This design comes from an exercise in tuning for small area, a short achievable clock period and few clock cycles per item on the open sky130 flow, not from production work. Where RTL was checked, it was by simulation tests only, not by an equivalence proof against the original. The series may have gaps, and a smaller design here may also do less where the tests do not look. No functional check of the RTL was part of runs 6 to 11. Power and IR drop assume default switching activity.

$ cat flow/config.mk
export PLATFORM = sky130hd
export DESIGN_NAME = HW3_FPMUL_754SP
export DESIGN_NICKNAME = HW3_FPMUL_754SP
export VERILOG_FILES = /design/flow/design.v
export SDC_FILE = /design/flow/constraint.sdc
export NUM_CORES = 4
export LEC_CHECK = 0
export CAP_MARGIN = 20
export CORE_MARGIN = 2
export CORE_UTILIZATION = 40
export SETUP_SLACK_MARGIN = 0
export SLEW_MARGIN = 20
export SYNTH_HIERARCHICAL = 1
export SYNTH_MINIMUM_KEEP_SIZE = 0
$ cat flow/constraint.sdc
create_clock -name core_clock -period 8.6 [get_ports {Clk}]
set_input_delay 1.7200 -clock core_clock [delete_from_list [all_inputs] [get_ports {Clk}]]
set_output_delay 1.7200 -clock core_clock [all_outputs]
set_load 0.01 [all_outputs]
$ cat flow/design.v
module HW3_FPMUL_754SP(Clk, Rst, St, FPmplier, FPmcand, Done, Ovf, Unf, FPproduct);
	input Clk, Rst, St;
	input [31:0] FPmplier, FPmcand;
	output [31:0] FPproduct;
	output Ovf, Unf;
	output reg Done;
	reg [34:0] rx, ry;
	reg rcin, rzero, rs;
	reg [8:0] re0;
	wire one1;
	wire two2;
	wire neg3;
	wire bp4;
	wire bp5;
	wire bp6;
	wire bp7;
	wire bp8;
	wire bp9;
	wire bp10;
	wire bp11;
	wire bp12;
	wire bp13;
	wire bp14;
	wire bp15;
	wire bp16;
	wire bp17;
	wire bp18;
	wire bp19;
	wire bp20;
	wire bp21;
	wire bp22;
	wire bp23;
	wire bp24;
	wire bp25;
	wire bp26;
	wire bp27;
	wire bp28;
	wire ns29;
	wire one30;
	wire two31;
	wire neg32;
	wire bp33;
	wire bp34;
	wire bp35;
	wire bp36;
	wire bp37;
	wire bp38;
	wire bp39;
	wire bp40;
	wire bp41;
	wire bp42;
	wire bp43;
	wire bp44;
	wire bp45;
	wire bp46;
	wire bp47;
	wire bp48;
	wire bp49;
	wire bp50;
	wire bp51;
	wire bp52;
	wire bp53;
	wire bp54;
	wire bp55;
	wire bp56;
	wire bp57;
	wire ns58;
	wire one59;
	wire two60;
	wire neg61;
	wire bp62;
	wire bp63;
	wire bp64;
	wire bp65;
	wire bp66;
	wire bp67;
	wire bp68;
	wire bp69;
	wire bp70;
	wire bp71;
	wire bp72;
	wire bp73;
	wire bp74;
	wire bp75;
	wire bp76;
	wire bp77;
	wire bp78;
	wire bp79;
	wire bp80;
	wire bp81;
	wire bp82;
	wire bp83;
	wire bp84;
	wire bp85;
	wire bp86;
	wire ns87;
	wire one88;
	wire two89;
	wire neg90;
	wire bp91;
	wire bp92;
	wire bp93;
	wire bp94;
	wire bp95;
	wire bp96;
	wire bp97;
	wire bp98;
	wire bp99;
	wire bp100;
	wire bp101;
	wire bp102;
	wire bp103;
	wire bp104;
	wire bp105;
	wire bp106;
	wire bp107;
	wire bp108;
	wire bp109;
	wire bp110;
	wire bp111;
	wire bp112;
	wire bp113;
	wire bp114;
	wire bp115;
	wire ns116;
	wire one117;
	wire two118;
	wire neg119;
	wire bp120;
	wire bp121;
	wire bp122;
	wire bp123;
	wire bp124;
	wire bp125;
	wire bp126;
	wire bp127;
	wire bp128;
	wire bp129;
	wire bp130;
	wire bp131;
	wire bp132;
	wire bp133;
	wire bp134;
	wire bp135;
	wire bp136;
	wire bp137;
	wire bp138;
	wire bp139;
	wire bp140;
	wire bp141;
	wire bp142;
	wire bp143;
	wire bp144;
	wire ns145;
	wire one146;
	wire two147;
	wire neg148;
	wire bp149;
	wire bp150;
	wire bp151;
	wire bp152;
	wire bp153;
	wire bp154;
	wire bp155;
	wire bp156;
	wire bp157;
	wire bp158;
	wire bp159;
	wire bp160;
	wire bp161;
	wire bp162;
	wire bp163;
	wire bp164;
	wire bp165;
	wire bp166;
	wire bp167;
	wire bp168;
	wire bp169;
	wire bp170;
	wire bp171;
	wire bp172;
	wire bp173;
	wire ns174;
	wire one175;
	wire two176;
	wire neg177;
	wire bp178;
	wire bp179;
	wire bp180;
	wire bp181;
	wire bp182;
	wire bp183;
	wire bp184;
	wire bp185;
	wire bp186;
	wire bp187;
	wire bp188;
	wire bp189;
	wire bp190;
	wire bp191;
	wire bp192;
	wire bp193;
	wire bp194;
	wire bp195;
	wire bp196;
	wire bp197;
	wire bp198;
	wire bp199;
	wire bp200;
	wire bp201;
	wire bp202;
	wire ns203;
	wire one204;
	wire two205;
	wire neg206;
	wire bp207;
	wire bp208;
	wire bp209;
	wire bp210;
	wire bp211;
	wire bp212;
	wire bp213;
	wire bp214;
	wire bp215;
	wire bp216;
	wire bp217;
	wire bp218;
	wire bp219;
	wire bp220;
	wire bp221;
	wire bp222;
	wire bp223;
	wire bp224;
	wire bp225;
	wire bp226;
	wire bp227;
	wire bp228;
	wire bp229;
	wire bp230;
	wire bp231;
	wire ns232;
	wire one233;
	wire two234;
	wire neg235;
	wire bp236;
	wire bp237;
	wire bp238;
	wire bp239;
	wire bp240;
	wire bp241;
	wire bp242;
	wire bp243;
	wire bp244;
	wire bp245;
	wire bp246;
	wire bp247;
	wire bp248;
	wire bp249;
	wire bp250;
	wire bp251;
	wire bp252;
	wire bp253;
	wire bp254;
	wire bp255;
	wire bp256;
	wire bp257;
	wire bp258;
	wire bp259;
	wire bp260;
	wire ns261;
	wire one262;
	wire two263;
	wire neg264;
	wire bp265;
	wire bp266;
	wire bp267;
	wire bp268;
	wire bp269;
	wire bp270;
	wire bp271;
	wire bp272;
	wire bp273;
	wire bp274;
	wire bp275;
	wire bp276;
	wire bp277;
	wire bp278;
	wire bp279;
	wire bp280;
	wire bp281;
	wire bp282;
	wire bp283;
	wire bp284;
	wire bp285;
	wire bp286;
	wire bp287;
	wire bp288;
	wire bp289;
	wire ns290;
	wire one291;
	wire two292;
	wire neg293;
	wire bp294;
	wire bp295;
	wire bp296;
	wire bp297;
	wire bp298;
	wire bp299;
	wire bp300;
	wire bp301;
	wire bp302;
	wire bp303;
	wire bp304;
	wire bp305;
	wire bp306;
	wire bp307;
	wire bp308;
	wire bp309;
	wire bp310;
	wire bp311;
	wire bp312;
	wire bp313;
	wire bp314;
	wire bp315;
	wire bp316;
	wire bp317;
	wire bp318;
	wire ns319;
	wire one320;
	wire two321;
	wire neg322;
	wire bp323;
	wire bp324;
	wire bp325;
	wire bp326;
	wire bp327;
	wire bp328;
	wire bp329;
	wire bp330;
	wire bp331;
	wire bp332;
	wire bp333;
	wire bp334;
	wire bp335;
	wire bp336;
	wire bp337;
	wire bp338;
	wire bp339;
	wire bp340;
	wire bp341;
	wire bp342;
	wire bp343;
	wire bp344;
	wire bp345;
	wire bp346;
	wire bp347;
	wire ns348;
	wire s349;
	wire c350;
	wire s351;
	wire c352;
	wire s353;
	wire c354;
	wire s355;
	wire c356;
	wire s357;
	wire c358;
	wire s359;
	wire c360;
	wire s361;
	wire c362;
	wire s363;
	wire c364;
	wire s365;
	wire c366;
	wire s367;
	wire c368;
	wire s369;
	wire c370;
	wire s371;
	wire c372;
	wire s373;
	wire c374;
	wire s375;
	wire c376;
	wire s377;
	wire c378;
	wire s379;
	wire c380;
	wire s381;
	wire c382;
	wire s383;
	wire c384;
	wire s385;
	wire c386;
	wire s387;
	wire c388;
	wire s389;
	wire c390;
	wire s391;
	wire c392;
	wire s393;
	wire c394;
	wire s395;
	wire c396;
	wire s397;
	wire c398;
	wire s399;
	wire c400;
	wire s401;
	wire c402;
	wire s403;
	wire c404;
	wire s405;
	wire c406;
	wire s407;
	wire c408;
	wire s409;
	wire c410;
	wire s411;
	wire c412;
	wire s413;
	wire c414;
	wire s415;
	wire c416;
	wire s417;
	wire c418;
	wire s419;
	wire c420;
	wire s421;
	wire c422;
	wire s423;
	wire c424;
	wire s425;
	wire c426;
	wire s427;
	wire c428;
	wire s429;
	wire c430;
	wire s431;
	wire c432;
	wire s433;
	wire c434;
	wire s435;
	wire c436;
	wire s437;
	wire c438;
	wire s439;
	wire c440;
	wire s441;
	wire c442;
	wire s443;
	wire c444;
	wire s445;
	wire c446;
	wire s447;
	wire c448;
	wire s449;
	wire c450;
	wire s451;
	wire c452;
	wire s453;
	wire c454;
	wire s455;
	wire c456;
	wire s457;
	wire c458;
	wire s459;
	wire c460;
	wire s461;
	wire c462;
	wire s463;
	wire c464;
	wire s465;
	wire c466;
	wire s467;
	wire c468;
	wire s469;
	wire c470;
	wire s471;
	wire c472;
	wire s473;
	wire c474;
	wire s475;
	wire c476;
	wire s477;
	wire c478;
	wire s479;
	wire c480;
	wire s481;
	wire c482;
	wire s483;
	wire c484;
	wire s485;
	wire c486;
	wire s487;
	wire c488;
	wire s489;
	wire c490;
	wire s491;
	wire c492;
	wire s493;
	wire c494;
	wire s495;
	wire c496;
	wire s497;
	wire c498;
	wire s499;
	wire c500;
	wire s501;
	wire c502;
	wire s503;
	wire c504;
	wire s505;
	wire c506;
	wire s507;
	wire c508;
	wire s509;
	wire c510;
	wire s511;
	wire c512;
	wire s513;
	wire c514;
	wire s515;
	wire c516;
	wire s517;
	wire c518;
	wire s519;
	wire c520;
	wire s521;
	wire c522;
	wire s523;
	wire c524;
	wire s525;
	wire c526;
	wire s527;
	wire c528;
	wire s529;
	wire c530;
	wire s531;
	wire c532;
	wire s533;
	wire c534;
	wire s535;
	wire c536;
	wire s537;
	wire c538;
	wire s539;
	wire c540;
	wire s541;
	wire c542;
	wire s543;
	wire c544;
	wire s545;
	wire c546;
	wire s547;
	wire c548;
	wire s549;
	wire c550;
	wire s551;
	wire c552;
	wire s553;
	wire c554;
	wire s555;
	wire c556;
	wire s557;
	wire c558;
	wire s559;
	wire c560;
	wire s561;
	wire c562;
	wire s563;
	wire c564;
	wire s565;
	wire c566;
	wire s567;
	wire c568;
	wire s569;
	wire c570;
	wire s571;
	wire c572;
	wire s573;
	wire c574;
	wire s575;
	wire c576;
	wire s577;
	wire c578;
	wire s579;
	wire c580;
	wire s581;
	wire c582;
	wire s583;
	wire c584;
	wire s585;
	wire c586;
	wire s587;
	wire c588;
	wire s589;
	wire c590;
	wire s591;
	wire c592;
	wire s593;
	wire c594;
	wire s595;
	wire c596;
	wire s597;
	wire c598;
	wire s599;
	wire c600;
	wire s601;
	wire c602;
	wire s603;
	wire c604;
	wire s605;
	wire c606;
	wire s607;
	wire c608;
	wire s609;
	wire c610;
	wire s611;
	wire c612;
	wire s613;
	wire c614;
	wire s615;
	wire c616;
	wire s617;
	wire c618;
	wire s619;
	wire c620;
	wire s621;
	wire c622;
	wire s623;
	wire c624;
	wire s625;
	wire c626;
	wire s627;
	wire c628;
	wire s629;
	wire c630;
	wire s631;
	wire c632;
	wire s633;
	wire c634;
	wire s635;
	wire c636;
	wire s637;
	wire c638;
	wire s639;
	wire c640;
	wire s641;
	wire c642;
	wire s643;
	wire c644;
	wire s645;
	wire c646;
	wire s647;
	wire c648;
	wire s649;
	wire c650;
	wire s651;
	wire c652;
	wire s653;
	wire c654;
	wire s655;
	wire c656;
	wire s657;
	wire c658;
	wire s659;
	wire c660;
	wire s661;
	wire c662;
	wire s663;
	wire c664;
	wire s665;
	wire c666;
	wire s667;
	wire c668;
	wire s669;
	wire c670;
	wire s671;
	wire c672;
	wire s673;
	wire c674;
	wire s675;
	wire c676;
	wire s677;
	wire c678;
	wire s679;
	wire c680;
	wire s681;
	wire c682;
	wire s683;
	wire c684;
	wire s685;
	wire c686;
	wire s687;
	wire c688;
	wire s689;
	wire c690;
	wire s691;
	wire c692;
	wire s693;
	wire c694;
	wire s695;
	wire c696;
	wire s697;
	wire c698;
	wire s699;
	wire c700;
	wire s701;
	wire c702;
	wire s703;
	wire c704;
	wire s705;
	wire c706;
	wire s707;
	wire c708;
	wire s709;
	wire c710;
	wire s711;
	wire c712;
	wire s713;
	wire c714;
	wire s715;
	wire c716;
	wire s717;
	wire c718;
	wire s719;
	wire c720;
	wire s721;
	wire c722;
	wire s723;
	wire c724;
	wire s725;
	wire c726;
	wire s727;
	wire c728;
	wire s729;
	wire c730;
	wire s731;
	wire c732;
	wire s733;
	wire c734;
	wire s735;
	wire c736;
	wire s737;
	wire c738;
	wire s739;
	wire c740;
	wire s741;
	wire c742;
	wire s743;
	wire c744;
	wire s745;
	wire c746;
	wire s747;
	wire c748;
	wire s749;
	wire c750;
	wire s751;
	wire c752;
	wire s753;
	wire c754;
	wire s755;
	wire c756;
	wire s757;
	wire c758;
	wire s759;
	wire c760;
	wire s761;
	wire c762;
	wire s763;
	wire c764;
	wire s765;
	wire c766;
	wire s767;
	wire c768;
	wire s769;
	wire c770;
	wire s771;
	wire c772;
	wire s773;
	wire c774;
	wire s775;
	wire c776;
	wire s777;
	wire c778;
	wire s779;
	wire c780;
	wire s781;
	wire c782;
	wire s783;
	wire c784;
	wire s785;
	wire c786;
	wire s787;
	wire c788;
	wire s789;
	wire c790;
	wire s791;
	wire c792;
	wire s793;
	wire c794;
	wire s795;
	wire c796;
	wire s797;
	wire c798;
	wire s799;
	wire c800;
	wire s801;
	wire c802;
	wire s803;
	wire c804;
	wire s805;
	wire c806;
	wire s807;
	wire c808;
	wire s809;
	wire c810;
	wire s811;
	wire c812;
	wire s813;
	wire c814;
	wire s815;
	wire c816;
	wire s817;
	wire c818;
	wire s819;
	wire c820;
	wire s821;
	wire c822;
	wire s823;
	wire c824;
	wire s825;
	wire c826;
	wire s827;
	wire c828;
	wire s829;
	wire c830;
	wire s831;
	wire c832;
	wire s833;
	wire c834;
	wire s835;
	wire c836;
	wire s837;
	wire c838;
	wire s839;
	wire c840;
	wire s841;
	wire c842;
	wire s843;
	wire c844;
	wire s845;
	wire c846;
	wire s847;
	wire c848;
	wire s849;
	wire c850;
	wire s851;
	wire c852;
	wire s853;
	wire c854;
	wire s855;
	wire c856;
	wire s857;
	wire c858;
	wire s859;
	wire c860;
	wire s861;
	wire c862;
	wire s863;
	wire c864;
	wire s865;
	wire c866;
	wire s867;
	wire c868;
	wire s869;
	wire c870;
	wire s871;
	wire c872;
	wire s873;
	wire c874;
	wire s875;
	wire c876;
	wire s877;
	wire c878;
	wire s879;
	wire c880;
	wire s881;
	wire c882;
	wire s883;
	wire c884;
	wire s885;
	wire c886;
	wire s887;
	wire c888;
	wire s889;
	wire c890;
	wire s891;
	wire c892;
	wire s893;
	wire c894;
	wire s895;
	wire c896;
	wire s897;
	wire c898;
	wire s899;
	wire c900;
	wire s901;
	wire c902;
	wire s903;
	wire c904;
	wire s905;
	wire c906;
	wire s907;
	wire c908;
	wire s909;
	wire c910;
	wire s911;
	wire c912;
	wire s913;
	wire c914;
	wire s915;
	wire c916;
	wire s917;
	wire c918;
	wire s919;
	wire c920;
	wire s921;
	wire c922;
	wire s923;
	wire c924;
	wire s925;
	wire c926;
	wire s927;
	wire c928;
	wire s929;
	wire c930;
	wire s931;
	wire c932;
	wire s933;
	wire c934;
	wire s935;
	wire c936;
	wire s937;
	wire c938;
	wire s939;
	wire c940;
	wire s941;
	wire c942;
	wire s943;
	wire c944;
	wire g945;
	wire p946;
	wire g947;
	wire p948;
	wire g949;
	wire p950;
	wire g951;
	wire p952;
	wire g953;
	wire p954;
	wire g955;
	wire p956;
	wire g957;
	wire p958;
	wire g959;
	wire p960;
	wire g961;
	wire p962;
	wire g963;
	wire p964;
	wire g965;
	wire p966;
	wire g967;
	wire p968;
	wire g969;
	wire p970;
	wire g971;
	wire p972;
	wire g973;
	wire p974;
	wire g975;
	wire p976;
	wire g977;
	wire p978;
	wire g979;
	wire p980;
	wire g981;
	wire p982;
	wire g983;
	wire p984;
	wire g985;
	wire p986;
	wire g987;
	wire p988;
	wire g989;
	wire p990;
	wire g991;
	wire p992;
	wire g993;
	wire p994;
	wire g995;
	wire p996;
	wire g997;
	wire p998;
	wire g999;
	wire p1000;
	wire g1001;
	wire p1002;
	wire g1003;
	wire p1004;
	wire g1005;
	wire p1006;
	wire g1007;
	wire p1008;
	wire g1009;
	wire p1010;
	wire g1011;
	wire p1012;
	wire g1013;
	wire p1014;
	wire g1015;
	wire p1016;
	wire g1017;
	wire p1018;
	wire g1019;
	wire p1020;
	wire g1021;
	wire p1022;
	wire g1023;
	wire p1024;
	wire g1025;
	wire p1026;
	wire g1027;
	wire p1028;
	wire g1029;
	wire p1030;
	wire g1031;
	wire p1032;
	wire g1033;
	wire p1034;
	wire g1035;
	wire p1036;
	wire g1037;
	wire p1038;
	wire g1039;
	wire p1040;
	wire g1041;
	wire p1042;
	wire g1043;
	wire p1044;
	wire g1045;
	wire p1046;
	wire g1047;
	wire p1048;
	wire g1049;
	wire p1050;
	wire g1051;
	wire p1052;
	wire g1053;
	wire p1054;
	wire g1055;
	wire p1056;
	wire g1057;
	wire p1058;
	wire g1059;
	wire p1060;
	wire g1061;
	wire p1062;
	wire g1063;
	wire p1064;
	wire g1065;
	wire g1066;
	wire p1067;
	wire g1068;
	wire p1069;
	wire g1070;
	wire p1071;
	wire g1072;
	wire p1073;
	wire g1074;
	wire p1075;
	wire g1076;
	wire p1077;
	wire g1078;
	wire p1079;
	wire g1080;
	wire p1081;
	wire g1082;
	wire p1083;
	wire g1084;
	wire p1085;
	wire g1086;
	wire p1087;
	wire g1088;
	wire p1089;
	wire g1090;
	wire p1091;
	wire g1092;
	wire p1093;
	wire g1094;
	wire p1095;
	wire g1096;
	wire p1097;
	wire g1098;
	wire p1099;
	wire g1100;
	wire p1101;
	wire g1102;
	wire p1103;
	wire g1104;
	wire p1105;
	wire g1106;
	wire p1107;
	wire g1108;
	wire p1109;
	wire g1110;
	wire p1111;
	wire g1112;
	wire p1113;
	wire g1114;
	wire p1115;
	wire g1116;
	wire p1117;
	wire g1118;
	wire p1119;
	wire g1120;
	wire p1121;
	wire g1122;
	wire p1123;
	wire g1124;
	wire p1125;
	wire g1126;
	wire p1127;
	wire g1128;
	wire p1129;
	wire g1130;
	wire p1131;
	wire g1132;
	wire p1133;
	wire g1134;
	wire p1135;
	wire g1136;
	wire p1137;
	wire g1138;
	wire p1139;
	wire g1140;
	wire p1141;
	wire g1142;
	wire p1143;
	wire g1144;
	wire p1145;
	wire g1146;
	wire p1147;
	wire g1148;
	wire p1149;
	wire g1150;
	wire p1151;
	wire g1152;
	wire p1153;
	wire g1154;
	wire p1155;
	wire g1156;
	wire p1157;
	wire g1158;
	wire p1159;
	wire g1160;
	wire p1161;
	wire g1162;
	wire p1163;
	wire g1164;
	wire p1165;
	wire g1166;
	wire p1167;
	wire g1168;
	wire p1169;
	wire g1170;
	wire p1171;
	wire g1172;
	wire p1173;
	wire g1174;
	wire p1175;
	wire g1176;
	wire p1177;
	wire g1178;
	wire p1179;
	wire g1180;
	wire p1181;
	wire g1182;
	wire p1183;
	wire g1184;
	wire p1185;
	wire g1186;
	wire p1187;
	wire g1188;
	wire p1189;
	wire g1190;
	wire p1191;
	wire g1192;
	wire p1193;
	wire g1194;
	wire p1195;
	wire g1196;
	wire p1197;
	wire g1198;
	wire p1199;
	wire g1200;
	wire p1201;
	wire g1202;
	wire p1203;
	wire g1204;
	wire p1205;
	wire g1206;
	wire p1207;
	wire g1208;
	wire p1209;
	wire g1210;
	wire p1211;
	wire g1212;
	wire p1213;
	wire g1214;
	wire p1215;
	wire g1216;
	wire p1217;
	wire g1218;
	wire p1219;
	wire g1220;
	wire p1221;
	wire g1222;
	wire p1223;
	wire g1224;
	wire p1225;
	wire g1226;
	wire p1227;
	wire g1228;
	wire p1229;
	wire g1230;
	wire p1231;
	wire g1232;
	wire p1233;
	wire g1234;
	wire p1235;
	wire g1236;
	wire p1237;
	wire g1238;
	wire p1239;
	wire g1240;
	wire p1241;
	wire g1242;
	wire p1243;
	wire g1244;
	wire p1245;
	wire g1246;
	wire p1247;
	wire g1248;
	wire p1249;
	wire g1250;
	wire p1251;
	wire g1252;
	wire p1253;
	wire g1254;
	wire p1255;
	wire g1256;
	wire p1257;
	wire g1258;
	wire p1259;
	wire g1260;
	wire p1261;
	wire g1262;
	wire p1263;
	wire g1264;
	wire p1265;
	wire g1266;
	wire p1267;
	wire g1268;
	wire p1269;
	wire g1270;
	wire p1271;
	wire g1272;
	wire p1273;
	wire g1274;
	wire p1275;
	wire g1276;
	wire p1277;
	wire g1278;
	wire p1279;
	wire g1280;
	wire p1281;
	wire g1282;
	wire p1283;
	wire g1284;
	wire p1285;
	wire g1286;
	wire p1287;
	wire g1288;
	wire p1289;
	wire g1290;
	wire p1291;
	wire g1292;
	wire p1293;
	wire g1294;
	wire p1295;
	wire g1296;
	wire p1297;
	wire g1298;
	wire p1299;
	wire g1300;
	wire p1301;
	wire g1302;
	wire p1303;
	wire g1304;
	wire p1305;
	wire g1306;
	wire p1307;
	wire g1308;
	wire p1309;
	wire g1310;
	wire p1311;
	wire g1312;
	wire p1313;
	wire g1314;
	wire p1315;
	wire g1316;
	wire p1317;
	wire g1318;
	wire p1319;
	wire g1320;
	wire p1321;
	wire g1322;
	wire p1323;
	wire g1324;
	wire p1325;
	wire g1326;
	wire p1327;
	wire g1328;
	wire p1329;
	wire g1330;
	wire p1331;
	wire g1332;
	wire p1333;
	wire g1334;
	wire p1335;
	wire g1336;
	wire p1337;
	wire g1338;
	wire p1339;
	wire g1340;
	wire p1341;
	wire g1342;
	wire p1343;
	wire g1344;
	wire p1345;
	wire g1346;
	wire p1347;
	wire g1348;
	wire p1349;
	wire g1350;
	wire p1351;
	wire g1352;
	wire p1353;
	wire g1354;
	wire p1355;
	wire g1356;
	wire p1357;
	wire g1358;
	wire p1359;
	wire sum1360;
	wire sum1361;
	wire sum1362;
	wire sum1363;
	wire sum1364;
	wire sum1365;
	wire sum1366;
	wire sum1367;
	wire sum1368;
	wire sum1369;
	wire sum1370;
	wire sum1371;
	wire sum1372;
	wire sum1373;
	wire sum1374;
	wire sum1375;
	wire sum1376;
	wire sum1377;
	wire sum1378;
	wire sum1379;
	wire sum1380;
	wire sum1381;
	wire sum1382;
	wire sum1383;
	wire sum1384;
	assign one1 = FPmcand[0] ^ 1'b0;
	assign two2 = (FPmcand[1] & ~FPmcand[0] & ~1'b0) | (~FPmcand[1] & FPmcand[0] & 1'b0);
	assign neg3 = FPmcand[1] & ~(FPmcand[0] & 1'b0);
	assign bp4 = ((one1 & FPmplier[0])) ^ neg3;
	assign bp5 = ((one1 & FPmplier[1]) | (two2 & FPmplier[0])) ^ neg3;
	assign bp6 = ((one1 & FPmplier[2]) | (two2 & FPmplier[1])) ^ neg3;
	assign bp7 = ((one1 & FPmplier[3]) | (two2 & FPmplier[2])) ^ neg3;
	assign bp8 = ((one1 & FPmplier[4]) | (two2 & FPmplier[3])) ^ neg3;
	assign bp9 = ((one1 & FPmplier[5]) | (two2 & FPmplier[4])) ^ neg3;
	assign bp10 = ((one1 & FPmplier[6]) | (two2 & FPmplier[5])) ^ neg3;
	assign bp11 = ((one1 & FPmplier[7]) | (two2 & FPmplier[6])) ^ neg3;
	assign bp12 = ((one1 & FPmplier[8]) | (two2 & FPmplier[7])) ^ neg3;
	assign bp13 = ((one1 & FPmplier[9]) | (two2 & FPmplier[8])) ^ neg3;
	assign bp14 = ((one1 & FPmplier[10]) | (two2 & FPmplier[9])) ^ neg3;
	assign bp15 = ((one1 & FPmplier[11]) | (two2 & FPmplier[10])) ^ neg3;
	assign bp16 = ((one1 & FPmplier[12]) | (two2 & FPmplier[11])) ^ neg3;
	assign bp17 = ((one1 & FPmplier[13]) | (two2 & FPmplier[12])) ^ neg3;
	assign bp18 = ((one1 & FPmplier[14]) | (two2 & FPmplier[13])) ^ neg3;
	assign bp19 = ((one1 & FPmplier[15]) | (two2 & FPmplier[14])) ^ neg3;
	assign bp20 = ((one1 & FPmplier[16]) | (two2 & FPmplier[15])) ^ neg3;
	assign bp21 = ((one1 & FPmplier[17]) | (two2 & FPmplier[16])) ^ neg3;
	assign bp22 = ((one1 & FPmplier[18]) | (two2 & FPmplier[17])) ^ neg3;
	assign bp23 = ((one1 & FPmplier[19]) | (two2 & FPmplier[18])) ^ neg3;
	assign bp24 = ((one1 & FPmplier[20]) | (two2 & FPmplier[19])) ^ neg3;
	assign bp25 = ((one1 & FPmplier[21]) | (two2 & FPmplier[20])) ^ neg3;
	assign bp26 = ((one1 & FPmplier[22]) | (two2 & FPmplier[21])) ^ neg3;
	assign bp27 = (one1 | (two2 & FPmplier[22])) ^ neg3;
	assign bp28 = (two2) ^ neg3;
	assign ns29 = ~neg3;
	assign one30 = FPmcand[2] ^ FPmcand[1];
	assign two31 = (FPmcand[3] & ~FPmcand[2] & ~FPmcand[1]) | (~FPmcand[3] & FPmcand[2] & FPmcand[1]);
	assign neg32 = FPmcand[3] & ~(FPmcand[2] & FPmcand[1]);
	assign bp33 = ((one30 & FPmplier[0])) ^ neg32;
	assign bp34 = ((one30 & FPmplier[1]) | (two31 & FPmplier[0])) ^ neg32;
	assign bp35 = ((one30 & FPmplier[2]) | (two31 & FPmplier[1])) ^ neg32;
	assign bp36 = ((one30 & FPmplier[3]) | (two31 & FPmplier[2])) ^ neg32;
	assign bp37 = ((one30 & FPmplier[4]) | (two31 & FPmplier[3])) ^ neg32;
	assign bp38 = ((one30 & FPmplier[5]) | (two31 & FPmplier[4])) ^ neg32;
	assign bp39 = ((one30 & FPmplier[6]) | (two31 & FPmplier[5])) ^ neg32;
	assign bp40 = ((one30 & FPmplier[7]) | (two31 & FPmplier[6])) ^ neg32;
	assign bp41 = ((one30 & FPmplier[8]) | (two31 & FPmplier[7])) ^ neg32;
	assign bp42 = ((one30 & FPmplier[9]) | (two31 & FPmplier[8])) ^ neg32;
	assign bp43 = ((one30 & FPmplier[10]) | (two31 & FPmplier[9])) ^ neg32;
	assign bp44 = ((one30 & FPmplier[11]) | (two31 & FPmplier[10])) ^ neg32;
	assign bp45 = ((one30 & FPmplier[12]) | (two31 & FPmplier[11])) ^ neg32;
	assign bp46 = ((one30 & FPmplier[13]) | (two31 & FPmplier[12])) ^ neg32;
	assign bp47 = ((one30 & FPmplier[14]) | (two31 & FPmplier[13])) ^ neg32;
	assign bp48 = ((one30 & FPmplier[15]) | (two31 & FPmplier[14])) ^ neg32;
	assign bp49 = ((one30 & FPmplier[16]) | (two31 & FPmplier[15])) ^ neg32;
	assign bp50 = ((one30 & FPmplier[17]) | (two31 & FPmplier[16])) ^ neg32;
	assign bp51 = ((one30 & FPmplier[18]) | (two31 & FPmplier[17])) ^ neg32;
	assign bp52 = ((one30 & FPmplier[19]) | (two31 & FPmplier[18])) ^ neg32;
	assign bp53 = ((one30 & FPmplier[20]) | (two31 & FPmplier[19])) ^ neg32;
	assign bp54 = ((one30 & FPmplier[21]) | (two31 & FPmplier[20])) ^ neg32;
	assign bp55 = ((one30 & FPmplier[22]) | (two31 & FPmplier[21])) ^ neg32;
	assign bp56 = (one30 | (two31 & FPmplier[22])) ^ neg32;
	assign bp57 = (two31) ^ neg32;
	assign ns58 = ~neg32;
	assign one59 = FPmcand[4] ^ FPmcand[3];
	assign two60 = (FPmcand[5] & ~FPmcand[4] & ~FPmcand[3]) | (~FPmcand[5] & FPmcand[4] & FPmcand[3]);
	assign neg61 = FPmcand[5] & ~(FPmcand[4] & FPmcand[3]);
	assign bp62 = ((one59 & FPmplier[0])) ^ neg61;
	assign bp63 = ((one59 & FPmplier[1]) | (two60 & FPmplier[0])) ^ neg61;
	assign bp64 = ((one59 & FPmplier[2]) | (two60 & FPmplier[1])) ^ neg61;
	assign bp65 = ((one59 & FPmplier[3]) | (two60 & FPmplier[2])) ^ neg61;
	assign bp66 = ((one59 & FPmplier[4]) | (two60 & FPmplier[3])) ^ neg61;
	assign bp67 = ((one59 & FPmplier[5]) | (two60 & FPmplier[4])) ^ neg61;
	assign bp68 = ((one59 & FPmplier[6]) | (two60 & FPmplier[5])) ^ neg61;
	assign bp69 = ((one59 & FPmplier[7]) | (two60 & FPmplier[6])) ^ neg61;
	assign bp70 = ((one59 & FPmplier[8]) | (two60 & FPmplier[7])) ^ neg61;
	assign bp71 = ((one59 & FPmplier[9]) | (two60 & FPmplier[8])) ^ neg61;
	assign bp72 = ((one59 & FPmplier[10]) | (two60 & FPmplier[9])) ^ neg61;
	assign bp73 = ((one59 & FPmplier[11]) | (two60 & FPmplier[10])) ^ neg61;
	assign bp74 = ((one59 & FPmplier[12]) | (two60 & FPmplier[11])) ^ neg61;
	assign bp75 = ((one59 & FPmplier[13]) | (two60 & FPmplier[12])) ^ neg61;
	assign bp76 = ((one59 & FPmplier[14]) | (two60 & FPmplier[13])) ^ neg61;
	assign bp77 = ((one59 & FPmplier[15]) | (two60 & FPmplier[14])) ^ neg61;
	assign bp78 = ((one59 & FPmplier[16]) | (two60 & FPmplier[15])) ^ neg61;
	assign bp79 = ((one59 & FPmplier[17]) | (two60 & FPmplier[16])) ^ neg61;
	assign bp80 = ((one59 & FPmplier[18]) | (two60 & FPmplier[17])) ^ neg61;
	assign bp81 = ((one59 & FPmplier[19]) | (two60 & FPmplier[18])) ^ neg61;
	assign bp82 = ((one59 & FPmplier[20]) | (two60 & FPmplier[19])) ^ neg61;
	assign bp83 = ((one59 & FPmplier[21]) | (two60 & FPmplier[20])) ^ neg61;
	assign bp84 = ((one59 & FPmplier[22]) | (two60 & FPmplier[21])) ^ neg61;
	assign bp85 = (one59 | (two60 & FPmplier[22])) ^ neg61;
	assign bp86 = (two60) ^ neg61;
	assign ns87 = ~neg61;
	assign one88 = FPmcand[6] ^ FPmcand[5];
	assign two89 = (FPmcand[7] & ~FPmcand[6] & ~FPmcand[5]) | (~FPmcand[7] & FPmcand[6] & FPmcand[5]);
	assign neg90 = FPmcand[7] & ~(FPmcand[6] & FPmcand[5]);
	assign bp91 = ((one88 & FPmplier[0])) ^ neg90;
	assign bp92 = ((one88 & FPmplier[1]) | (two89 & FPmplier[0])) ^ neg90;
	assign bp93 = ((one88 & FPmplier[2]) | (two89 & FPmplier[1])) ^ neg90;
	assign bp94 = ((one88 & FPmplier[3]) | (two89 & FPmplier[2])) ^ neg90;
	assign bp95 = ((one88 & FPmplier[4]) | (two89 & FPmplier[3])) ^ neg90;
	assign bp96 = ((one88 & FPmplier[5]) | (two89 & FPmplier[4])) ^ neg90;
	assign bp97 = ((one88 & FPmplier[6]) | (two89 & FPmplier[5])) ^ neg90;
	assign bp98 = ((one88 & FPmplier[7]) | (two89 & FPmplier[6])) ^ neg90;
	assign bp99 = ((one88 & FPmplier[8]) | (two89 & FPmplier[7])) ^ neg90;
	assign bp100 = ((one88 & FPmplier[9]) | (two89 & FPmplier[8])) ^ neg90;
	assign bp101 = ((one88 & FPmplier[10]) | (two89 & FPmplier[9])) ^ neg90;
	assign bp102 = ((one88 & FPmplier[11]) | (two89 & FPmplier[10])) ^ neg90;
	assign bp103 = ((one88 & FPmplier[12]) | (two89 & FPmplier[11])) ^ neg90;
	assign bp104 = ((one88 & FPmplier[13]) | (two89 & FPmplier[12])) ^ neg90;
	assign bp105 = ((one88 & FPmplier[14]) | (two89 & FPmplier[13])) ^ neg90;
	assign bp106 = ((one88 & FPmplier[15]) | (two89 & FPmplier[14])) ^ neg90;
	assign bp107 = ((one88 & FPmplier[16]) | (two89 & FPmplier[15])) ^ neg90;
	assign bp108 = ((one88 & FPmplier[17]) | (two89 & FPmplier[16])) ^ neg90;
	assign bp109 = ((one88 & FPmplier[18]) | (two89 & FPmplier[17])) ^ neg90;
	assign bp110 = ((one88 & FPmplier[19]) | (two89 & FPmplier[18])) ^ neg90;
	assign bp111 = ((one88 & FPmplier[20]) | (two89 & FPmplier[19])) ^ neg90;
	assign bp112 = ((one88 & FPmplier[21]) | (two89 & FPmplier[20])) ^ neg90;
	assign bp113 = ((one88 & FPmplier[22]) | (two89 & FPmplier[21])) ^ neg90;
	assign bp114 = (one88 | (two89 & FPmplier[22])) ^ neg90;
	assign bp115 = (two89) ^ neg90;
	assign ns116 = ~neg90;
	assign one117 = FPmcand[8] ^ FPmcand[7];
	assign two118 = (FPmcand[9] & ~FPmcand[8] & ~FPmcand[7]) | (~FPmcand[9] & FPmcand[8] & FPmcand[7]);
	assign neg119 = FPmcand[9] & ~(FPmcand[8] & FPmcand[7]);
	assign bp120 = ((one117 & FPmplier[0])) ^ neg119;
	assign bp121 = ((one117 & FPmplier[1]) | (two118 & FPmplier[0])) ^ neg119;
	assign bp122 = ((one117 & FPmplier[2]) | (two118 & FPmplier[1])) ^ neg119;
	assign bp123 = ((one117 & FPmplier[3]) | (two118 & FPmplier[2])) ^ neg119;
	assign bp124 = ((one117 & FPmplier[4]) | (two118 & FPmplier[3])) ^ neg119;
	assign bp125 = ((one117 & FPmplier[5]) | (two118 & FPmplier[4])) ^ neg119;
	assign bp126 = ((one117 & FPmplier[6]) | (two118 & FPmplier[5])) ^ neg119;
	assign bp127 = ((one117 & FPmplier[7]) | (two118 & FPmplier[6])) ^ neg119;
	assign bp128 = ((one117 & FPmplier[8]) | (two118 & FPmplier[7])) ^ neg119;
	assign bp129 = ((one117 & FPmplier[9]) | (two118 & FPmplier[8])) ^ neg119;
	assign bp130 = ((one117 & FPmplier[10]) | (two118 & FPmplier[9])) ^ neg119;
	assign bp131 = ((one117 & FPmplier[11]) | (two118 & FPmplier[10])) ^ neg119;
	assign bp132 = ((one117 & FPmplier[12]) | (two118 & FPmplier[11])) ^ neg119;
	assign bp133 = ((one117 & FPmplier[13]) | (two118 & FPmplier[12])) ^ neg119;
	assign bp134 = ((one117 & FPmplier[14]) | (two118 & FPmplier[13])) ^ neg119;
	assign bp135 = ((one117 & FPmplier[15]) | (two118 & FPmplier[14])) ^ neg119;
	assign bp136 = ((one117 & FPmplier[16]) | (two118 & FPmplier[15])) ^ neg119;
	assign bp137 = ((one117 & FPmplier[17]) | (two118 & FPmplier[16])) ^ neg119;
	assign bp138 = ((one117 & FPmplier[18]) | (two118 & FPmplier[17])) ^ neg119;
	assign bp139 = ((one117 & FPmplier[19]) | (two118 & FPmplier[18])) ^ neg119;
	assign bp140 = ((one117 & FPmplier[20]) | (two118 & FPmplier[19])) ^ neg119;
	assign bp141 = ((one117 & FPmplier[21]) | (two118 & FPmplier[20])) ^ neg119;
	assign bp142 = ((one117 & FPmplier[22]) | (two118 & FPmplier[21])) ^ neg119;
	assign bp143 = (one117 | (two118 & FPmplier[22])) ^ neg119;
	assign bp144 = (two118) ^ neg119;
	assign ns145 = ~neg119;
	assign one146 = FPmcand[10] ^ FPmcand[9];
	assign two147 = (FPmcand[11] & ~FPmcand[10] & ~FPmcand[9]) | (~FPmcand[11] & FPmcand[10] & FPmcand[9]);
	assign neg148 = FPmcand[11] & ~(FPmcand[10] & FPmcand[9]);
	assign bp149 = ((one146 & FPmplier[0])) ^ neg148;
	assign bp150 = ((one146 & FPmplier[1]) | (two147 & FPmplier[0])) ^ neg148;
	assign bp151 = ((one146 & FPmplier[2]) | (two147 & FPmplier[1])) ^ neg148;
	assign bp152 = ((one146 & FPmplier[3]) | (two147 & FPmplier[2])) ^ neg148;
	assign bp153 = ((one146 & FPmplier[4]) | (two147 & FPmplier[3])) ^ neg148;
	assign bp154 = ((one146 & FPmplier[5]) | (two147 & FPmplier[4])) ^ neg148;
	assign bp155 = ((one146 & FPmplier[6]) | (two147 & FPmplier[5])) ^ neg148;
	assign bp156 = ((one146 & FPmplier[7]) | (two147 & FPmplier[6])) ^ neg148;
	assign bp157 = ((one146 & FPmplier[8]) | (two147 & FPmplier[7])) ^ neg148;
	assign bp158 = ((one146 & FPmplier[9]) | (two147 & FPmplier[8])) ^ neg148;
	assign bp159 = ((one146 & FPmplier[10]) | (two147 & FPmplier[9])) ^ neg148;
	assign bp160 = ((one146 & FPmplier[11]) | (two147 & FPmplier[10])) ^ neg148;
	assign bp161 = ((one146 & FPmplier[12]) | (two147 & FPmplier[11])) ^ neg148;
	assign bp162 = ((one146 & FPmplier[13]) | (two147 & FPmplier[12])) ^ neg148;
	assign bp163 = ((one146 & FPmplier[14]) | (two147 & FPmplier[13])) ^ neg148;
	assign bp164 = ((one146 & FPmplier[15]) | (two147 & FPmplier[14])) ^ neg148;
	assign bp165 = ((one146 & FPmplier[16]) | (two147 & FPmplier[15])) ^ neg148;
	assign bp166 = ((one146 & FPmplier[17]) | (two147 & FPmplier[16])) ^ neg148;
	assign bp167 = ((one146 & FPmplier[18]) | (two147 & FPmplier[17])) ^ neg148;
	assign bp168 = ((one146 & FPmplier[19]) | (two147 & FPmplier[18])) ^ neg148;
	assign bp169 = ((one146 & FPmplier[20]) | (two147 & FPmplier[19])) ^ neg148;
	assign bp170 = ((one146 & FPmplier[21]) | (two147 & FPmplier[20])) ^ neg148;
	assign bp171 = ((one146 & FPmplier[22]) | (two147 & FPmplier[21])) ^ neg148;
	assign bp172 = (one146 | (two147 & FPmplier[22])) ^ neg148;
	assign bp173 = (two147) ^ neg148;
	assign ns174 = ~neg148;
	assign one175 = FPmcand[12] ^ FPmcand[11];
	assign two176 = (FPmcand[13] & ~FPmcand[12] & ~FPmcand[11]) | (~FPmcand[13] & FPmcand[12] & FPmcand[11]);
	assign neg177 = FPmcand[13] & ~(FPmcand[12] & FPmcand[11]);
	assign bp178 = ((one175 & FPmplier[0])) ^ neg177;
	assign bp179 = ((one175 & FPmplier[1]) | (two176 & FPmplier[0])) ^ neg177;
	assign bp180 = ((one175 & FPmplier[2]) | (two176 & FPmplier[1])) ^ neg177;
	assign bp181 = ((one175 & FPmplier[3]) | (two176 & FPmplier[2])) ^ neg177;
	assign bp182 = ((one175 & FPmplier[4]) | (two176 & FPmplier[3])) ^ neg177;
	assign bp183 = ((one175 & FPmplier[5]) | (two176 & FPmplier[4])) ^ neg177;
	assign bp184 = ((one175 & FPmplier[6]) | (two176 & FPmplier[5])) ^ neg177;
	assign bp185 = ((one175 & FPmplier[7]) | (two176 & FPmplier[6])) ^ neg177;
	assign bp186 = ((one175 & FPmplier[8]) | (two176 & FPmplier[7])) ^ neg177;
	assign bp187 = ((one175 & FPmplier[9]) | (two176 & FPmplier[8])) ^ neg177;
	assign bp188 = ((one175 & FPmplier[10]) | (two176 & FPmplier[9])) ^ neg177;
	assign bp189 = ((one175 & FPmplier[11]) | (two176 & FPmplier[10])) ^ neg177;
	assign bp190 = ((one175 & FPmplier[12]) | (two176 & FPmplier[11])) ^ neg177;
	assign bp191 = ((one175 & FPmplier[13]) | (two176 & FPmplier[12])) ^ neg177;
	assign bp192 = ((one175 & FPmplier[14]) | (two176 & FPmplier[13])) ^ neg177;
	assign bp193 = ((one175 & FPmplier[15]) | (two176 & FPmplier[14])) ^ neg177;
	assign bp194 = ((one175 & FPmplier[16]) | (two176 & FPmplier[15])) ^ neg177;
	assign bp195 = ((one175 & FPmplier[17]) | (two176 & FPmplier[16])) ^ neg177;
	assign bp196 = ((one175 & FPmplier[18]) | (two176 & FPmplier[17])) ^ neg177;
	assign bp197 = ((one175 & FPmplier[19]) | (two176 & FPmplier[18])) ^ neg177;
	assign bp198 = ((one175 & FPmplier[20]) | (two176 & FPmplier[19])) ^ neg177;
	assign bp199 = ((one175 & FPmplier[21]) | (two176 & FPmplier[20])) ^ neg177;
	assign bp200 = ((one175 & FPmplier[22]) | (two176 & FPmplier[21])) ^ neg177;
	assign bp201 = (one175 | (two176 & FPmplier[22])) ^ neg177;
	assign bp202 = (two176) ^ neg177;
	assign ns203 = ~neg177;
	assign one204 = FPmcand[14] ^ FPmcand[13];
	assign two205 = (FPmcand[15] & ~FPmcand[14] & ~FPmcand[13]) | (~FPmcand[15] & FPmcand[14] & FPmcand[13]);
	assign neg206 = FPmcand[15] & ~(FPmcand[14] & FPmcand[13]);
	assign bp207 = ((one204 & FPmplier[0])) ^ neg206;
	assign bp208 = ((one204 & FPmplier[1]) | (two205 & FPmplier[0])) ^ neg206;
	assign bp209 = ((one204 & FPmplier[2]) | (two205 & FPmplier[1])) ^ neg206;
	assign bp210 = ((one204 & FPmplier[3]) | (two205 & FPmplier[2])) ^ neg206;
	assign bp211 = ((one204 & FPmplier[4]) | (two205 & FPmplier[3])) ^ neg206;
	assign bp212 = ((one204 & FPmplier[5]) | (two205 & FPmplier[4])) ^ neg206;
	assign bp213 = ((one204 & FPmplier[6]) | (two205 & FPmplier[5])) ^ neg206;
	assign bp214 = ((one204 & FPmplier[7]) | (two205 & FPmplier[6])) ^ neg206;
	assign bp215 = ((one204 & FPmplier[8]) | (two205 & FPmplier[7])) ^ neg206;
	assign bp216 = ((one204 & FPmplier[9]) | (two205 & FPmplier[8])) ^ neg206;
	assign bp217 = ((one204 & FPmplier[10]) | (two205 & FPmplier[9])) ^ neg206;
	assign bp218 = ((one204 & FPmplier[11]) | (two205 & FPmplier[10])) ^ neg206;
	assign bp219 = ((one204 & FPmplier[12]) | (two205 & FPmplier[11])) ^ neg206;
	assign bp220 = ((one204 & FPmplier[13]) | (two205 & FPmplier[12])) ^ neg206;
	assign bp221 = ((one204 & FPmplier[14]) | (two205 & FPmplier[13])) ^ neg206;
	assign bp222 = ((one204 & FPmplier[15]) | (two205 & FPmplier[14])) ^ neg206;
	assign bp223 = ((one204 & FPmplier[16]) | (two205 & FPmplier[15])) ^ neg206;
	assign bp224 = ((one204 & FPmplier[17]) | (two205 & FPmplier[16])) ^ neg206;
	assign bp225 = ((one204 & FPmplier[18]) | (two205 & FPmplier[17])) ^ neg206;
	assign bp226 = ((one204 & FPmplier[19]) | (two205 & FPmplier[18])) ^ neg206;
	assign bp227 = ((one204 & FPmplier[20]) | (two205 & FPmplier[19])) ^ neg206;
	assign bp228 = ((one204 & FPmplier[21]) | (two205 & FPmplier[20])) ^ neg206;
	assign bp229 = ((one204 & FPmplier[22]) | (two205 & FPmplier[21])) ^ neg206;
	assign bp230 = (one204 | (two205 & FPmplier[22])) ^ neg206;
	assign bp231 = (two205) ^ neg206;
	assign ns232 = ~neg206;
	assign one233 = FPmcand[16] ^ FPmcand[15];
	assign two234 = (FPmcand[17] & ~FPmcand[16] & ~FPmcand[15]) | (~FPmcand[17] & FPmcand[16] & FPmcand[15]);
	assign neg235 = FPmcand[17] & ~(FPmcand[16] & FPmcand[15]);
	assign bp236 = ((one233 & FPmplier[0])) ^ neg235;
	assign bp237 = ((one233 & FPmplier[1]) | (two234 & FPmplier[0])) ^ neg235;
	assign bp238 = ((one233 & FPmplier[2]) | (two234 & FPmplier[1])) ^ neg235;
	assign bp239 = ((one233 & FPmplier[3]) | (two234 & FPmplier[2])) ^ neg235;
	assign bp240 = ((one233 & FPmplier[4]) | (two234 & FPmplier[3])) ^ neg235;
	assign bp241 = ((one233 & FPmplier[5]) | (two234 & FPmplier[4])) ^ neg235;
	assign bp242 = ((one233 & FPmplier[6]) | (two234 & FPmplier[5])) ^ neg235;
	assign bp243 = ((one233 & FPmplier[7]) | (two234 & FPmplier[6])) ^ neg235;
	assign bp244 = ((one233 & FPmplier[8]) | (two234 & FPmplier[7])) ^ neg235;
	assign bp245 = ((one233 & FPmplier[9]) | (two234 & FPmplier[8])) ^ neg235;
	assign bp246 = ((one233 & FPmplier[10]) | (two234 & FPmplier[9])) ^ neg235;
	assign bp247 = ((one233 & FPmplier[11]) | (two234 & FPmplier[10])) ^ neg235;
	assign bp248 = ((one233 & FPmplier[12]) | (two234 & FPmplier[11])) ^ neg235;
	assign bp249 = ((one233 & FPmplier[13]) | (two234 & FPmplier[12])) ^ neg235;
	assign bp250 = ((one233 & FPmplier[14]) | (two234 & FPmplier[13])) ^ neg235;
	assign bp251 = ((one233 & FPmplier[15]) | (two234 & FPmplier[14])) ^ neg235;
	assign bp252 = ((one233 & FPmplier[16]) | (two234 & FPmplier[15])) ^ neg235;
	assign bp253 = ((one233 & FPmplier[17]) | (two234 & FPmplier[16])) ^ neg235;
	assign bp254 = ((one233 & FPmplier[18]) | (two234 & FPmplier[17])) ^ neg235;
	assign bp255 = ((one233 & FPmplier[19]) | (two234 & FPmplier[18])) ^ neg235;
	assign bp256 = ((one233 & FPmplier[20]) | (two234 & FPmplier[19])) ^ neg235;
	assign bp257 = ((one233 & FPmplier[21]) | (two234 & FPmplier[20])) ^ neg235;
	assign bp258 = ((one233 & FPmplier[22]) | (two234 & FPmplier[21])) ^ neg235;
	assign bp259 = (one233 | (two234 & FPmplier[22])) ^ neg235;
	assign bp260 = (two234) ^ neg235;
	assign ns261 = ~neg235;
	assign one262 = FPmcand[18] ^ FPmcand[17];
	assign two263 = (FPmcand[19] & ~FPmcand[18] & ~FPmcand[17]) | (~FPmcand[19] & FPmcand[18] & FPmcand[17]);
	assign neg264 = FPmcand[19] & ~(FPmcand[18] & FPmcand[17]);
	assign bp265 = ((one262 & FPmplier[0])) ^ neg264;
	assign bp266 = ((one262 & FPmplier[1]) | (two263 & FPmplier[0])) ^ neg264;
	assign bp267 = ((one262 & FPmplier[2]) | (two263 & FPmplier[1])) ^ neg264;
	assign bp268 = ((one262 & FPmplier[3]) | (two263 & FPmplier[2])) ^ neg264;
	assign bp269 = ((one262 & FPmplier[4]) | (two263 & FPmplier[3])) ^ neg264;
	assign bp270 = ((one262 & FPmplier[5]) | (two263 & FPmplier[4])) ^ neg264;
	assign bp271 = ((one262 & FPmplier[6]) | (two263 & FPmplier[5])) ^ neg264;
	assign bp272 = ((one262 & FPmplier[7]) | (two263 & FPmplier[6])) ^ neg264;
	assign bp273 = ((one262 & FPmplier[8]) | (two263 & FPmplier[7])) ^ neg264;
	assign bp274 = ((one262 & FPmplier[9]) | (two263 & FPmplier[8])) ^ neg264;
	assign bp275 = ((one262 & FPmplier[10]) | (two263 & FPmplier[9])) ^ neg264;
	assign bp276 = ((one262 & FPmplier[11]) | (two263 & FPmplier[10])) ^ neg264;
	assign bp277 = ((one262 & FPmplier[12]) | (two263 & FPmplier[11])) ^ neg264;
	assign bp278 = ((one262 & FPmplier[13]) | (two263 & FPmplier[12])) ^ neg264;
	assign bp279 = ((one262 & FPmplier[14]) | (two263 & FPmplier[13])) ^ neg264;
	assign bp280 = ((one262 & FPmplier[15]) | (two263 & FPmplier[14])) ^ neg264;
	assign bp281 = ((one262 & FPmplier[16]) | (two263 & FPmplier[15])) ^ neg264;
	assign bp282 = ((one262 & FPmplier[17]) | (two263 & FPmplier[16])) ^ neg264;
	assign bp283 = ((one262 & FPmplier[18]) | (two263 & FPmplier[17])) ^ neg264;
	assign bp284 = ((one262 & FPmplier[19]) | (two263 & FPmplier[18])) ^ neg264;
	assign bp285 = ((one262 & FPmplier[20]) | (two263 & FPmplier[19])) ^ neg264;
	assign bp286 = ((one262 & FPmplier[21]) | (two263 & FPmplier[20])) ^ neg264;
	assign bp287 = ((one262 & FPmplier[22]) | (two263 & FPmplier[21])) ^ neg264;
	assign bp288 = (one262 | (two263 & FPmplier[22])) ^ neg264;
	assign bp289 = (two263) ^ neg264;
	assign ns290 = ~neg264;
	assign one291 = FPmcand[20] ^ FPmcand[19];
	assign two292 = (FPmcand[21] & ~FPmcand[20] & ~FPmcand[19]) | (~FPmcand[21] & FPmcand[20] & FPmcand[19]);
	assign neg293 = FPmcand[21] & ~(FPmcand[20] & FPmcand[19]);
	assign bp294 = ((one291 & FPmplier[0])) ^ neg293;
	assign bp295 = ((one291 & FPmplier[1]) | (two292 & FPmplier[0])) ^ neg293;
	assign bp296 = ((one291 & FPmplier[2]) | (two292 & FPmplier[1])) ^ neg293;
	assign bp297 = ((one291 & FPmplier[3]) | (two292 & FPmplier[2])) ^ neg293;
	assign bp298 = ((one291 & FPmplier[4]) | (two292 & FPmplier[3])) ^ neg293;
	assign bp299 = ((one291 & FPmplier[5]) | (two292 & FPmplier[4])) ^ neg293;
	assign bp300 = ((one291 & FPmplier[6]) | (two292 & FPmplier[5])) ^ neg293;
	assign bp301 = ((one291 & FPmplier[7]) | (two292 & FPmplier[6])) ^ neg293;
	assign bp302 = ((one291 & FPmplier[8]) | (two292 & FPmplier[7])) ^ neg293;
	assign bp303 = ((one291 & FPmplier[9]) | (two292 & FPmplier[8])) ^ neg293;
	assign bp304 = ((one291 & FPmplier[10]) | (two292 & FPmplier[9])) ^ neg293;
	assign bp305 = ((one291 & FPmplier[11]) | (two292 & FPmplier[10])) ^ neg293;
	assign bp306 = ((one291 & FPmplier[12]) | (two292 & FPmplier[11])) ^ neg293;
	assign bp307 = ((one291 & FPmplier[13]) | (two292 & FPmplier[12])) ^ neg293;
	assign bp308 = ((one291 & FPmplier[14]) | (two292 & FPmplier[13])) ^ neg293;
	assign bp309 = ((one291 & FPmplier[15]) | (two292 & FPmplier[14])) ^ neg293;
	assign bp310 = ((one291 & FPmplier[16]) | (two292 & FPmplier[15])) ^ neg293;
	assign bp311 = ((one291 & FPmplier[17]) | (two292 & FPmplier[16])) ^ neg293;
	assign bp312 = ((one291 & FPmplier[18]) | (two292 & FPmplier[17])) ^ neg293;
	assign bp313 = ((one291 & FPmplier[19]) | (two292 & FPmplier[18])) ^ neg293;
	assign bp314 = ((one291 & FPmplier[20]) | (two292 & FPmplier[19])) ^ neg293;
	assign bp315 = ((one291 & FPmplier[21]) | (two292 & FPmplier[20])) ^ neg293;
	assign bp316 = ((one291 & FPmplier[22]) | (two292 & FPmplier[21])) ^ neg293;
	assign bp317 = (one291 | (two292 & FPmplier[22])) ^ neg293;
	assign bp318 = (two292) ^ neg293;
	assign ns319 = ~neg293;
	assign one320 = FPmcand[22] ^ FPmcand[21];
	assign two321 = ~FPmcand[22] & ~FPmcand[21];
	assign neg322 = ~(FPmcand[22] & FPmcand[21]);
	assign bp323 = ((one320 & FPmplier[0])) ^ neg322;
	assign bp324 = ((one320 & FPmplier[1]) | (two321 & FPmplier[0])) ^ neg322;
	assign bp325 = ((one320 & FPmplier[2]) | (two321 & FPmplier[1])) ^ neg322;
	assign bp326 = ((one320 & FPmplier[3]) | (two321 & FPmplier[2])) ^ neg322;
	assign bp327 = ((one320 & FPmplier[4]) | (two321 & FPmplier[3])) ^ neg322;
	assign bp328 = ((one320 & FPmplier[5]) | (two321 & FPmplier[4])) ^ neg322;
	assign bp329 = ((one320 & FPmplier[6]) | (two321 & FPmplier[5])) ^ neg322;
	assign bp330 = ((one320 & FPmplier[7]) | (two321 & FPmplier[6])) ^ neg322;
	assign bp331 = ((one320 & FPmplier[8]) | (two321 & FPmplier[7])) ^ neg322;
	assign bp332 = ((one320 & FPmplier[9]) | (two321 & FPmplier[8])) ^ neg322;
	assign bp333 = ((one320 & FPmplier[10]) | (two321 & FPmplier[9])) ^ neg322;
	assign bp334 = ((one320 & FPmplier[11]) | (two321 & FPmplier[10])) ^ neg322;
	assign bp335 = ((one320 & FPmplier[12]) | (two321 & FPmplier[11])) ^ neg322;
	assign bp336 = ((one320 & FPmplier[13]) | (two321 & FPmplier[12])) ^ neg322;
	assign bp337 = ((one320 & FPmplier[14]) | (two321 & FPmplier[13])) ^ neg322;
	assign bp338 = ((one320 & FPmplier[15]) | (two321 & FPmplier[14])) ^ neg322;
	assign bp339 = ((one320 & FPmplier[16]) | (two321 & FPmplier[15])) ^ neg322;
	assign bp340 = ((one320 & FPmplier[17]) | (two321 & FPmplier[16])) ^ neg322;
	assign bp341 = ((one320 & FPmplier[18]) | (two321 & FPmplier[17])) ^ neg322;
	assign bp342 = ((one320 & FPmplier[19]) | (two321 & FPmplier[18])) ^ neg322;
	assign bp343 = ((one320 & FPmplier[20]) | (two321 & FPmplier[19])) ^ neg322;
	assign bp344 = ((one320 & FPmplier[21]) | (two321 & FPmplier[20])) ^ neg322;
	assign bp345 = ((one320 & FPmplier[22]) | (two321 & FPmplier[21])) ^ neg322;
	assign bp346 = (one320 | (two321 & FPmplier[22])) ^ neg322;
	assign bp347 = (two321) ^ neg322;
	assign ns348 = ~neg322;
	assign s635 = FPmplier[1] ^ 1'b1 ^ ns29;
	assign c636 = (FPmplier[1] & 1'b1) | (FPmplier[1] & ns29) | (1'b1 & ns29);
	assign s659 = FPmplier[2] ^ 1'b1 ^ bp57;
	assign c660 = (FPmplier[2] & 1'b1) | (FPmplier[2] & bp57) | (1'b1 & bp57);
	assign s705 = FPmplier[4] ^ 1'b1 ^ bp86;
	assign c706 = (FPmplier[4] & 1'b1) | (FPmplier[4] & bp86) | (1'b1 & bp86);
	assign s747 = FPmplier[6] ^ 1'b1 ^ bp115;
	assign c748 = (FPmplier[6] & 1'b1) | (FPmplier[6] & bp115) | (1'b1 & bp115);
	assign s785 = FPmplier[8] ^ 1'b1 ^ bp144;
	assign c786 = (FPmplier[8] & 1'b1) | (FPmplier[8] & bp144) | (1'b1 & bp144);
	assign s819 = FPmplier[10] ^ 1'b1 ^ bp173;
	assign c820 = (FPmplier[10] & 1'b1) | (FPmplier[10] & bp173) | (1'b1 & bp173);
	assign s849 = FPmplier[12] ^ 1'b1 ^ bp202;
	assign c850 = (FPmplier[12] & 1'b1) | (FPmplier[12] & bp202) | (1'b1 & bp202);
	assign s875 = FPmplier[14] ^ 1'b1 ^ bp231;
	assign c876 = (FPmplier[14] & 1'b1) | (FPmplier[14] & bp231) | (1'b1 & bp231);
	assign s897 = FPmplier[16] ^ 1'b1 ^ bp260;
	assign c898 = (FPmplier[16] & 1'b1) | (FPmplier[16] & bp260) | (1'b1 & bp260);
	assign s915 = FPmplier[18] ^ 1'b1 ^ bp289;
	assign c916 = (FPmplier[18] & 1'b1) | (FPmplier[18] & bp289) | (1'b1 & bp289);
	assign s929 = FPmplier[20] ^ 1'b1 ^ bp318;
	assign c930 = (FPmplier[20] & 1'b1) | (FPmplier[20] & bp318) | (1'b1 & bp318);
	assign s939 = FPmplier[22] ^ 1'b1 ^ bp347;
	assign c940 = (FPmplier[22] & 1'b1) | (FPmplier[22] & bp347) | (1'b1 & bp347);
	assign s943 = 1'b1 ^ ns348 ^ c940;
	assign c944 = (1'b1 & ns348) | (1'b1 & c940) | (ns348 & c940);
	assign g945 = neg3 & bp4;
	assign p946 = neg3 | bp4;
	assign g947 = bp5 & 1'b0;
	assign p948 = bp5 | 1'b0;
	assign g949 = bp33 & s349;
	assign p950 = bp33 | s349;
	assign g951 = c350 & s351;
	assign p952 = c350 | s351;
	assign g953 = s353 & s355;
	assign p954 = s353 | s355;
	assign g955 = s357 & s359;
	assign p956 = s357 | s359;
	assign g957 = s363 & s365;
	assign p958 = s363 | s365;
	assign g959 = s369 & s371;
	assign p960 = s369 | s371;
	assign g961 = c372 & s379;
	assign p962 = c372 | s379;
	assign g963 = s385 & s387;
	assign p964 = s385 | s387;
	assign g965 = s395 & s397;
	assign p966 = s395 | s397;
	assign g967 = c398 & s407;
	assign p968 = c398 | s407;
	assign g969 = c408 & s419;
	assign p970 = c408 | s419;
	assign g971 = g949 | (p950 & g947);
	assign p972 = p950 & p948;
	assign g973 = g971 | (p972 & g945);
	assign p974 = p972 & p946;
	assign g975 = g955 | (p956 & g953);
	assign p976 = p956 & p954;
	assign g977 = g975 | (p976 & g951);
	assign p978 = p976 & p952;
	assign g979 = g977 | (p978 & g973);
	assign p980 = p978 & p974;
	assign g981 = g961 | (p962 & g959);
	assign p982 = p962 & p960;
	assign g983 = g981 | (p982 & g957);
	assign p984 = p982 & p958;
	assign g985 = g965 | (p966 & g963);
	assign p986 = p966 & p964;
	assign g987 = g969 | (p970 & g967);
	assign p988 = p970 & p968;
	assign g989 = g987 | (p988 & g985);
	assign p990 = p988 & p986;
	assign g991 = g989 | (p990 & g983);
	assign p992 = p990 & p984;
	assign g993 = g991 | (p992 & g979);
	assign p994 = p992 & p980;
	assign g995 = s429 & s431;
	assign p996 = s429 ^ s431;
	assign g997 = c432 & s445;
	assign p998 = c432 ^ s445;
	assign g999 = c446 & s459;
	assign p1000 = c446 ^ s459;
	assign g1001 = c460 & s475;
	assign p1002 = c460 ^ s475;
	assign g1003 = c476 & s491;
	assign p1004 = c476 ^ s491;
	assign g1005 = c492 & s509;
	assign p1006 = c492 ^ s509;
	assign g1007 = c510 & s527;
	assign p1008 = c510 ^ s527;
	assign g1009 = c528 & s547;
	assign p1010 = c528 ^ s547;
	assign g1011 = c548 & s567;
	assign p1012 = c548 ^ s567;
	assign g1013 = c568 & s589;
	assign p1014 = c568 ^ s589;
	assign g1015 = c590 & s611;
	assign p1016 = c590 ^ s611;
	assign g1017 = c612 & s633;
	assign p1018 = c612 ^ s633;
	assign g1019 = c634 & s657;
	assign p1020 = c634 ^ s657;
	assign g1021 = c658 & s681;
	assign p1022 = c658 ^ s681;
	assign g1023 = c682 & s703;
	assign p1024 = c682 ^ s703;
	assign g1025 = s725 & c704;
	assign p1026 = s725 ^ c704;
	assign g1027 = c726 & s745;
	assign p1028 = c726 ^ s745;
	assign g1029 = c746 & s765;
	assign p1030 = c746 ^ s765;
	assign g1031 = c766 & s783;
	assign p1032 = c766 ^ s783;
	assign g1033 = c784 & s801;
	assign p1034 = c784 ^ s801;
	assign g1035 = c802 & s817;
	assign p1036 = c802 ^ s817;
	assign g1037 = s833 & c818;
	assign p1038 = s833 ^ c818;
	assign g1039 = c834 & s847;
	assign p1040 = c834 ^ s847;
	assign g1041 = c848 & s861;
	assign p1042 = c848 ^ s861;
	assign g1043 = c862 & s873;
	assign p1044 = c862 ^ s873;
	assign g1045 = s885 & c874;
	assign p1046 = s885 ^ c874;
	assign g1047 = c886 & s895;
	assign p1048 = c886 ^ s895;
	assign g1049 = s905 & c896;
	assign p1050 = s905 ^ c896;
	assign g1051 = c906 & s913;
	assign p1052 = c906 ^ s913;
	assign g1053 = s921 & c914;
	assign p1054 = s921 ^ c914;
	assign g1055 = c922 & s927;
	assign p1056 = c922 ^ s927;
	assign g1057 = s933 & c928;
	assign p1058 = s933 ^ c928;
	assign g1059 = c934 & s937;
	assign p1060 = c934 ^ s937;
	assign g1061 = s941 & c938;
	assign p1062 = s941 ^ c938;
	assign g1063 = c942 & s943;
	assign p1064 = c942 ^ s943;
	assign g1065 = rx[0] | (ry[0] & rcin);
	assign g1066 = rx[1] | (ry[1] & g1065);
	assign p1067 = ry[1] & ry[0];
	assign g1068 = rx[2] | (ry[2] & rx[1]);
	assign p1069 = ry[2] & ry[1];
	assign g1070 = rx[3] | (ry[3] & rx[2]);
	assign p1071 = ry[3] & ry[2];
	assign g1072 = rx[4] | (ry[4] & rx[3]);
	assign p1073 = ry[4] & ry[3];
	assign g1074 = rx[5] | (ry[5] & rx[4]);
	assign p1075 = ry[5] & ry[4];
	assign g1076 = rx[6] | (ry[6] & rx[5]);
	assign p1077 = ry[6] & ry[5];
	assign g1078 = rx[7] | (ry[7] & rx[6]);
	assign p1079 = ry[7] & ry[6];
	assign g1080 = rx[8] | (ry[8] & rx[7]);
	assign p1081 = ry[8] & ry[7];
	assign g1082 = rx[9] | (ry[9] & rx[8]);
	assign p1083 = ry[9] & ry[8];
	assign g1084 = rx[10] | (ry[10] & rx[9]);
	assign p1085 = ry[10] & ry[9];
	assign g1086 = rx[11] | (ry[11] & rx[10]);
	assign p1087 = ry[11] & ry[10];
	assign g1088 = rx[12] | (ry[12] & rx[11]);
	assign p1089 = ry[12] & ry[11];
	assign g1090 = rx[13] | (ry[13] & rx[12]);
	assign p1091 = ry[13] & ry[12];
	assign g1092 = rx[14] | (ry[14] & rx[13]);
	assign p1093 = ry[14] & ry[13];
	assign g1094 = rx[15] | (ry[15] & rx[14]);
	assign p1095 = ry[15] & ry[14];
	assign g1096 = rx[16] | (ry[16] & rx[15]);
	assign p1097 = ry[16] & ry[15];
	assign g1098 = rx[17] | (ry[17] & rx[16]);
	assign p1099 = ry[17] & ry[16];
	assign g1100 = rx[18] | (ry[18] & rx[17]);
	assign p1101 = ry[18] & ry[17];
	assign g1102 = rx[19] | (ry[19] & rx[18]);
	assign p1103 = ry[19] & ry[18];
	assign g1104 = rx[20] | (ry[20] & rx[19]);
	assign p1105 = ry[20] & ry[19];
	assign g1106 = rx[21] | (ry[21] & rx[20]);
	assign p1107 = ry[21] & ry[20];
	assign g1108 = rx[22] | (ry[22] & rx[21]);
	assign p1109 = ry[22] & ry[21];
	assign g1110 = rx[23] | (ry[23] & rx[22]);
	assign p1111 = ry[23] & ry[22];
	assign g1112 = rx[24] | (ry[24] & rx[23]);
	assign p1113 = ry[24] & ry[23];
	assign g1114 = rx[25] | (ry[25] & rx[24]);
	assign p1115 = ry[25] & ry[24];
	assign g1116 = rx[26] | (ry[26] & rx[25]);
	assign p1117 = ry[26] & ry[25];
	assign g1118 = rx[27] | (ry[27] & rx[26]);
	assign p1119 = ry[27] & ry[26];
	assign g1120 = rx[28] | (ry[28] & rx[27]);
	assign p1121 = ry[28] & ry[27];
	assign g1122 = rx[29] | (ry[29] & rx[28]);
	assign p1123 = ry[29] & ry[28];
	assign g1124 = rx[30] | (ry[30] & rx[29]);
	assign p1125 = ry[30] & ry[29];
	assign g1126 = rx[31] | (ry[31] & rx[30]);
	assign p1127 = ry[31] & ry[30];
	assign g1128 = rx[32] | (ry[32] & rx[31]);
	assign p1129 = ry[32] & ry[31];
	assign g1130 = rx[33] | (ry[33] & rx[32]);
	assign p1131 = ry[33] & ry[32];
	assign g1132 = rx[34] | (ry[34] & rx[33]);
	assign p1133 = ry[34] & ry[33];
	assign g1134 = g1068 | (p1069 & g1065);
	assign p1135 = p1069 & ry[0];
	assign g1136 = g1070 | (p1071 & g1066);
	assign p1137 = p1071 & p1067;
	assign g1138 = g1072 | (p1073 & g1068);
	assign p1139 = p1073 & p1069;
	assign g1140 = g1074 | (p1075 & g1070);
	assign p1141 = p1075 & p1071;
	assign g1142 = g1076 | (p1077 & g1072);
	assign p1143 = p1077 & p1073;
	assign g1144 = g1078 | (p1079 & g1074);
	assign p1145 = p1079 & p1075;
	assign g1146 = g1080 | (p1081 & g1076);
	assign p1147 = p1081 & p1077;
	assign g1148 = g1082 | (p1083 & g1078);
	assign p1149 = p1083 & p1079;
	assign g1150 = g1084 | (p1085 & g1080);
	assign p1151 = p1085 & p1081;
	assign g1152 = g1086 | (p1087 & g1082);
	assign p1153 = p1087 & p1083;
	assign g1154 = g1088 | (p1089 & g1084);
	assign p1155 = p1089 & p1085;
	assign g1156 = g1090 | (p1091 & g1086);
	assign p1157 = p1091 & p1087;
	assign g1158 = g1092 | (p1093 & g1088);
	assign p1159 = p1093 & p1089;
	assign g1160 = g1094 | (p1095 & g1090);
	assign p1161 = p1095 & p1091;
	assign g1162 = g1096 | (p1097 & g1092);
	assign p1163 = p1097 & p1093;
	assign g1164 = g1098 | (p1099 & g1094);
	assign p1165 = p1099 & p1095;
	assign g1166 = g1100 | (p1101 & g1096);
	assign p1167 = p1101 & p1097;
	assign g1168 = g1102 | (p1103 & g1098);
	assign p1169 = p1103 & p1099;
	assign g1170 = g1104 | (p1105 & g1100);
	assign p1171 = p1105 & p1101;
	assign g1172 = g1106 | (p1107 & g1102);
	assign p1173 = p1107 & p1103;
	assign g1174 = g1108 | (p1109 & g1104);
	assign p1175 = p1109 & p1105;
	assign g1176 = g1110 | (p1111 & g1106);
	assign p1177 = p1111 & p1107;
	assign g1178 = g1112 | (p1113 & g1108);
	assign p1179 = p1113 & p1109;
	assign g1180 = g1114 | (p1115 & g1110);
	assign p1181 = p1115 & p1111;
	assign g1182 = g1116 | (p1117 & g1112);
	assign p1183 = p1117 & p1113;
	assign g1184 = g1118 | (p1119 & g1114);
	assign p1185 = p1119 & p1115;
	assign g1186 = g1120 | (p1121 & g1116);
	assign p1187 = p1121 & p1117;
	assign g1188 = g1122 | (p1123 & g1118);
	assign p1189 = p1123 & p1119;
	assign g1190 = g1124 | (p1125 & g1120);
	assign p1191 = p1125 & p1121;
	assign g1192 = g1126 | (p1127 & g1122);
	assign p1193 = p1127 & p1123;
	assign g1194 = g1128 | (p1129 & g1124);
	assign p1195 = p1129 & p1125;
	assign g1196 = g1130 | (p1131 & g1126);
	assign p1197 = p1131 & p1127;
	assign g1198 = g1132 | (p1133 & g1128);
	assign p1199 = p1133 & p1129;
	assign g1200 = g1138 | (p1139 & g1065);
	assign p1201 = p1139 & ry[0];
	assign g1202 = g1140 | (p1141 & g1066);
	assign p1203 = p1141 & p1067;
	assign g1204 = g1142 | (p1143 & g1134);
	assign p1205 = p1143 & p1135;
	assign g1206 = g1144 | (p1145 & g1136);
	assign p1207 = p1145 & p1137;
	assign g1208 = g1146 | (p1147 & g1138);
	assign p1209 = p1147 & p1139;
	assign g1210 = g1148 | (p1149 & g1140);
	assign p1211 = p1149 & p1141;
	assign g1212 = g1150 | (p1151 & g1142);
	assign p1213 = p1151 & p1143;
	assign g1214 = g1152 | (p1153 & g1144);
	assign p1215 = p1153 & p1145;
	assign g1216 = g1154 | (p1155 & g1146);
	assign p1217 = p1155 & p1147;
	assign g1218 = g1156 | (p1157 & g1148);
	assign p1219 = p1157 & p1149;
	assign g1220 = g1158 | (p1159 & g1150);
	assign p1221 = p1159 & p1151;
	assign g1222 = g1160 | (p1161 & g1152);
	assign p1223 = p1161 & p1153;
	assign g1224 = g1162 | (p1163 & g1154);
	assign p1225 = p1163 & p1155;
	assign g1226 = g1164 | (p1165 & g1156);
	assign p1227 = p1165 & p1157;
	assign g1228 = g1166 | (p1167 & g1158);
	assign p1229 = p1167 & p1159;
	assign g1230 = g1168 | (p1169 & g1160);
	assign p1231 = p1169 & p1161;
	assign g1232 = g1170 | (p1171 & g1162);
	assign p1233 = p1171 & p1163;
	assign g1234 = g1172 | (p1173 & g1164);
	assign p1235 = p1173 & p1165;
	assign g1236 = g1174 | (p1175 & g1166);
	assign p1237 = p1175 & p1167;
	assign g1238 = g1176 | (p1177 & g1168);
	assign p1239 = p1177 & p1169;
	assign g1240 = g1178 | (p1179 & g1170);
	assign p1241 = p1179 & p1171;
	assign g1242 = g1180 | (p1181 & g1172);
	assign p1243 = p1181 & p1173;
	assign g1244 = g1182 | (p1183 & g1174);
	assign p1245 = p1183 & p1175;
	assign g1246 = g1184 | (p1185 & g1176);
	assign p1247 = p1185 & p1177;
	assign g1248 = g1186 | (p1187 & g1178);
	assign p1249 = p1187 & p1179;
	assign g1250 = g1188 | (p1189 & g1180);
	assign p1251 = p1189 & p1181;
	assign g1252 = g1190 | (p1191 & g1182);
	assign p1253 = p1191 & p1183;
	assign g1254 = g1192 | (p1193 & g1184);
	assign p1255 = p1193 & p1185;
	assign g1256 = g1194 | (p1195 & g1186);
	assign p1257 = p1195 & p1187;
	assign g1258 = g1196 | (p1197 & g1188);
	assign p1259 = p1197 & p1189;
	assign g1260 = g1198 | (p1199 & g1190);
	assign p1261 = p1199 & p1191;
	assign g1262 = g1208 | (p1209 & g1065);
	assign p1263 = p1209 & ry[0];
	assign g1264 = g1210 | (p1211 & g1066);
	assign p1265 = p1211 & p1067;
	assign g1266 = g1212 | (p1213 & g1134);
	assign p1267 = p1213 & p1135;
	assign g1268 = g1214 | (p1215 & g1136);
	assign p1269 = p1215 & p1137;
	assign g1270 = g1216 | (p1217 & g1200);
	assign p1271 = p1217 & p1201;
	assign g1272 = g1218 | (p1219 & g1202);
	assign p1273 = p1219 & p1203;
	assign g1274 = g1220 | (p1221 & g1204);
	assign p1275 = p1221 & p1205;
	assign g1276 = g1222 | (p1223 & g1206);
	assign p1277 = p1223 & p1207;
	assign g1278 = g1224 | (p1225 & g1208);
	assign p1279 = p1225 & p1209;
	assign g1280 = g1226 | (p1227 & g1210);
	assign p1281 = p1227 & p1211;
	assign g1282 = g1228 | (p1229 & g1212);
	assign p1283 = p1229 & p1213;
	assign g1284 = g1230 | (p1231 & g1214);
	assign p1285 = p1231 & p1215;
	assign g1286 = g1232 | (p1233 & g1216);
	assign p1287 = p1233 & p1217;
	assign g1288 = g1234 | (p1235 & g1218);
	assign p1289 = p1235 & p1219;
	assign g1290 = g1236 | (p1237 & g1220);
	assign p1291 = p1237 & p1221;
	assign g1292 = g1238 | (p1239 & g1222);
	assign p1293 = p1239 & p1223;
	assign g1294 = g1240 | (p1241 & g1224);
	assign p1295 = p1241 & p1225;
	assign g1296 = g1242 | (p1243 & g1226);
	assign p1297 = p1243 & p1227;
	assign g1298 = g1244 | (p1245 & g1228);
	assign p1299 = p1245 & p1229;
	assign g1300 = g1246 | (p1247 & g1230);
	assign p1301 = p1247 & p1231;
	assign g1302 = g1248 | (p1249 & g1232);
	assign p1303 = p1249 & p1233;
	assign g1304 = g1250 | (p1251 & g1234);
	assign p1305 = p1251 & p1235;
	assign g1306 = g1252 | (p1253 & g1236);
	assign p1307 = p1253 & p1237;
	assign g1308 = g1254 | (p1255 & g1238);
	assign p1309 = p1255 & p1239;
	assign g1310 = g1256 | (p1257 & g1240);
	assign p1311 = p1257 & p1241;
	assign g1312 = g1258 | (p1259 & g1242);
	assign p1313 = p1259 & p1243;
	assign g1314 = g1260 | (p1261 & g1244);
	assign p1315 = p1261 & p1245;
	assign g1316 = g1278 | (p1279 & g1065);
	assign p1317 = p1279 & ry[0];
	assign g1318 = g1280 | (p1281 & g1066);
	assign p1319 = p1281 & p1067;
	assign g1320 = g1282 | (p1283 & g1134);
	assign p1321 = p1283 & p1135;
	assign g1322 = g1284 | (p1285 & g1136);
	assign p1323 = p1285 & p1137;
	assign g1324 = g1286 | (p1287 & g1200);
	assign p1325 = p1287 & p1201;
	assign g1326 = g1288 | (p1289 & g1202);
	assign p1327 = p1289 & p1203;
	assign g1328 = g1290 | (p1291 & g1204);
	assign p1329 = p1291 & p1205;
	assign g1330 = g1292 | (p1293 & g1206);
	assign p1331 = p1293 & p1207;
	assign g1332 = g1294 | (p1295 & g1262);
	assign p1333 = p1295 & p1263;
	assign g1334 = g1296 | (p1297 & g1264);
	assign p1335 = p1297 & p1265;
	assign g1336 = g1298 | (p1299 & g1266);
	assign p1337 = p1299 & p1267;
	assign g1338 = g1300 | (p1301 & g1268);
	assign p1339 = p1301 & p1269;
	assign g1340 = g1302 | (p1303 & g1270);
	assign p1341 = p1303 & p1271;
	assign g1342 = g1304 | (p1305 & g1272);
	assign p1343 = p1305 & p1273;
	assign g1344 = g1306 | (p1307 & g1274);
	assign p1345 = p1307 & p1275;
	assign g1346 = g1308 | (p1309 & g1276);
	assign p1347 = p1309 & p1277;
	assign g1348 = g1310 | (p1311 & g1278);
	assign p1349 = p1311 & p1279;
	assign g1350 = g1312 | (p1313 & g1280);
	assign p1351 = p1313 & p1281;
	assign g1352 = g1314 | (p1315 & g1282);
	assign p1353 = p1315 & p1283;
	assign g1354 = g1348 | (p1349 & g1065);
	assign p1355 = p1349 & ry[0];
	assign g1356 = g1350 | (p1351 & g1066);
	assign p1357 = p1351 & p1067;
	assign g1358 = g1352 | (p1353 & g1134);
	assign p1359 = p1353 & p1135;
	assign sum1360 = ry[10] ^ g1264;
	assign sum1361 = ry[11] ^ g1266;
	assign sum1362 = ry[12] ^ g1268;
	assign sum1363 = ry[13] ^ g1270;
	assign sum1364 = ry[14] ^ g1272;
	assign sum1365 = ry[15] ^ g1274;
	assign sum1366 = ry[16] ^ g1276;
	assign sum1367 = ry[17] ^ g1316;
	assign sum1368 = ry[18] ^ g1318;
	assign sum1369 = ry[19] ^ g1320;
	assign sum1370 = ry[20] ^ g1322;
	assign sum1371 = ry[21] ^ g1324;
	assign sum1372 = ry[22] ^ g1326;
	assign sum1373 = ry[23] ^ g1328;
	assign sum1374 = ry[24] ^ g1330;
	assign sum1375 = ry[25] ^ g1332;
	assign sum1376 = ry[26] ^ g1334;
	assign sum1377 = ry[27] ^ g1336;
	assign sum1378 = ry[28] ^ g1338;
	assign sum1379 = ry[29] ^ g1340;
	assign sum1380 = ry[30] ^ g1342;
	assign sum1381 = ry[31] ^ g1344;
	assign sum1382 = ry[32] ^ g1346;
	assign sum1383 = ry[33] ^ g1354;
	assign sum1384 = ry[34] ^ g1356;
	fpm_ha us349 (.a(neg32), .b(bp6), .s(s349), .co(c350));
	fpm_ha us351 (.a(bp7), .b(bp34), .s(s351), .co(c352));
	fpm_fa us353 (.a(neg61), .b(bp8), .c(bp35), .s(s353), .co(c354));
	fpm_ha us355 (.a(bp62), .b(c352), .s(s355), .co(c356));
	fpm_fa us357 (.a(bp9), .b(bp36), .c(bp63), .s(s357), .co(c358));
	fpm_ha us359 (.a(c354), .b(c356), .s(s359), .co(c360));
	fpm_fa us361 (.a(neg90), .b(bp10), .c(bp37), .s(s361), .co(c362));
	fpm_fa us363 (.a(bp64), .b(bp91), .c(c358), .s(s363), .co(c364));
	fpm_ha us365 (.a(s361), .b(c360), .s(s365), .co(c366));
	fpm_fa us367 (.a(bp11), .b(bp38), .c(bp65), .s(s367), .co(c368));
	fpm_fa us369 (.a(bp92), .b(c362), .c(s367), .s(s369), .co(c370));
	fpm_ha us371 (.a(c364), .b(c366), .s(s371), .co(c372));
	fpm_fa us373 (.a(neg119), .b(bp12), .c(bp39), .s(s373), .co(c374));
	fpm_fa us375 (.a(bp66), .b(bp93), .c(bp120), .s(s375), .co(c376));
	fpm_fa us377 (.a(c368), .b(s373), .c(s375), .s(s377), .co(c378));
	fpm_ha us379 (.a(c370), .b(s377), .s(s379), .co(c380));
	fpm_fa us381 (.a(bp13), .b(bp40), .c(bp67), .s(s381), .co(c382));
	fpm_fa us383 (.a(bp94), .b(bp121), .c(c374), .s(s383), .co(c384));
	fpm_fa us385 (.a(c376), .b(s381), .c(c378), .s(s385), .co(c386));
	fpm_ha us387 (.a(s383), .b(c380), .s(s387), .co(c388));
	fpm_fa us389 (.a(neg148), .b(bp14), .c(bp41), .s(s389), .co(c390));
	fpm_fa us391 (.a(bp68), .b(bp95), .c(bp122), .s(s391), .co(c392));
	fpm_fa us393 (.a(bp149), .b(c382), .c(s389), .s(s393), .co(c394));
	fpm_fa us395 (.a(s391), .b(c384), .c(s393), .s(s395), .co(c396));
	fpm_ha us397 (.a(c386), .b(c388), .s(s397), .co(c398));
	fpm_fa us399 (.a(bp15), .b(bp42), .c(bp69), .s(s399), .co(c400));
	fpm_fa us401 (.a(bp96), .b(bp123), .c(bp150), .s(s401), .co(c402));
	fpm_fa us403 (.a(c390), .b(c392), .c(s399), .s(s403), .co(c404));
	fpm_fa us405 (.a(s401), .b(c394), .c(s403), .s(s405), .co(c406));
	fpm_ha us407 (.a(c396), .b(s405), .s(s407), .co(c408));
	fpm_fa us409 (.a(neg177), .b(bp16), .c(bp43), .s(s409), .co(c410));
	fpm_fa us411 (.a(bp70), .b(bp97), .c(bp124), .s(s411), .co(c412));
	fpm_fa us413 (.a(bp151), .b(bp178), .c(c400), .s(s413), .co(c414));
	fpm_fa us415 (.a(c402), .b(s409), .c(s411), .s(s415), .co(c416));
	fpm_fa us417 (.a(c404), .b(s413), .c(s415), .s(s417), .co(c418));
	fpm_ha us419 (.a(c406), .b(s417), .s(s419), .co(c420));
	fpm_fa us421 (.a(bp17), .b(bp44), .c(bp71), .s(s421), .co(c422));
	fpm_fa us423 (.a(bp98), .b(bp125), .c(bp152), .s(s423), .co(c424));
	fpm_fa us425 (.a(bp179), .b(c410), .c(c412), .s(s425), .co(c426));
	fpm_fa us427 (.a(s421), .b(s423), .c(c414), .s(s427), .co(c428));
	fpm_fa us429 (.a(c416), .b(s425), .c(s427), .s(s429), .co(c430));
	fpm_ha us431 (.a(c418), .b(c420), .s(s431), .co(c432));
	fpm_fa us433 (.a(neg206), .b(bp18), .c(bp45), .s(s433), .co(c434));
	fpm_fa us435 (.a(bp72), .b(bp99), .c(bp126), .s(s435), .co(c436));
	fpm_fa us437 (.a(bp153), .b(bp180), .c(bp207), .s(s437), .co(c438));
	fpm_fa us439 (.a(c422), .b(c424), .c(s433), .s(s439), .co(c440));
	fpm_fa us441 (.a(s435), .b(s437), .c(c426), .s(s441), .co(c442));
	fpm_fa us443 (.a(s439), .b(c428), .c(s441), .s(s443), .co(c444));
	fpm_ha us445 (.a(c430), .b(s443), .s(s445), .co(c446));
	fpm_fa us447 (.a(bp19), .b(bp46), .c(bp73), .s(s447), .co(c448));
	fpm_fa us449 (.a(bp100), .b(bp127), .c(bp154), .s(s449), .co(c450));
	fpm_fa us451 (.a(bp181), .b(bp208), .c(c434), .s(s451), .co(c452));
	fpm_fa us453 (.a(c436), .b(c438), .c(s447), .s(s453), .co(c454));
	fpm_fa us455 (.a(s449), .b(c440), .c(s451), .s(s455), .co(c456));
	fpm_fa us457 (.a(s453), .b(c442), .c(s455), .s(s457), .co(c458));
	fpm_ha us459 (.a(c444), .b(s457), .s(s459), .co(c460));
	fpm_fa us461 (.a(neg235), .b(bp20), .c(bp47), .s(s461), .co(c462));
	fpm_fa us463 (.a(bp74), .b(bp101), .c(bp128), .s(s463), .co(c464));
	fpm_fa us465 (.a(bp155), .b(bp182), .c(bp209), .s(s465), .co(c466));
	fpm_fa us467 (.a(bp236), .b(c448), .c(c450), .s(s467), .co(c468));
	fpm_fa us469 (.a(s461), .b(s463), .c(s465), .s(s469), .co(c470));
	fpm_fa us471 (.a(c452), .b(c454), .c(s467), .s(s471), .co(c472));
	fpm_fa us473 (.a(s469), .b(c456), .c(s471), .s(s473), .co(c474));
	fpm_ha us475 (.a(c458), .b(s473), .s(s475), .co(c476));
	fpm_fa us477 (.a(bp21), .b(bp48), .c(bp75), .s(s477), .co(c478));
	fpm_fa us479 (.a(bp102), .b(bp129), .c(bp156), .s(s479), .co(c480));
	fpm_fa us481 (.a(bp183), .b(bp210), .c(bp237), .s(s481), .co(c482));
	fpm_fa us483 (.a(c462), .b(c464), .c(c466), .s(s483), .co(c484));
	fpm_fa us485 (.a(s477), .b(s479), .c(s481), .s(s485), .co(c486));
	fpm_fa us487 (.a(c468), .b(c470), .c(s483), .s(s487), .co(c488));
	fpm_fa us489 (.a(s485), .b(c472), .c(s487), .s(s489), .co(c490));
	fpm_ha us491 (.a(c474), .b(s489), .s(s491), .co(c492));
	fpm_fa us493 (.a(neg264), .b(bp22), .c(bp49), .s(s493), .co(c494));
	fpm_fa us495 (.a(bp76), .b(bp103), .c(bp130), .s(s495), .co(c496));
	fpm_fa us497 (.a(bp157), .b(bp184), .c(bp211), .s(s497), .co(c498));
	fpm_fa us499 (.a(bp238), .b(bp265), .c(c478), .s(s499), .co(c500));
	fpm_fa us501 (.a(c480), .b(c482), .c(s493), .s(s501), .co(c502));
	fpm_fa us503 (.a(s495), .b(s497), .c(c484), .s(s503), .co(c504));
	fpm_fa us505 (.a(c486), .b(s499), .c(s501), .s(s505), .co(c506));
	fpm_fa us507 (.a(c488), .b(s503), .c(s505), .s(s507), .co(c508));
	fpm_ha us509 (.a(c490), .b(s507), .s(s509), .co(c510));
	fpm_fa us511 (.a(bp23), .b(bp50), .c(bp77), .s(s511), .co(c512));
	fpm_fa us513 (.a(bp104), .b(bp131), .c(bp158), .s(s513), .co(c514));
	fpm_fa us515 (.a(bp185), .b(bp212), .c(bp239), .s(s515), .co(c516));
	fpm_fa us517 (.a(bp266), .b(c494), .c(c496), .s(s517), .co(c518));
	fpm_fa us519 (.a(c498), .b(s511), .c(s513), .s(s519), .co(c520));
	fpm_fa us521 (.a(s515), .b(c500), .c(c502), .s(s521), .co(c522));
	fpm_fa us523 (.a(s517), .b(s519), .c(c504), .s(s523), .co(c524));
	fpm_fa us525 (.a(c506), .b(s521), .c(s523), .s(s525), .co(c526));
	fpm_ha us527 (.a(c508), .b(s525), .s(s527), .co(c528));
	fpm_fa us529 (.a(neg293), .b(bp24), .c(bp51), .s(s529), .co(c530));
	fpm_fa us531 (.a(bp78), .b(bp105), .c(bp132), .s(s531), .co(c532));
	fpm_fa us533 (.a(bp159), .b(bp186), .c(bp213), .s(s533), .co(c534));
	fpm_fa us535 (.a(bp240), .b(bp267), .c(bp294), .s(s535), .co(c536));
	fpm_fa us537 (.a(c512), .b(c514), .c(c516), .s(s537), .co(c538));
	fpm_fa us539 (.a(s529), .b(s531), .c(s533), .s(s539), .co(c540));
	fpm_fa us541 (.a(s535), .b(c518), .c(c520), .s(s541), .co(c542));
	fpm_fa us543 (.a(s537), .b(s539), .c(c522), .s(s543), .co(c544));
	fpm_fa us545 (.a(s541), .b(c524), .c(s543), .s(s545), .co(c546));
	fpm_ha us547 (.a(c526), .b(s545), .s(s547), .co(c548));
	fpm_fa us549 (.a(bp25), .b(bp52), .c(bp79), .s(s549), .co(c550));
	fpm_fa us551 (.a(bp106), .b(bp133), .c(bp160), .s(s551), .co(c552));
	fpm_fa us553 (.a(bp187), .b(bp214), .c(bp241), .s(s553), .co(c554));
	fpm_fa us555 (.a(bp268), .b(bp295), .c(c530), .s(s555), .co(c556));
	fpm_fa us557 (.a(c532), .b(c534), .c(c536), .s(s557), .co(c558));
	fpm_fa us559 (.a(s549), .b(s551), .c(s553), .s(s559), .co(c560));
	fpm_fa us561 (.a(c538), .b(c540), .c(s555), .s(s561), .co(c562));
	fpm_fa us563 (.a(s557), .b(s559), .c(c542), .s(s563), .co(c564));
	fpm_fa us565 (.a(s561), .b(c544), .c(s563), .s(s565), .co(c566));
	fpm_ha us567 (.a(c546), .b(s565), .s(s567), .co(c568));
	fpm_fa us569 (.a(neg322), .b(bp26), .c(bp53), .s(s569), .co(c570));
	fpm_fa us571 (.a(bp80), .b(bp107), .c(bp134), .s(s571), .co(c572));
	fpm_fa us573 (.a(bp161), .b(bp188), .c(bp215), .s(s573), .co(c574));
	fpm_fa us575 (.a(bp242), .b(bp269), .c(bp296), .s(s575), .co(c576));
	fpm_fa us577 (.a(bp323), .b(c550), .c(c552), .s(s577), .co(c578));
	fpm_fa us579 (.a(c554), .b(s569), .c(s571), .s(s579), .co(c580));
	fpm_fa us581 (.a(s573), .b(s575), .c(c556), .s(s581), .co(c582));
	fpm_fa us583 (.a(c558), .b(c560), .c(s577), .s(s583), .co(c584));
	fpm_fa us585 (.a(s579), .b(c562), .c(s581), .s(s585), .co(c586));
	fpm_fa us587 (.a(s583), .b(c564), .c(s585), .s(s587), .co(c588));
	fpm_ha us589 (.a(c566), .b(s587), .s(s589), .co(c590));
	fpm_fa us591 (.a(bp27), .b(bp54), .c(bp81), .s(s591), .co(c592));
	fpm_fa us593 (.a(bp108), .b(bp135), .c(bp162), .s(s593), .co(c594));
	fpm_fa us595 (.a(bp189), .b(bp216), .c(bp243), .s(s595), .co(c596));
	fpm_fa us597 (.a(bp270), .b(bp297), .c(bp324), .s(s597), .co(c598));
	fpm_fa us599 (.a(c570), .b(c572), .c(c574), .s(s599), .co(c600));
	fpm_fa us601 (.a(c576), .b(s591), .c(s593), .s(s601), .co(c602));
	fpm_fa us603 (.a(s595), .b(s597), .c(c578), .s(s603), .co(c604));
	fpm_fa us605 (.a(c580), .b(s599), .c(s601), .s(s605), .co(c606));
	fpm_fa us607 (.a(c582), .b(c584), .c(s603), .s(s607), .co(c608));
	fpm_fa us609 (.a(s605), .b(c586), .c(s607), .s(s609), .co(c610));
	fpm_ha us611 (.a(c588), .b(s609), .s(s611), .co(c612));
	fpm_fa us613 (.a(FPmplier[0]), .b(bp28), .c(bp55), .s(s613), .co(c614));
	fpm_fa us615 (.a(bp82), .b(bp109), .c(bp136), .s(s615), .co(c616));
	fpm_fa us617 (.a(bp163), .b(bp190), .c(bp217), .s(s617), .co(c618));
	fpm_fa us619 (.a(bp244), .b(bp271), .c(bp298), .s(s619), .co(c620));
	fpm_fa us621 (.a(bp325), .b(c592), .c(c594), .s(s621), .co(c622));
	fpm_fa us623 (.a(c596), .b(c598), .c(s613), .s(s623), .co(c624));
	fpm_fa us625 (.a(s615), .b(s617), .c(s619), .s(s625), .co(c626));
	fpm_fa us627 (.a(c600), .b(c602), .c(s621), .s(s627), .co(c628));
	fpm_fa us629 (.a(s623), .b(s625), .c(c604), .s(s629), .co(c630));
	fpm_fa us631 (.a(c606), .b(s627), .c(c608), .s(s631), .co(c632));
	fpm_fa us633 (.a(s629), .b(c610), .c(s631), .s(s633), .co(c634));
	fpm_fa us637 (.a(bp56), .b(bp83), .c(bp110), .s(s637), .co(c638));
	fpm_fa us639 (.a(bp137), .b(bp164), .c(bp191), .s(s639), .co(c640));
	fpm_fa us641 (.a(bp218), .b(bp245), .c(bp272), .s(s641), .co(c642));
	fpm_fa us643 (.a(bp299), .b(bp326), .c(s635), .s(s643), .co(c644));
	fpm_fa us645 (.a(c614), .b(c616), .c(c618), .s(s645), .co(c646));
	fpm_fa us647 (.a(c620), .b(s637), .c(s639), .s(s647), .co(c648));
	fpm_fa us649 (.a(s641), .b(s643), .c(c622), .s(s649), .co(c650));
	fpm_fa us651 (.a(c624), .b(c626), .c(s645), .s(s651), .co(c652));
	fpm_fa us653 (.a(s647), .b(c628), .c(s649), .s(s653), .co(c654));
	fpm_fa us655 (.a(s651), .b(c630), .c(s653), .s(s655), .co(c656));
	fpm_ha us657 (.a(c632), .b(s655), .s(s657), .co(c658));
	fpm_fa us661 (.a(bp84), .b(bp111), .c(bp138), .s(s661), .co(c662));
	fpm_fa us663 (.a(bp165), .b(bp192), .c(bp219), .s(s663), .co(c664));
	fpm_fa us665 (.a(bp246), .b(bp273), .c(bp300), .s(s665), .co(c666));
	fpm_fa us667 (.a(bp327), .b(c636), .c(c638), .s(s667), .co(c668));
	fpm_fa us669 (.a(c640), .b(c642), .c(s659), .s(s669), .co(c670));
	fpm_fa us671 (.a(s661), .b(s663), .c(s665), .s(s671), .co(c672));
	fpm_fa us673 (.a(c644), .b(c646), .c(c648), .s(s673), .co(c674));
	fpm_fa us675 (.a(s667), .b(s669), .c(s671), .s(s675), .co(c676));
	fpm_fa us677 (.a(c650), .b(c652), .c(s673), .s(s677), .co(c678));
	fpm_fa us679 (.a(s675), .b(c654), .c(s677), .s(s679), .co(c680));
	fpm_ha us681 (.a(c656), .b(s679), .s(s681), .co(c682));
	fpm_fa us683 (.a(FPmplier[3]), .b(ns58), .c(bp85), .s(s683), .co(c684));
	fpm_fa us685 (.a(bp112), .b(bp139), .c(bp166), .s(s685), .co(c686));
	fpm_fa us687 (.a(bp193), .b(bp220), .c(bp247), .s(s687), .co(c688));
	fpm_fa us689 (.a(bp274), .b(bp301), .c(bp328), .s(s689), .co(c690));
	fpm_fa us691 (.a(c660), .b(c662), .c(c664), .s(s691), .co(c692));
	fpm_fa us693 (.a(c666), .b(s683), .c(s685), .s(s693), .co(c694));
	fpm_fa us695 (.a(s687), .b(s689), .c(c668), .s(s695), .co(c696));
	fpm_fa us697 (.a(c670), .b(c672), .c(s691), .s(s697), .co(c698));
	fpm_fa us699 (.a(s693), .b(c674), .c(s695), .s(s699), .co(c700));
	fpm_fa us701 (.a(c676), .b(s697), .c(c678), .s(s701), .co(c702));
	fpm_fa us703 (.a(s699), .b(c680), .c(s701), .s(s703), .co(c704));
	fpm_fa us707 (.a(bp113), .b(bp140), .c(bp167), .s(s707), .co(c708));
	fpm_fa us709 (.a(bp194), .b(bp221), .c(bp248), .s(s709), .co(c710));
	fpm_fa us711 (.a(bp275), .b(bp302), .c(bp329), .s(s711), .co(c712));
	fpm_fa us713 (.a(c684), .b(c686), .c(c688), .s(s713), .co(c714));
	fpm_fa us715 (.a(c690), .b(s705), .c(s707), .s(s715), .co(c716));
	fpm_fa us717 (.a(s709), .b(s711), .c(c692), .s(s717), .co(c718));
	fpm_fa us719 (.a(c694), .b(s713), .c(s715), .s(s719), .co(c720));
	fpm_fa us721 (.a(c696), .b(c698), .c(s717), .s(s721), .co(c722));
	fpm_fa us723 (.a(s719), .b(c700), .c(s721), .s(s723), .co(c724));
	fpm_ha us725 (.a(c702), .b(s723), .s(s725), .co(c726));
	fpm_fa us727 (.a(FPmplier[5]), .b(ns87), .c(bp114), .s(s727), .co(c728));
	fpm_fa us729 (.a(bp141), .b(bp168), .c(bp195), .s(s729), .co(c730));
	fpm_fa us731 (.a(bp222), .b(bp249), .c(bp276), .s(s731), .co(c732));
	fpm_fa us733 (.a(bp303), .b(bp330), .c(c706), .s(s733), .co(c734));
	fpm_fa us735 (.a(c708), .b(c710), .c(c712), .s(s735), .co(c736));
	fpm_fa us737 (.a(s727), .b(s729), .c(s731), .s(s737), .co(c738));
	fpm_fa us739 (.a(c714), .b(c716), .c(s733), .s(s739), .co(c740));
	fpm_fa us741 (.a(s735), .b(s737), .c(c718), .s(s741), .co(c742));
	fpm_fa us743 (.a(c720), .b(s739), .c(c722), .s(s743), .co(c744));
	fpm_fa us745 (.a(s741), .b(c724), .c(s743), .s(s745), .co(c746));
	fpm_fa us749 (.a(bp142), .b(bp169), .c(bp196), .s(s749), .co(c750));
	fpm_fa us751 (.a(bp223), .b(bp250), .c(bp277), .s(s751), .co(c752));
	fpm_fa us753 (.a(bp304), .b(bp331), .c(c728), .s(s753), .co(c754));
	fpm_fa us755 (.a(c730), .b(c732), .c(s747), .s(s755), .co(c756));
	fpm_fa us757 (.a(s749), .b(s751), .c(c734), .s(s757), .co(c758));
	fpm_fa us759 (.a(c736), .b(c738), .c(s753), .s(s759), .co(c760));
	fpm_fa us761 (.a(s755), .b(c740), .c(s757), .s(s761), .co(c762));
	fpm_fa us763 (.a(s759), .b(c742), .c(s761), .s(s763), .co(c764));
	fpm_ha us765 (.a(c744), .b(s763), .s(s765), .co(c766));
	fpm_fa us767 (.a(FPmplier[7]), .b(ns116), .c(bp143), .s(s767), .co(c768));
	fpm_fa us769 (.a(bp170), .b(bp197), .c(bp224), .s(s769), .co(c770));
	fpm_fa us771 (.a(bp251), .b(bp278), .c(bp305), .s(s771), .co(c772));
	fpm_fa us773 (.a(bp332), .b(c748), .c(c750), .s(s773), .co(c774));
	fpm_fa us775 (.a(c752), .b(s767), .c(s769), .s(s775), .co(c776));
	fpm_fa us777 (.a(s771), .b(c754), .c(c756), .s(s777), .co(c778));
	fpm_fa us779 (.a(s773), .b(s775), .c(c758), .s(s779), .co(c780));
	fpm_fa us781 (.a(c760), .b(s777), .c(c762), .s(s781), .co(c782));
	fpm_fa us783 (.a(s779), .b(c764), .c(s781), .s(s783), .co(c784));
	fpm_fa us787 (.a(bp171), .b(bp198), .c(bp225), .s(s787), .co(c788));
	fpm_fa us789 (.a(bp252), .b(bp279), .c(bp306), .s(s789), .co(c790));
	fpm_fa us791 (.a(bp333), .b(c768), .c(c770), .s(s791), .co(c792));
	fpm_fa us793 (.a(c772), .b(s785), .c(s787), .s(s793), .co(c794));
	fpm_fa us795 (.a(s789), .b(c774), .c(c776), .s(s795), .co(c796));
	fpm_fa us797 (.a(s791), .b(s793), .c(c778), .s(s797), .co(c798));
	fpm_fa us799 (.a(s795), .b(c780), .c(s797), .s(s799), .co(c800));
	fpm_ha us801 (.a(c782), .b(s799), .s(s801), .co(c802));
	fpm_fa us803 (.a(FPmplier[9]), .b(ns145), .c(bp172), .s(s803), .co(c804));
	fpm_fa us805 (.a(bp199), .b(bp226), .c(bp253), .s(s805), .co(c806));
	fpm_fa us807 (.a(bp280), .b(bp307), .c(bp334), .s(s807), .co(c808));
	fpm_fa us809 (.a(c786), .b(c788), .c(c790), .s(s809), .co(c810));
	fpm_fa us811 (.a(s803), .b(s805), .c(s807), .s(s811), .co(c812));
	fpm_fa us813 (.a(c792), .b(c794), .c(s809), .s(s813), .co(c814));
	fpm_fa us815 (.a(s811), .b(c796), .c(s813), .s(s815), .co(c816));
	fpm_fa us817 (.a(c798), .b(s815), .c(c800), .s(s817), .co(c818));
	fpm_fa us821 (.a(bp200), .b(bp227), .c(bp254), .s(s821), .co(c822));
	fpm_fa us823 (.a(bp281), .b(bp308), .c(bp335), .s(s823), .co(c824));
	fpm_fa us825 (.a(c804), .b(c806), .c(c808), .s(s825), .co(c826));
	fpm_fa us827 (.a(s819), .b(s821), .c(s823), .s(s827), .co(c828));
	fpm_fa us829 (.a(c810), .b(c812), .c(s825), .s(s829), .co(c830));
	fpm_fa us831 (.a(s827), .b(c814), .c(s829), .s(s831), .co(c832));
	fpm_ha us833 (.a(c816), .b(s831), .s(s833), .co(c834));
	fpm_fa us835 (.a(FPmplier[11]), .b(ns174), .c(bp201), .s(s835), .co(c836));
	fpm_fa us837 (.a(bp228), .b(bp255), .c(bp282), .s(s837), .co(c838));
	fpm_fa us839 (.a(bp309), .b(bp336), .c(c820), .s(s839), .co(c840));
	fpm_fa us841 (.a(c822), .b(c824), .c(s835), .s(s841), .co(c842));
	fpm_fa us843 (.a(s837), .b(c826), .c(c828), .s(s843), .co(c844));
	fpm_fa us845 (.a(s839), .b(s841), .c(c830), .s(s845), .co(c846));
	fpm_fa us847 (.a(s843), .b(c832), .c(s845), .s(s847), .co(c848));
	fpm_fa us851 (.a(bp229), .b(bp256), .c(bp283), .s(s851), .co(c852));
	fpm_fa us853 (.a(bp310), .b(bp337), .c(c836), .s(s853), .co(c854));
	fpm_fa us855 (.a(c838), .b(s849), .c(s851), .s(s855), .co(c856));
	fpm_fa us857 (.a(c840), .b(c842), .c(s853), .s(s857), .co(c858));
	fpm_fa us859 (.a(s855), .b(c844), .c(s857), .s(s859), .co(c860));
	fpm_ha us861 (.a(c846), .b(s859), .s(s861), .co(c862));
	fpm_fa us863 (.a(FPmplier[13]), .b(ns203), .c(bp230), .s(s863), .co(c864));
	fpm_fa us865 (.a(bp257), .b(bp284), .c(bp311), .s(s865), .co(c866));
	fpm_fa us867 (.a(bp338), .b(c850), .c(c852), .s(s867), .co(c868));
	fpm_fa us869 (.a(s863), .b(s865), .c(c854), .s(s869), .co(c870));
	fpm_fa us871 (.a(c856), .b(s867), .c(c858), .s(s871), .co(c872));
	fpm_fa us873 (.a(s869), .b(c860), .c(s871), .s(s873), .co(c874));
	fpm_fa us877 (.a(bp258), .b(bp285), .c(bp312), .s(s877), .co(c878));
	fpm_fa us879 (.a(bp339), .b(c864), .c(c866), .s(s879), .co(c880));
	fpm_fa us881 (.a(s875), .b(s877), .c(c868), .s(s881), .co(c882));
	fpm_fa us883 (.a(s879), .b(c870), .c(s881), .s(s883), .co(c884));
	fpm_ha us885 (.a(c872), .b(s883), .s(s885), .co(c886));
	fpm_fa us887 (.a(FPmplier[15]), .b(ns232), .c(bp259), .s(s887), .co(c888));
	fpm_fa us889 (.a(bp286), .b(bp313), .c(bp340), .s(s889), .co(c890));
	fpm_fa us891 (.a(c876), .b(c878), .c(s887), .s(s891), .co(c892));
	fpm_fa us893 (.a(s889), .b(c880), .c(s891), .s(s893), .co(c894));
	fpm_fa us895 (.a(c882), .b(s893), .c(c884), .s(s895), .co(c896));
	fpm_fa us899 (.a(bp287), .b(bp314), .c(bp341), .s(s899), .co(c900));
	fpm_fa us901 (.a(c888), .b(c890), .c(s897), .s(s901), .co(c902));
	fpm_fa us903 (.a(s899), .b(c892), .c(s901), .s(s903), .co(c904));
	fpm_ha us905 (.a(c894), .b(s903), .s(s905), .co(c906));
	fpm_fa us907 (.a(FPmplier[17]), .b(ns261), .c(bp288), .s(s907), .co(c908));
	fpm_fa us909 (.a(bp315), .b(bp342), .c(c898), .s(s909), .co(c910));
	fpm_fa us911 (.a(c900), .b(s907), .c(c902), .s(s911), .co(c912));
	fpm_fa us913 (.a(s909), .b(c904), .c(s911), .s(s913), .co(c914));
	fpm_fa us917 (.a(bp316), .b(bp343), .c(c908), .s(s917), .co(c918));
	fpm_fa us919 (.a(s915), .b(c910), .c(s917), .s(s919), .co(c920));
	fpm_ha us921 (.a(c912), .b(s919), .s(s921), .co(c922));
	fpm_fa us923 (.a(FPmplier[19]), .b(ns290), .c(bp317), .s(s923), .co(c924));
	fpm_fa us925 (.a(bp344), .b(c916), .c(s923), .s(s925), .co(c926));
	fpm_fa us927 (.a(c918), .b(s925), .c(c920), .s(s927), .co(c928));
	fpm_fa us931 (.a(bp345), .b(c924), .c(s929), .s(s931), .co(c932));
	fpm_ha us933 (.a(c926), .b(s931), .s(s933), .co(c934));
	fpm_fa us935 (.a(FPmplier[21]), .b(ns319), .c(bp346), .s(s935), .co(c936));
	fpm_fa us937 (.a(c930), .b(s935), .c(c932), .s(s937), .co(c938));
	fpm_ha us941 (.a(c936), .b(s939), .s(s941), .co(c942));
	wire [34:0] nx = {g1063, g1061, g1059, g1057, g1055, g1053, g1051, g1049, g1047, g1045, g1043, g1041, g1039, g1037, g1035, g1033, g1031, g1029, g1027, g1025, g1023, g1021, g1019, g1017, g1015, g1013, g1011, g1009, g1007, g1005, g1003, g1001, g999, g997, g995};
	wire [34:0] ny = {p1064, p1062, p1060, p1058, p1056, p1054, p1052, p1050, p1048, p1046, p1044, p1042, p1040, p1038, p1036, p1034, p1032, p1030, p1028, p1026, p1024, p1022, p1020, p1018, p1016, p1014, p1012, p1010, p1008, p1006, p1004, p1002, p1000, p998, p996};
	always @ (posedge Clk) begin
		Done <= St & ~Rst;
		rx <= nx;
		ry <= ny;
		rcin <= g993;
		rzero <= (FPmplier == 32'b0) || (FPmcand == 32'b0);
		rs <= FPmplier[31] ^ FPmcand[31];
		re0 <= {1'b0, FPmplier[30:23]} + {1'b0, FPmcand[30:23]} - 9'd127;
	end
	wire [47:23] m = {sum1384, sum1383, sum1382, sum1381, sum1380, sum1379, sum1378, sum1377, sum1376, sum1375, sum1374, sum1373, sum1372, sum1371, sum1370, sum1369, sum1368, sum1367, sum1366, sum1365, sum1364, sum1363, sum1362, sum1361, sum1360};
	wire [8:0] re1 = re0 + 9'd1;
	wire [8:0] E = rzero ? 9'd0 : (m[47] ? re1 : re0);
	assign Ovf = (E > 9'd254);
	assign Unf = (E == 9'd0);
	assign FPproduct = {rs, E[7:0], m[47] ? m[46:24] : m[45:23]};
endmodule
module fpm_fa(a, b, c, s, co);
	input a, b, c;
	output s, co;
	assign s = a ^ b ^ c;
	assign co = (a & b) | (a & c) | (b & c);
endmodule
module fpm_ha(a, b, s, co);
	input a, b;
	output s, co;
	assign s = a ^ b;
	assign co = a & b;
endmodule
$ cat flow/run.sh
#!/bin/bash
# synth_recipe.tcl (not shown) runs the flow's synth.tcl, then flattens the netlist and writes it again
# the make line also repeats each setting of config.mk as NAME=value (left out here)
make -C /OpenROAD-flow-scripts/flow DESIGN_CONFIG=/design/flow/config.mk WORK_HOME=/design/flow/orfs CLKGATE_MAP_FILE= SYNTH_SCRIPT=/design/flow/synth_recipe.tcl finish
run_1/m3.png
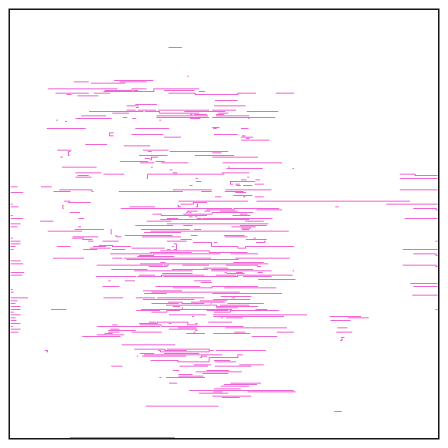
longest straight run: 73.1 um
share of all routed wire: 9.6%
nets with wire on the layer: 238
wire length on this layer: 4920 um
main direction: horizontal

run_1/class_map.png
The bar under the picture is 50 um long.
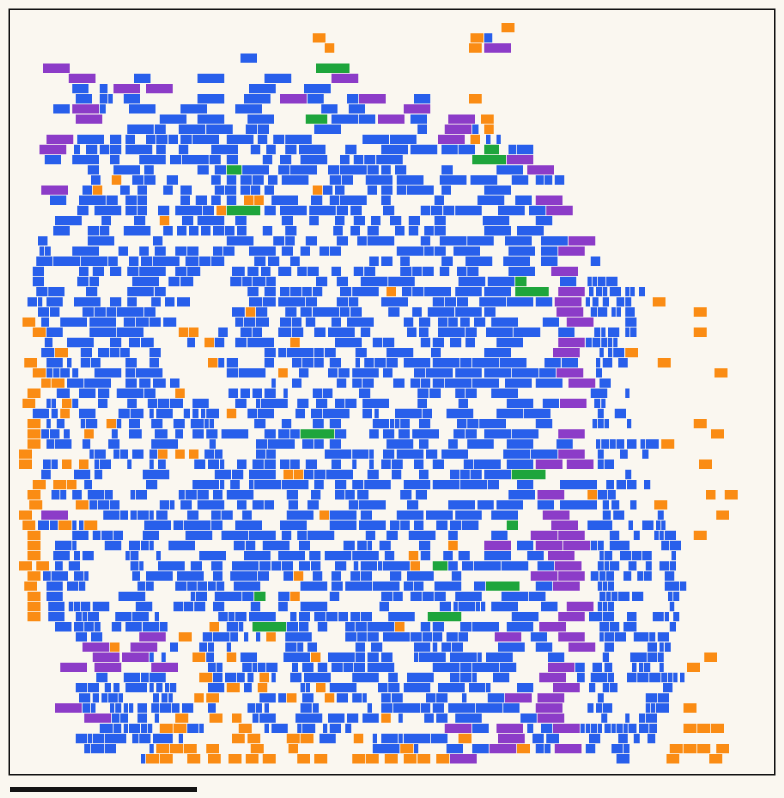
legend:
  remaining logic cells:
    colour: blue
    cells: 1392
  remaining buffers and delay cells:
    colour: orange
    cells: 158
  sequential cells:
    colour: purple
    cells: 82
  clock drivers and dummy loads:
    colour: green
    cells: 16

==> impl_results.md, run 1 <==
* Antenna viol nets, final at 0
* Maximum capacitance violations at 0
* DP HPWL at slightly below 40000 um
* Final Hold Vio Count at 0
* PostCTS Resize Cnt at 0
* Fin Hold WS at 1880 ps
* Crit path required time at 8860 ps
* First-pass GRT wire length at approximately 80000 um
* Layout Utilization at a little under half
* CP peak stage delay at between 1000 and 1500 ps
* Die width at 205 um
* Status: timing/DRC/antenna clean
* Cell Chain, Critical Path: clkdlybuf4s50_1 > ha_1 > a22oi_1 > xnor2_1 > fa_1 > fa_1 > fa_1 > fa_1 > fa_1 > fa_1 > ha_1
* Fillers at around 3800
* Post-Syn Nets at just over 2000
* GP Congestion at around 0.9
* Total power at approximately 7500 uW
* Fin. max-slew vios at 0
* Final setup fails at 0
* Cell count after synthesis at between 1500 and 2000
* VDD IR max at approximately 0.23 mV
* Commonest non-fill, non-tap cell in the layout: xnor2_1
* Setup tns final at 0 ps
* CTS H-tree lvls at 3
* Worst path top cell family by delay: adder cells
* Hold Path Cell Cnt at 2
* HP Start: Rst
* CP Max Fanout at 24
* Share of cells above drive strength 1 at 6.37%
* Die ar. at 41900 um^2
* Final period utilization at between 70 and 80%
* Initial antenna violation count at 0
* Post-CTS setup buffer count at 0
* Detailed-route vias per instance at 6.01
* Core region area at 39700 um^2
* Slowest CP cell: ha_1
* Hold Buf Count CTS at 0
* Vias in the first global route at roughly 13000
* Grt total ovfl at 0
* Synth Flop Type: dfxtp_1
* Slew HR at 23.3%
* F_max at around 150 MHz
* Total wire length at 51300 um
* Synthesis Warnings at 7
* Total track usage at 25.0%
* Register area at about 1600 um^2
* Arr. time, crit path at ~6900 ps
* Initial Utilization at 40.5%
* RSZ-0062 raised after global routing: false
* Largest net degree at the start of global routing at 43
* LEAKAGE at slightly below 0.007 uW
* Clk sink count at between 80 and 90
* Critical Path Start: FPmcand[13]
* CTS tree: yes
* Row count at 73
* Post-synth ARST share at 0%
* Clock transition at path regs at roughly 60 ps
* Total CTS buffers at 9
* Hold EP: Done
* Syn avg cell area at 9.84 um^2
* Residual DRC at 0
* FF+latch count, synth at 82
* Crit end category: flip-flop
* Startpoint types: input port
* Final Net Count at between 2000 and 2500
* CP Class: input port to flip-flop
* Worst Hold Class: input port to flip-flop
* Clock Path Buffers at 2
* Final Critical Period at 6640 ps
* WL/cell at 23.6 um
* Number of I/O port buffers at 101
* Antenna diodes at 0
* Register area share after synthesis at about a tenth
* Synth cell types at about 70
* Synthesized area at roughly 16000 um^2
* 1st-iter DRT viols at ~1500
* Area of the multi-input gates at roughly 14000 um^2
* Via count at around 13000
* Power per cell area at about 420 nW/um^2
* Worst Tran Pin Value at 1150 ps
* WP buf/inv at 1
* Critical Path Stages at 11
* Root Driver: clkbuf_16
* Most frequent cells in the layout: 284 x xnor2_1, 252 x fa_1, 242 x a22oi_1
* Area Overhead vs Synth at 11.0%
* Cell mode on critical path: fa_1
* Post-synth EDFFs at 0
* First-pass DRT Iterations at 6
Testbench counts for the RTL of run 1, summed over its fixed seeds: cycles 12,000, ops 12,000.
run_1/chip.png
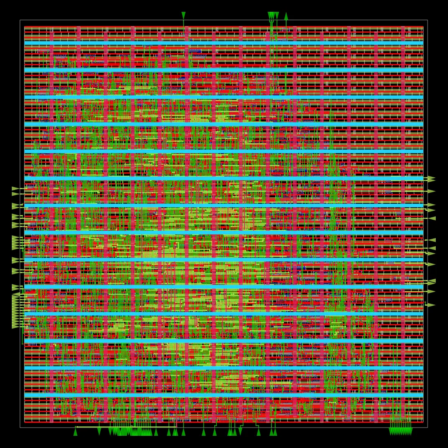
Die H: 205 um
IO Pins: 102

-- run 1: layer usage --
layer	routed length (um)	track usage, %	vias up
li1	-	-	5733
met1	21900	35.2	6502
met2	23300	39.5	750
met3	4920	4.74	77
met4	1080	6.26	0
met5	0	0	-
-- run 1: modules after synthesis (local to each module, per instance) --
| module | copies in the design | cells inside |
|---|---|---|
| HW3_FPMUL_754SP | 1 | 1351 |
| fpm_fa | 251 | 1 |
| fpm_ha | 34 | 1 |
-- run 1: worst max-delay path by stage --
stage / to / slack [ps]
global placement: ry[14] / 1670
floorplan: ry[14] / 2650
global route: ry[14] / 1810
detailed placement: ry[16] / 1630
CTS: ry[16] / 2030
finish: ry[16] / 1960
-- run 1: where the power goes --
group          internal, uW  total (uW)  switching, uW  leakage, uW
sequential              716         895            179     0.000685
combinational          2950        6230           3280      0.00598
clock                   207         403            195     0.000150
-- run 1: cell families after synthesis --
logic type      share of synthesized area [%]
buf+inv                                  5.54
flops                                    10.2
xor+xnor                                 16.9
compound gates                           19.5
mux                                      1.63
simple gates                             6.30
fa+ha+maj                                39.9
-- run 1: registers in the layout, summed over array words and instances (netlist names) --
signal  cells
rzero       1
ry         35
re0         9
Done        1
rcin        1
rs          1
rx         34
-- run 1: cell usage after synthesis, types with 4 or more instances --
library cell	instances	share of area (%)
a22oi_1	242	11
a211oi_1	5	0.23
a21oi_1	55	1.7
o22ai_1	6	0.23
o21ai_1	11	0.34
nand3_1	9	0.28
nand2b_1	24	0.93
xor2_1	20	1.1
fa_1	252	31
o31ai_1	6	0.28
nand3b_1	9	0.42
a211o_1	4	0.22
o21ai_0	27	0.84
buf_1	40	0.93
nor3_1	8	0.25
nor2_1	31	0.72
buf_4	4	0.19
clkbuf_1	108	2.5
o211ai_1	7	0.33
mux2i_1	24	1.5
dfxtp_1	82	10
inv_1	54	1.3
nand4_1	9	0.35
xnor2_1	284	15
nor2b_1	9	0.35
inv_2	11	0.26
a31oi_1	4	0.16
ha_1	108	8.4
a22o_1	22	1.2
a21o_1	17	0.79
o21bai_1	4	0.19
nand2_1	54	1.3
nor4_1	18	0.70
and3_1	4	0.16
buf_2	7	0.22
-- run 1: layout make-up --
class | instances | share of cell area (%)
Tap cell | 525 | 3.67
Multi-Input combinational cell | 1327 | 76.1
Clock inverter | 7 | 0.427
Clock buffer | 9 | 1.26
Inverter | 65 | 1.36
Timing Repair Buffer | 158 | 8.05
Sequential cell | 82 | 9.18
-- run 1: through the flow --
stage                     cell area [um^2]  worst slack, ps  std cells
after floorplan                      16100             2650       1636
after global placement               17600             1670       2157
after detailed placement             17600             1630       2157
after CTS                            17900             2030       2173
after global routing                 17900             1810       2173
final                                17900             1960       2173
--- run 2 (diff from run 1) ---
--- a/flow/config.mk
+++ b/flow/config.mk
@@ -10,3 +10,3 @@
 export CORE_UTILIZATION = 40
-export SETUP_SLACK_MARGIN = 0
+export SETUP_SLACK_MARGIN = 2
 export SLEW_MARGIN = 20
run_2/cts.png
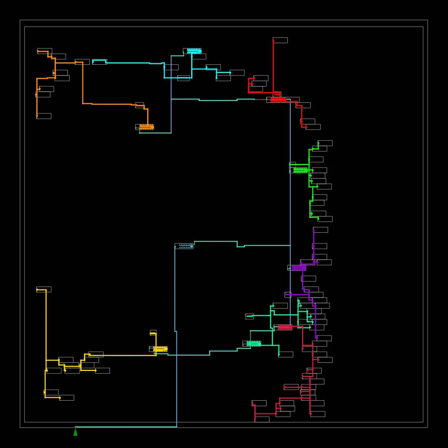
Root Driver: clkbuf_16
layout sequential cell count: 82
clk sink count: 82
total CTS buffers: 9
CTS H-tree lvls: 3

run_2/gates.png
The bar under the picture is 50 um long.
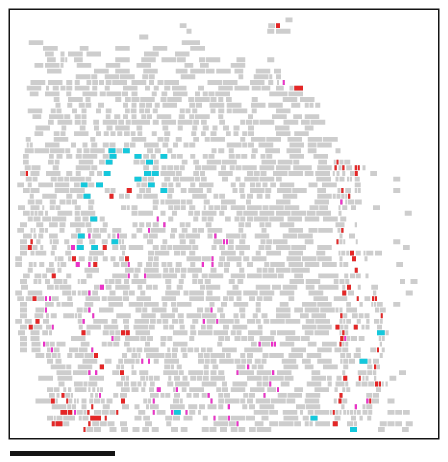
legend:
  inv cells:
    colour: magenta
    cells: 65
    most_used: inv_1
  nor cells:
    colour: red
    cells: 72
    most_used: nor2_1
  mux cells:
    colour: cyan
    cells: 26
    most_used: mux2i_1

==> run 2 against run 1 <==
Effect of this change:
- synthesized cell count unchanged
- largest power group unchanged
- sequential share of layout area about the same
- critical endpoint is now ry[11]
- first-iteration DRC count down 1.9%
- clock power about the same
- die area unchanged
- still clean
- total power about the same
- combinational power about the same
- final area up 0.18%
- non-clock buffer count unchanged
- critical path depth unchanged
- sequential power about the same
- core utilization up 0.082 points
- highest routed layer unchanged
==> impl_results.md, run 2 <==
* Synth top area share at 31.3%
* Startpoint types: input port
* Total power at 7530 uW
* Final Critical Period at between 6000 and 7000 ps
* FF+latch count, synth at 82
* Clock network fraction of total power at 5.4%
* Initial antenna violation count at 0
* Synth area leader: fa_1
* Biggest register: ry
* LEAKAGE at about 0.007 uW
* Synthesis Warnings at 7
* Synth Flop Type: dfxtp_1
* Switching part of the total at roughly half
* Vias in the first global route at 13200
* Maximum capacitance violations at 0
* F_max at around 150 MHz
* Setup tns final at 0 ps
* Share of cells above drive strength 1 at under 10%
* VDD IR max at approximately 0.22 mV
* 1st-iter DRT viols at approximately 1500
* RSZ-0062 raised after global routing: false
* Final period utilization at between 70 and 80%
* Clock transition at path regs at around 60 ps
* Status: timing/DRC/antenna clean
* Cell count after synthesis at around 1600
* Worst Tran Pin Value at ~1100 ps
* Total wire length at roughly 50000 um
* Cell Chain, Critical Path: clkdlybuf4s50_1 > nor2b_1 > buf_4 > a22o_1 > fa_1 > fa_1 > fa_1 > fa_1 > fa_1 > fa_1 > ha_1
* Most instantiated cells after synthesis: 284 x xnor2_1, 252 x fa_1, 242 x a22oi_1
* DP HPWL at between 30000 and 40000 um
* Crit end category: flip-flop
* Placed cells at around 2200
* GP Congestion at 0.908
* CP Class: input port to flip-flop
* Register area at around 1600 um^2
* Final Hold Vio Count at 0
* Post-synth EDFFs at 0
* Power share of the combinational group at between 80% and 90%
* Antenna viol nets, final at 0
* Synthesized area at 16100 um^2
run_2/m3.png
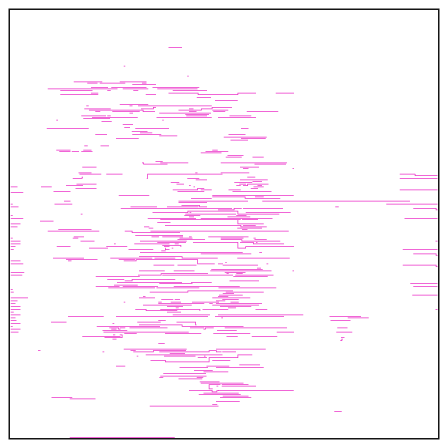
longest straight run: 70.4 um
wire length on this layer: 4910 um
main direction: horizontal

run_2/chip.png
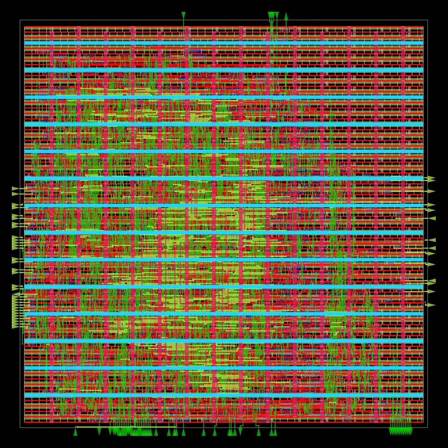
die width: 205 um
row count: 73
Final Cell Area: 17900 um^2
Die ar.: 41900 um^2
Layout Utilization: 45.1%

## run 2: changes by cell type in the layout (fill, tap and decap cells not counted)
cell,before,now
inv_2,11,7
inv_4,0,4
ha_1,108,105
ha_2,0,3
o21ai_2,2,0
o21ai_4,0,2
## run 2: kinds of logic after synthesis
kind of cell	after synthesis	share of synthesized area [%]
compound gates	438	19.5
xor+xnor	308	16.9
fa+ha+maj	363	39.9
buf+inv	227	5.54
flops	82	10.2
mux	26	1.63
simple gates	192	6.30
## run 2: per-module statistics from Yosys, one instance, submodules excluded
module | copies in the design | flip-flops and latches
fpm_fa | 251 | 0
fpm_ha | 34 | 0
HW3_FPMUL_754SP | 1 | 82
## run 2: power groups by stage
stage	Clock, uW	Combinational, uW	Sequential (uW)
finish	403	6230	895
global route	430	7180	918
CTS	419	6350	890
detailed placement	0	6300	899
global placement	0	6030	894
floorplan	0	4270	816
## run 2: path summary, 6_finish.rpt
path,start,slack [ps],cells after the start,end
max,FPmcand[0],2110,11,ry[11]
min,Rst,1880,2,Done
## run 2: final cells by class
class                           count  area share (%)
Clock inverter                      7           0.426
Multi-Input combinational cell   1327            76.0
Timing Repair Buffer              158            8.03
Clock buffer                        9            1.26
Tap cell                          525            3.67
Inverter                           65            1.42
Sequential cell                    82            9.16
## run 2: repair_timing
item / CTS / global route
gates resized for setup: 0 / 13
endpoints found under the hold margin: 0 / 0
endpoints found under the setup margin: 0 / 22
setup buffers: 0 / 0
## run 2: through the flow
| stage | hold WS (ps) | setup WS (ps) | cell area (um^2) |
|---|---|---|---|
| 6_report | 1880 | 2110 | 17900 |
| 5_1_grt | 1870 | 2000 | 17900 |
| 4_1_cts | 1860 | 2030 | 17900 |
| 3_5_place_dp | 2260 | 1630 | 17600 |
| 3_3_place_gp | 2250 | 1670 | 17600 |
| 2_1_floorplan | 1790 | 2650 | 16100 |
## run 2: critical path, delay by kind of cell
family          cells  cell delay [ps]
fa+ha+maj           7             3160
buf+inv             2             1170
simple gates        1              400
compound gates      1              280
## run 2: metal layers
layer	GRT usage, %	routed length [um]
met1	35.2	22000
met2	39.5	23300
met3	4.74	4910
met4	6.26	1150
met5	0	0
--- run 3 (diff from run 2) ---
--- a/flow/config.mk
+++ b/flow/config.mk
@@ -10,3 +10,3 @@
 export CORE_UTILIZATION = 40
-export SETUP_SLACK_MARGIN = 2
+export SETUP_SLACK_MARGIN = 3.5
 export SLEW_MARGIN = 20
run_3/ff_map.png
The bar under the picture is 50 um long.
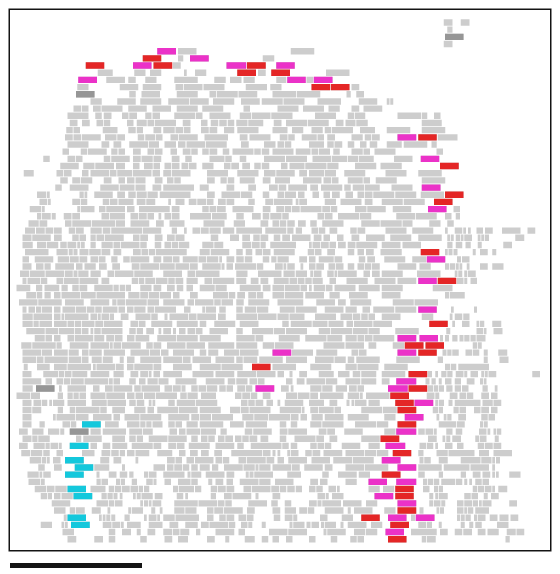
legend:
  `re0`:
    colour: cyan
    sequential_cells: 9
    where: south-west
  `rx`:
    colour: red
    sequential_cells: 34
  `ry`:
    colour: magenta
    sequential_cells: 35

run_3/gates.png
The bar under the picture is 50 um long.
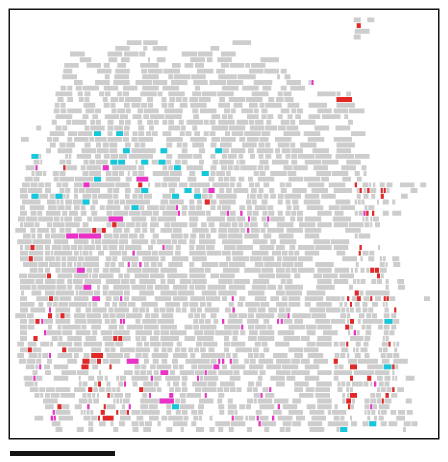
legend:
  inv cells:
    colour: magenta
    cells: 69
    most_used: inv_1
  nor cells:
    colour: red
    cells: 72
    most_used: nor2_1
  mux cells:
    colour: cyan
    cells: 26
    most_used: mux2i_1

==> run 3 against run 2 <==
Effect of this change:
- still clean on timing, DRC and antenna
- total power rose by 30%
- synthesized cell count did not move
- area after synthesis did not move
- fmax rose by 21%
- final cell count rose by 8.2%
- sequential share of layout area fell by 1.8 points
- non-clock buffer count rose by 169
- largest power group unchanged
==> impl_results.md, run 3 <==
* Total wire length at approximately 64000 um
* Clock Path Buffers at 2
* Clock transition at path regs at 80 ps
* Clk sink count at about 80
* Fillers at between 3000 and 4000
* Power per cell area at about 440 nW/um^2
* Crit end category: flip-flop
* CTS tree: yes
* Initial Utilization at between 40% and 50%
* Residual DRC at 0
* Die H at between 200 and 250 um
* Synth cell types at 69
* Largest net degree at the start of global routing at 28
* Slew HR at a little over half
* CP Class: input port to flip-flop
* RSZ-0062 raised after global routing: true
* GP Congestion at about 0.9
* CTS H-tree lvls at 3
* Die width at 205 um
* Grt total ovfl at 0
* Layout Utilization at a little under three fifths
* Fin. max-slew vios at 0
* Total CTS buffers at 9
* Total track usage at 30.3%
* Hold Buf Count CTS at 0
* Slowest CP cell: fa_2
* WL/cell at roughly 27 um
* Status: timing/DRC/antenna clean
* DP HPWL at between 30000 and 40000 um
* FF+latch count, synth at a little over 80
* Final period utilization at just over 60%
* Count leader, synth: xnor2_1
* Final Critical Period at ~5400 ps
* Detailed-route vias per instance at 6.35
* Cell mode on critical path: fa_2
* Row count at 73
* Post-synth EDFFs at 0
* Setup tns final at 0 ps
* CP Max Fanout at 7
* Final Instance Count excl. Fillers at around 2400
* Area Overhead vs Synth at 38.4%
run_3/m3.png
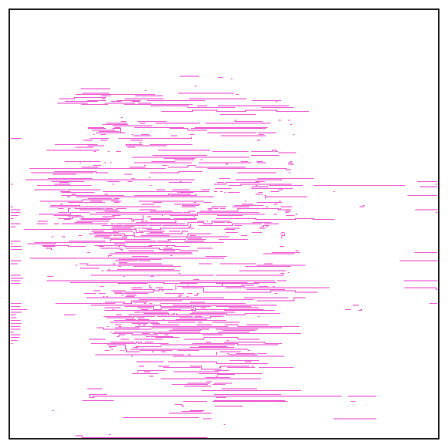
longest straight run: 119 um
wire length on this layer: 8330 um
nets with wire on the layer: 324
main direction: horizontal
share of all routed wire: 13%

run_3/cts.png
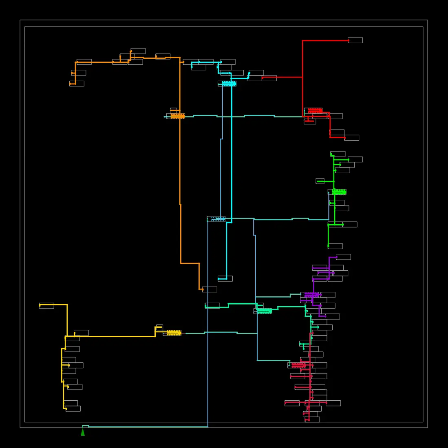

==> run 3: changes by cell type in the layout (fill, tap and decap cells not counted), moves of 19 or more <==
cell / previous run / this run
fa_1: 252 / 122
fa_2: 0 / 130
buf_4: 57 / 134
a22oi_1: 242 / 174
a22oi_2: 1 / 69
clkdlybuf4s50_1: 101 / 35
buf_12: 0 / 47
buf_6: 0 / 45
xnor2_1: 284 / 244
xnor2_2: 1 / 41
ha_1: 105 / 73
ha_4: 0 / 32
nand2b_1: 24 / 5
nand2b_4: 0 / 19
==> run 3: modules after synthesis (local to each module, per instance) <==
| module | cell area [um^2] | flops+latches | cells inside | copies in the design |
|---|---|---|---|---|
| fpm_ha | 12.5 | 0 | 1 | 34 |
| HW3_FPMUL_754SP | 10700 | 82 | 1351 | 1 |
| fpm_fa | 20.0 | 0 | 1 | 251 |
==> run 3: logic make-up after synthesis <==
family	after synthesis	synth area share [%]
AO/OA/AOI/OAI	438	19.5
XOR/XNOR	308	16.9
adder cells (fa/ha/maj)	363	39.9
buffers and inverters	227	5.54
flip-flops	82	10.2
multiplexers	26	1.63
AND/OR/NAND/NOR	192	6.30
==> run 3: worst max path at each step <==
stage / endpoint / cells past startpoint / start / slack, ps
2_1_floorplan: ry[11] / 12 / FPmcand[1] / 3140
5_1_grt: ry[20] / 13 / FPmcand[13] / 3200
4_1_cts: ry[14] / 14 / FPmcand[11] / 3240
6_report: ry[20] / 14 / FPmcand[11] / 3240
3_3_place_gp: ry[18] / 13 / FPmcand[17] / 1650
3_5_place_dp: ry[18] / 13 / FPmcand[17] / 1580
==> run 3: per-layer routing <==
layer | track usage (%) | up-vias | part of all wire (%)
met2 | 46.3 | 1098 | 43
met3 | 10.0 | 304 | 13
li1 | - | 6133 | -
met1 | 37.6 | 7406 | 37
met4 | 17.0 | 0 | 6.9
met5 | 0 | - | 0
==> run 3: critical path, delay by kind of cell <==
kind                       cells  cell delay, ps
adders and majority gates      6            2760
buffers and inverters          4             520
and+or+nand+nor                1             200
AOI/OAI and AO/OA              2             150
xor gates and xnor gates       1             290
==> run 3: report_power, final <==
part,internal (uW),total [uW],switching (uW)
Clock,207,415,208
Sequential,722,922,199
Combinational,4300,8480,4190
Total,5230,9820,4590
==> run 3: area by class of cell <==
type | count | area, um^2 | share of cell area, %
Inverter | 65 | 373 | 1.67
Tap cell | 525 | 657 | 2.95
Sequential cell | 82 | 1650 | 7.40
Clock buffer | 9 | 225 | 1.01
Antenna cell | 1 | 2.50 | 0.0112
Timing Repair inverter | 4 | 35.0 | 0.157
Timing Repair Buffer | 327 | 3750 | 16.9
Multi-Input combinational cell | 1332 | 15500 | 69.6
Clock inverter | 7 | 76.3 | 0.343
==> run 3: metrics by stage <==
step	power, uW	hold slack [ps]	setup slack (ps)
3_5_place_dp	7700	2270	1580
4_1_cts	9280	1650	3240
5_1_grt	10900	1650	3200
6_report	9820	1650	3240
3_3_place_gp	7510	2260	1650
2_1_floorplan	5560	1790	3140
==> run 3: repair_timing <==
item,4_1_cts,5_1_grt
endpoints found under the setup margin,101,81
cloned,21,2
pin swaps,180,121
setup buffers,146,34
gates resized for setup,494,144
--- run 4 (diff from run 3) ---
--- a/flow/config.mk
+++ b/flow/config.mk
@@ -10,3 +10,3 @@
 export CORE_UTILIZATION = 40
-export SETUP_SLACK_MARGIN = 3.5
+export SETUP_SLACK_MARGIN = 5
 export SLEW_MARGIN = 20
run_4/ff_map.png
The bar under the picture is 50 um long.
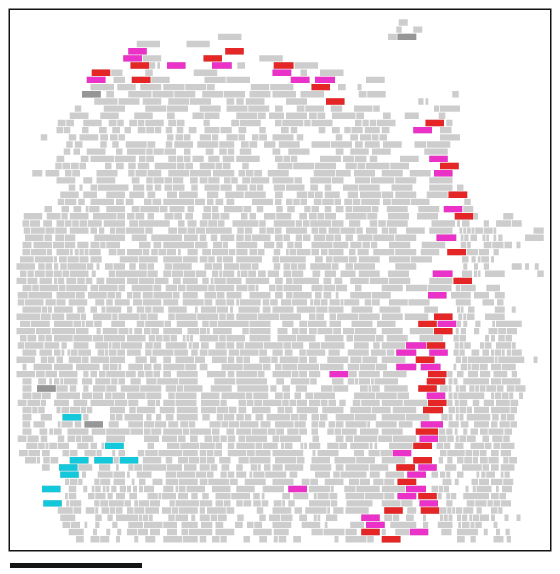
legend:
  `re0`:
    colour: cyan
    sequential_cells: 9
    where: south-west
  `rx`:
    colour: red
    sequential_cells: 34
  `ry`:
    colour: magenta
    sequential_cells: 35
not coloured: 4

run_4/class_map.png
The bar under the picture is 50 um long.
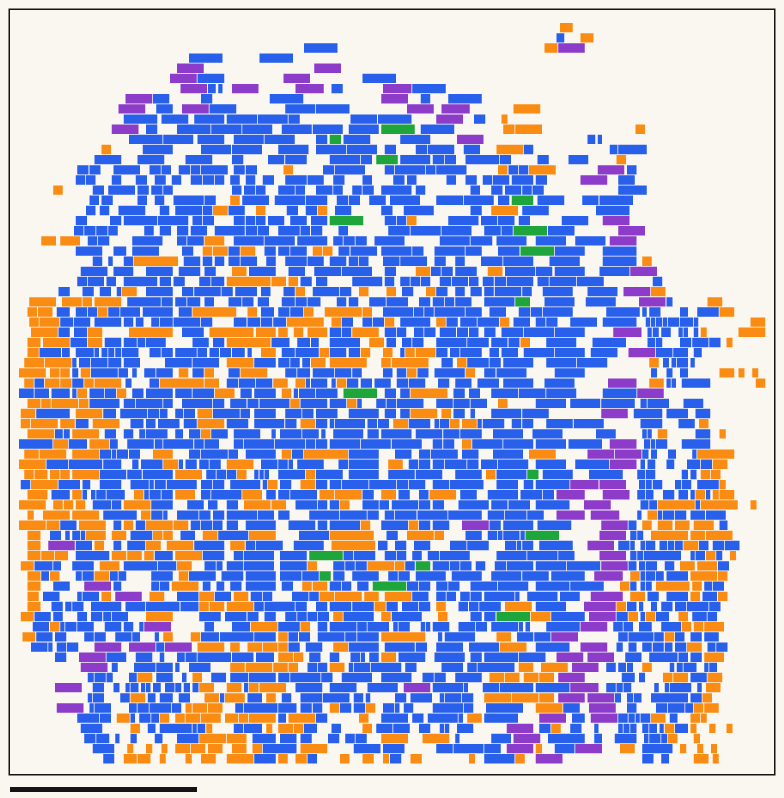
legend:
  sequential cells:
    colour: purple
    cells: 82
  remaining buffers and delay cells:
    colour: orange
    cells: 430
  remaining logic cells:
    colour: blue
    cells: 1401
  clock drivers and dummy loads:
    colour: green
    cells: 16

==> run 4 against run 3 <==
Effect of this change:
- critical path depth stayed put
- clock power is essentially flat
- area after synthesis unchanged
- largest cell class unchanged
- largest power group unchanged
- flip-flop and latch count did not move
==> impl_results.md, run 4 <==
* Status: timing/DRC/antenna clean
* Synth area leader: fa_1
* GP Congestion at a little under 0.9
* WP buf/inv at 3
* GRT met1 Usage at between 40 and 50%
* Post-synth EDFFs at 0
* Total CTS buffers at 9
* Post-Syn Nets at between 2000 and 2500
* Most frequent cells in the layout: 232 x xnor2_1, 162 x a22oi_1, 162 x fa_2
* Crit end category: flip-flop
* Biggest regs: ry: 35 flops, rx: 34 flops, re0: 9 flops
* Startpoint types: input port
* Placed cells at 2131
* Synthesized area at approximately 16000 um^2
* Gr busiest metal: met2
* Die ar. at around 42000 um^2
* Slowest CP cell: fa_2
* Critical Path Stages at 14
* Fillers at 2966
* Hold Buf Count CTS at 0
* Die H at 205 um
* Biggest register: ry
* Initial Utilization at between 40% and 50%
* Vias in the first global route at 16000
* Clock transition at path regs at 80 ps
* Register area share after synthesis at between 10% and 20%
* Met3 usage at under 10%
* Switching part of the total at between 40% and 50%
* Total power at between 10000 and 15000 uW
* Residual DRC at 0
* Area of the multi-input gates at ~17000 um^2
* Root Driver: clkbuf_16
* Synth top area share at 31.3%
* Synthesis Warnings at 7
* WL/cell at 27.8 um
* CTS tree: yes
* VDD IR max at 0.386 mV
* Die width at 205 um
* Final Instance Count excl. Fillers at around 2500
* LEAKAGE at 0.00941 uW
* Final Net Count at approximately 2400
* Total wire length at between 60000 and 70000 um
* Cell count after synthesis at around 1600
* Int Power at 6490 uW
* Initial antenna violation count at 0
* Antenna diodes at 0
* Syn avg cell area at 9.84 um^2
* Via count at roughly 16000
* First-pass GRT wire length at roughly 100000 um
* Arr. time, crit path at 5760 ps
* Mux cell area share after synthesis at roughly 1.6%
* Power share of the combinational group at 88.7%
* Part of the power in registers at 7.8%
* Final Hold Vio Count at 0
* DP HPWL at 37500 um
* Final period utilization at between 60% and 70%
* Top cells by area, synth: fa_1 31%, xnor2_1 15%, a22oi_1 11%, dfxtp_1 10%, ha_1 8.4%
* Count leader, synth: xnor2_1
* Largest net degree at the start of global routing at 28
* Row count at 73
* Crit path required time at 8870 ps
* Number of I/O port buffers at a little over 100
* CTS H-tree lvls at 3
* Share of cells above drive strength 1 at around half
* FF+latch count, synth at just over 80
* Antenna viol nets, final at 0
* Worst Tran Pin Value at approximately 740 ps
* Register area at around 1700 um^2
* Grt total ovfl at 0
* CP Max Fanout at 6
* Area Overhead vs Synth at 53.3%
* Final setup fails at 0
* Fin. max-slew vios at 0
* CP peak stage delay at roughly 540 ps
* Power per cell area at slightly below 500 nW/um^2
* Detailed-route vias per instance at around 6.4
* Main combinational cell family by area after synthesis: adder cells
* Commonest non-fill, non-tap cell in the layout: xnor2_1
* Clock network fraction of total power at roughly 3.5%
* Grt met2 use at 49.1%
* Maximum capacitance violations at 0
* Complex-gate fraction of the synthesized area at between 10% and 20%
* Post-Synth Adder-Cell Area at between 30% and 40%
* Slew HR at between 50 and 60%
* Final Critical Period at ~5500 ps
* Setup tns final at 0 ps
* Simple-Gate Fraction of Synth Area at 6.30%
* Synth cell types at a little under 70
* Sw Pwr at between 5000 and 6000 uW
* Worst path top cell family by delay: adder cells
* Total track usage at between 30% and 40%
* RSZ-0062 raised after global routing: true
* CP Class: input port to flip-flop
* Cell Chain, Critical Path: buf_12 > nand3b_1 > o21ai_4 > buf_12 > buf_16 > a22oi_2 > xnor2_1 > fa_1 > fa_2 > fa_1 > fa_2 > fa_2 > fa_2 > ha_2
* Worst Hold Class: input port to flip-flop
* Hold Path Cell Cnt at 4
run_4/chip.png
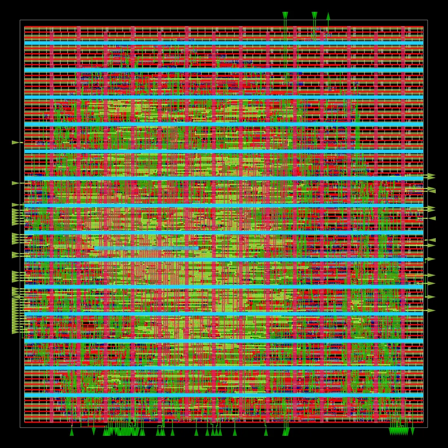
Layout Utilization: 62.1%
Final Cell Area: 24700 um^2

run_4/cts.png
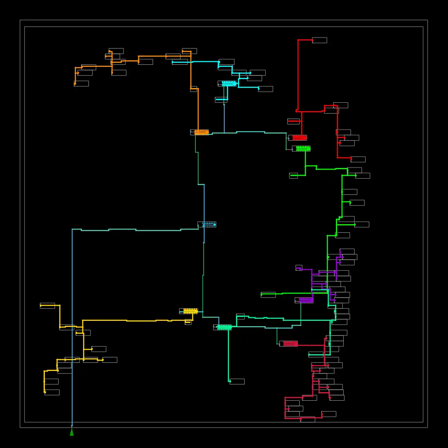

-- run 4: power by group through the flow --
stage          clock [uW]  combinational [uW]  sequential [uW]
2_1_floorplan           0                5140              825
3_3_place_gp            0                6930              903
3_5_place_dp            0                7130              904
4_1_cts               420                9210              911
5_1_grt               435               11700              953
6_report              412               10500              931
-- run 4: final timing paths --
check / from / end / slack, ps
worst max-delay path: FPmcand[5] / ry[14] / 3110
worst min-delay path: FPmcand[15] / rzero / 1690
-- run 4: kinds of logic after synthesis --
| group | after synthesis |
|---|---|
| AO/OA/AOI/OAI | 438 |
| adder cells (fa/ha/maj) | 363 |
| flip-flops | 82 |
| multiplexers | 26 |
| XOR/XNOR | 308 |
| buffers and inverters | 227 |
| AND/OR/NAND/NOR | 192 |
-- run 4: cell type report --
| class | count | area share (%) |
|---|---|---|
| Multi-Input combinational cell | 1333 | 67.0 |
| Timing Repair Buffer | 430 | 20.8 |
| Clock buffer | 9 | 0.912 |
| Sequential cell | 82 | 6.74 |
| Inverter | 65 | 1.51 |
| Clock inverter | 7 | 0.329 |
| Tap cell | 525 | 2.66 |
| Timing Repair inverter | 3 | 0.0963 |
-- run 4: routing by layer --
| layer | up-vias | share of wire, % |
|---|---|---|
| li1 | 6345 | - |
| met1 | 7768 | 37 |
| met2 | 1142 | 44 |
| met3 | 335 | 12 |
| met4 | 2 | 6.4 |
| met5 | - | 0.073 |
-- run 4: timing repair --
item,CTS,global route
gates resized for setup,754,188
setup endpoints to repair,105,104
gates cloned,29,1
setup buffers,210,67
pin swaps,264,187
-- run 4: modules after synthesis (local to each module, per instance) --
module           times used  flip-flops and latches  area (um^2)
HW3_FPMUL_754SP           1                      82        10700
fpm_fa                  251                       0         20.0
fpm_ha                   34                       0         12.5
-- run 4: metrics by stage --
step                util [%]  setup WS (ps)  hold WS (ps)  instance area (um^2)
floorplan                  -           3140          1790                 17900
global route            62.1           3020          1690                 24700
global placement        46.5           1810          2250                 18500
detailed placement      46.5           1750          2250                 18500
finish                  62.1           3110          1690                 24700
CTS                     58.4           3250          1670                 23200
--- run 5 (diff from run 4) ---
==> flow/flow/run.sh (new file) <==
#!/bin/bash
set -euo pipefail
export BUFFER_PORTS_ARGS="-buffer_cell sky130_fd_sc_hd__buf_1"
bash standard.sh > standard.log 2>&1
==> flow/standard.sh (new file) <==
#!/bin/bash
# synth_recipe.tcl (not shown) runs the flow's synth.tcl, then flattens the netlist and writes it again
# the make line also repeats each setting of config.mk as NAME=value (left out here)
make -C /OpenROAD-flow-scripts/flow DESIGN_CONFIG=/design/flow/config.mk WORK_HOME=/design/flow/orfs CLKGATE_MAP_FILE= SYNTH_SCRIPT=/design/flow/synth_recipe.tcl "${@:-finish}"
--- a/flow/config.mk
+++ b/flow/config.mk
@@ -10,3 +10,3 @@
 export CORE_UTILIZATION = 40
-export SETUP_SLACK_MARGIN = 5
+export SETUP_SLACK_MARGIN = 2
 export SLEW_MARGIN = 20
removed: flow/run.sh
run_5/chip.png
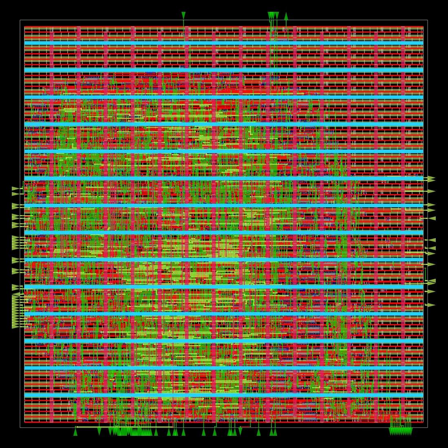
Final Instance Count excl. Fillers: 2162
Final Cell Area: 17200 um^2
Layout Utilization: 43.3%

run_5/gates.png
The bar under the picture is 50 um long.
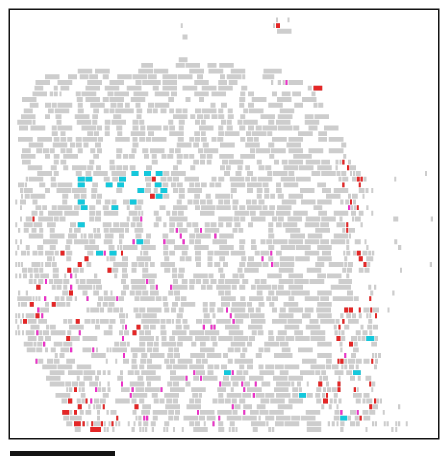
legend:
  mux cells:
    colour: cyan
    cells: 26
    most_used: mux2i_1
  nor cells:
    colour: red
    cells: 72
    most_used: nor2_1
  inv cells:
    colour: magenta
    cells: 65
    most_used: inv_1

==> run 5 against run 4 <==
Effect of this change:
- final area is 30% lower
- hold slack worse by 200 ps
- non-clock buffer count is 285 lower
- worst setup slack worse by 820 ps
- area after synthesis stayed put
- sequential share of layout area is 2.8 points higher
- first-iteration DRC count is 31% lower
==> impl_results.md, run 5 <==
* Status: timing/DRC/antenna clean
* Cell Chain, Critical Path: buf_1 > nand2b_1 > o21ai_2 > buf_4 > a22oi_1 > xnor2_1 > fa_1 > fa_1 > fa_1 > fa_1 > fa_1 > fa_1 > ha_1
* F_max at between 150 and 200 MHz
* HP Start: Rst
* Area Overhead vs Synth at 6.73%
* Fin. max-slew vios at 0
* Clock transition at path regs at about 70 ps
* Die width at a little over 200 um
* Arr. time, crit path at roughly 6600 ps
* Synth top area share at about 31%
* Post-Syn Nets at just over 2000
* Most frequent cells in the layout: 284 x xnor2_1, 252 x fa_1, 242 x a22oi_1
* First-pass GRT wire length at ~80000 um
* Final Net Count at between 2000 and 2500
* CP peak stage delay at between 700 and 800 ps
* Vias in the first global route at approximately 13000
* 1st-iter DRT viols at 1245
* Hold EP: Done
* Grt total ovfl at 0
* Synth cell types at 69
* Largest net degree at the start of global routing at 35
* Die H at a little over 200 um
* Final Hold Vio Count at 0
* Cell count after synthesis at roughly 1600
* Final setup fails at 0
* Post-synth EDFFs at 0
* Row count at between 70 and 80
* CP Max Fanout at 13
* Power per cell area at 419 nW/um^2
* Slowest CP cell: o21ai_2
* Fin Hold WS at ~1500 ps
* Synthesized area at around 16000 um^2
* Count leader, synth: xnor2_1
* Initial antenna violation count at 2
* Total track usage at 24.9%
* Total power at ~7000 uW
* Final period utilization at roughly three quarters
* First-pass DRT Iterations at 7
* Crit path required time at around 8900 ps
* Most instantiated cells after synthesis: 284 x xnor2_1, 252 x fa_1, 242 x a22oi_1
* Final setup margin at 2290 ps
* Total CTS buffers at 9
* LEAKAGE at ~0.0065 uW
* DP HPWL at between 30000 and 40000 um
* Synthesis Warnings at 7
* Worst Hold Class: input port to flip-flop
* Synth Flop Type: dfxtp_1
* GP Congestion at ~0.89
* Crit end category: flip-flop
* Biggest register: ry
* RSZ-0062 raised after global routing: false
* Clock Path Buffers at 2
* WL/cell at between 20 and 25 um
* Top cells by area, synth: fa_1 31%, xnor2_1 15%, a22oi_1 11%, dfxtp_1 10%, ha_1 8.4%
* Startpoint types: input port
* Detailed-route vias per instance at a little over 6
* Cell mode on critical path: fa_1
* Biggest regs: ry: 35 flops, rx: 34 flops, re0: 9 flops
* Placed cells at roughly 2100
* Fillers at around 3900
* Post-synth ARST share at 0%
* Post-CTS setup buffer count at 0
* Antenna viol nets, final at 0
* Register area share after synthesis at 10.2%
* Initial Utilization at between 40% and 50%
* VDD IR max at between 0.2 and 0.25 mV
* Clk sink count at between 80 and 90
* Max reg flops at 35
* Hold Buf Count CTS at 0
* Worst Tran Pin Value at 1210 ps
* Hold Path Cell Cnt at 2
* Share of cells above drive strength 1 at 6.18%
* FF+latch count, synth at just over 80
* CTS tree: yes
* CP Class: input port to flip-flop
* IO Pins at between 100 and 150
* PostCTS Resize Cnt at 0
* CTS H-tree lvls at 3
* Slew HR at around a fifth
* Via count at ~13000
* Residual DRC at 0
run_5/class_map.png
The bar under the picture is 50 um long.
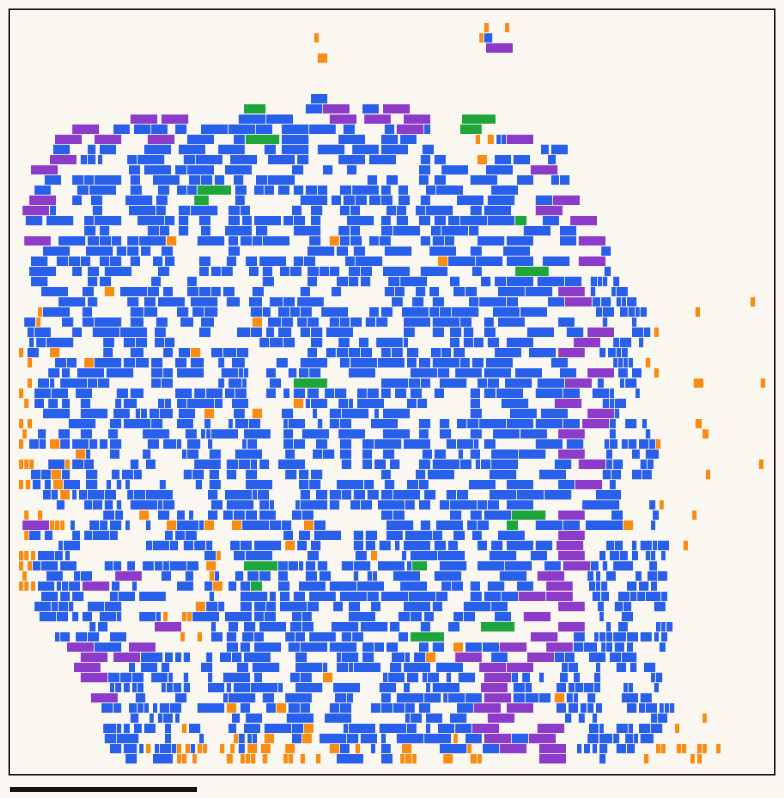
legend:
  clock drivers and dummy loads:
    colour: green
    cells: 16
  remaining logic cells:
    colour: blue
    cells: 1392
  sequential cells:
    colour: purple
    cells: 82
  remaining buffers and delay cells:
    colour: orange
    cells: 145

run_5/m3.png
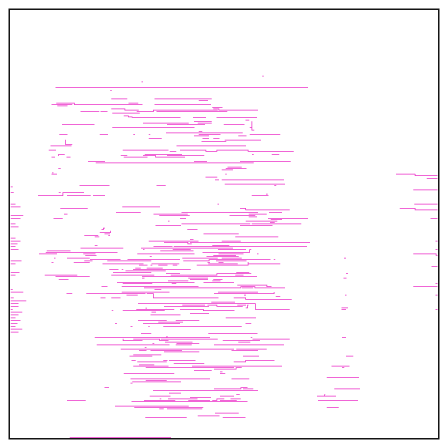
share of all routed wire: 9.0%
wire length on this layer: 4640 um
longest straight run: 121 um
main direction: horizontal
nets with wire on the layer: 210

==> run 5: cell counts after synthesis <==
Identical to the previous run, type by type.
==> run 5: worst max path at each step <==
| stage | endpoint | slack, ps | cells after the start |
|---|---|---|---|
| 2_1_floorplan | ry[14] | 2650 | 13 |
| 3_5_place_dp | ry[16] | 1960 | 13 |
| 6_report | ry[14] | 2290 | 13 |
| 5_1_grt | ry[14] | 2090 | 13 |
| 3_3_place_gp | ry[14] | 2030 | 13 |
| 4_1_cts | ry[16] | 2370 | 13 |
==> run 5: power by group <==
group / internal [uW] / switching, uW
combinational: 2660 / 3240
clock: 207 / 197
sequential: 716 / 177
==> run 5: through the flow <==
step	instance area [um^2]	util, %
floorplan	16100	-
global placement	16900	42.5
detailed placement	16900	42.5
CTS	17200	43.2
global route	17200	43.3
finish	17200	43.3
==> run 5: final cells by class <==
type / instances / area (um^2) / share of cell area [%]
multi-input combinational: 1327 / 13600 / 79.2
sequential: 82 / 1640 / 9.55
timing repair buffer: 145 / 718 / 4.18
tap: 525 / 657 / 3.82
inverter: 65 / 244 / 1.42
clock buffer: 9 / 225 / 1.31
clock inverter: 7 / 81.3 / 0.473
antenna: 2 / 5.00 / 0.0291
==> run 5: worst max-delay path: cells and delay by family <==
kind	cells	cell delay, ps
compound gates	2	810
simple gates	1	120
buf+inv	2	630
fa+ha+maj	7	3020
xor+xnor	1	280
==> run 5: modules after synthesis, one instance, submodules excluded <==
module           cells  times used  cell area, um^2
fpm_ha               1          34             12.5
HW3_FPMUL_754SP   1351           1            10700
fpm_fa               1         251             20.0
==> run 5: cell families after synthesis <==
family	Yosys count	synth area share, %
muxes	26	1.63
xor gates and xnor gates	308	16.9
adders and majority gates	363	39.9
DFF	82	10.2
buffers and inverters	227	5.54
and+or+nand+nor	192	6.30
AOI/OAI and AO/OA	438	19.5
==> run 5: routing by layer <==
layer	vias up	part of all wire (%)	global-route usage (%)
met5	-	0	0
met4	0	3.1	10.1
met3	92	9.0	5.70
met2	683	45	38.3
met1	6617	43	33.9
li1	5711	-	-
## Run 6: large edit since run 5, in outline
flow/design.v: 2522 -> 2529 lines; modules unchanged: 2
  HW3_FPMUL_754SP: edited, 2510 -> 1871 lines
  fpm_cpa: new, 646 lines
==> flow/run.sh (new file) <==
#!/bin/bash
# synth_recipe.tcl (not shown) runs the flow's synth.tcl, then flattens the netlist and writes it again
# the make line also repeats each setting of config.mk as NAME=value (left out here)
make -C /OpenROAD-flow-scripts/flow DESIGN_CONFIG=/design/flow/config.mk WORK_HOME=/design/flow/orfs CLKGATE_MAP_FILE= SYNTH_SCRIPT=/design/flow/synth_recipe.tcl finish
removed: flow/flow/run.sh
removed: flow/standard.sh
run_6/chip.png
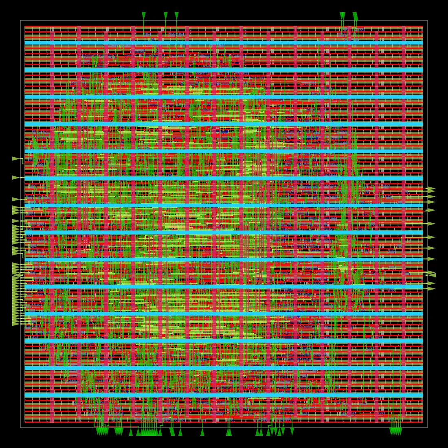
total wire length: 49200 um
Final Instance Count excl. Fillers: 2126

run_6/cts.png
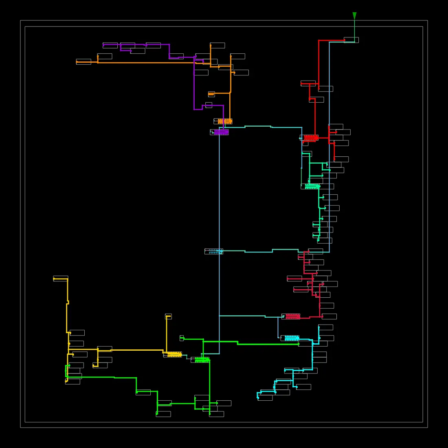

==> run 6 against run 5 <==
Effect of this change:
- hold slack gained 400 ps
- critical endpoint is now ry[18]
- synthesized cell count shrank 2.1%
- critical path depth shrank 2
- largest cell class unchanged
- sequential power shrank 3.1%
- flip-flop and latch count is the same
- first-iteration DRC count grew 3.0%
- core utilization grew 1.3 points
- area after synthesis shrank 0.30%
- final area grew 2.9%
- wire length shrank 4.0%
- global-route usage shrank 0.85 points
==> impl_results.md, run 6 <==
* Die H at slightly above 200 um
* Fillers at around 3800
* Hold EP: Done
* First-pass DRT Iterations at 5
* Hold Buf Count CTS at 0
* Crit path required time at about 8800 ps
* Power per cell area at 416 nW/um^2
* Max reg flops at 35
* CTS H-tree lvls at 3
* Worst Tran Pin Value at roughly 1200 ps
* Syn avg cell area at approximately 10 um^2
* Status: timing/DRC/antenna clean
* Largest net degree at the start of global routing at 30
* Die width at about 200 um
* Commonest non-fill, non-tap cell in the layout: xnor2_1
* Biggest regs: ry: 35 flops, rx: 34 flops, re0: 9 flops
* Hold Path Cell Cnt at 2
* CP Max Fanout at 17
* VDD IR max at 0.207 mV
* Area after DPL at 17300 um^2
* Total CTS buffers at 9
* Row count at between 70 and 80
* Core region area at ~40000 um^2
* Grt total ovfl at 0
* Cell Chain, Critical Path: clkdlybuf4s50_1 > ha_1 > a22oi_1 > xnor2_1 > fa_1 > fa_1 > fa_1 > fa_1 > fa_1 > fa_1 > ha_1
* Fin. max-slew vios at 0
* Crit end category: flip-flop
* Biggest register: ry
* F_max at between 150 and 200 MHz
* Startpoint types: input port
* Slowest CP cell: ha_1
* 1st-iter DRT viols at around 1300
* Final Cell Area at around 18000 um^2
* WL/cell at between 20 and 25 um
* Detailed-route vias per instance at around 6.0
* GP Congestion at 0.924
* Post-Syn Nets at 2029
* CP peak stage delay at a little over 900 ps
* Clock transition at path regs at around 60 ps
* CP Class: input port to flip-flop
* Final Hold Vio Count at 0
* Synthesized area at between 15000 and 20000 um^2
* Vias in the first global route at between 10000 and 15000
* Initial Utilization at a little over 40%
* Arr. time, crit path at 6700 ps
* DP HPWL at between 30000 and 40000 um
* Via count at about 13000
* Final period utilization at around 75%
* Total track usage at 24.1%
* Final Critical Period at ~6500 ps
* Die ar. at around 42000 um^2
* Worst Hold Class: input port to flip-flop
run_6/gates.png
The bar under the picture is 50 um long.
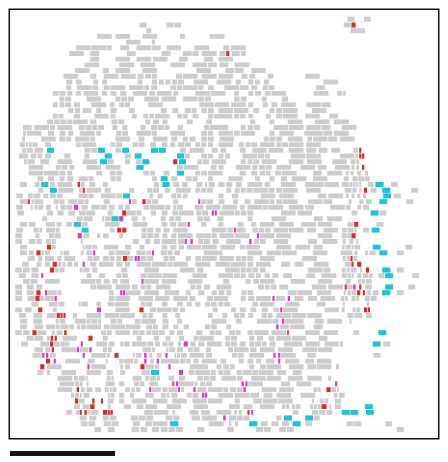
legend:
  mux cells:
    colour: cyan
    cells: 45
    most_used: mux2_2
    where: spread over the die
  inv cells:
    colour: magenta
    cells: 63
    most_used: inv_1
  nor cells:
    colour: red
    cells: 63
    most_used: nor2_1

run_6/class_map.png
The bar under the picture is 50 um long.
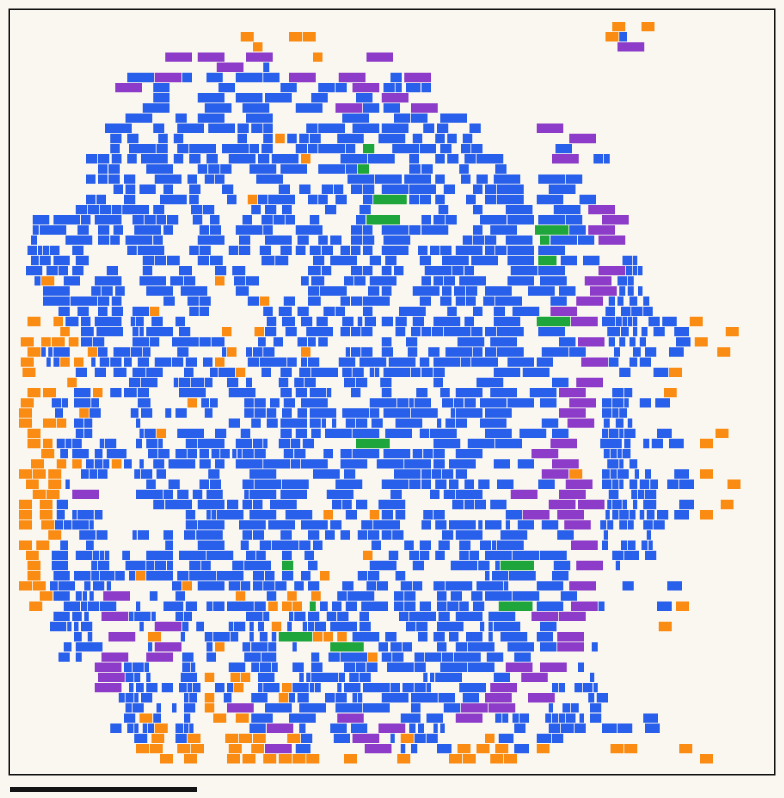
legend:
  sequential cells:
    colour: purple
    cells: 82
  clock drivers and dummy loads:
    colour: green
    cells: 15
  remaining buffers and delay cells:
    colour: orange
    cells: 159
  remaining logic cells:
    colour: blue
    cells: 1345

==> run 6: per-stage QoR <==
stage | utilization [%] | total power [uW] | std cells | hold WS, ps | setup slack (ps)
2_1_floorplan | - | 5170 | 1601 | 1790 | 2860
5_1_grt | 44.6 | 8450 | 2126 | 1900 | 2020
3_3_place_gp | 43.7 | 6840 | 2107 | 2240 | 1670
3_5_place_dp | 43.7 | 6980 | 2107 | 2260 | 1630
4_1_cts | 44.4 | 7430 | 2122 | 1880 | 2020
6_report | 44.6 | 7360 | 2126 | 1890 | 2140
==> run 6: cell type report <==
| type | count | area (um^2) | area share, % |
|---|---|---|---|
| multi-input cells | 1282 | 13400 | 75.8 |
| flip-flops and latches | 82 | 1640 | 9.28 |
| well taps | 525 | 657 | 3.71 |
| repair buffers | 159 | 1450 | 8.18 |
| clock buffers | 10 | 239 | 1.35 |
| clock inverters | 5 | 38.8 | 0.219 |
| inverters | 63 | 251 | 1.42 |
==> run 6: repair_timing <==
action,in CTS,in global routing
pin swaps,0,1
endpoints found under the setup margin,2,25
buffers inserted,0,4
gates resized for setup,1,20
==> run 6: metal layers <==
| layer | vias to the layer above | share of wire, % | GRT usage, % |
|---|---|---|---|
| met5 | - | 0 | 0 |
| met4 | 0 | 3.2 | 8.85 |
| met3 | 91 | 10 | 5.02 |
| met2 | 712 | 45 | 37.3 |
| met1 | 6302 | 42 | 33.2 |
| li1 | 5557 | - | - |
==> run 6: worst max-delay path by stage <==
stage / start / endpoint / slack, ps / cells past startpoint
6_report: FPmcand[7] / ry[18] / 2140 / 11
5_1_grt: FPmcand[7] / ry[16] / 2020 / 12
4_1_cts: FPmcand[9] / ry[14] / 2020 / 11
3_5_place_dp: FPmcand[13] / ry[14] / 1630 / 11
3_3_place_gp: FPmcand[13] / ry[14] / 1670 / 11
2_1_floorplan: FPmcand[1] / ry[11] / 2860 / 14
==> run 6: critical path: cells and delay by family <==
family                     cells  cell delay [ps]
AOI/OAI and AO/OA              1              230
xor gates and xnor gates       1              270
adders and majority gates      8             3960
buffers and inverters          1              510
==> run 6: where the power goes <==
part | switching (uW) | internal (uW)
Sequential | 149 | 716
Combinational | 3140 | 2970
Clock | 175 | 204
Total | 3470 | 3890
--- run 7: outline of the changes from run 6 ---
flow/design.v: 2529 -> 2520 lines; modules unchanged: 2
  HW3_FPMUL_754SP: edited, 1871 -> 1862 lines
  fpm_cpa: edited, 646 -> 646 lines
==> flow/flow/run.sh (new file) <==
#!/bin/bash
set -euo pipefail
export BUFFER_PORTS_ARGS="-buffer_cell sky130_fd_sc_hd__buf_1"
bash standard.sh > standard.log 2>&1
==> flow/standard.sh (new file) <==
#!/bin/bash
# synth_recipe.tcl (not shown) runs the flow's synth.tcl, then flattens the netlist and writes it again
# the make line also repeats each setting of config.mk as NAME=value (left out here)
make -C /OpenROAD-flow-scripts/flow DESIGN_CONFIG=/design/flow/config.mk WORK_HOME=/design/flow/orfs CLKGATE_MAP_FILE= SYNTH_SCRIPT=/design/flow/synth_recipe.tcl "${@:-finish}"
removed: flow/run.sh
run_7/chip.png
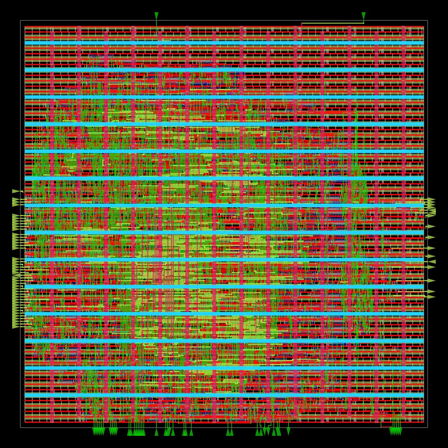
Layout Utilization: 42.9%
total wire length: 50500 um
Die ar.: 41800 um^2
Die H: 204 um
die width: 204 um

run_7/gates.png
The bar under the picture is 50 um long.
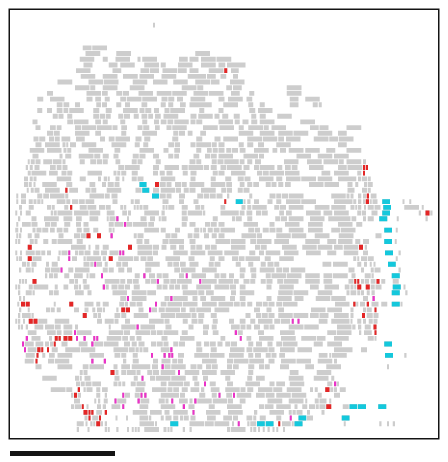
legend:
  inv cells:
    colour: magenta
    cells: 60
    most_used: inv_1
  mux cells:
    colour: cyan
    cells: 27
    most_used: mux2_2
  nor cells:
    colour: red
    cells: 62
    most_used: nor2_1

==> run 7 against run 6 <==
Effect of this change:
- critical path type is now flip-flop to output port
- largest power group unchanged
- global-route usage up 0.42 points
- total power down 4.2%
- first-iteration DRC count up 9.0%
- clock power up 11%
- wire length up 2.7%
==> impl_results.md, run 7 <==
* Hold Buf Count CTS at 0
* Max reg flops at 35
* Post-CTS setup buffer count at 0
* Clock Path Buffers at 2
* Critical Path Start: ry[5]
* Crit end category: output port
* Final setup margin at roughly 2500 ps
* Biggest register: ry
* Status: timing/DRC/antenna clean
* Synthesis Warnings at 7
* Worst setup path endpoint: Unf
* Cell mode on critical path: nor4_1
* Cell Chain, Critical Path: a2111oi_1 > o21a_1 > or4_1 > nand3_1 > o21ai_2 > o2111ai_1 > a21oi_1 > xnor2_2 > nand4_1 > xor2_1 > nor2_1 > nor4_1 > o21ai_0 > nor4_1 > buf_1
* Total track usage at around a quarter
* Power per cell area at 414 nW/um^2
* Startpoint types: flip-flop
* Final setup fails at 0
* Final Critical Period at 6100 ps
* Initial Utilization at between 40 and 50%
* First-pass GRT wire length at 78100 um
* DP HPWL at between 30000 and 40000 um
* Via count at 13000
* Worst Tran Pin Value at slightly above 1000 ps
* Detailed-route vias per instance at 6.05
* Arr. time, crit path at around 4400 ps
* Most frequent cells in the layout: 282 x xnor2_1, 254 x fa_1, 243 x a22oi_1
* Initial antenna violation count at 0
* Worst Hold Class: input port to flip-flop
* VDD IR max at between 0.2 and 0.25 mV
* Cell count after synthesis at between 1500 and 2000
* CP Class: flip-flop to output port
* F_max at 164 MHz
* Commonest non-fill, non-tap cell in the layout: xnor2_1
* Clock transition at path regs at 60 ps
* Slowest CP cell: a2111oi_1
* CTS H-tree lvls at 3
* Clk sink count at 82
* 1st-iter DRT viols at approximately 1400
* Crit path required time at between 6000 and 7000 ps
* Maximum capacitance violations at 0
* Fillers at 3862
* Biggest regs: ry: 35 flops, rx: 34 flops, re0: 9 flops
* CP Max Fanout at 8
* Root Driver: clkbuf_16
* Grt total ovfl at 0
* Share of cells above drive strength 1 at 7.60%
* Core region area at approximately 40000 um^2
* Placement Setup Slack at between 2000 and 2500 ps
* Residual DRC at 0
* Setup tns final at 0 ps
* Final Net Count at 2042
* Fin. max-slew vios at 0
* Row count at 73
* Synthesized area at 16100 um^2
* Final Hold Vio Count at 0
* Number of I/O port buffers at between 100 and 150
* GP Congestion at just over 0.9
* CP peak stage delay at approximately 520 ps
* Post-Syn Nets at 2052
* First-pass DRT Iterations at 8
* Final period utilization at a little under three quarters
* Area Overhead vs Synth at 5.99%
* LEAKAGE at between 0.006 and 0.007 uW
* Hold Path Cell Cnt at 2
* Slew HR at between 30% and 40%
* Syn avg cell area at 9.89 um^2
* Total CTS buffers at 9
* RSZ-0062 raised after global routing: false
* IO Pins at 102
* WL/cell at roughly 24 um
* CTS tree: yes
* Largest net degree at the start of global routing at 48
* Antenna diodes at 0
* Vias in the first global route at ~13000
* Antenna viol nets, final at 0
run_7/m3.png
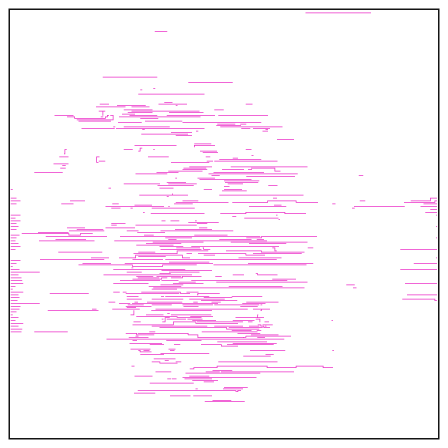
main direction: horizontal
longest straight run: 84.6 um
nets with wire on the layer: 253
share of all routed wire: 11%
wire length on this layer: 5510 um

run_7/ff_map.png
The bar under the picture is 50 um long.
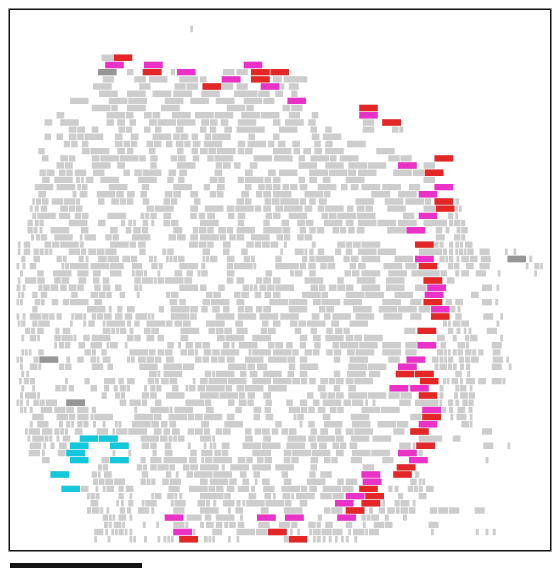
legend:
  `rx`:
    colour: red
    sequential_cells: 34
  `re0`:
    colour: cyan
    sequential_cells: 9
    where: south-west
  `ry`:
    colour: magenta
    sequential_cells: 35

## run 7: cell types whose count changed in the layout (fill, tap and decap cells not counted), sizes merged, moves of 3 or more
| cell | before | now |
|---|---|---|
| nand2 | 37 | 52 |
| nand2b | 23 | 32 |
| o211ai | 2 | 11 |
| o21ai | 32 | 49 |
| buf | 58 | 151 |
| mux2i | 21 | 4 |
| inv | 64 | 61 |
| nand3 | 9 | 17 |
| a22o | 21 | 4 |
| clkdlybuf4s50 | 101 | 0 |
| clkbuf | 10 | 15 |
## run 7: worst max-delay path, delay by kind of cell (launching register included)
kind	cells	cell delay (ps)
AO/OA/AOI/OAI	6	1930
XOR/XNOR	2	420
buffers and inverters	1	180
flip-flops	1	320
AND/OR/NAND/NOR	6	1140
## run 7: repair_timing
item,4_1_cts,5_1_grt
resized for setup,0,2
endpoints found under the setup margin,0,2
endpoints found under the hold margin,0,0
## run 7: final cells by class
cell class | count | area, um^2 | area share, %
clock buffers | 10 | 229 | 1.34
inverters | 60 | 225 | 1.32
repair buffers | 156 | 803 | 4.72
flip-flops and latches | 82 | 1640 | 9.64
multi-input cells | 1305 | 13400 | 78.6
clock inverters | 6 | 90.1 | 0.529
well taps | 525 | 657 | 3.86
## run 7: worst min path at each step
stage / to / startpoint
finish: Done / Rst
CTS: Done / Rst
floorplan: Done / Rst
global route: Done / Rst
global placement: Done / Rst
detailed placement: Done / Rst
## run 7: routing by layer
metal / share of wire, % / wire (um) / vias up / global-route usage [%]
li1: - / - / 5604 / -
met1: 42 / 21000 / 6497 / 33.9
met2: 45 / 22600 / 794 / 37.7
met3: 11 / 5510 / 86 / 5.40
met4: 2.7 / 1390 / 0 / 8.62
met5: 0 / 0 / - / 0
## run 7: metrics by stage
step	total power, uW	cells	hold WS [ps]	cell area (um^2)	util, %
5_1_grt	8030	2144	1510	17000	42.9
3_5_place_dp	6650	2127	1880	16700	42.0
6_report	7050	2144	1510	17000	42.9
4_1_cts	7150	2143	1490	17000	42.8
3_3_place_gp	6540	2127	1880	16700	42.0
2_1_floorplan	5120	1624	1790	16100	-
## run 7: where the power goes
part / switching, uW / internal (uW) / total [uW]
sequential: 153 / 713 / 866
clock: 166 / 255 / 421
combinational: 3110 / 2650 / 5760
## Run 8: large edit since run 7, in outline
flow/design.v: 2520 -> 2515 lines; modules unchanged: 2
  HW3_FPMUL_754SP: edited, 1862 -> 2503 lines
  removed: fpm_cpa
run_8/cts.png
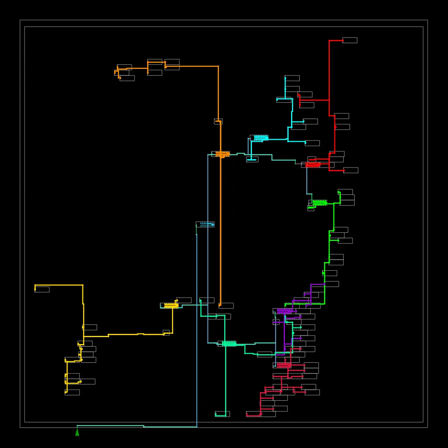

run_8/gates.png
The bar under the picture is 50 um long.
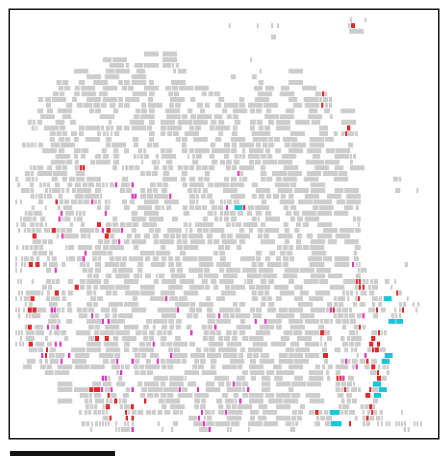
legend:
  nor cells:
    colour: red
    cells: 70
    most_used: nor2_1
  inv cells:
    colour: magenta
    cells: 66
    most_used: inv_1
  mux cells:
    colour: cyan
    cells: 11
    most_used: mux2_2
    where: south-east

==> run 8 against run 7 <==
Effect of this change:
- worst setup slack worse by 110 ps
- flip-flop and latch count unchanged
- first-iteration DRC count up 2.6%
- largest power group unchanged
- still clean
- global-route usage up 1.2 points
- core utilization up 0.38 points
- largest cell class unchanged
==> impl_results.md, run 8 <==
* Status: timing/DRC/antenna clean
* Critical Path Stages at 11
* Part of the power in registers at 12.4%
* Antenna diodes at 0
* Startpoint types: input port
* Row count at 73
* CP peak stage delay at 1000 ps
* Core region area at 39700 um^2
* CP Class: input port to flip-flop
* PostCTS Resize Cnt at 0
* Hold Buf Count CTS at 0
* Fin. max-slew vios at 0
* RSZ-0062 raised after global routing: false
* Residual DRC at 0
* Worst path top cell family by delay: adder cells
* Total CTS buffers at 9
* Power per cell area at between 400 and 500 nW/um^2
* Placement Setup Slack at 2080 ps
* CTS H-tree lvls at 3
* Cell Chain, Critical Path: buf_1 > ha_1 > a22oi_1 > xnor2_1 > fa_1 > fa_1 > fa_1 > fa_1 > fa_1 > fa_1 > ha_1
* Post-synth ARST share at 0%
* Met2 wire len at ~23000 um
* Final Net Count at 2099
* CP Max Fanout at 19
* Routed wl met3 at approximately 5500 um
* Largest net degree at the start of global routing at between 50 and 60
* Via count at around 13000
* Cell count after synthesis at ~1700
* Initial antenna violation count at 2
* Register area share after synthesis at around a tenth
* Synth top area share at 31.6%
* Worst setup path endpoint: ry[11]
* Biggest regs: ry: 35 flops, rx: 34 flops, re0: 9 flops
* Root Driver: clkbuf_16
* Biggest register: ry
* Synthesized area at approximately 16000 um^2
* IO Pins at around 100
* Maximum capacitance violations at 0
* Slowest CP cell: ha_1
* LEAKAGE at approximately 0.0064 uW
* First-pass GRT wire length at 81600 um
* Power share of the combinational group at just over 80%
* Clock network fraction of total power at 5.6%
* Detailed-route vias per instance at 6.07
* Post-synth EDFFs at 0
* Top Layer Used: met4
* Setup tns final at 0 ps
* Synthesis Warnings at 7
* Vias in the first global route at between 10000 and 15000
* Worst Tran Pin Value at 1160 ps
* F_max at roughly 160 MHz
* Most frequent cells in the layout: 284 x xnor2_1, 254 x fa_1, 241 x a22oi_1
* Arr. time, crit path at roughly 6500 ps
* Clock Path Buffers at 2
* Die width at approximately 200 um
* Final Critical Period at approximately 6200 ps
* Sw Pwr at between 3000 and 4000 uW
* Share of cells above drive strength 1 at 5.79%
* Synth Flop Type: dfxtp_1
* CTS tree: yes
* WP buf/inv at 1
* Synth cell types at between 70 and 80
* 1st-iter DRT viols at ~1400
* GP Congestion at just over 0.9
* Die ar. at 41900 um^2
* Post-CTS setup buffer count at 0
* Total track usage at about a quarter
* VDD IR max at 0.207 mV
* Switching part of the total at about 51%
* Commonest non-fill, non-tap cell in the layout: xnor2_1
* Slew HR at between 20 and 25%
* FF+latch count, synth at 82
* Final period utilization at 72.3%
* Cell mode on critical path: fa_1
* Crit path required time at between 8000 and 9000 ps
* Grt total ovfl at 0
* DP HPWL at 39300 um
* Crit end category: flip-flop
* Total wire length at 53200 um
* Max reg flops at 35
* Post-Syn Nets at 2098
* Clk sink count at 82
* Syn avg cell area at between 9 and 10 um^2
* Worst Hold Class: input port to flip-flop
* Antenna viol nets, final at 0
* Final setup margin at 2380 ps
* Initial Utilization at a little over 40%
* Synth area leader: fa_1
* Final setup fails at 0
* Top cells by area, synth: fa_1 32%, xnor2_1 15%, a22oi_1 11%, dfxtp_1 10%, ha_1 8.5%
* Most instantiated cells after synthesis: 284 x xnor2_1, 254 x fa_1, 241 x a22oi_1
* WL met1 at roughly 22000 um
* Clock transition at path regs at 70 ps
* First-pass DRT Iterations at 7
* WL/cell at 24.2 um
* Area Overhead vs Synth at 6.66%
* Critical Path Start: FPmcand[9]
* Final Hold Vio Count at 0
* Int Power at about 3600 uW
* Number of I/O port buffers at roughly 100
* Fillers at about 3800
* Count leader, synth: xnor2_1
run_8/class_map.png
The bar under the picture is 50 um long.
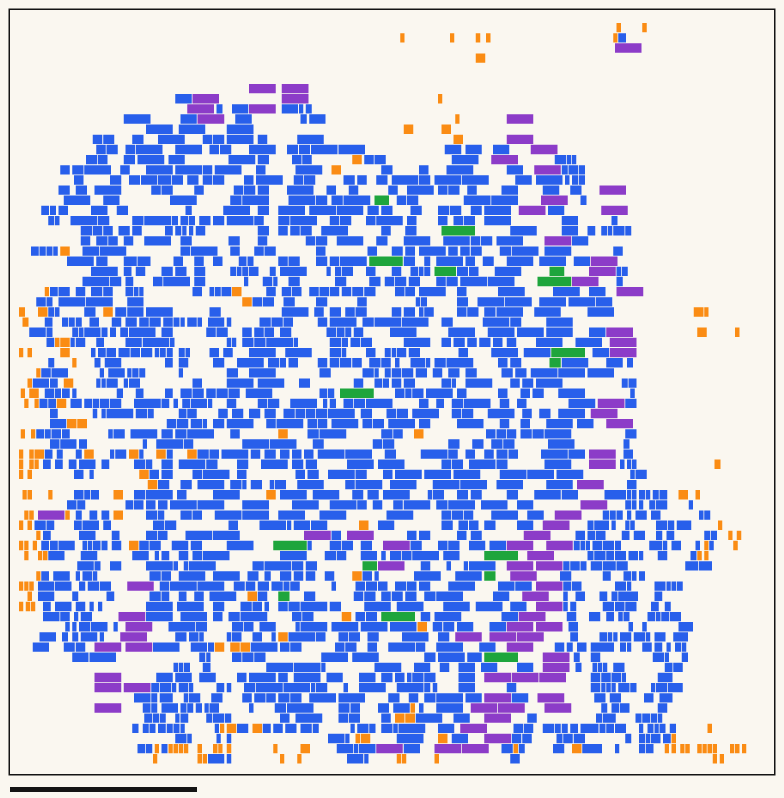
legend:
  remaining logic cells:
    colour: blue
    cells: 1424
  remaining buffers and delay cells:
    colour: orange
    cells: 152
  clock drivers and dummy loads:
    colour: green
    cells: 16
  sequential cells:
    colour: purple
    cells: 82

run_8/chip.png
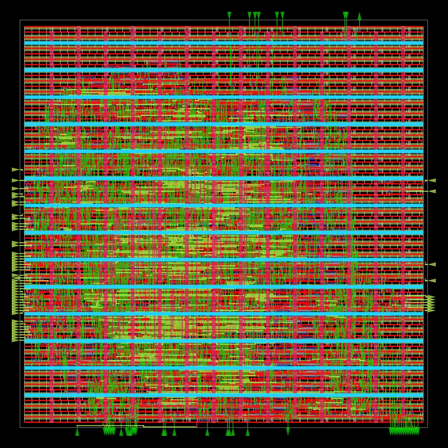
Die H: 205 um
Final Cell Area: 17200 um^2

==> run 8: worst min-delay path by stage <==
stage,from,to,slack [ps],cells after the start
floorplan,Rst,Done,1790,1
CTS,Rst,Done,1490,2
global route,Rst,Done,1500,2
finish,Rst,Done,1500,2
detailed placement,Rst,Done,1880,2
global placement,Rst,Done,1870,2
==> run 8: power by group through the flow <==
stage / clock (uW) / combinational [uW] / sequential, uW
after floorplan: 0 / 4150 / 825
after global placement: 0 / 5770 / 913
after detailed placement: 0 / 6000 / 917
after CTS: 417 / 6090 / 907
after global routing: 430 / 6950 / 939
final: 409 / 6050 / 912
==> run 8: cells by family (layout without fill, tap and decap cells) <==
kind of cell / after synthesis / count (layout) / synth area share [%]
AND/OR/NAND/NOR: 235 / 235 / 7.53
XOR/XNOR: 306 / 306 / 16.6
adder cells (fa/ha/maj): 366 / 366 / 40.2
multiplexers: 11 / 11 / 0.785
flip-flops: 82 / 82 / 10.2
AO/OA/AOI/OAI: 440 / 440 / 19.0
buffers and inverters: 228 / 234 / 5.59
==> run 8: modules after synthesis (local to each module, per instance) <==
| module | cells | flip-flops and latches |
|---|---|---|
| HW3_FPMUL_754SP | 1382 | 82 |
| fpm_fa | 1 | 0 |
| fpm_ha | 1 | 0 |
==> run 8: stage by stage <==
step | power, uW | util, % | instance area [um^2] | instances | hold slack, ps
5_1_grt | 8320 | 43.2 | 17200 | 2199 | 1500
2_1_floorplan | 4980 | - | 16100 | 1668 | 1790
3_5_place_dp | 6920 | 42.5 | 16900 | 2183 | 1880
4_1_cts | 7420 | 43.2 | 17200 | 2199 | 1490
6_report | 7370 | 43.2 | 17200 | 2199 | 1500
3_3_place_gp | 6680 | 42.5 | 16900 | 2183 | 1870
==> run 8: area by class of cell <==
class	count	area, um^2	area share (%)
well taps	525	657	3.82
clock buffers	9	225	1.31
inverters	66	248	1.44
flip-flops and latches	82	1640	9.56
clock inverters	7	76.3	0.444
multi-input cells	1358	13600	79.0
repair buffers	152	766	4.46
==> run 8: routing by layer <==
metal	track usage [%]	up-vias
met3	6.54	121
met1	34.9	6628
li1	-	5812
met2	39.3	778
met5	0.476	-
met4	9.34	0
--- run 9 (diff from run 8) ---
--- a/flow/config.mk
+++ b/flow/config.mk
@@ -10,3 +10,3 @@
 export CORE_UTILIZATION = 40
-export SETUP_SLACK_MARGIN = 2
+export SETUP_SLACK_MARGIN = 3
 export SLEW_MARGIN = 20
run_9/ff_map.png
The bar under the picture is 50 um long.
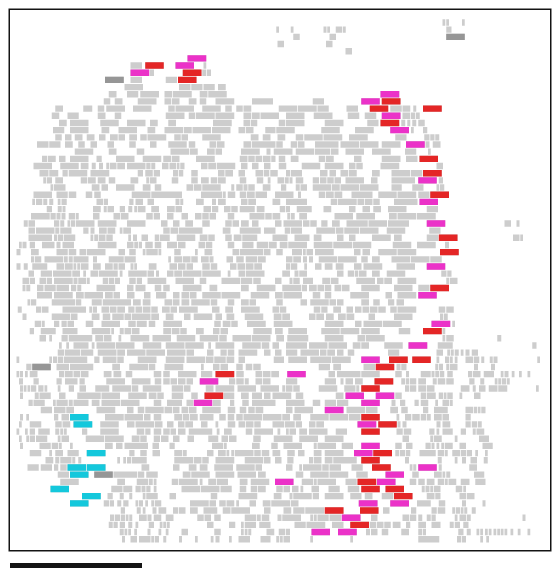
legend:
  `ry`:
    colour: magenta
    sequential_cells: 35
  `re0`:
    colour: cyan
    sequential_cells: 9
    where: south-west
  `rx`:
    colour: red
    sequential_cells: 34

run_9/chip.png
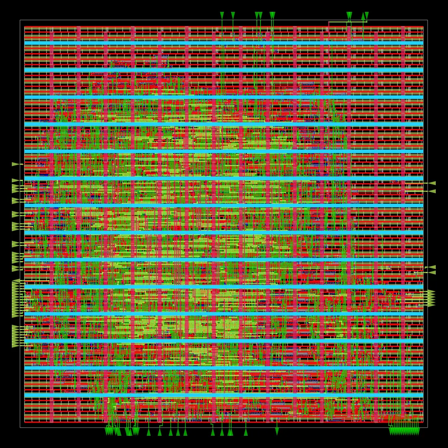
total wire length: 55900 um
Layout Utilization: 46.1%

==> run 9 against run 8 <==
Effect of this change:
- still clean
- wire length increased by 5.1%
- sequential share of layout area decreased by 0.60 points
- clock power about the same
- core utilization increased by 2.9 points
- worst setup slack improved by 690 ps
- via count increased by 3.1%
- final cell count increased by 2.0%
- critical path depth increased by 2
- first-iteration DRC count increased by 13%
- critical path type unchanged
- highest routed layer unchanged
==> impl_results.md, run 9 <==
* DP HPWL at around 40000 um
* WL/cell at around 25 um
* Commonest non-fill, non-tap cell in the layout: xnor2_1
* Vias in the first global route at between 10000 and 15000
* Final Critical Period at approximately 5500 ps
* RSZ-0062 raised after global routing: true
* Synth Flop Type: dfxtp_1
* Via count at about 14000
* Cell count after synthesis at 1668
* CP Max Fanout at 7
* F_max at 181 MHz
* CP Class: input port to flip-flop
* Status: timing/DRC/antenna clean
* Final period utilization at approximately 64%
* Arr. time, crit path at 5790 ps
* Hold Buf Count CTS at 0
* HP Start: Rst
* Biggest register: ry
* Post-synth ARST share at 0%
* Power per cell area at just over 400 nW/um^2
* Biggest regs: ry: 35 flops, rx: 34 flops, re0: 9 flops
* Antenna viol nets, final at 0
* Int Power at between 3000 and 4000 uW
* Die width at 205 um
* Sw Pwr at around 3700 uW
* 1st-iter DRT viols at between 1500 and 2000
* Clock network fraction of total power at under 10%
* Area Overhead vs Synth at 13.8%
* Crit end category: flip-flop
* VDD IR max at around 0.20 mV
* Count leader, synth: xnor2_1
* Die H at slightly above 200 um
* Synth top area share at a little under a third
* Synthesized area at 16100 um^2
* Total CTS buffers at 9
* Final Hold Vio Count at 0
* LEAKAGE at 0.00690 uW
* Setup tns final at 0 ps
* Initial antenna violation count at 0
* Most frequent cells in the layout: 277 x xnor2_1, 244 x fa_1, 233 x a22oi_1
* Root Driver: clkbuf_16
* Clk sink count at roughly 80
* Share of cells above drive strength 1 at roughly an eighth
* Initial Utilization at just over 40%
* IO Pins at about 100
* Part of the power in registers at 12.4%
* Post-synth EDFFs at 0
* First-pass GRT wire length at 84200 um
* Hold EP: Done
* CTS H-tree lvls at 3
* Grt total ovfl at 0
* Synth cell types at 71
* Number of I/O port buffers at between 100 and 150
* Worst Hold Class: input port to flip-flop
* Worst Tran Pin Value at 740 ps
* Switching part of the total at between 50% and 60%
* Startpoint types: input port
* Clock Path Buffers at 2
* Fin Hold WS at between 1000 and 1500 ps
* Row count at 73
* Max reg flops at 35
* Fin. max-slew vios at 0
* Detailed-route vias per instance at ~6.1
* Largest net degree at the start of global routing at 48
* Clock transition at path regs at 80 ps
* Most instantiated cells after synthesis: 284 x xnor2_1, 254 x fa_1, 241 x a22oi_1
* Register area share after synthesis at about 10%
* FF+latch count, synth at between 80 and 90
* Final Net Count at about 2100
* Die ar. at approximately 42000 um^2
* Residual DRC at 0
* Post-Syn Nets at approximately 2100
* Antenna diodes at 0
* Crit path required time at slightly below 9000 ps
* Maximum capacitance violations at 0
* Synthesis Warnings at 7
* Slew HR at between 40 and 50%
* Final setup fails at 0
* Hold Path Cell Cnt at 2
* Top cells by area, synth: fa_1 32%, xnor2_1 15%, a22oi_1 11%, dfxtp_1 10%, ha_1 8.5%
* Syn avg cell area at 9.65 um^2
* First-pass DRT Iterations at 6
* Power share of the combinational group at 82.0%
* Core region area at 39700 um^2
* GP Congestion at around 0.95
* Synth area leader: fa_1
* CTS tree: yes
* Total track usage at roughly a quarter
run_9/gates.png
The bar under the picture is 50 um long.
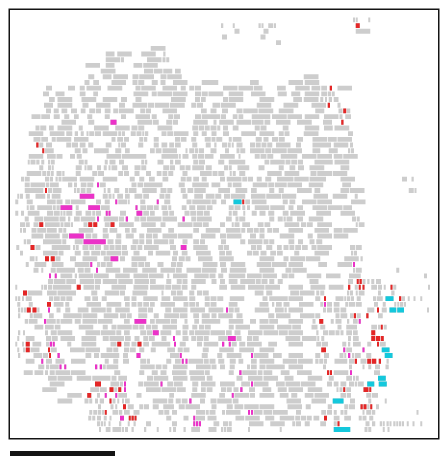
legend:
  mux cells:
    colour: cyan
    cells: 11
    most_used: mux2_2
    where: south-east
  nor cells:
    colour: red
    cells: 70
    most_used: nor2_1
  inv cells:
    colour: magenta
    cells: 69
    most_used: inv_1

run_9/m3.png
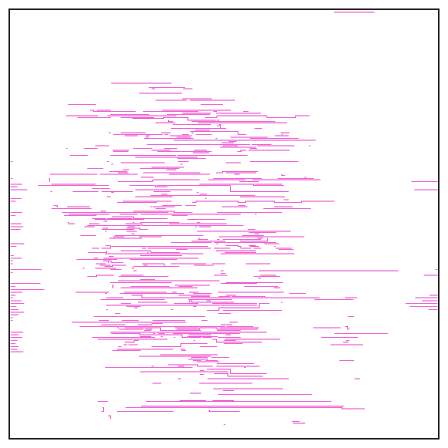
longest straight run: 103 um
share of all routed wire: 12%
wire length on this layer: 6480 um
main direction: horizontal

run 9: cell counts after synthesis:
Identical to the previous run, type by type.
run 9: routing by layer:
metal	track usage [%]	wire length, um	up-vias
li1	-	-	5909
met1	36.0	22500	6865
met2	40.3	25000	855
met5	0	0	-
met4	10.7	1990	0
met3	6.75	6480	126
run 9: worst max-delay path by stage:
stage,end,startpoint,slack [ps]
3_3_place_gp,ry[11],FPmcand[19],2120
3_5_place_dp,ry[16],FPmcand[21],2060
4_1_cts,ry[16],FPmcand[17],2980
2_1_floorplan,ry[11],FPmcand[3],2950
5_1_grt,ry[11],FPmcand[5],2980
6_report,ry[18],FPmcand[15],3070
run 9: critical path, stage by stage:
cell and delay (ps):
buf_2 220, ha_4 150, nand2b_2 220, clkinv_4 130, buf_4 180, xnor2_1 170, fa_1 460, fa_1 460
fa_1 460, fa_1 490, fa_1 400, fa_1 470, ha_1 270
run 9: Yosys stat by module (local to each module, per instance):
module	flip-flops and latches	cells inside	cell area, um^2	copies in the design
HW3_FPMUL_754SP	82	1382	10600	1
fpm_ha	0	1	12.5	33
fpm_fa	0	1	20.0	253
run 9: kinds of logic after synthesis:
logic type,count (synthesis),share of synthesized area [%]
AND/OR/NAND/NOR,235,7.53
adder cells (fa/ha/maj),366,40.2
multiplexers,11,0.785
XOR/XNOR,306,16.6
flip-flops,82,10.2
buffers and inverters,228,5.59
AO/OA/AOI/OAI,440,19.0
run 9: through the flow:
stage	worst slack [ps]	instances	cell area, um^2	total power (uW)
6_report	3070	2242	18300	7380
5_1_grt	2980	2242	18300	8340
4_1_cts	2980	2225	17800	7360
3_5_place_dp	2060	2190	17000	6850
3_3_place_gp	2120	2190	17000	6630
2_1_floorplan	2950	1668	16300	4990
run 9: cell type report:
class / count / area (um^2)
Fill cell: 3745 / 21400
Multi-Input combinational cell: 1358 / 14000
Sequential cell: 82 / 1640
Timing Repair Buffer: 192 / 1370
Tap cell: 525 / 657
Inverter: 66 / 369
Clock buffer: 9 / 225
Clock inverter: 7 / 76.3
Timing Repair inverter: 3 / 26.3
run 9: repair_timing:
| item | CTS | global route |
|---|---|---|
| resized for setup | 92 | 90 |
| cloned | 1 | 6 |
| pin swaps | 6 | 23 |
| buffers inserted | 18 | 11 |
| setup endpoints to repair | 57 | 28 |
run 9: power groups by stage:
stage                     clock network [uW]  registers (uW)  logic [uW]
after global routing                     436             939        6960
after detailed placement                   0             918        5940
final                                    410             916        6060
after CTS                                419             909        6030
after floorplan                            0             825        4170
after global placement                     0             917        5710
--- run 10 (diff from run 9) ---
--- a/flow/config.mk
+++ b/flow/config.mk
@@ -10,3 +10,3 @@
 export CORE_UTILIZATION = 40
-export SETUP_SLACK_MARGIN = 3
+export SETUP_SLACK_MARGIN = 4
 export SLEW_MARGIN = 20
run_10/chip.png
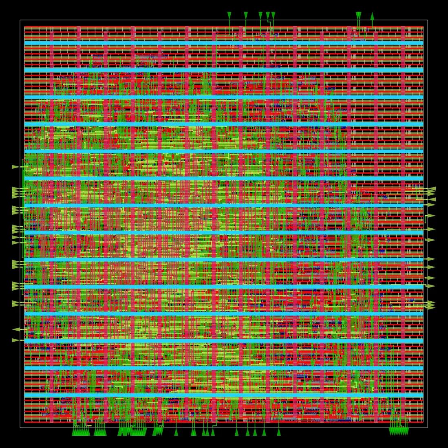
Layout Utilization: 57.1%
Final Cell Area: 22700 um^2
Final Instance Count excl. Fillers: 2415

run_10/gates.png
The bar under the picture is 50 um long.
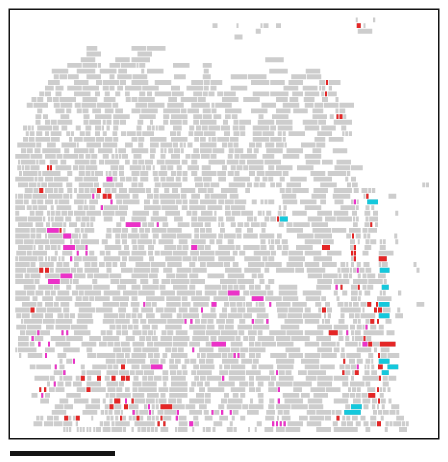
legend:
  mux cells:
    colour: cyan
    cells: 11
    most_used: mux2_4
  nor cells:
    colour: red
    cells: 70
    most_used: nor2_1
  inv cells:
    colour: magenta
    cells: 68
    most_used: inv_1

==> run 10 against run 9 <==
Effect of this change:
- still clean on timing, DRC and antenna
- core utilization increased by 11 points
- area after synthesis unchanged
- global-route usage increased by 5.6 points
- non-clock buffer count increased by 155
- flip-flop and latch count unchanged
- worst setup slack improved by 200 ps
- clock power decreased by 2%
- hold slack got worse by 4.8 ps
- fmax increased by 3.7%
- largest power group unchanged
==> impl_results.md, run 10 <==
* Status: timing/DRC/antenna clean
* Detailed-route vias per instance at about 6.4
* Final Net Count at about 2300
* VDD IR max at approximately 0.39 mV
* GP Congestion at ~0.9
* Total power at between 10000 and 15000 uW
* Post-Synth XOR/XNOR Area at between 10% and 20%
* Worst Tran Pin Value at between 600 and 700 ps
* Placement Setup Slack at approximately 2100 ps
* Clock Path Buffers at 2
* Crit path required time at approximately 8900 ps
* Post-Syn Nets at between 2000 and 2500
* WL/cell at 28.1 um
* Most instantiated cells after synthesis: 284 x xnor2_1, 254 x fa_1, 241 x a22oi_1
* Worst Hold Class: input port to flip-flop
* Post-synth ARST share at 0%
* Core region area at 39700 um^2
* Total track usage at 32.1%
* Power per cell area at ~450 nW/um^2
* Via count at 15400
* Max reg flops at 35
* Final setup fails at 0
* DP HPWL at 38700 um
* Startpoint types: input port
* Syn avg cell area at 9.65 um^2
* CP Class: input port to flip-flop
* Grt total ovfl at 0
* Final Critical Period at approximately 5300 ps
* Biggest register: ry
* Final setup margin at about 3300 ps
* Sw Pwr at approximately 4900 uW
* CTS tree: yes
* Clock transition at path regs at ~70 ps
* Synth area leader: fa_1
* Root Driver: clkbuf_16
* Part of the power in registers at under 10%
* IO Pins at 102
* Synth top area share at 31.6%
* Register area share after synthesis at ~10%
* Number of I/O port buffers at 101
* Critical Path Start: FPmcand[20]
* Cell count after synthesis at between 1500 and 2000
* Final Hold Vio Count at 0
* Antenna viol nets, final at 0
* Clock network fraction of total power at between 3 and 4%
* Biggest regs: ry: 35 flops, rx: 34 flops, re0: 9 flops
* FF+latch count, synth at roughly 80
* Row count at 73
* Die width at between 200 and 250 um
* 1st-iter DRT viols at roughly 1800
* RSZ-0062 raised after global routing: true
* Most frequent cells in the layout: 234 x xnor2_1, 169 x a22oi_1, 153 x fa_2
* CTS H-tree lvls at 3
* Largest net degree at the start of global routing at 48
* Total CTS buffers at 9
* Int Power at 5430 uW
* Initial Utilization at between 40% and 50%
* Crit end category: flip-flop
* Maximum capacitance violations at 0
* Slew HR at a little under three fifths
* Arr. time, crit path at between 5000 and 6000 ps
* Total wire length at a little under 70000 um
* Synthesized area at 16100 um^2
* Final period utilization at around three fifths
* Synth Flop Type: dfxtp_1
* Post-synth EDFFs at 0
* Power share of the combinational group at 87.1%
* HP Start: Rst
* Vias in the first global route at about 15000
* Die H at 205 um
* Synthesis Warnings at 7
* Fin. max-slew vios at 0
* Initial antenna violation count at 1
* Die ar. at 41900 um^2
* Mux cell area share after synthesis at less than 1%
* Setup tns final at 0 ps
* F_max at 188 MHz
* Residual DRC at 0
* Top cells by area, synth: fa_1 32%, xnor2_1 15%, a22oi_1 11%, dfxtp_1 10%, ha_1 8.5%
* Post-Synth Adder-Cell Area at about two fifths
* Share of cells above drive strength 1 at a little over two fifths
* Hold Buf Count CTS at 0
* Simple-Gate Fraction of Synth Area at under 10%
* Commonest non-fill, non-tap cell in the layout: xnor2_1
* CP Max Fanout at 7
* Switching part of the total at a little under half
* Fin Hold WS at 1490 ps
* First-pass GRT wire length at a little under 100000 um
* LEAKAGE at about 0.0084 uW
* Complex-gate fraction of the synthesized area at between 10% and 20%
* Count leader, synth: xnor2_1
* First-pass DRT Iterations at 6
* Worst setup path endpoint: ry[16]
* Area Overhead vs Synth at 40.9%
* Main combinational cell family by area after synthesis: adder cells
* Clk sink count at about 80
* Synth cell types at 71
run_10/m3.png
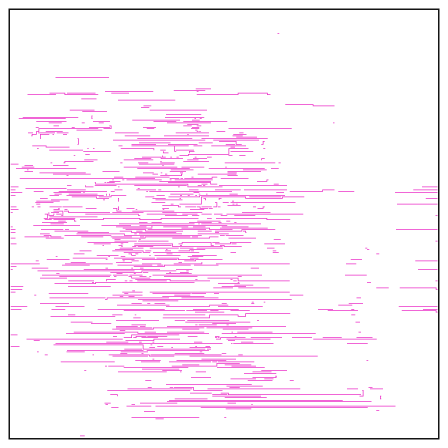
wire length on this layer: 8310 um
longest straight run: 115 um
share of all routed wire: 12%
main direction: horizontal

run_10/ff_map.png
The bar under the picture is 50 um long.
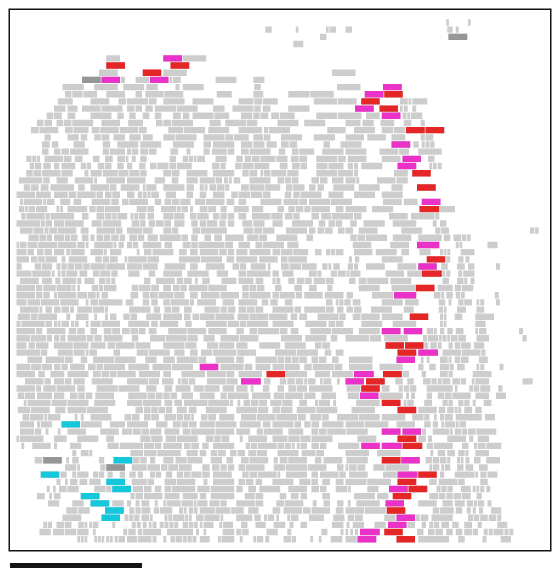
legend:
  `re0`:
    colour: cyan
    sequential_cells: 9
    where: south-west
  `ry`:
    colour: magenta
    sequential_cells: 35
  `rx`:
    colour: red
    sequential_cells: 34
    where: a column on the right
not coloured: 4

[run 10: cell counts after synthesis]
No cell type changed its count.
[run 10: Yosys stat by module, one instance, submodules excluded]
module | flip-flops and latches | cells | area (um^2) | copies in the design
HW3_FPMUL_754SP | 82 | 1382 | 10600 | 1
fpm_ha | 0 | 1 | 12.5 | 33
fpm_fa | 0 | 1 | 20.0 | 253
[run 10: power by group through the flow]
stage	clock network, uW	registers [uW]	logic [uW]
3_5_place_dp	0	913	6700
6_report	400	927	8960
5_1_grt	430	947	9970
4_1_cts	412	910	8290
3_3_place_gp	0	909	6470
2_1_floorplan	0	826	4750
[run 10: worst min path at each step]
| stage | endpoint | slack [ps] | cells past startpoint |
|---|---|---|---|
| after floorplan | Done | 1790 | 1 |
| after global placement | Done | 1880 | 2 |
| after detailed placement | Done | 1880 | 2 |
| after CTS | Done | 1470 | 2 |
| after global routing | Done | 1470 | 2 |
| final | Done | 1490 | 2 |
[run 10: routing by layer]
layer	part of all wire, %	vias up	global-route usage [%]
li1	-	6283	-
met1	37	7587	40.3
met2	43	1202	48.5
met3	12	345	9.42
met4	7.6	0	20.0
met5	0	-	0
[run 10: kinds of logic (layout without fill, tap and decap cells)]
| group | after synthesis | count (layout) |
|---|---|---|
| AOI/OAI and AO/OA | 440 | 451 |
| adders and majority gates | 366 | 366 |
| xor gates and xnor gates | 306 | 306 |
| and+or+nand+nor | 235 | 241 |
| buffers and inverters | 228 | 431 |
| DFF | 82 | 82 |
| muxes | 11 | 11 |
| other | 0 | 2 |
[run 10: layout make-up]
class | count | area, um^2
antenna | 2 | 5.00
clock buffer | 9 | 225
clock inverter | 7 | 81.3
fill | 3217 | 17000
inverter | 66 | 385
multi-input combinational | 1375 | 16100
sequential | 82 | 1660
tap | 525 | 657
timing repair buffer | 347 | 3560
timing repair inverter | 2 | 17.5
[run 10: metrics by stage]
stage | area (um^2) | std cells
6_report | 22700 | 2415
5_1_grt | 22700 | 2413
4_1_cts | 21500 | 2368
3_5_place_dp | 17500 | 2159
3_3_place_gp | 17500 | 2159
2_1_floorplan | 17500 | 1668
[run 10: worst max-delay path, stage by stage]
cell      delay (ps)
buf_4            150
nand2b_4         180
o21ai_4          170
buf_12           160
a22oi_2           70
xnor2_2          180
fa_1             600
fa_2             470
fa_2             360
fa_2             370
fa_2             350
fa_2             570
ha_1             230
[run 10: repair_timing]
action | in CTS | in global routing
pin swaps | 193 | 127
resized for setup | 466 | 148
hold endpoints to repair | 0 | 0
buffers inserted | 171 | 44
cloned | 22 | 1
setup endpoints to repair | 99 | 98
--- run 11 (diff from run 10) ---
--- a/flow/config.mk
+++ b/flow/config.mk
@@ -10,3 +10,3 @@
 export CORE_UTILIZATION = 40
-export SETUP_SLACK_MARGIN = 4
+export SETUP_SLACK_MARGIN = 3.5
 export SLEW_MARGIN = 20
run_11/cts.png
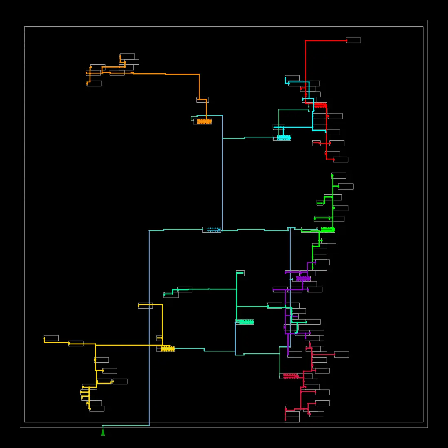

run_11/chip.png
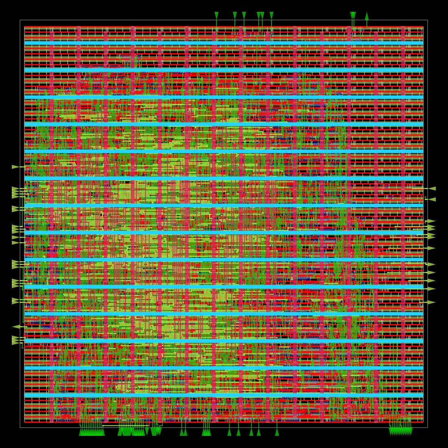
Final Instance Count excl. Fillers: 2360
die width: 205 um
Die ar.: 41900 um^2

==> run 11 against run 10 <==
Effect of this change:
- worst setup slack worse by 38 ps
- clock power is 1% higher
- count of clock-buffer cells in the layout unchanged
- fmax is 0.71% lower
- total power shrank 10%
- non-clock buffer count decreased by 46
- final cell count is 2.3% lower
- core utilization is 3.9 points lower
- critical path type unchanged
==> impl_results.md, run 11 <==
* CTS H-tree lvls at 3
* Largest net degree at the start of global routing at 48
* Synth cell types at slightly above 70
* Biggest register: ry
* VDD IR max at around 0.32 mV
* Synthesized area at roughly 16000 um^2
* Root Driver: clkbuf_16
* Syn avg cell area at 9.65 um^2
* Placement Setup Slack at between 2000 and 2500 ps
* RSZ-0062 raised after global routing: true
* Slew HR at 52.7%
* Synth Flop Type: dfxtp_1
* FF+latch count, synth at 82
* Vias in the first global route at 14900
* First-pass GRT wire length at roughly 93000 um
* Grt total ovfl at 0
* Synth top area share at approximately a third
* CTS tree: yes
* Setup tns final at 0 ps
* Worst Tran Pin Value at around 700 ps
* CP Class: input port to flip-flop
* Commonest non-fill, non-tap cell in the layout: xnor2_1
* Most frequent cells in the layout: 255 x xnor2_1, 182 x a22oi_1, 127 x fa_1, 127 x fa_2, 125 x buf_4
* LEAKAGE at just under 0.008 uW
* Register area share after synthesis at approximately 10%
* Final setup margin at ~3200 ps
* DP HPWL at 38300 um
* Residual DRC at 0
* Clock transition at path regs at roughly 70 ps
* IO Pins at just over 100
* Detailed-route vias per instance at 6.27
* Synthesis Warnings at 7
* Total wire length at 63700 um
* Post-Syn Nets at between 2000 and 2500
* WL/cell at 27.0 um
* Arr. time, crit path at roughly 5600 ps
* Via count at about 15000
* Final Critical Period at approximately 5400 ps
* Row count at 73
* Number of I/O port buffers at slightly above 100
* GP Congestion at about 0.90
* 1st-iter DRT viols at approximately 1900
* Most instantiated cells after synthesis: 284 x xnor2_1, 254 x fa_1, 241 x a22oi_1
* Power per cell area at between 400 and 500 nW/um^2
* Fin Hold WS at 1490 ps
* Cell Chain, Critical Path: buf_12 > nand3b_1 > o21ai_4 > buf_12 > a22oi_2 > xnor2_1 > fa_1 > fa_2 > fa_2 > fa_2 > fa_1 > fa_2 > ha_4
* First-pass DRT Iterations at 6
* Max reg flops at 35
* F_max at ~190 MHz
* Core region area at 39700 um^2
* Cell mode on critical path: fa_2
* Synth area leader: fa_1
* Fin. max-slew vios at 0
* Startpoint types: input port
* Share of cells above drive strength 1 at approximately a third
* Crit end category: flip-flop
* Final Hold Vio Count at 0
* Total track usage at ~30%
* Crit path required time at around 8900 ps
* Top cells by area, synth: fa_1 32%, xnor2_1 15%, a22oi_1 11%, dfxtp_1 10%, ha_1 8.5%
* Cell count after synthesis at 1668
* Count leader, synth: xnor2_1
* Biggest regs: ry: 35 flops, rx: 34 flops, re0: 9 flops
* Final period utilization at ~62%
* Post-synth ARST share at 0%
* Worst Hold Class: input port to flip-flop
* CP Max Fanout at 9
* CP peak stage delay at around 600 ps
* Critical Path Start: FPmcand[17]
* Clock Path Buffers at 2
* Slowest CP cell: fa_2
* Area Overhead vs Synth at 31.4%
* Total power at about 9000 uW
* Total CTS buffers at 9
* Status: timing/DRC/antenna clean
* Maximum capacitance violations at 0
* Final setup fails at 0
* Clk sink count at between 80 and 90
* Antenna viol nets, final at 0
* Initial antenna violation count at 0
* Worst setup path endpoint: ry[16]
run_11/m3.png
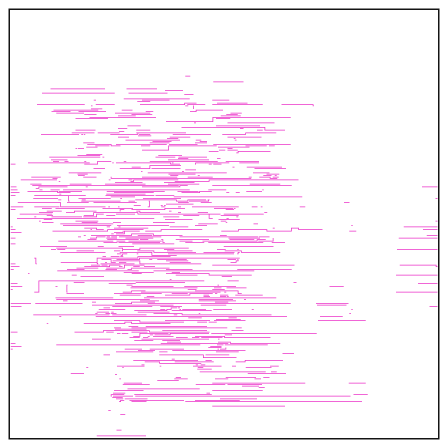
main direction: horizontal
wire length on this layer: 7770 um
longest straight run: 103 um
share of all routed wire: 12%

run_11/ff_map.png
The bar under the picture is 50 um long.
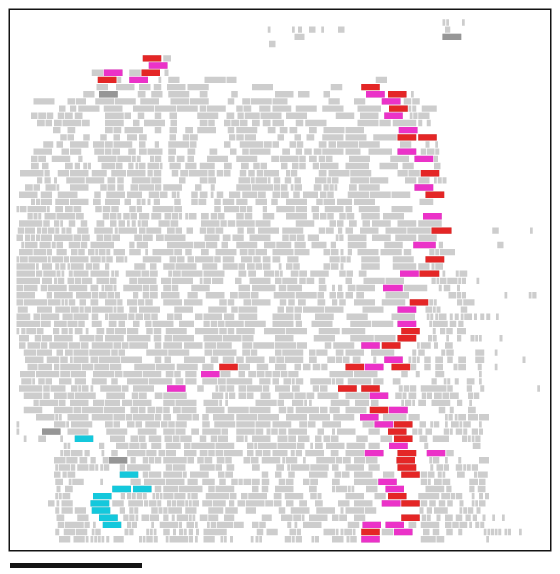
legend:
  `re0`:
    colour: cyan
    sequential_cells: 9
    where: south-west
  `ry`:
    colour: magenta
    sequential_cells: 35
  `rx`:
    colour: red
    sequential_cells: 34
not coloured: 4

run 11: cell counts after synthesis:
Identical to the previous run, type by type.
run 11: worst max-delay path, delay by kind of cell:
| family | cells | cell delay (ps) |
|---|---|---|
| simple gates | 1 | 240 |
| compound gates | 2 | 190 |
| fa+ha+maj | 7 | 2880 |
| buf+inv | 2 | 300 |
| xor+xnor | 1 | 290 |
run 11: report_power, final:
part	total (uW)	internal [uW]	switching, uW
clock	404	207	197
combinational	7900	3840	4060
sequential	919	719	200
total	9220	4770	4450
run 11: worst min path at each step:
| stage | slack, ps | depth (start not counted) | to | start |
|---|---|---|---|---|
| 3_5_place_dp | 1880 | 2 | Done | Rst |
| 2_1_floorplan | 1790 | 1 | Done | Rst |
| 6_report | 1490 | 2 | Done | Rst |
| 3_3_place_gp | 1880 | 2 | Done | Rst |
| 4_1_cts | 1480 | 2 | Done | Rst |
| 5_1_grt | 1500 | 2 | Done | Rst |
run 11: timing repair:
action,4_1_cts,5_1_grt
hold endpoints to repair,0,0
hold buffers,0,0
resized for setup,236,186
pin swaps,119,117
gates cloned,14,2
setup buffers,128,42
endpoints found under the setup margin,94,67
run 11: modules after synthesis (local to each module, per instance):
module,cells,flops+latches,cell area (um^2),copies in the design
fpm_fa,1,0,20.0,253
HW3_FPMUL_754SP,1382,82,10600,1
fpm_ha,1,0,12.5,33
run 11: kinds of logic (layout without fill, tap and decap cells):
kind of cell,after synthesis,after routing,synth area share [%]
flip-flops,82,82,10.2
buffers and inverters,228,384,5.59
multiplexers,11,11,0.785
adder cells (fa/ha/maj),366,366,40.2
XOR/XNOR,306,306,16.6
AO/OA/AOI/OAI,440,451,19.0
AND/OR/NAND/NOR,235,235,7.53
run 11: layout make-up:
class	count	area, um^2
Fill cell	3384	18600
Sequential cell	82	1650
Timing Repair inverter	1	8.76
Clock inverter	7	81.3
Inverter	66	368
Tap cell	525	657
Multi-Input combinational cell	1369	15400
Clock buffer	9	225
Timing Repair Buffer	301	2770
run 11: metrics by stage:
stage,area [um^2],cells
2_1_floorplan,17400,1668
3_3_place_gp,17400,2158
3_5_place_dp,17400,2158
4_1_cts,19900,2316
5_1_grt,21200,2360
6_report,21200,2360
run 11: metal layers:
| metal | wire, um | up-vias | GRT usage (%) |
|---|---|---|---|
| li1 | - | 6165 | - |
| met1 | 24300 | 7319 | 38.5 |
| met2 | 27800 | 1055 | 44.9 |
| met3 | 7770 | 264 | 8.46 |
| met4 | 3820 | 0 | 17.0 |
| met5 | 0 | - | 0 |
## Run 12: large edit since run 11, in outline
flow/design.v: 2515 -> 2515 lines; modules unchanged: 2
  HW3_FPMUL_754SP: edited, 2503 -> 2503 lines
--- a/flow/config.mk
+++ b/flow/config.mk
@@ -9,5 +9,5 @@
 export CORE_MARGIN = 2
 export CORE_UTILIZATION = 40
-export SETUP_SLACK_MARGIN = 3.5
+export SETUP_SLACK_MARGIN = 2.5
 export SLEW_MARGIN = 20
 export SYNTH_HIERARCHICAL = 1
run_12/ff_map.png
The bar under the picture is 50 um long.
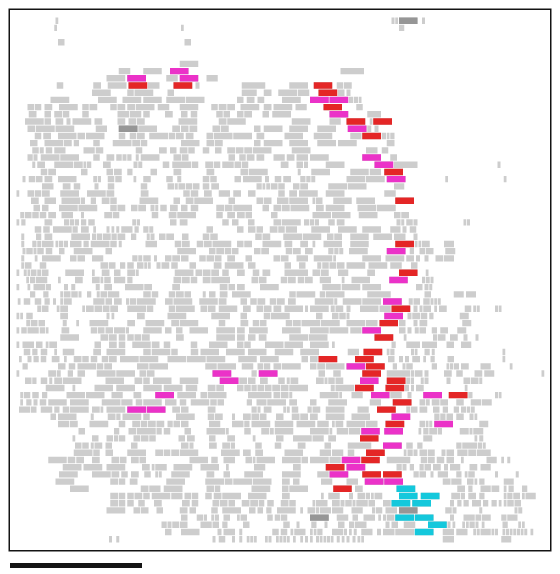
legend:
  `rx`:
    colour: red
    sequential_cells: 34
  `re0`:
    colour: cyan
    sequential_cells: 9
    where: south-east
  `ry`:
    colour: magenta
    sequential_cells: 35
not coloured: 4

run_12/m3.png
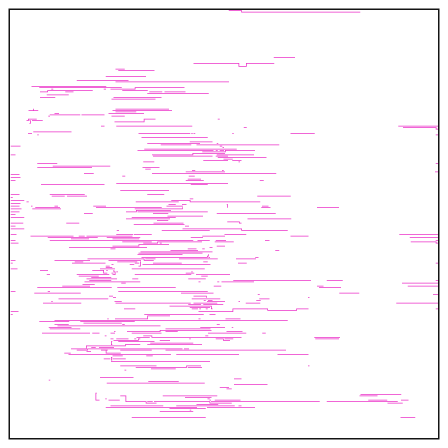
nets with wire on the layer: 206
main direction: horizontal
wire length on this layer: 5150 um
longest straight run: 111 um
share of all routed wire: 9.8%

==> run 12 against run 11 <==
Effect of this change:
- still clean on timing, DRC and antenna
- sequential power down 2%
- non-clock buffer count fell by 157
- wire length decreased by 18%
- critical path type unchanged
- largest power group unchanged
==> impl_results.md, run 12 <==
* Row count at 73
* WP buf/inv at 1
* Int Power at 3400 uW
* First-pass GRT wire length at 80900 um
* Cell mode on critical path: fa_1
* Fin Hold WS at around 1500 ps
* Post-synth ARST share at 0%
* Power share of the combinational group at 81.2%
* Synthesis Warnings at 7
* Share of cells above drive strength 1 at under 10%
* Detailed-route vias per instance at slightly above 6
* Area Overhead vs Synth at 6.72%
* Core region area at ~40000 um^2
* Placed cells at between 2000 and 2500
* Syn avg cell area at 9.83 um^2
* IO Pins at approximately 100
* Number of I/O port buffers at slightly above 100
* CTS tree: yes
* Clock transition at path regs at ~70 ps
* CTS H-tree lvls at 3
* GP Congestion at ~0.9
* Hold EP: Done
* Die ar. at around 42000 um^2
* Biggest register: ry
* Commonest non-fill, non-tap cell in the layout: xnor2_1
* Switching part of the total at 50.4%
* Count leader, synth: xnor2_1
* Synth area leader: fa_1
* Final period utilization at ~69%
* Total power at about 7000 uW
* Status: timing/DRC/antenna clean
* FF+latch count, synth at 82
* Arr. time, crit path at ~6200 ps
* Crit end category: flip-flop
* Maximum capacitance violations at 0
* Sw Pwr at about 3500 uW
* Worst Tran Pin Value at 1060 ps
* Root Driver: clkbuf_16
* Final Cell Area at between 15000 and 20000 um^2
* DP HPWL at around 38000 um
* Initial antenna violation count at 0
* Total CTS buffers at 9
* CP Max Fanout at 24
* Part of the power in registers at approximately an eighth
* Initial Utilization at between 40% and 50%
* Power per cell area at around 400 nW/um^2
* LEAKAGE at 0.00628 uW
* Crit path required time at roughly 8800 ps
* Synthesized area at 16000 um^2
* Slew HR at between 20 and 30%
* Startpoint types: input port
* Top cells by area, synth: fa_1 32%, xnor2_1 15%, a22oi_1 11%, dfxtp_1 10%, ha_1 7.8%
* Clock Path Buffers at 2
* Synth cell types at 70
* CP Class: input port to flip-flop
* Clk sink count at between 80 and 90
* Routed wl met3 at slightly above 5000 um
* Worst path top cell family by delay: adder cells
* Residual DRC at 0
* Biggest regs: ry: 35 flops, rx: 34 flops, re0: 9 flops
* Max reg flops at 35
* Synth top area share at between 30% and 40%
* Final Critical Period at ~6000 ps
* Final setup fails at 0
* WL met1 at 22300 um
* VDD IR max at between 0.2 and 0.25 mV
* Cell count after synthesis at roughly 1600
* Vias in the first global route at 13500
* Worst Hold Class: input port to flip-flop
* HP Start: Rst
* Grt total ovfl at 0
Testbench counts for the RTL of run 12, summed over its fixed seeds: cycles 12,000, ops 12,000.
run_12/chip.png
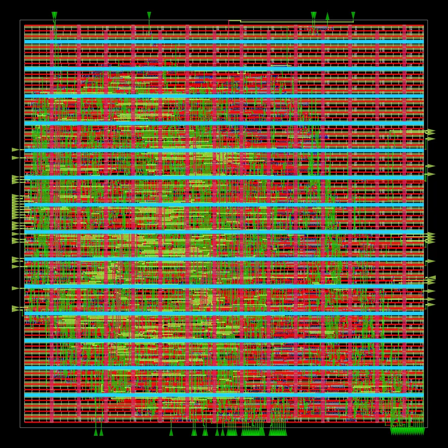
Die H: 204 um
Final Instance Count excl. Fillers: 2158
total wire length: 52300 um
die width: 204 um

run_12/class_map.png
The bar under the picture is 50 um long.
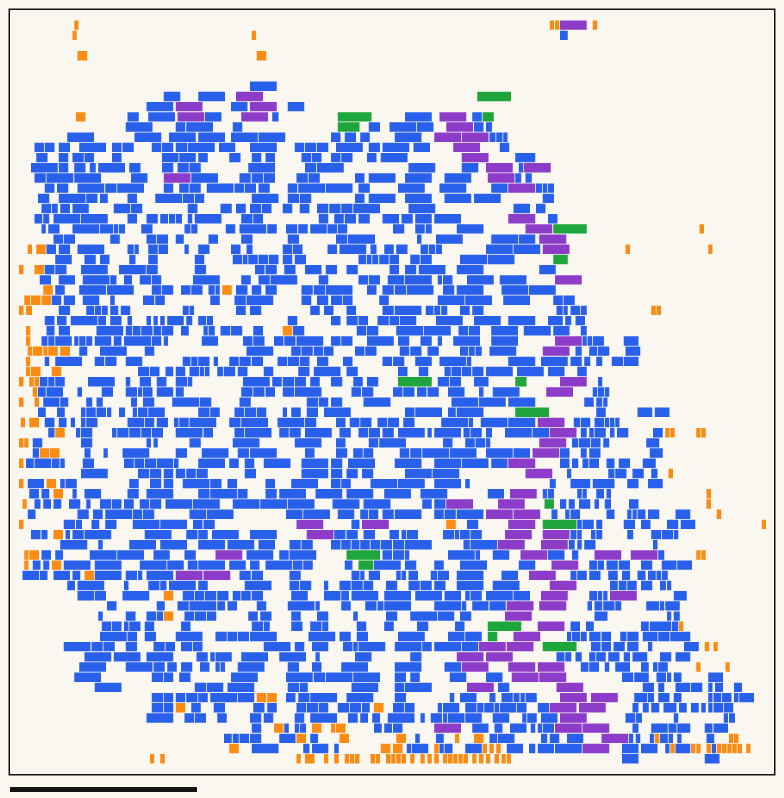
legend:
  clock drivers and dummy loads:
    colour: green
    cells: 16
  remaining logic cells:
    colour: blue
    cells: 1391
  remaining buffers and delay cells:
    colour: orange
    cells: 144
  sequential cells:
    colour: purple
    cells: 82

## run 12: cell count changes in the layout (fill, tap and decap cells not counted), moves of 31 or more
| cell | previous run | this run |
|---|---|---|
| a22oi_1 | 182 | 242 |
| buf_1 | 68 | 99 |
| ha_4 | 31 | 0 |
| fa_1 | 127 | 258 |
| fa_2 | 127 | 0 |
| buf_4 | 125 | 43 |
| buf_6 | 51 | 0 |
| buf_12 | 36 | 0 |
| a22oi_2 | 59 | 0 |
## run 12: cell type report
| cell class | count | area [um^2] |
|---|---|---|
| multi-input combinational | 1332 | 13500 |
| sequential | 82 | 1640 |
| inverter | 59 | 221 |
| clock inverter | 7 | 71.3 |
| tap | 525 | 657 |
| timing repair buffer | 144 | 704 |
| clock buffer | 9 | 225 |
| fill | 3859 | 22600 |
## run 12: how the worst max path moves through the flow
stage / depth (start not counted) / startpoint / end / slack [ps]
5_1_grt: 10 / FPmcand[1] / ry[10] / 2550
3_3_place_gp: 13 / FPmcand[1] / rcin / 2340
4_1_cts: 13 / FPmcand[1] / rcin / 2690
6_report: 10 / FPmcand[3] / ry[10] / 2640
2_1_floorplan: 12 / FPmcand[9] / ry[12] / 2970
3_5_place_dp: 13 / FPmcand[1] / rcin / 2300
## run 12: timing repair
item / 4_1_cts / 5_1_grt
setup endpoints to repair: 0 / 1
hold buffers: 0 / 0
resized for setup: 0 / 1
## run 12: Yosys stat by module (local to each module, per instance)
module / copies in the design / flops+latches / cells inside
fpm_fa: 257 / 0 / 1
HW3_FPMUL_754SP: 1 / 82 / 1341
fpm_ha: 29 / 0 / 1
## run 12: logic make-up after synthesis
| kind of cell | count (synthesis) | share of synthesized area [%] |
|---|---|---|
| flops | 82 | 10.3 |
| xor+xnor | 302 | 16.5 |
| mux | 30 | 2.09 |
| fa+ha+maj | 359 | 40.2 |
| buf+inv | 213 | 5.05 |
| simple gates | 219 | 7.17 |
| compound gates | 422 | 18.7 |
## run 12: stage by stage
stage	setup WS [ps]	utilization [%]
finish	2640	43.1
global route	2550	43.1
CTS	2690	43.0
detailed placement	2300	42.3
global placement	2340	42.3
floorplan	2970	-
## run 12: power groups by stage
stage,registers (uW),clock network (uW),logic (uW)
after floorplan,829,0,3770
after global placement,904,0,5290
after detailed placement,905,0,5520
after CTS,896,398,5570
after global routing,925,411,6350
final,903,386,5570
## run 12: metal layers
layer | vias up | global-route usage (%)
li1 | 5684 | -
met1 | 6475 | 35.5
met2 | 738 | 39.1
met3 | 131 | 5.40
met4 | 0 | 10.4
met5 | - | 0
--- run 13 (diff from run 12) ---
--- a/flow/config.mk
+++ b/flow/config.mk
@@ -10,3 +10,3 @@
 export CORE_UTILIZATION = 40
-export SETUP_SLACK_MARGIN = 2.5
+export SETUP_SLACK_MARGIN = 3.3
 export SLEW_MARGIN = 20
run_13/cts.png
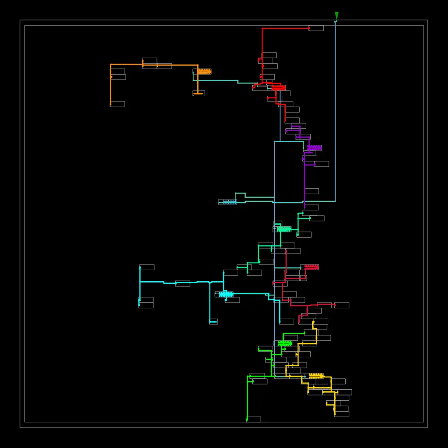

run_13/class_map.png
The bar under the picture is 50 um long.
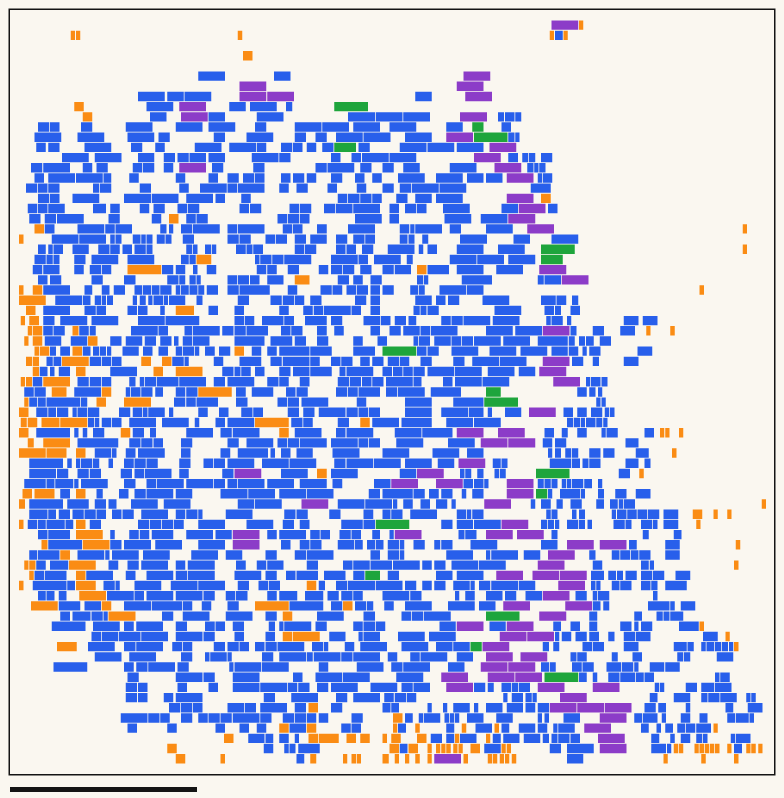
legend:
  sequential cells:
    colour: purple
    cells: 82
  clock drivers and dummy loads:
    colour: green
    cells: 16
  remaining logic cells:
    colour: blue
    cells: 1398
  remaining buffers and delay cells:
    colour: orange
    cells: 178

==> run 13 against run 12 <==
Effect of this change:
- clock power grew 2%
- wire length grew 8.5%
- die area is the same
- final cell count grew 1.9%
==> impl_results.md, run 13 <==
* Hold Buf Count CTS at 0
* Initial antenna violation count at 1
* Worst Hold Class: input port to flip-flop
* Via count at approximately 14000
* Row count at 73
* CP Class: input port to flip-flop
* Synthesis Warnings at 7
* Synthesized area at 16000 um^2
* Antenna viol nets, final at 0
* WL/cell at between 20 and 30 um
* Power share of the combinational group at ~82%
* Register area share after synthesis at just over 10%
* Number of I/O port buffers at between 100 and 150
* Max reg flops at 35
* CTS H-tree lvls at 3
* Final Net Count at between 2000 and 2500
* LEAKAGE at between 0.006 and 0.007 uW
* Count leader, synth: xnor2_1
* Most instantiated cells after synthesis: 278 x xnor2_1, 258 x fa_1, 242 x a22oi_1
* Vias in the first global route at roughly 14000
* FF+latch count, synth at between 80 and 90
* Fin. max-slew vios at 0
* 1st-iter DRT viols at approximately 1600
* Total wire length at 56800 um
* Post-synth EDFFs at 0
* Detailed-route vias per instance at between 6 and 7
* Die ar. at approximately 42000 um^2
* Cell mode on critical path: fa_1
* Clock transition at path regs at approximately 80 ps
* Root Driver: clkbuf_16
* Clock network fraction of total power at under 10%
* Die H at about 200 um
* Post-synth ARST share at 0%
* CP Max Fanout at 7
* Setup tns final at 0 ps
* Largest net degree at the start of global routing at 35
* Final period utilization at between 60 and 70%
* Maximum capacitance violations at 0
* Syn avg cell area at about 9.8 um^2
* Grt total ovfl at 0
* Switching part of the total at roughly half
* Cell count after synthesis at ~1600
* CTS tree: yes
* Crit end category: flip-flop
* Power per cell area at 385 nW/um^2
* Top cells by area, synth: fa_1 32%, xnor2_1 15%, a22oi_1 11%, dfxtp_1 10%, ha_1 7.8%
* Total CTS buffers at 9
* Area Overhead vs Synth at 15.0%
* Initial Utilization at 40.3%
* Clk sink count at about 80
* VDD IR max at 0.203 mV
* Share of cells above drive strength 1 at about an eighth
* Status: timing/DRC/antenna clean
* Hold Path Cell Cnt at 2
* Residual DRC at 0
* GP Congestion at 0.868
* Most frequent cells in the layout: 263 x xnor2_1, 246 x fa_1, 236 x a22oi_1
* Biggest regs: ry: 35 flops, rx: 34 flops, re0: 9 flops
* Arr. time, crit path at 5520 ps
* Slew HR at 22.4%
* Clock Path Buffers at 2
* Worst Tran Pin Value at about 1200 ps
* CP peak stage delay at 540 ps
* Int Power at between 3000 and 4000 uW
* Cell Chain, Critical Path: clkbuf_4 > nand3b_1 > o21ai_4 > buf_12 > clkbuf_16 > a22oi_1 > xnor2_1 > fa_1 > fa_1 > fa_1 > fa_1 > fa_1 > ha_1
* Biggest register: ry
* Die width at approximately 200 um
* Part of the power in registers at between 10% and 20%
* Worst path top cell family by delay: adder cells
* Sw Pwr at 3550 uW
* First-pass GRT wire length at 83100 um
* IO Pins at around 100
* Final setup fails at 0
* Final Critical Period at around 5300 ps
* RSZ-0062 raised after global routing: true
* Core region area at roughly 40000 um^2
* Total track usage at 26.2%
* Slowest CP cell: fa_1
* Crit path required time at 8860 ps
* Critical Path Stages at 13
* F_max at around 190 MHz
* First-pass DRT Iterations at 6
* Commonest non-fill, non-tap cell in the layout: xnor2_1
* Synth Flop Type: dfxtp_1
* Final Hold Vio Count at 0
* Synth top area share at between 30% and 40%
* Synth area leader: fa_1
* WP buf/inv at 3
* Synth cell types at 70
* Post-Syn Nets at just over 2000
* Startpoint types: input port
run_13/chip.png
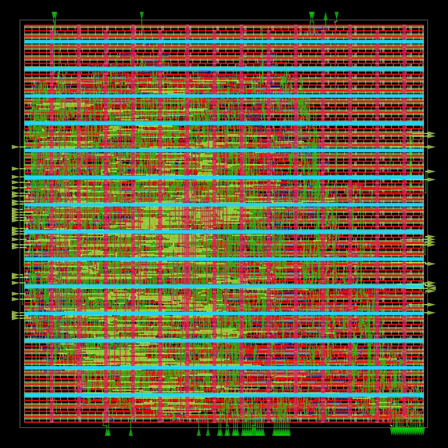
Final Instance Count excl. Fillers: 2200
Final Cell Area: 18400 um^2
Layout Utilization: 46.4%

run_13/m3.png
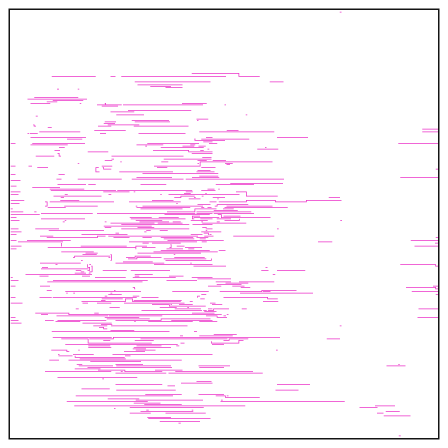
wire length on this layer: 6370 um
share of all routed wire: 11%

run 13: changes by cell type in the layout (fill, tap and decap cells not counted), sizes merged:
| cell | delta |
|---|---|
| clkbuf | +20 |
| bufinv | +1 |
| diode | +1 |
| clkinvlp | -2 |
| o21ai | +1 |
| inv | +3 |
| buf | +14 |
| clkinv | +4 |
run 13: repair_timing:
item / CTS / global route
cloned: 1 / 16
setup buffers: 5 / 22
endpoints found under the hold margin: 0 / 0
setup endpoints to repair: 80 / 65
pin swaps: 2 / 44
gates resized for setup: 89 / 134
run 13: final timing paths:
check | from | to
hold / removal | Rst | Done
setup / recovery | FPmcand[9] | ry[17]
run 13: stage by stage:
stage          area, um^2  power, uW  cells  hold WS, ps  setup WS [ps]
3_3_place_gp        16800       6200   2139         1870           2270
6_report            18400       7090   2200         1500           3340
2_1_floorplan       16100       4610   1627         1790           3300
4_1_cts             17500       6950   2161         1480           3290
5_1_grt             18400       7890   2199         1490           3250
3_5_place_dp        16800       6450   2139         1880           2180
run 13: layout make-up:
class	count	area, um^2
sequential	82	1640
tap	525	657
multi-input combinational	1333	14000
inverter	59	385
antenna	1	2.50
fill	3711	21200
timing repair buffer	178	1320
clock buffer	9	225
clock inverter	7	81.3
timing repair inverter	6	52.6
run 13: cells by family (layout without fill, tap and decap cells):
| logic type | count (synthesis) | count (layout) | share of synthesized area, % |
|---|---|---|---|
| DFF | 82 | 82 | 10.3 |
| and+or+nand+nor | 219 | 219 | 7.17 |
| AOI/OAI and AO/OA | 422 | 423 | 18.7 |
| other | 0 | 1 | 0 |
| adders and majority gates | 359 | 359 | 40.2 |
| muxes | 30 | 30 | 2.09 |
| xor gates and xnor gates | 302 | 302 | 16.5 |
| buffers and inverters | 213 | 259 | 5.05 |
run 13: metal layers:
layer	track usage [%]	vias to the layer above	routed length (um)
li1	-	5788	-
met1	35.6	6696	22500
met2	41.2	886	25000
met3	4.85	177	6370
met4	10.8	0	2990
met5	0	-	0
run 13: modules after synthesis, one instance, submodules excluded:
| module | flip-flops and latches | cells | area [um^2] |
|---|---|---|---|
| fpm_fa | 0 | 1 | 20.0 |
| HW3_FPMUL_754SP | 82 | 1341 | 10500 |
| fpm_ha | 0 | 1 | 12.5 |
run 13: power groups by stage:
stage                     Combinational (uW)  Clock, uW  Sequential, uW
final                                   5790        394             903
after global routing                    6540        418             926
after detailed placement                5540          0             906
after global placement                  5300          0             903
after floorplan                         3780          0             829
after CTS                               5640        408             897
--- run 14 (diff from run 13) ---
--- a/flow/config.mk
+++ b/flow/config.mk
@@ -10,3 +10,3 @@
 export CORE_UTILIZATION = 40
-export SETUP_SLACK_MARGIN = 3.3
+export SETUP_SLACK_MARGIN = 3
 export SLEW_MARGIN = 20
run_14/cts.png
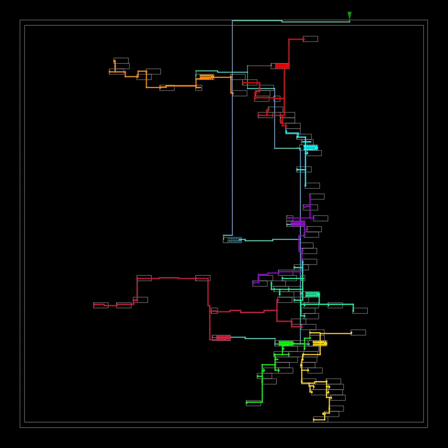

run_14/class_map.png
The bar under the picture is 50 um long.
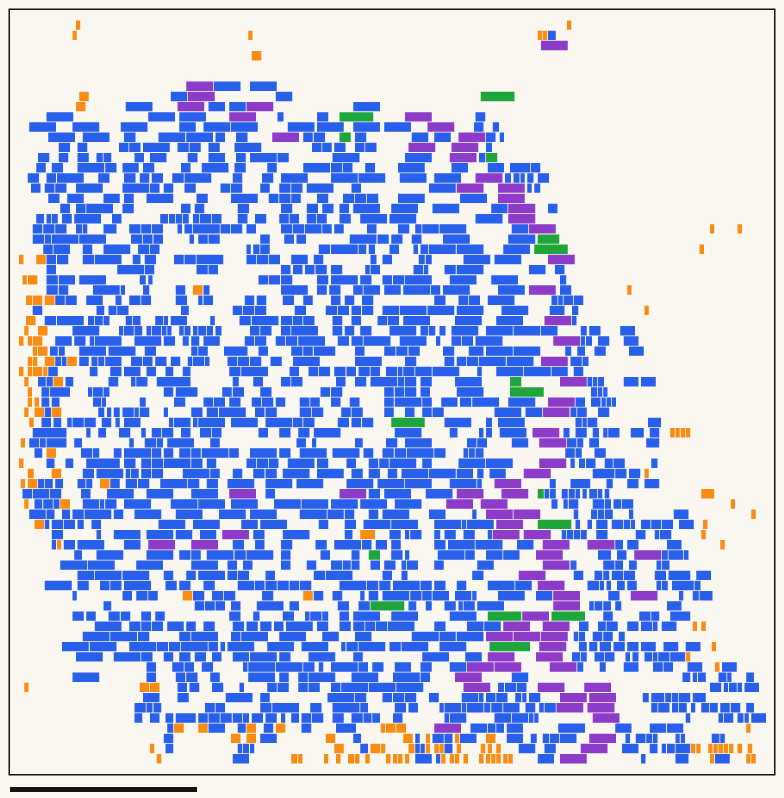
legend:
  remaining buffers and delay cells:
    colour: orange
    cells: 142
  remaining logic cells:
    colour: blue
    cells: 1391
  sequential cells:
    colour: purple
    cells: 82
  clock drivers and dummy loads:
    colour: green
    cells: 16

==> run 14 against run 13 <==
Effect of this change:
- die area unchanged
- highest routed layer is now met5
- still clean
- fmax fell by 5.4%
- synthesized cell count stayed put
- worst setup slack worse by 300 ps
- critical path type unchanged
==> impl_results.md, run 14 <==
* Status: timing/DRC/antenna clean
* Maximum capacitance violations at 0
* Synth Flop Type: dfxtp_1
* Biggest register: ry
* Die H at around 200 um
* F_max at approximately 180 MHz
* Crit path required time at about 8800 ps
* Sw Pwr at 3440 uW
* Synth cell types at 70
* Root Driver: clkbuf_16
* Total power at 6880 uW
* Clock network fraction of total power at between 5 and 6%
* Largest net degree at the start of global routing at 48
* Clock Path Buffers at 2
* CP Max Fanout at 15
* Post-synth EDFFs at 0
* Core region area at about 40000 um^2
* Worst Hold Class: input port to flip-flop
* Power share of the combinational group at around 81%
* LEAKAGE at between 0.006 and 0.007 uW
* Top cells by area, synth: fa_1 32%, xnor2_1 15%, a22oi_1 11%, dfxtp_1 10%, ha_1 7.8%
* Cell count after synthesis at approximately 1600
* 1st-iter DRT viols at between 1000 and 1500
* CTS tree: yes
* Post-synth ARST share at 0%
* Clk sink count at 82
* Most instantiated cells after synthesis: 278 x xnor2_1, 258 x fa_1, 242 x a22oi_1
* Worst Tran Pin Value at roughly 1000 ps
* DP HPWL at between 30000 and 40000 um
* Final setup fails at 0
* Clock transition at path regs at 60 ps
* Syn avg cell area at just under 10 um^2
* Antenna viol nets, final at 0
* Max reg flops at 35
* Power per cell area at 400 nW/um^2
* Arr. time, crit path at approximately 5800 ps
* Total track usage at 25.5%
* Switching part of the total at roughly half
* First-pass GRT wire length at approximately 80000 um
* Startpoint types: input port
* FF+latch count, synth at just over 80
* RSZ-0062 raised after global routing: true
* Layout Utilization at between 40% and 50%
* Final Net Count at between 2000 and 2500
* CTS H-tree lvls at 3
* Die ar. at approximately 42000 um^2
* Hold EP: Done
* First-pass DRT Iterations at 6
* Final Hold Vio Count at 0
* WL/cell at ~24 um
* Initial antenna violation count at 2
* Biggest regs: ry: 35 flops, rx: 34 flops, re0: 9 flops
* Detailed-route vias per instance at roughly 6
* VDD IR max at roughly 0.26 mV
* Crit end category: flip-flop
* GP Congestion at between 0.8 and 0.9
* Final period utilization at between 60 and 70%
* Count leader, synth: xnor2_1
* Setup tns final at 0 ps
* Synthesis Warnings at 7
* IO Pins at about 100
* Fillers at ~3900
* Post-Syn Nets at roughly 2100
* Share of cells above drive strength 1 at slightly below 7%
* Synthesized area at 16000 um^2
* Synth top area share at 32.3%
* Synth area leader: fa_1
* HP Start: Rst
* Total CTS buffers at 9
* Initial Utilization at 40.3%
* Die width at 204 um
* Slew HR at 30.3%
* Row count at 73
* Most frequent cells in the layout: 277 x xnor2_1, 258 x fa_1, 242 x a22oi_1
* Int Power at between 3000 and 4000 uW
* PostCTS Resize Cnt at 19
* Register area at around 1600 um^2
* Part of the power in registers at between 10% and 20%
* Hold Path Cell Cnt at 2
* Vias in the first global route at between 10000 and 15000
* Via count at roughly 13000
* Final Critical Period at around 5600 ps
* Residual DRC at 0
* Commonest non-fill, non-tap cell in the layout: xnor2_1
* Grt total ovfl at 0
* Area of the multi-input gates at ~14000 um^2
* Register area share after synthesis at approximately a tenth
* Post-CTS setup buffer count at 0
* Area Overhead vs Synth at 7.65%
* CP Class: input port to flip-flop
* Fin. max-slew vios at 0
* Hold Buf Count CTS at 0
* Number of I/O port buffers at 101
run_14/chip.png
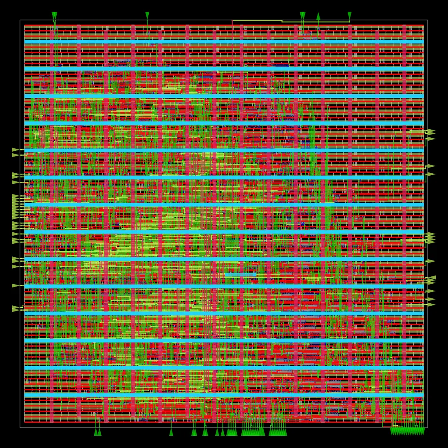
total wire length: 52000 um
Final Instance Count excl. Fillers: 2157
Final Cell Area: 17200 um^2

run_14/gates.png
The bar under the picture is 50 um long.
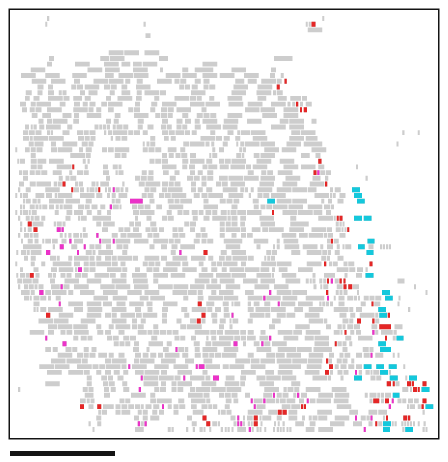
legend:
  mux cells:
    colour: cyan
    cells: 30
    most_used: mux2_1
  inv cells:
    colour: magenta
    cells: 59
    most_used: inv_1
  nor cells:
    colour: red
    cells: 70
    most_used: nor2_1

## run 14: cell types whose count changed in the layout (fill, tap and decap cells not counted), sizes merged, moves of 2 or more
cell    previous run  this run
clkbuf            31        15
buf              156       135
clkinv             6         4
inv               65        60
## run 14: cells by family after synthesis
logic type      after synthesis  synth area share (%)
flops                        82                  10.3
buf+inv                     213                  5.05
mux                          30                  2.09
simple gates                219                  7.17
compound gates              422                  18.7
fa+ha+maj                   359                  40.2
xor+xnor                    302                  16.5
## run 14: worst max path at each step
stage | from | endpoint | slack (ps)
6_report | FPmplier[21] | ry[10] | 3040
3_3_place_gp | FPmcand[1] | rcin | 2290
2_1_floorplan | FPmcand[15] | ry[12] | 3010
4_1_cts | FPmcand[1] | rcin | 2950
3_5_place_dp | FPmcand[1] | rcin | 2210
5_1_grt | FPmcand[3] | rcin | 2940
## run 14: layer usage
layer	vias up	share of wire [%]	global-route usage (%)
li1	5692	-	-
met1	6455	43	35.6
met2	738	44	39.7
met3	125	10	4.93
met4	2	3.4	8.70
met5	-	0.025	0
## run 14: critical path, cell delays in order
cell	delay, ps
clkdlybuf4s15_1	820
nand2_1	160
o21ai_0	480
fa_1	510
fa_1	440
fa_1	450
fa_1	530
fa_1	410
ha_1	280
## run 14: layout make-up
class                           instances  area share (%)
Sequential cell                        82            9.53
Tap cell                              525            3.82
Antenna cell                            1          0.0145
Timing Repair Buffer                  142            4.11
Clock buffer                            9            1.31
Multi-Input combinational cell       1332            79.2
Inverter                               59            1.53
Clock inverter                          7           0.501
## run 14: power groups by stage
stage	clock, uW	sequential [uW]	combinational, uW
after floorplan	0	829	3770
after global placement	0	904	5280
after detailed placement	0	904	5520
after CTS	418	895	5580
after global routing	432	927	6350
final	405	905	5570
## run 14: Yosys stat by module, one instance, submodules excluded
| module | cell area [um^2] | copies in the design | flip-flops and latches |
|---|---|---|---|
| HW3_FPMUL_754SP | 10500 | 1 | 82 |
| fpm_ha | 12.5 | 29 | 0 |
| fpm_fa | 20.0 | 257 | 0 |
## run 14: per-stage QoR
stage	instances	setup WS, ps	cell area, um^2	hold slack, ps
after CTS	2155	2950	17100	1490
after floorplan	1627	3010	16000	1790
after global routing	2156	2940	17200	1510
final	2157	3040	17200	1510
after detailed placement	2139	2210	16700	1880
after global placement	2139	2290	16700	1870
--- run 15 (diff from run 14) ---
--- a/flow/config.mk
+++ b/flow/config.mk
@@ -9,3 +9,4 @@
 export CORE_MARGIN = 2
-export CORE_UTILIZATION = 40
+export CORE_UTILIZATION = 60
+export PLACE_DENSITY = 0.72
 export SETUP_SLACK_MARGIN = 3
run_15/gates.png
The bar under the picture is 50 um long.
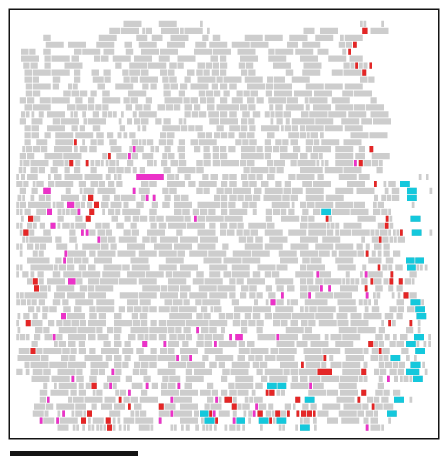
legend:
  mux cells:
    colour: cyan
    cells: 30
    most_used: mux2_1
  nor cells:
    colour: red
    cells: 70
    most_used: nor2_1
    where: spread over the die
  inv cells:
    colour: magenta
    cells: 59
    most_used: inv_1

run_15/chip.png
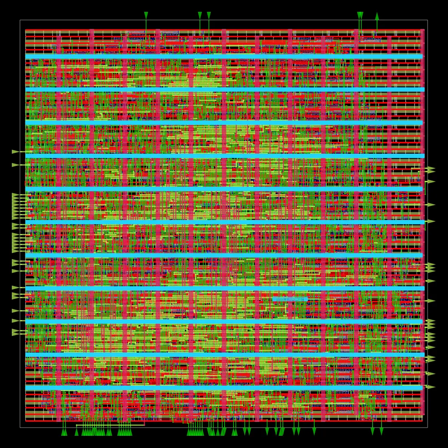
total wire length: 50200 um
Layout Utilization: 64.9%
row count: 59
die width: 167 um

==> run 15 against run 14 <==
Effect of this change:
- first-iteration DRC count increased by 8.1%
- flip-flop and latch count unchanged
- area after synthesis unchanged
- still clean on timing, DRC and antenna
- critical endpoint is now ry[14]
- fmax increased by 0.23%
- final area decreased by 1.4%
- highest routed layer unchanged
==> impl_results.md, run 15 <==
* CP Class: input port to flip-flop
* Commonest non-fill, non-tap cell in the layout: xnor2_1
* Core region area at around 26000 um^2
* Count leader, synth: xnor2_1
* WL/cell at 25.6 um
* Post-synth EDFFs at 0
* Status: timing/DRC/antenna clean
* Syn avg cell area at 9.83 um^2
* Cell mode on critical path: fa_1
* Slowest CP cell: fa_1
* RSZ-0062 raised after global routing: true
* Area after DPL at between 15000 and 20000 um^2
* Most instantiated cells after synthesis: 278 x xnor2_1, 258 x fa_1, 242 x a22oi_1
* Synth Flop Type: dfxtp_1
* Slew HR at 35.5%
* Initial antenna violation count at 1
* First-pass GRT wire length at approximately 79000 um
* Synth area leader: fa_1
* GP Congestion at 0.932
* Startpoint types: input port
* Fin. max-slew vios at 0
* Residual DRC at 0
* CTS H-tree lvls at 3
* Number of I/O port buffers at ~100
* Clock transition at path regs at roughly 70 ps
* Setup tns final at 0 ps
* Post-synth ARST share at 0%
* Die ar. at between 20000 and 30000 um^2
* Area Overhead vs Synth at 6.09%
* Worst Tran Pin Value at between 900 and 1000 ps
* Crit end category: flip-flop
* Arr. time, crit path at slightly below 6000 ps
* Max reg flops at 35
* Clock Path Buffers at 2
* LEAKAGE at between 0.006 and 0.007 uW
* Final Cell Area at about 17000 um^2
* Register area share after synthesis at 10.3%
* Fillers at 2185
* Final Critical Period at roughly 5500 ps
* Synthesis Warnings at 7
* Most frequent cells in the layout: 278 x xnor2_1, 258 x fa_1, 242 x a22oi_1
* CTS tree: yes
* Post-CTS setup buffer count at 0
* Sw Pwr at between 3000 and 4000 uW
* Via count at around 13000
* Biggest regs: ry: 35 flops, rx: 34 flops, re0: 9 flops
* IO Pins at roughly 100
* Synth top area share at between 30 and 40%
* F_max at roughly 180 MHz
* Detailed-route vias per instance at 6.85
* Power per cell area at slightly below 400 nW/um^2
* Final period utilization at 64.5%
* Post-Syn Nets at 2052
* Top cells by area, synth: fa_1 32%, xnor2_1 15%, a22oi_1 11%, dfxtp_1 10%, ha_1 7.8%
* Cell Chain, Critical Path: buf_1 > ha_1 > nand2b_2 > inv_4 > xnor2_1 > fa_1 > fa_1 > fa_1 > fa_1 > fa_1 > ha_1
* Hold Buf Count CTS at 0
* Final setup fails at 0
* DP HPWL at between 30000 and 40000 um
* Power share of the combinational group at roughly four fifths
* Int Power at 3390 uW
* Switching part of the total at between 40% and 50%
* Synthesized area at 16000 um^2
* Area of the multi-input gates at between 10000 and 15000 um^2
* Maximum capacitance violations at 0
* CP peak stage delay at about 540 ps
* Part of the power in registers at between 10% and 20%
run_15/class_map.png
The bar under the picture is 50 um long.
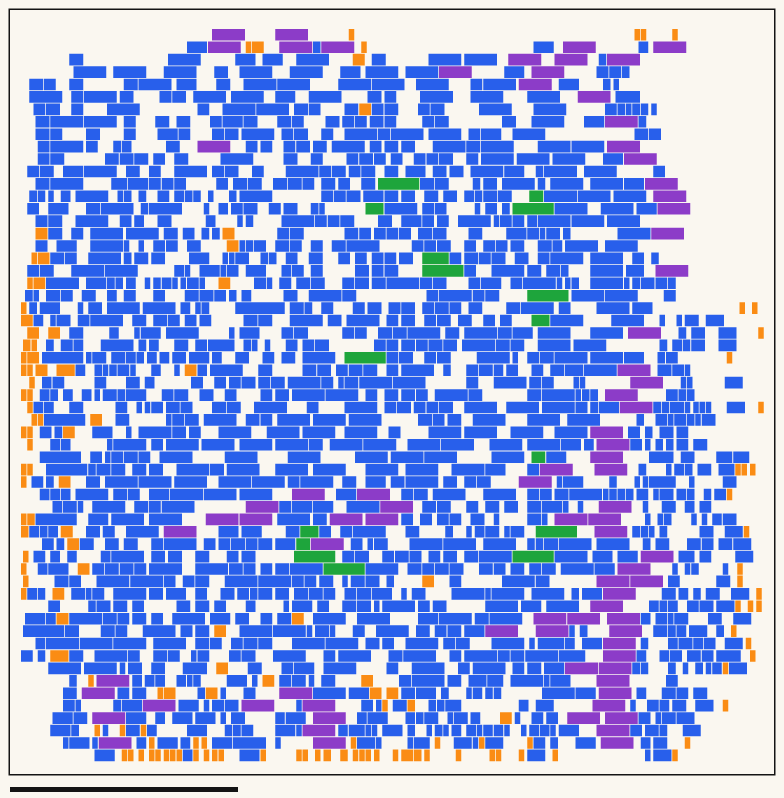
legend:
  clock drivers and dummy loads:
    colour: green
    cells: 16
  remaining logic cells:
    colour: blue
    cells: 1391
  remaining buffers and delay cells:
    colour: orange
    cells: 137
  sequential cells:
    colour: purple
    cells: 82

run_15/cts.png
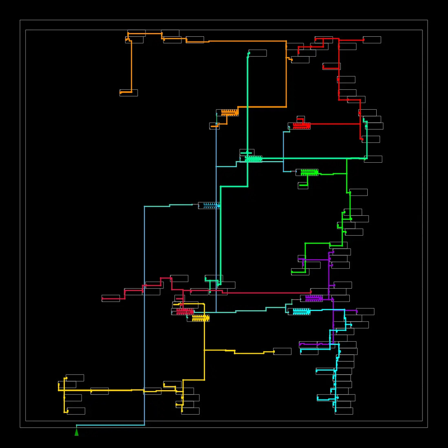

run 15: final cells by class:
type	count	area share [%]
multi-input combinational	1332	80.5
clock inverter	7	0.450
timing repair buffer	137	3.94
tap	335	2.47
inverter	59	1.65
clock buffer	9	1.33
sequential	82	9.67
run 15: worst paths after layout:
path	start	to	depth (start not counted)
min	Rst	Done	2
max	FPmcand[19]	ry[14]	11
run 15: power by group through the flow:
stage	Combinational, uW	Sequential (uW)	Clock [uW]
2_1_floorplan	3770	829	0
3_3_place_gp	5020	908	0
3_5_place_dp	5330	911	0
4_1_cts	5360	902	418
5_1_grt	6160	934	435
6_report	5410	915	414
run 15: kinds of logic after synthesis:
group,count (synthesis),share of synthesized area (%)
flip-flops,82,10.3
XOR/XNOR,302,16.5
AND/OR/NAND/NOR,219,7.17
AO/OA/AOI/OAI,422,18.7
buffers and inverters,213,5.05
adder cells (fa/ha/maj),359,40.2
multiplexers,30,2.09
run 15: Yosys stat by module (local to each module, per instance):
module / flops+latches / cells
HW3_FPMUL_754SP: 82 / 1341
fpm_fa: 0 / 1
fpm_ha: 0 / 1
run 15: worst max-delay path: cells and delay by family:
kind / cells / cell delay [ps]
XOR/XNOR: 1 / 220
adder cells (fa/ha/maj): 7 / 2900
AND/OR/NAND/NOR: 1 / 280
buffers and inverters: 2 / 630
run 15: metal layers:
layer / global-route usage, % / vias up / routed length, um
met5: 0 / - / 12
met4: 17.4 / 2 / 2460
met3: 9.55 / 185 / 6420
met2: 55.8 / 958 / 21900
met1: 48.8 / 6618 / 19500
li1: - / 5670 / -
run 15: per-stage QoR:
step | hold slack [ps] | cells | total power (uW)
2_1_floorplan | 1790 | 1627 | 4600
3_3_place_gp | 1870 | 1945 | 5930
3_5_place_dp | 1880 | 1945 | 6240
4_1_cts | 1500 | 1961 | 6680
5_1_grt | 1540 | 1961 | 7530
6_report | 1510 | 1961 | 6740
--- run 16 (diff from run 15) ---
--- a/flow/design.v
+++ b/flow/design.v
@@ -1807,143 +1807,143 @@
 	assign p990 = p988 & p976;
-	assign g991 = c870 & s871;
-	assign p992 = c870 ^ s871;
-	assign g993 = c872 & s873;
-	assign p994 = c872 ^ s873;
-	assign g995 = c874 & s875;
-	assign p996 = c874 ^ s875;
-	assign g997 = c876 & s877;
-	assign p998 = c876 ^ s877;
-	assign g999 = c878 & s879;
-	assign p1000 = c878 ^ s879;
-	assign g1001 = c880 & s881;
-	assign p1002 = c880 ^ s881;
-	assign g1003 = c882 & s883;
-	assign p1004 = c882 ^ s883;
-	assign g1005 = c884 & s885;
-	assign p1006 = c884 ^ s885;
-	assign g1007 = c886 & s887;
-	assign p1008 = c886 ^ s887;
-	assign g1009 = c888 & s889;
-	assign p1010 = c888 ^ s889;
-	assign g1011 = c890 & s891;
-	assign p1012 = c890 ^ s891;
-	assign g1013 = c892 & s893;
-	assign p1014 = c892 ^ s893;
-	assign g1015 = c894 & s895;
-	assign p1016 = c894 ^ s895;
-	assign g1017 = c896 & s897;
-	assign p1018 = c896 ^ s897;
-	assign g1019 = c898 & s899;
-	assign p1020 = c898 ^ s899;
-	assign g1021 = c900 & s901;
-	assign p1022 = c900 ^ s901;
-	assign g1023 = c902 & s903;
-	assign p1024 = c902 ^ s903;
-	assign g1025 = c904 & s905;
-	assign p1026 = c904 ^ s905;
-	assign g1027 = c906 & s907;
-	assign p1028 = c906 ^ s907;
-	assign g1029 = c908 & s909;
-	assign p1030 = c908 ^ s909;
-	assign g1031 = c910 & s911;
-	assign p1032 = c910 ^ s911;
-	assign g1033 = c912 & s913;
-	assign p1034 = c912 ^ s913;
-	assign g1035 = c914 & s915;
-	assign p1036 = c914 ^ s915;
-	assign g1037 = c916 & s917;
-	assign p1038 = c916 ^ s917;
-	assign g1039 = s919 & c918;
-	assign p1040 = s919 ^ c918;
-	assign g1041 = c920 & s921;
-	assign p1042 = c920 ^ s921;
-	assign g1043 = c922 & s923;
-	assign p1044 = c922 ^ s923;
-	assign g1045 = c924 & s925;
-	assign p1046 = c924 ^ s925;
-	assign g1047 = c926 & s927;
-	assign p1048 = c926 ^ s927;
-	assign g1049 = s929 & c928;
-	assign p1050 = s929 ^ c928;
-	assign g1051 = c930 & s931;
-	assign p1052 = c930 ^ s931;
-	assign g1053 = c932 & s933;
-	assign p1054 = c932 ^ s933;
-	assign g1055 = s935 & c934;
-	assign p1056 = s935 ^ c934;
-	assign g1057 = s937 & c936;
-	assign p1058 = s937 ^ c936;
-	assign g1059 = s939 & c938;
-	assign p1060 = s939 ^ c938;
-	assign g1061 = rx[0] | (ry[0] & rcin);
-	assign g1062 = rx[1] | (ry[1] & g1061);
-	assign p1063 = ry[1] & ry[0];
-	assign g1064 = rx[2] | (ry[2] & rx[1]);
-	assign p1065 = ry[2] & ry[1];
-	assign g1066 = rx[3] | (ry[3] & rx[2]);
-	assign p1067 = ry[3] & ry[2];
-	assign g1068 = rx[4] | (ry[4] & rx[3]);
-	assign p1069 = ry[4] & ry[3];
-	assign g1070 = rx[5] | (ry[5] & rx[4]);
-	assign p1071 = ry[5] & ry[4];
-	assign g1072 = rx[6] | (ry[6] & rx[5]);
-	assign p1073 = ry[6] & ry[5];
-	assign g1074 = rx[7] | (ry[7] & rx[6]);
-	assign p1075 = ry[7] & ry[6];
-	assign g1076 = rx[8] | (ry[8] & rx[7]);
-	assign p1077 = ry[8] & ry[7];
-	assign g1078 = rx[9] | (ry[9] & rx[8]);
-	assign p1079 = ry[9] & ry[8];
-	assign g1080 = rx[10] | (ry[10] & rx[9]);
-	assign p1081 = ry[10] & ry[9];
-	assign g1082 = rx[11] | (ry[11] & rx[10]);
-	assign p1083 = ry[11] & ry[10];
-	assign g1084 = rx[12] | (ry[12] & rx[11]);
-	assign p1085 = ry[12] & ry[11];
-	assign g1086 = rx[13] | (ry[13] & rx[12]);
-	assign p1087 = ry[13] & ry[12];
-	assign g1088 = rx[14] | (ry[14] & rx[13]);
-	assign p1089 = ry[14] & ry[13];
-	assign g1090 = rx[15] | (ry[15] & rx[14]);
-	assign p1091 = ry[15] & ry[14];
-	assign g1092 = rx[16] | (ry[16] & rx[15]);
-	assign p1093 = ry[16] & ry[15];
-	assign g1094 = rx[17] | (ry[17] & rx[16]);
-	assign p1095 = ry[17] & ry[16];
-	assign g1096 = rx[18] | (ry[18] & rx[17]);
-	assign p1097 = ry[18] & ry[17];
-	assign g1098 = rx[19] | (ry[19] & rx[18]);
-	assign p1099 = ry[19] & ry[18];
-	assign g1100 = rx[20] | (ry[20] & rx[19]);
-	assign p1101 = ry[20] & ry[19];
-	assign g1102 = rx[21] | (ry[21] & rx[20]);
-	assign p1103 = ry[21] & ry[20];
-	assign g1104 = rx[22] | (ry[22] & rx[21]);
-	assign p1105 = ry[22] & ry[21];
-	assign g1106 = rx[23] | (ry[23] & rx[22]);
-	assign p1107 = ry[23] & ry[22];
-	assign g1108 = rx[24] | (ry[24] & rx[23]);
-	assign p1109 = ry[24] & ry[23];
-	assign g1110 = rx[25] | (ry[25] & rx[24]);
-	assign p1111 = ry[25] & ry[24];
-	assign g1112 = rx[26] | (ry[26] & rx[25]);
-	assign p1113 = ry[26] & ry[25];
-	assign g1114 = rx[27] | (ry[27] & rx[26]);
-	assign p1115 = ry[27] & ry[26];
-	assign g1116 = rx[28] | (ry[28] & rx[27]);
-	assign p1117 = ry[28] & ry[27];
-	assign g1118 = rx[29] | (ry[29] & rx[28]);
-	assign p1119 = ry[29] & ry[28];
-	assign g1120 = rx[30] | (ry[30] & rx[29]);
-	assign p1121 = ry[30] & ry[29];
-	assign g1122 = rx[31] | (ry[31] & rx[30]);
-	assign p1123 = ry[31] & ry[30];
-	assign g1124 = rx[32] | (ry[32] & rx[31]);
-	assign p1125 = ry[32] & ry[31];
-	assign g1126 = rx[33] | (ry[33] & rx[32]);
-	assign p1127 = ry[33] & ry[32];
-	assign g1128 = rx[34] | (ry[34] & rx[33]);
-	assign p1129 = ry[34] & ry[33];
+	assign g991 = rx[0] & ry[0];
+	assign p992 = rx[0] ^ ry[0];
+	assign g993 = rx[1] & ry[1];
+	assign p994 = rx[1] ^ ry[1];
+	assign g995 = rx[2] & ry[2];
+	assign p996 = rx[2] ^ ry[2];
+	assign g997 = rx[3] & ry[3];
+	assign p998 = rx[3] ^ ry[3];
+	assign g999 = rx[4] & ry[4];
+	assign p1000 = rx[4] ^ ry[4];
+	assign g1001 = rx[5] & ry[5];
+	assign p1002 = rx[5] ^ ry[5];
+	assign g1003 = rx[6] & ry[6];
+	assign p1004 = rx[6] ^ ry[6];
+	assign g1005 = rx[7] & ry[7];
+	assign p1006 = rx[7] ^ ry[7];
+	assign g1007 = rx[8] & ry[8];
+	assign p1008 = rx[8] ^ ry[8];
+	assign g1009 = rx[9] & ry[9];
+	assign p1010 = rx[9] ^ ry[9];
+	assign g1011 = rx[10] & ry[10];
+	assign p1012 = rx[10] ^ ry[10];
+	assign g1013 = rx[11] & ry[11];
+	assign p1014 = rx[11] ^ ry[11];
+	assign g1015 = rx[12] & ry[12];
+	assign p1016 = rx[12] ^ ry[12];
+	assign g1017 = rx[13] & ry[13];
+	assign p1018 = rx[13] ^ ry[13];
+	assign g1019 = rx[14] & ry[14];
+	assign p1020 = rx[14] ^ ry[14];
+	assign g1021 = rx[15] & ry[15];
+	assign p1022 = rx[15] ^ ry[15];
+	assign g1023 = rx[16] & ry[16];
+	assign p1024 = rx[16] ^ ry[16];
+	assign g1025 = rx[17] & ry[17];
+	assign p1026 = rx[17] ^ ry[17];
+	assign g1027 = rx[18] & ry[18];
+	assign p1028 = rx[18] ^ ry[18];
+	assign g1029 = rx[19] & ry[19];
+	assign p1030 = rx[19] ^ ry[19];
+	assign g1031 = rx[20] & ry[20];
+	assign p1032 = rx[20] ^ ry[20];
+	assign g1033 = rx[21] & ry[21];
+	assign p1034 = rx[21] ^ ry[21];
+	assign g1035 = rx[22] & ry[22];
+	assign p1036 = rx[22] ^ ry[22];
+	assign g1037 = rx[23] & ry[23];
+	assign p1038 = rx[23] ^ ry[23];
+	assign g1039 = rx[24] & ry[24];
+	assign p1040 = rx[24] ^ ry[24];
+	assign g1041 = rx[25] & ry[25];
+	assign p1042 = rx[25] ^ ry[25];
+	assign g1043 = rx[26] & ry[26];
+	assign p1044 = rx[26] ^ ry[26];
+	assign g1045 = rx[27] & ry[27];
+	assign p1046 = rx[27] ^ ry[27];
+	assign g1047 = rx[28] & ry[28];
+	assign p1048 = rx[28] ^ ry[28];
+	assign g1049 = rx[29] & ry[29];
+	assign p1050 = rx[29] ^ ry[29];
+	assign g1051 = rx[30] & ry[30];
+	assign p1052 = rx[30] ^ ry[30];
+	assign g1053 = rx[31] & ry[31];
+	assign p1054 = rx[31] ^ ry[31];
+	assign g1055 = rx[32] & ry[32];
+	assign p1056 = rx[32] ^ ry[32];
+	assign g1057 = rx[33] & ry[33];
+	assign p1058 = rx[33] ^ ry[33];
+	assign g1059 = rx[34] & ry[34];
+	assign p1060 = rx[34] ^ ry[34];
+	assign g1061 = g991 | (p992 & rcin);
+	assign g1062 = g993 | (p994 & g1061);
+	assign p1063 = p994 & p992;
+	assign g1064 = g995 | (p996 & g993);
+	assign p1065 = p996 & p994;
+	assign g1066 = g997 | (p998 & g995);
+	assign p1067 = p998 & p996;
+	assign g1068 = g999 | (p1000 & g997);
+	assign p1069 = p1000 & p998;
+	assign g1070 = g1001 | (p1002 & g999);
+	assign p1071 = p1002 & p1000;
+	assign g1072 = g1003 | (p1004 & g1001);
+	assign p1073 = p1004 & p1002;
+	assign g1074 = g1005 | (p1006 & g1003);
+	assign p1075 = p1006 & p1004;
+	assign g1076 = g1007 | (p1008 & g1005);
+	assign p1077 = p1008 & p1006;
+	assign g1078 = g1009 | (p1010 & g1007);
+	assign p1079 = p1010 & p1008;
+	assign g1080 = g1011 | (p1012 & g1009);
+	assign p1081 = p1012 & p1010;
+	assign g1082 = g1013 | (p1014 & g1011);
+	assign p1083 = p1014 & p1012;
+	assign g1084 = g1015 | (p1016 & g1013);
+	assign p1085 = p1016 & p1014;
+	assign g1086 = g1017 | (p1018 & g1015);
+	assign p1087 = p1018 & p1016;
+	assign g1088 = g1019 | (p1020 & g1017);
+	assign p1089 = p1020 & p1018;
+	assign g1090 = g1021 | (p1022 & g1019);
+	assign p1091 = p1022 & p1020;
+	assign g1092 = g1023 | (p1024 & g1021);
+	assign p1093 = p1024 & p1022;
+	assign g1094 = g1025 | (p1026 & g1023);
+	assign p1095 = p1026 & p1024;
+	assign g1096 = g1027 | (p1028 & g1025);
+	assign p1097 = p1028 & p1026;
+	assign g1098 = g1029 | (p1030 & g1027);
+	assign p1099 = p1030 & p1028;
+	assign g1100 = g1031 | (p1032 & g1029);
+	assign p1101 = p1032 & p1030;
+	assign g1102 = g1033 | (p1034 & g1031);
+	assign p1103 = p1034 & p1032;
+	assign g1104 = g1035 | (p1036 & g1033);
+	assign p1105 = p1036 & p1034;
+	assign g1106 = g1037 | (p1038 & g1035);
+	assign p1107 = p1038 & p1036;
+	assign g1108 = g1039 | (p1040 & g1037);
+	assign p1109 = p1040 & p1038;
+	assign g1110 = g1041 | (p1042 & g1039);
+	assign p1111 = p1042 & p1040;
+	assign g1112 = g1043 | (p1044 & g1041);
+	assign p1113 = p1044 & p1042;
+	assign g1114 = g1045 | (p1046 & g1043);
+	assign p1115 = p1046 & p1044;
+	assign g1116 = g1047 | (p1048 & g1045);
+	assign p1117 = p1048 & p1046;
+	assign g1118 = g1049 | (p1050 & g1047);
+	assign p1119 = p1050 & p1048;
+	assign g1120 = g1051 | (p1052 & g1049);
+	assign p1121 = p1052 & p1050;
+	assign g1122 = g1053 | (p1054 & g1051);
+	assign p1123 = p1054 & p1052;
+	assign g1124 = g1055 | (p1056 & g1053);
+	assign p1125 = p1056 & p1054;
+	assign g1126 = g1057 | (p1058 & g1055);
+	assign p1127 = p1058 & p1056;
+	assign g1128 = g1059 | (p1060 & g1057);
+	assign p1129 = p1060 & p1058;
 	assign g1130 = g1064 | (p1065 & g1061);
-	assign p1131 = p1065 & ry[0];
+	assign p1131 = p1065 & p992;
 	assign g1132 = g1066 | (p1067 & g1062);
@@ -2013,3 +2013,3 @@
 	assign g1196 = g1134 | (p1135 & g1061);
-	assign p1197 = p1135 & ry[0];
+	assign p1197 = p1135 & p992;
 	assign g1198 = g1136 | (p1137 & g1062);
@@ -2075,3 +2075,3 @@
 	assign g1258 = g1204 | (p1205 & g1061);
-	assign p1259 = p1205 & ry[0];
+	assign p1259 = p1205 & p992;
 	assign g1260 = g1206 | (p1207 & g1062);
@@ -2129,3 +2129,3 @@
 	assign g1312 = g1274 | (p1275 & g1061);
-	assign p1313 = p1275 & ry[0];
+	assign p1313 = p1275 & p992;
 	assign g1314 = g1276 | (p1277 & g1062);
@@ -2167,3 +2167,3 @@
 	assign g1350 = g1344 | (p1345 & g1061);
-	assign p1351 = p1345 & ry[0];
+	assign p1351 = p1345 & p992;
 	assign g1352 = g1346 | (p1347 & g1062);
@@ -2172,27 +2172,27 @@
 	assign p1355 = p1349 & p1131;
-	assign sum1356 = ry[10] ^ g1260;
-	assign sum1357 = ry[11] ^ g1262;
-	assign sum1358 = ry[12] ^ g1264;
-	assign sum1359 = ry[13] ^ g1266;
-	assign sum1360 = ry[14] ^ g1268;
-	assign sum1361 = ry[15] ^ g1270;
-	assign sum1362 = ry[16] ^ g1272;
-	assign sum1363 = ry[17] ^ g1312;
-	assign sum1364 = ry[18] ^ g1314;
-	assign sum1365 = ry[19] ^ g1316;
-	assign sum1366 = ry[20] ^ g1318;
-	assign sum1367 = ry[21] ^ g1320;
-	assign sum1368 = ry[22] ^ g1322;
-	assign sum1369 = ry[23] ^ g1324;
-	assign sum1370 = ry[24] ^ g1326;
-	assign sum1371 = ry[25] ^ g1328;
-	assign sum1372 = ry[26] ^ g1330;
-	assign sum1373 = ry[27] ^ g1332;
-	assign sum1374 = ry[28] ^ g1334;
-	assign sum1375 = ry[29] ^ g1336;
-	assign sum1376 = ry[30] ^ g1338;
-	assign sum1377 = ry[31] ^ g1340;
-	assign sum1378 = ry[32] ^ g1342;
-	assign sum1379 = ry[33] ^ g1350;
-	assign sum1380 = ry[34] ^ g1352;
+	assign sum1356 = p1012 ^ g1260;
+	assign sum1357 = p1014 ^ g1262;
+	assign sum1358 = p1016 ^ g1264;
+	assign sum1359 = p1018 ^ g1266;
+	assign sum1360 = p1020 ^ g1268;
+	assign sum1361 = p1022 ^ g1270;
+	assign sum1362 = p1024 ^ g1272;
+	assign sum1363 = p1026 ^ g1312;
+	assign sum1364 = p1028 ^ g1314;
+	assign sum1365 = p1030 ^ g1316;
+	assign sum1366 = p1032 ^ g1318;
+	assign sum1367 = p1034 ^ g1320;
+	assign sum1368 = p1036 ^ g1322;
+	assign sum1369 = p1038 ^ g1324;
+	assign sum1370 = p1040 ^ g1326;
+	assign sum1371 = p1042 ^ g1328;
+	assign sum1372 = p1044 ^ g1330;
+	assign sum1373 = p1046 ^ g1332;
+	assign sum1374 = p1048 ^ g1334;
+	assign sum1375 = p1050 ^ g1336;
+	assign sum1376 = p1052 ^ g1338;
+	assign sum1377 = p1054 ^ g1340;
+	assign sum1378 = p1056 ^ g1342;
+	assign sum1379 = p1058 ^ g1350;
+	assign sum1380 = p1060 ^ g1352;
 	fpm_ha us349 (.a(neg235), .b(bp20), .s(s349), .co(c350));
@@ -2483,4 +2483,4 @@
 	fpm_ha us939 (.a(c848), .b(neg322), .s(s939), .co(c940));
-	wire [34:0] nx = {g1059, g1057, g1055, g1053, g1051, g1049, g1047, g1045, g1043, g1041, g1039, g1037, g1035, g1033, g1031, g1029, g1027, g1025, g1023, g1021, g1019, g1017, g1015, g1013, g1011, g1009, g1007, g1005, g1003, g1001, g999, g997, g995, g993, g991};
-	wire [34:0] ny = {p1060, p1058, p1056, p1054, p1052, p1050, p1048, p1046, p1044, p1042, p1040, p1038, p1036, p1034, p1032, p1030, p1028, p1026, p1024, p1022, p1020, p1018, p1016, p1014, p1012, p1010, p1008, p1006, p1004, p1002, p1000, p998, p996, p994, p992};
+	wire [34:0] nx = {s939, s937, s935, c932, c930, s929, c926, c924, c922, c920, s919, c916, c914, c912, c910, c908, c906, c904, c902, c900, c898, c896, c894, c892, c890, c888, c886, c884, c882, c880, c878, c876, c874, c872, c870};
+	wire [34:0] ny = {c938, c936, c934, s933, s931, c928, s927, s925, s923, s921, c918, s917, s915, s913, s911, s909, s907, s905, s903, s901, s899, s897, s895, s893, s891, s889, s887, s885, s883, s881, s879, s877, s875, s873, s871};
 	always @ (posedge Clk) begin
--- a/flow/config.mk
+++ b/flow/config.mk
@@ -9,4 +9,3 @@
 export CORE_MARGIN = 2
-export CORE_UTILIZATION = 60
-export PLACE_DENSITY = 0.72
+export CORE_UTILIZATION = 40
 export SETUP_SLACK_MARGIN = 3
run_16/class_map.png
The bar under the picture is 50 um long.
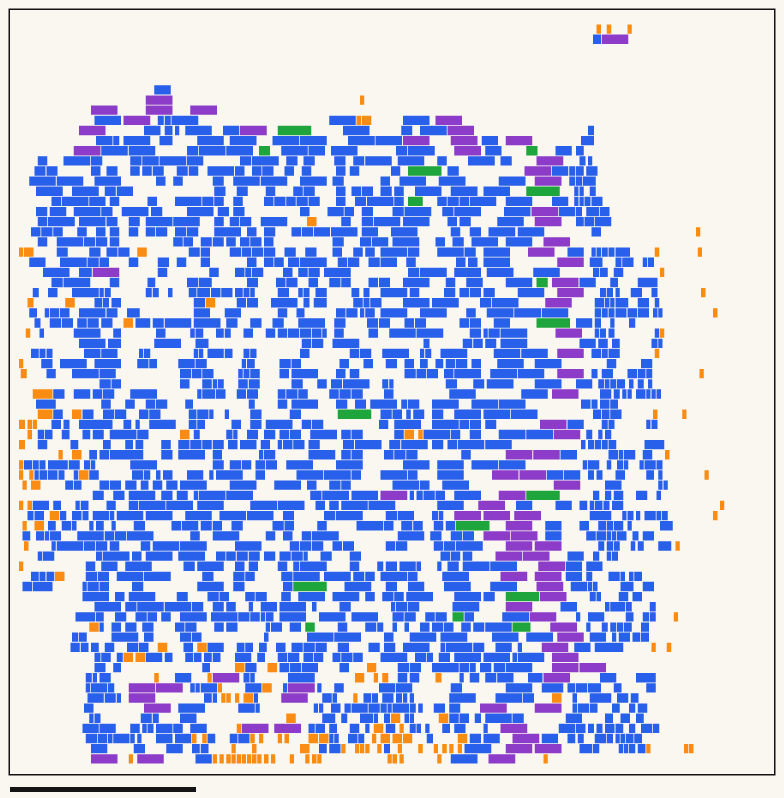
legend:
  clock drivers and dummy loads:
    colour: green
    cells: 16
  remaining logic cells:
    colour: blue
    cells: 1425
  sequential cells:
    colour: purple
    cells: 83
  remaining buffers and delay cells:
    colour: orange
    cells: 142

run_16/chip.png
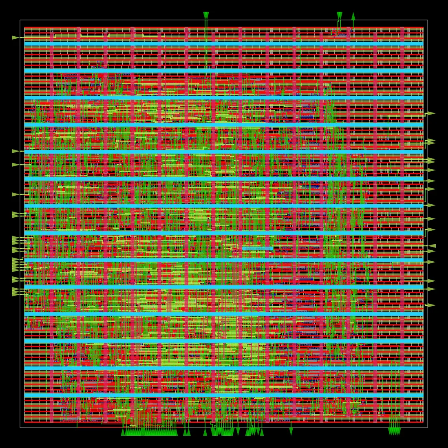
Final Instance Count excl. Fillers: 2191
Die ar.: 42000 um^2
Final Cell Area: 17300 um^2
total wire length: 53100 um

==> run 16 against run 15 <==
Effect of this change:
- count of clock-buffer cells in the layout rose by 1
- area after synthesis is 1.1% higher
- synthesized cell count grew 2.9%
- global-route usage decreased by 11 points
- highest routed layer unchanged
- combinational power up 5.9%
- critical path depth up 1
- hold slack worse by 2.7 ps
- critical endpoint is now rcin
- largest power group unchanged
- still clean on timing, DRC and antenna
- via count is essentially flat
- wire length rose by 5.6%
==> impl_results.md, run 16 <==
* Status: timing/DRC/antenna clean
* Share of cells above drive strength 1 at approximately 6.3%
* Register share of the cell area at 9.63%
* TAP cells at roughly 530
* Arr. time, crit path at between 5000 and 6000 ps
* Most instantiated cells after synthesis: 282 x xnor2_1, 258 x fa_1, 244 x a22oi_1
* Residual DRC at 0
* Cell count after synthesis at 1674
* Number of non-clock buffers at ~140
* Startpoint types: input port
* Largest net degree at the start of global routing at 50
* Post-Syn Nets at roughly 2100
* Worst Hold Class: input port to flip-flop
* Antenna diodes at 0
* Clk sink count at 83
* Count leader, synth: xnor2_1
* Final Critical Period at approximately 5500 ps
* Setup tns final at 0 ps
* CTS H-tree lvls at 3
* Clock transition at path regs at ~70 ps
* Initial antenna violation count at 1
* F_max at approximately 180 MHz
* Total track usage at between 20% and 30%
* Final Net Count at ~2100
* Mux cell area share after synthesis at less than 1%
Testbench counts for the RTL of run 16, summed over its fixed seeds: cycles 12,000, ops 12,000.
run_16/gates.png
The bar under the picture is 50 um long.
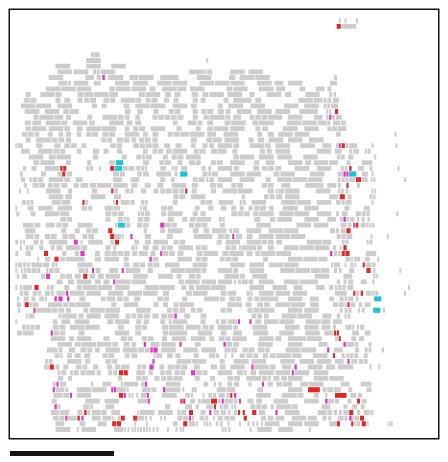
legend:
  nor cells:
    colour: red
    cells: 65
    most_used: nor2_1
  inv cells:
    colour: magenta
    cells: 65
    most_used: inv_1
  mux cells:
    colour: cyan
    cells: 7
    most_used: mux2i_1

run_16/ff_map.png
The bar under the picture is 50 um long.
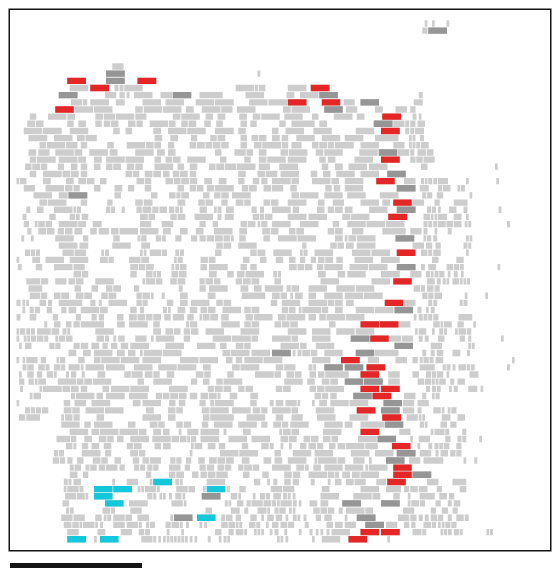
legend:
  `rx`:
    colour: red
    sequential_cells: 35
  `re0`:
    colour: cyan
    sequential_cells: 9
    where: south-west

==> run 16: modules after synthesis, one instance, submodules excluded <==
module	cells inside	times used	area [um^2]
HW3_FPMUL_754SP	1388	1	10700
fpm_fa	1	257	20.0
fpm_ha	1	29	12.5
==> run 16: final timing paths <==
kind	start	endpoint	slack (ps)	cells past startpoint
max	FPmcand[9]	rcin	3120	12
min	Rst	Done	1510	2
==> run 16: per-stage QoR <==
step | setup WS (ps) | instances | hold WS (ps)
finish | 3120 | 2191 | 1510
global route | 2910 | 2191 | 1520
CTS | 3000 | 2191 | 1490
detailed placement | 2480 | 2175 | 1880
global placement | 2520 | 2175 | 1870
floorplan | 3000 | 1674 | 1790
==> run 16: what timing repair did <==
action                                  CTS  global route
endpoints found under the setup margin    2            31
gates resized for setup                   7            31
endpoints found under the hold margin     0             0
pin swaps                                 0             0
==> run 16: routing by layer <==
layer / track usage [%] / vias to the layer above / share of wire (%)
li1: - / 5818 / -
met1: 34.7 / 6714 / 41
met2: 39.5 / 777 / 44
met3: 6.51 / 119 / 11
met4: 10.9 / 2 / 4.0
met5: 0 / - / 0.024
==> run 16: power breakdown <==
part	switching (uW)	internal, uW
sequential	74.3	668
clock	185	209
combinational	3320	2410
total	3580	3290

Check on run 16: ideal ports give 3.118 ns setup slack; a clkbuf_16 on the clock port and buf_2 on the inputs give 3.142 ns; moving port delays by the midpoint clock arrival (0.419 ns) as well gives 2.723 ns.
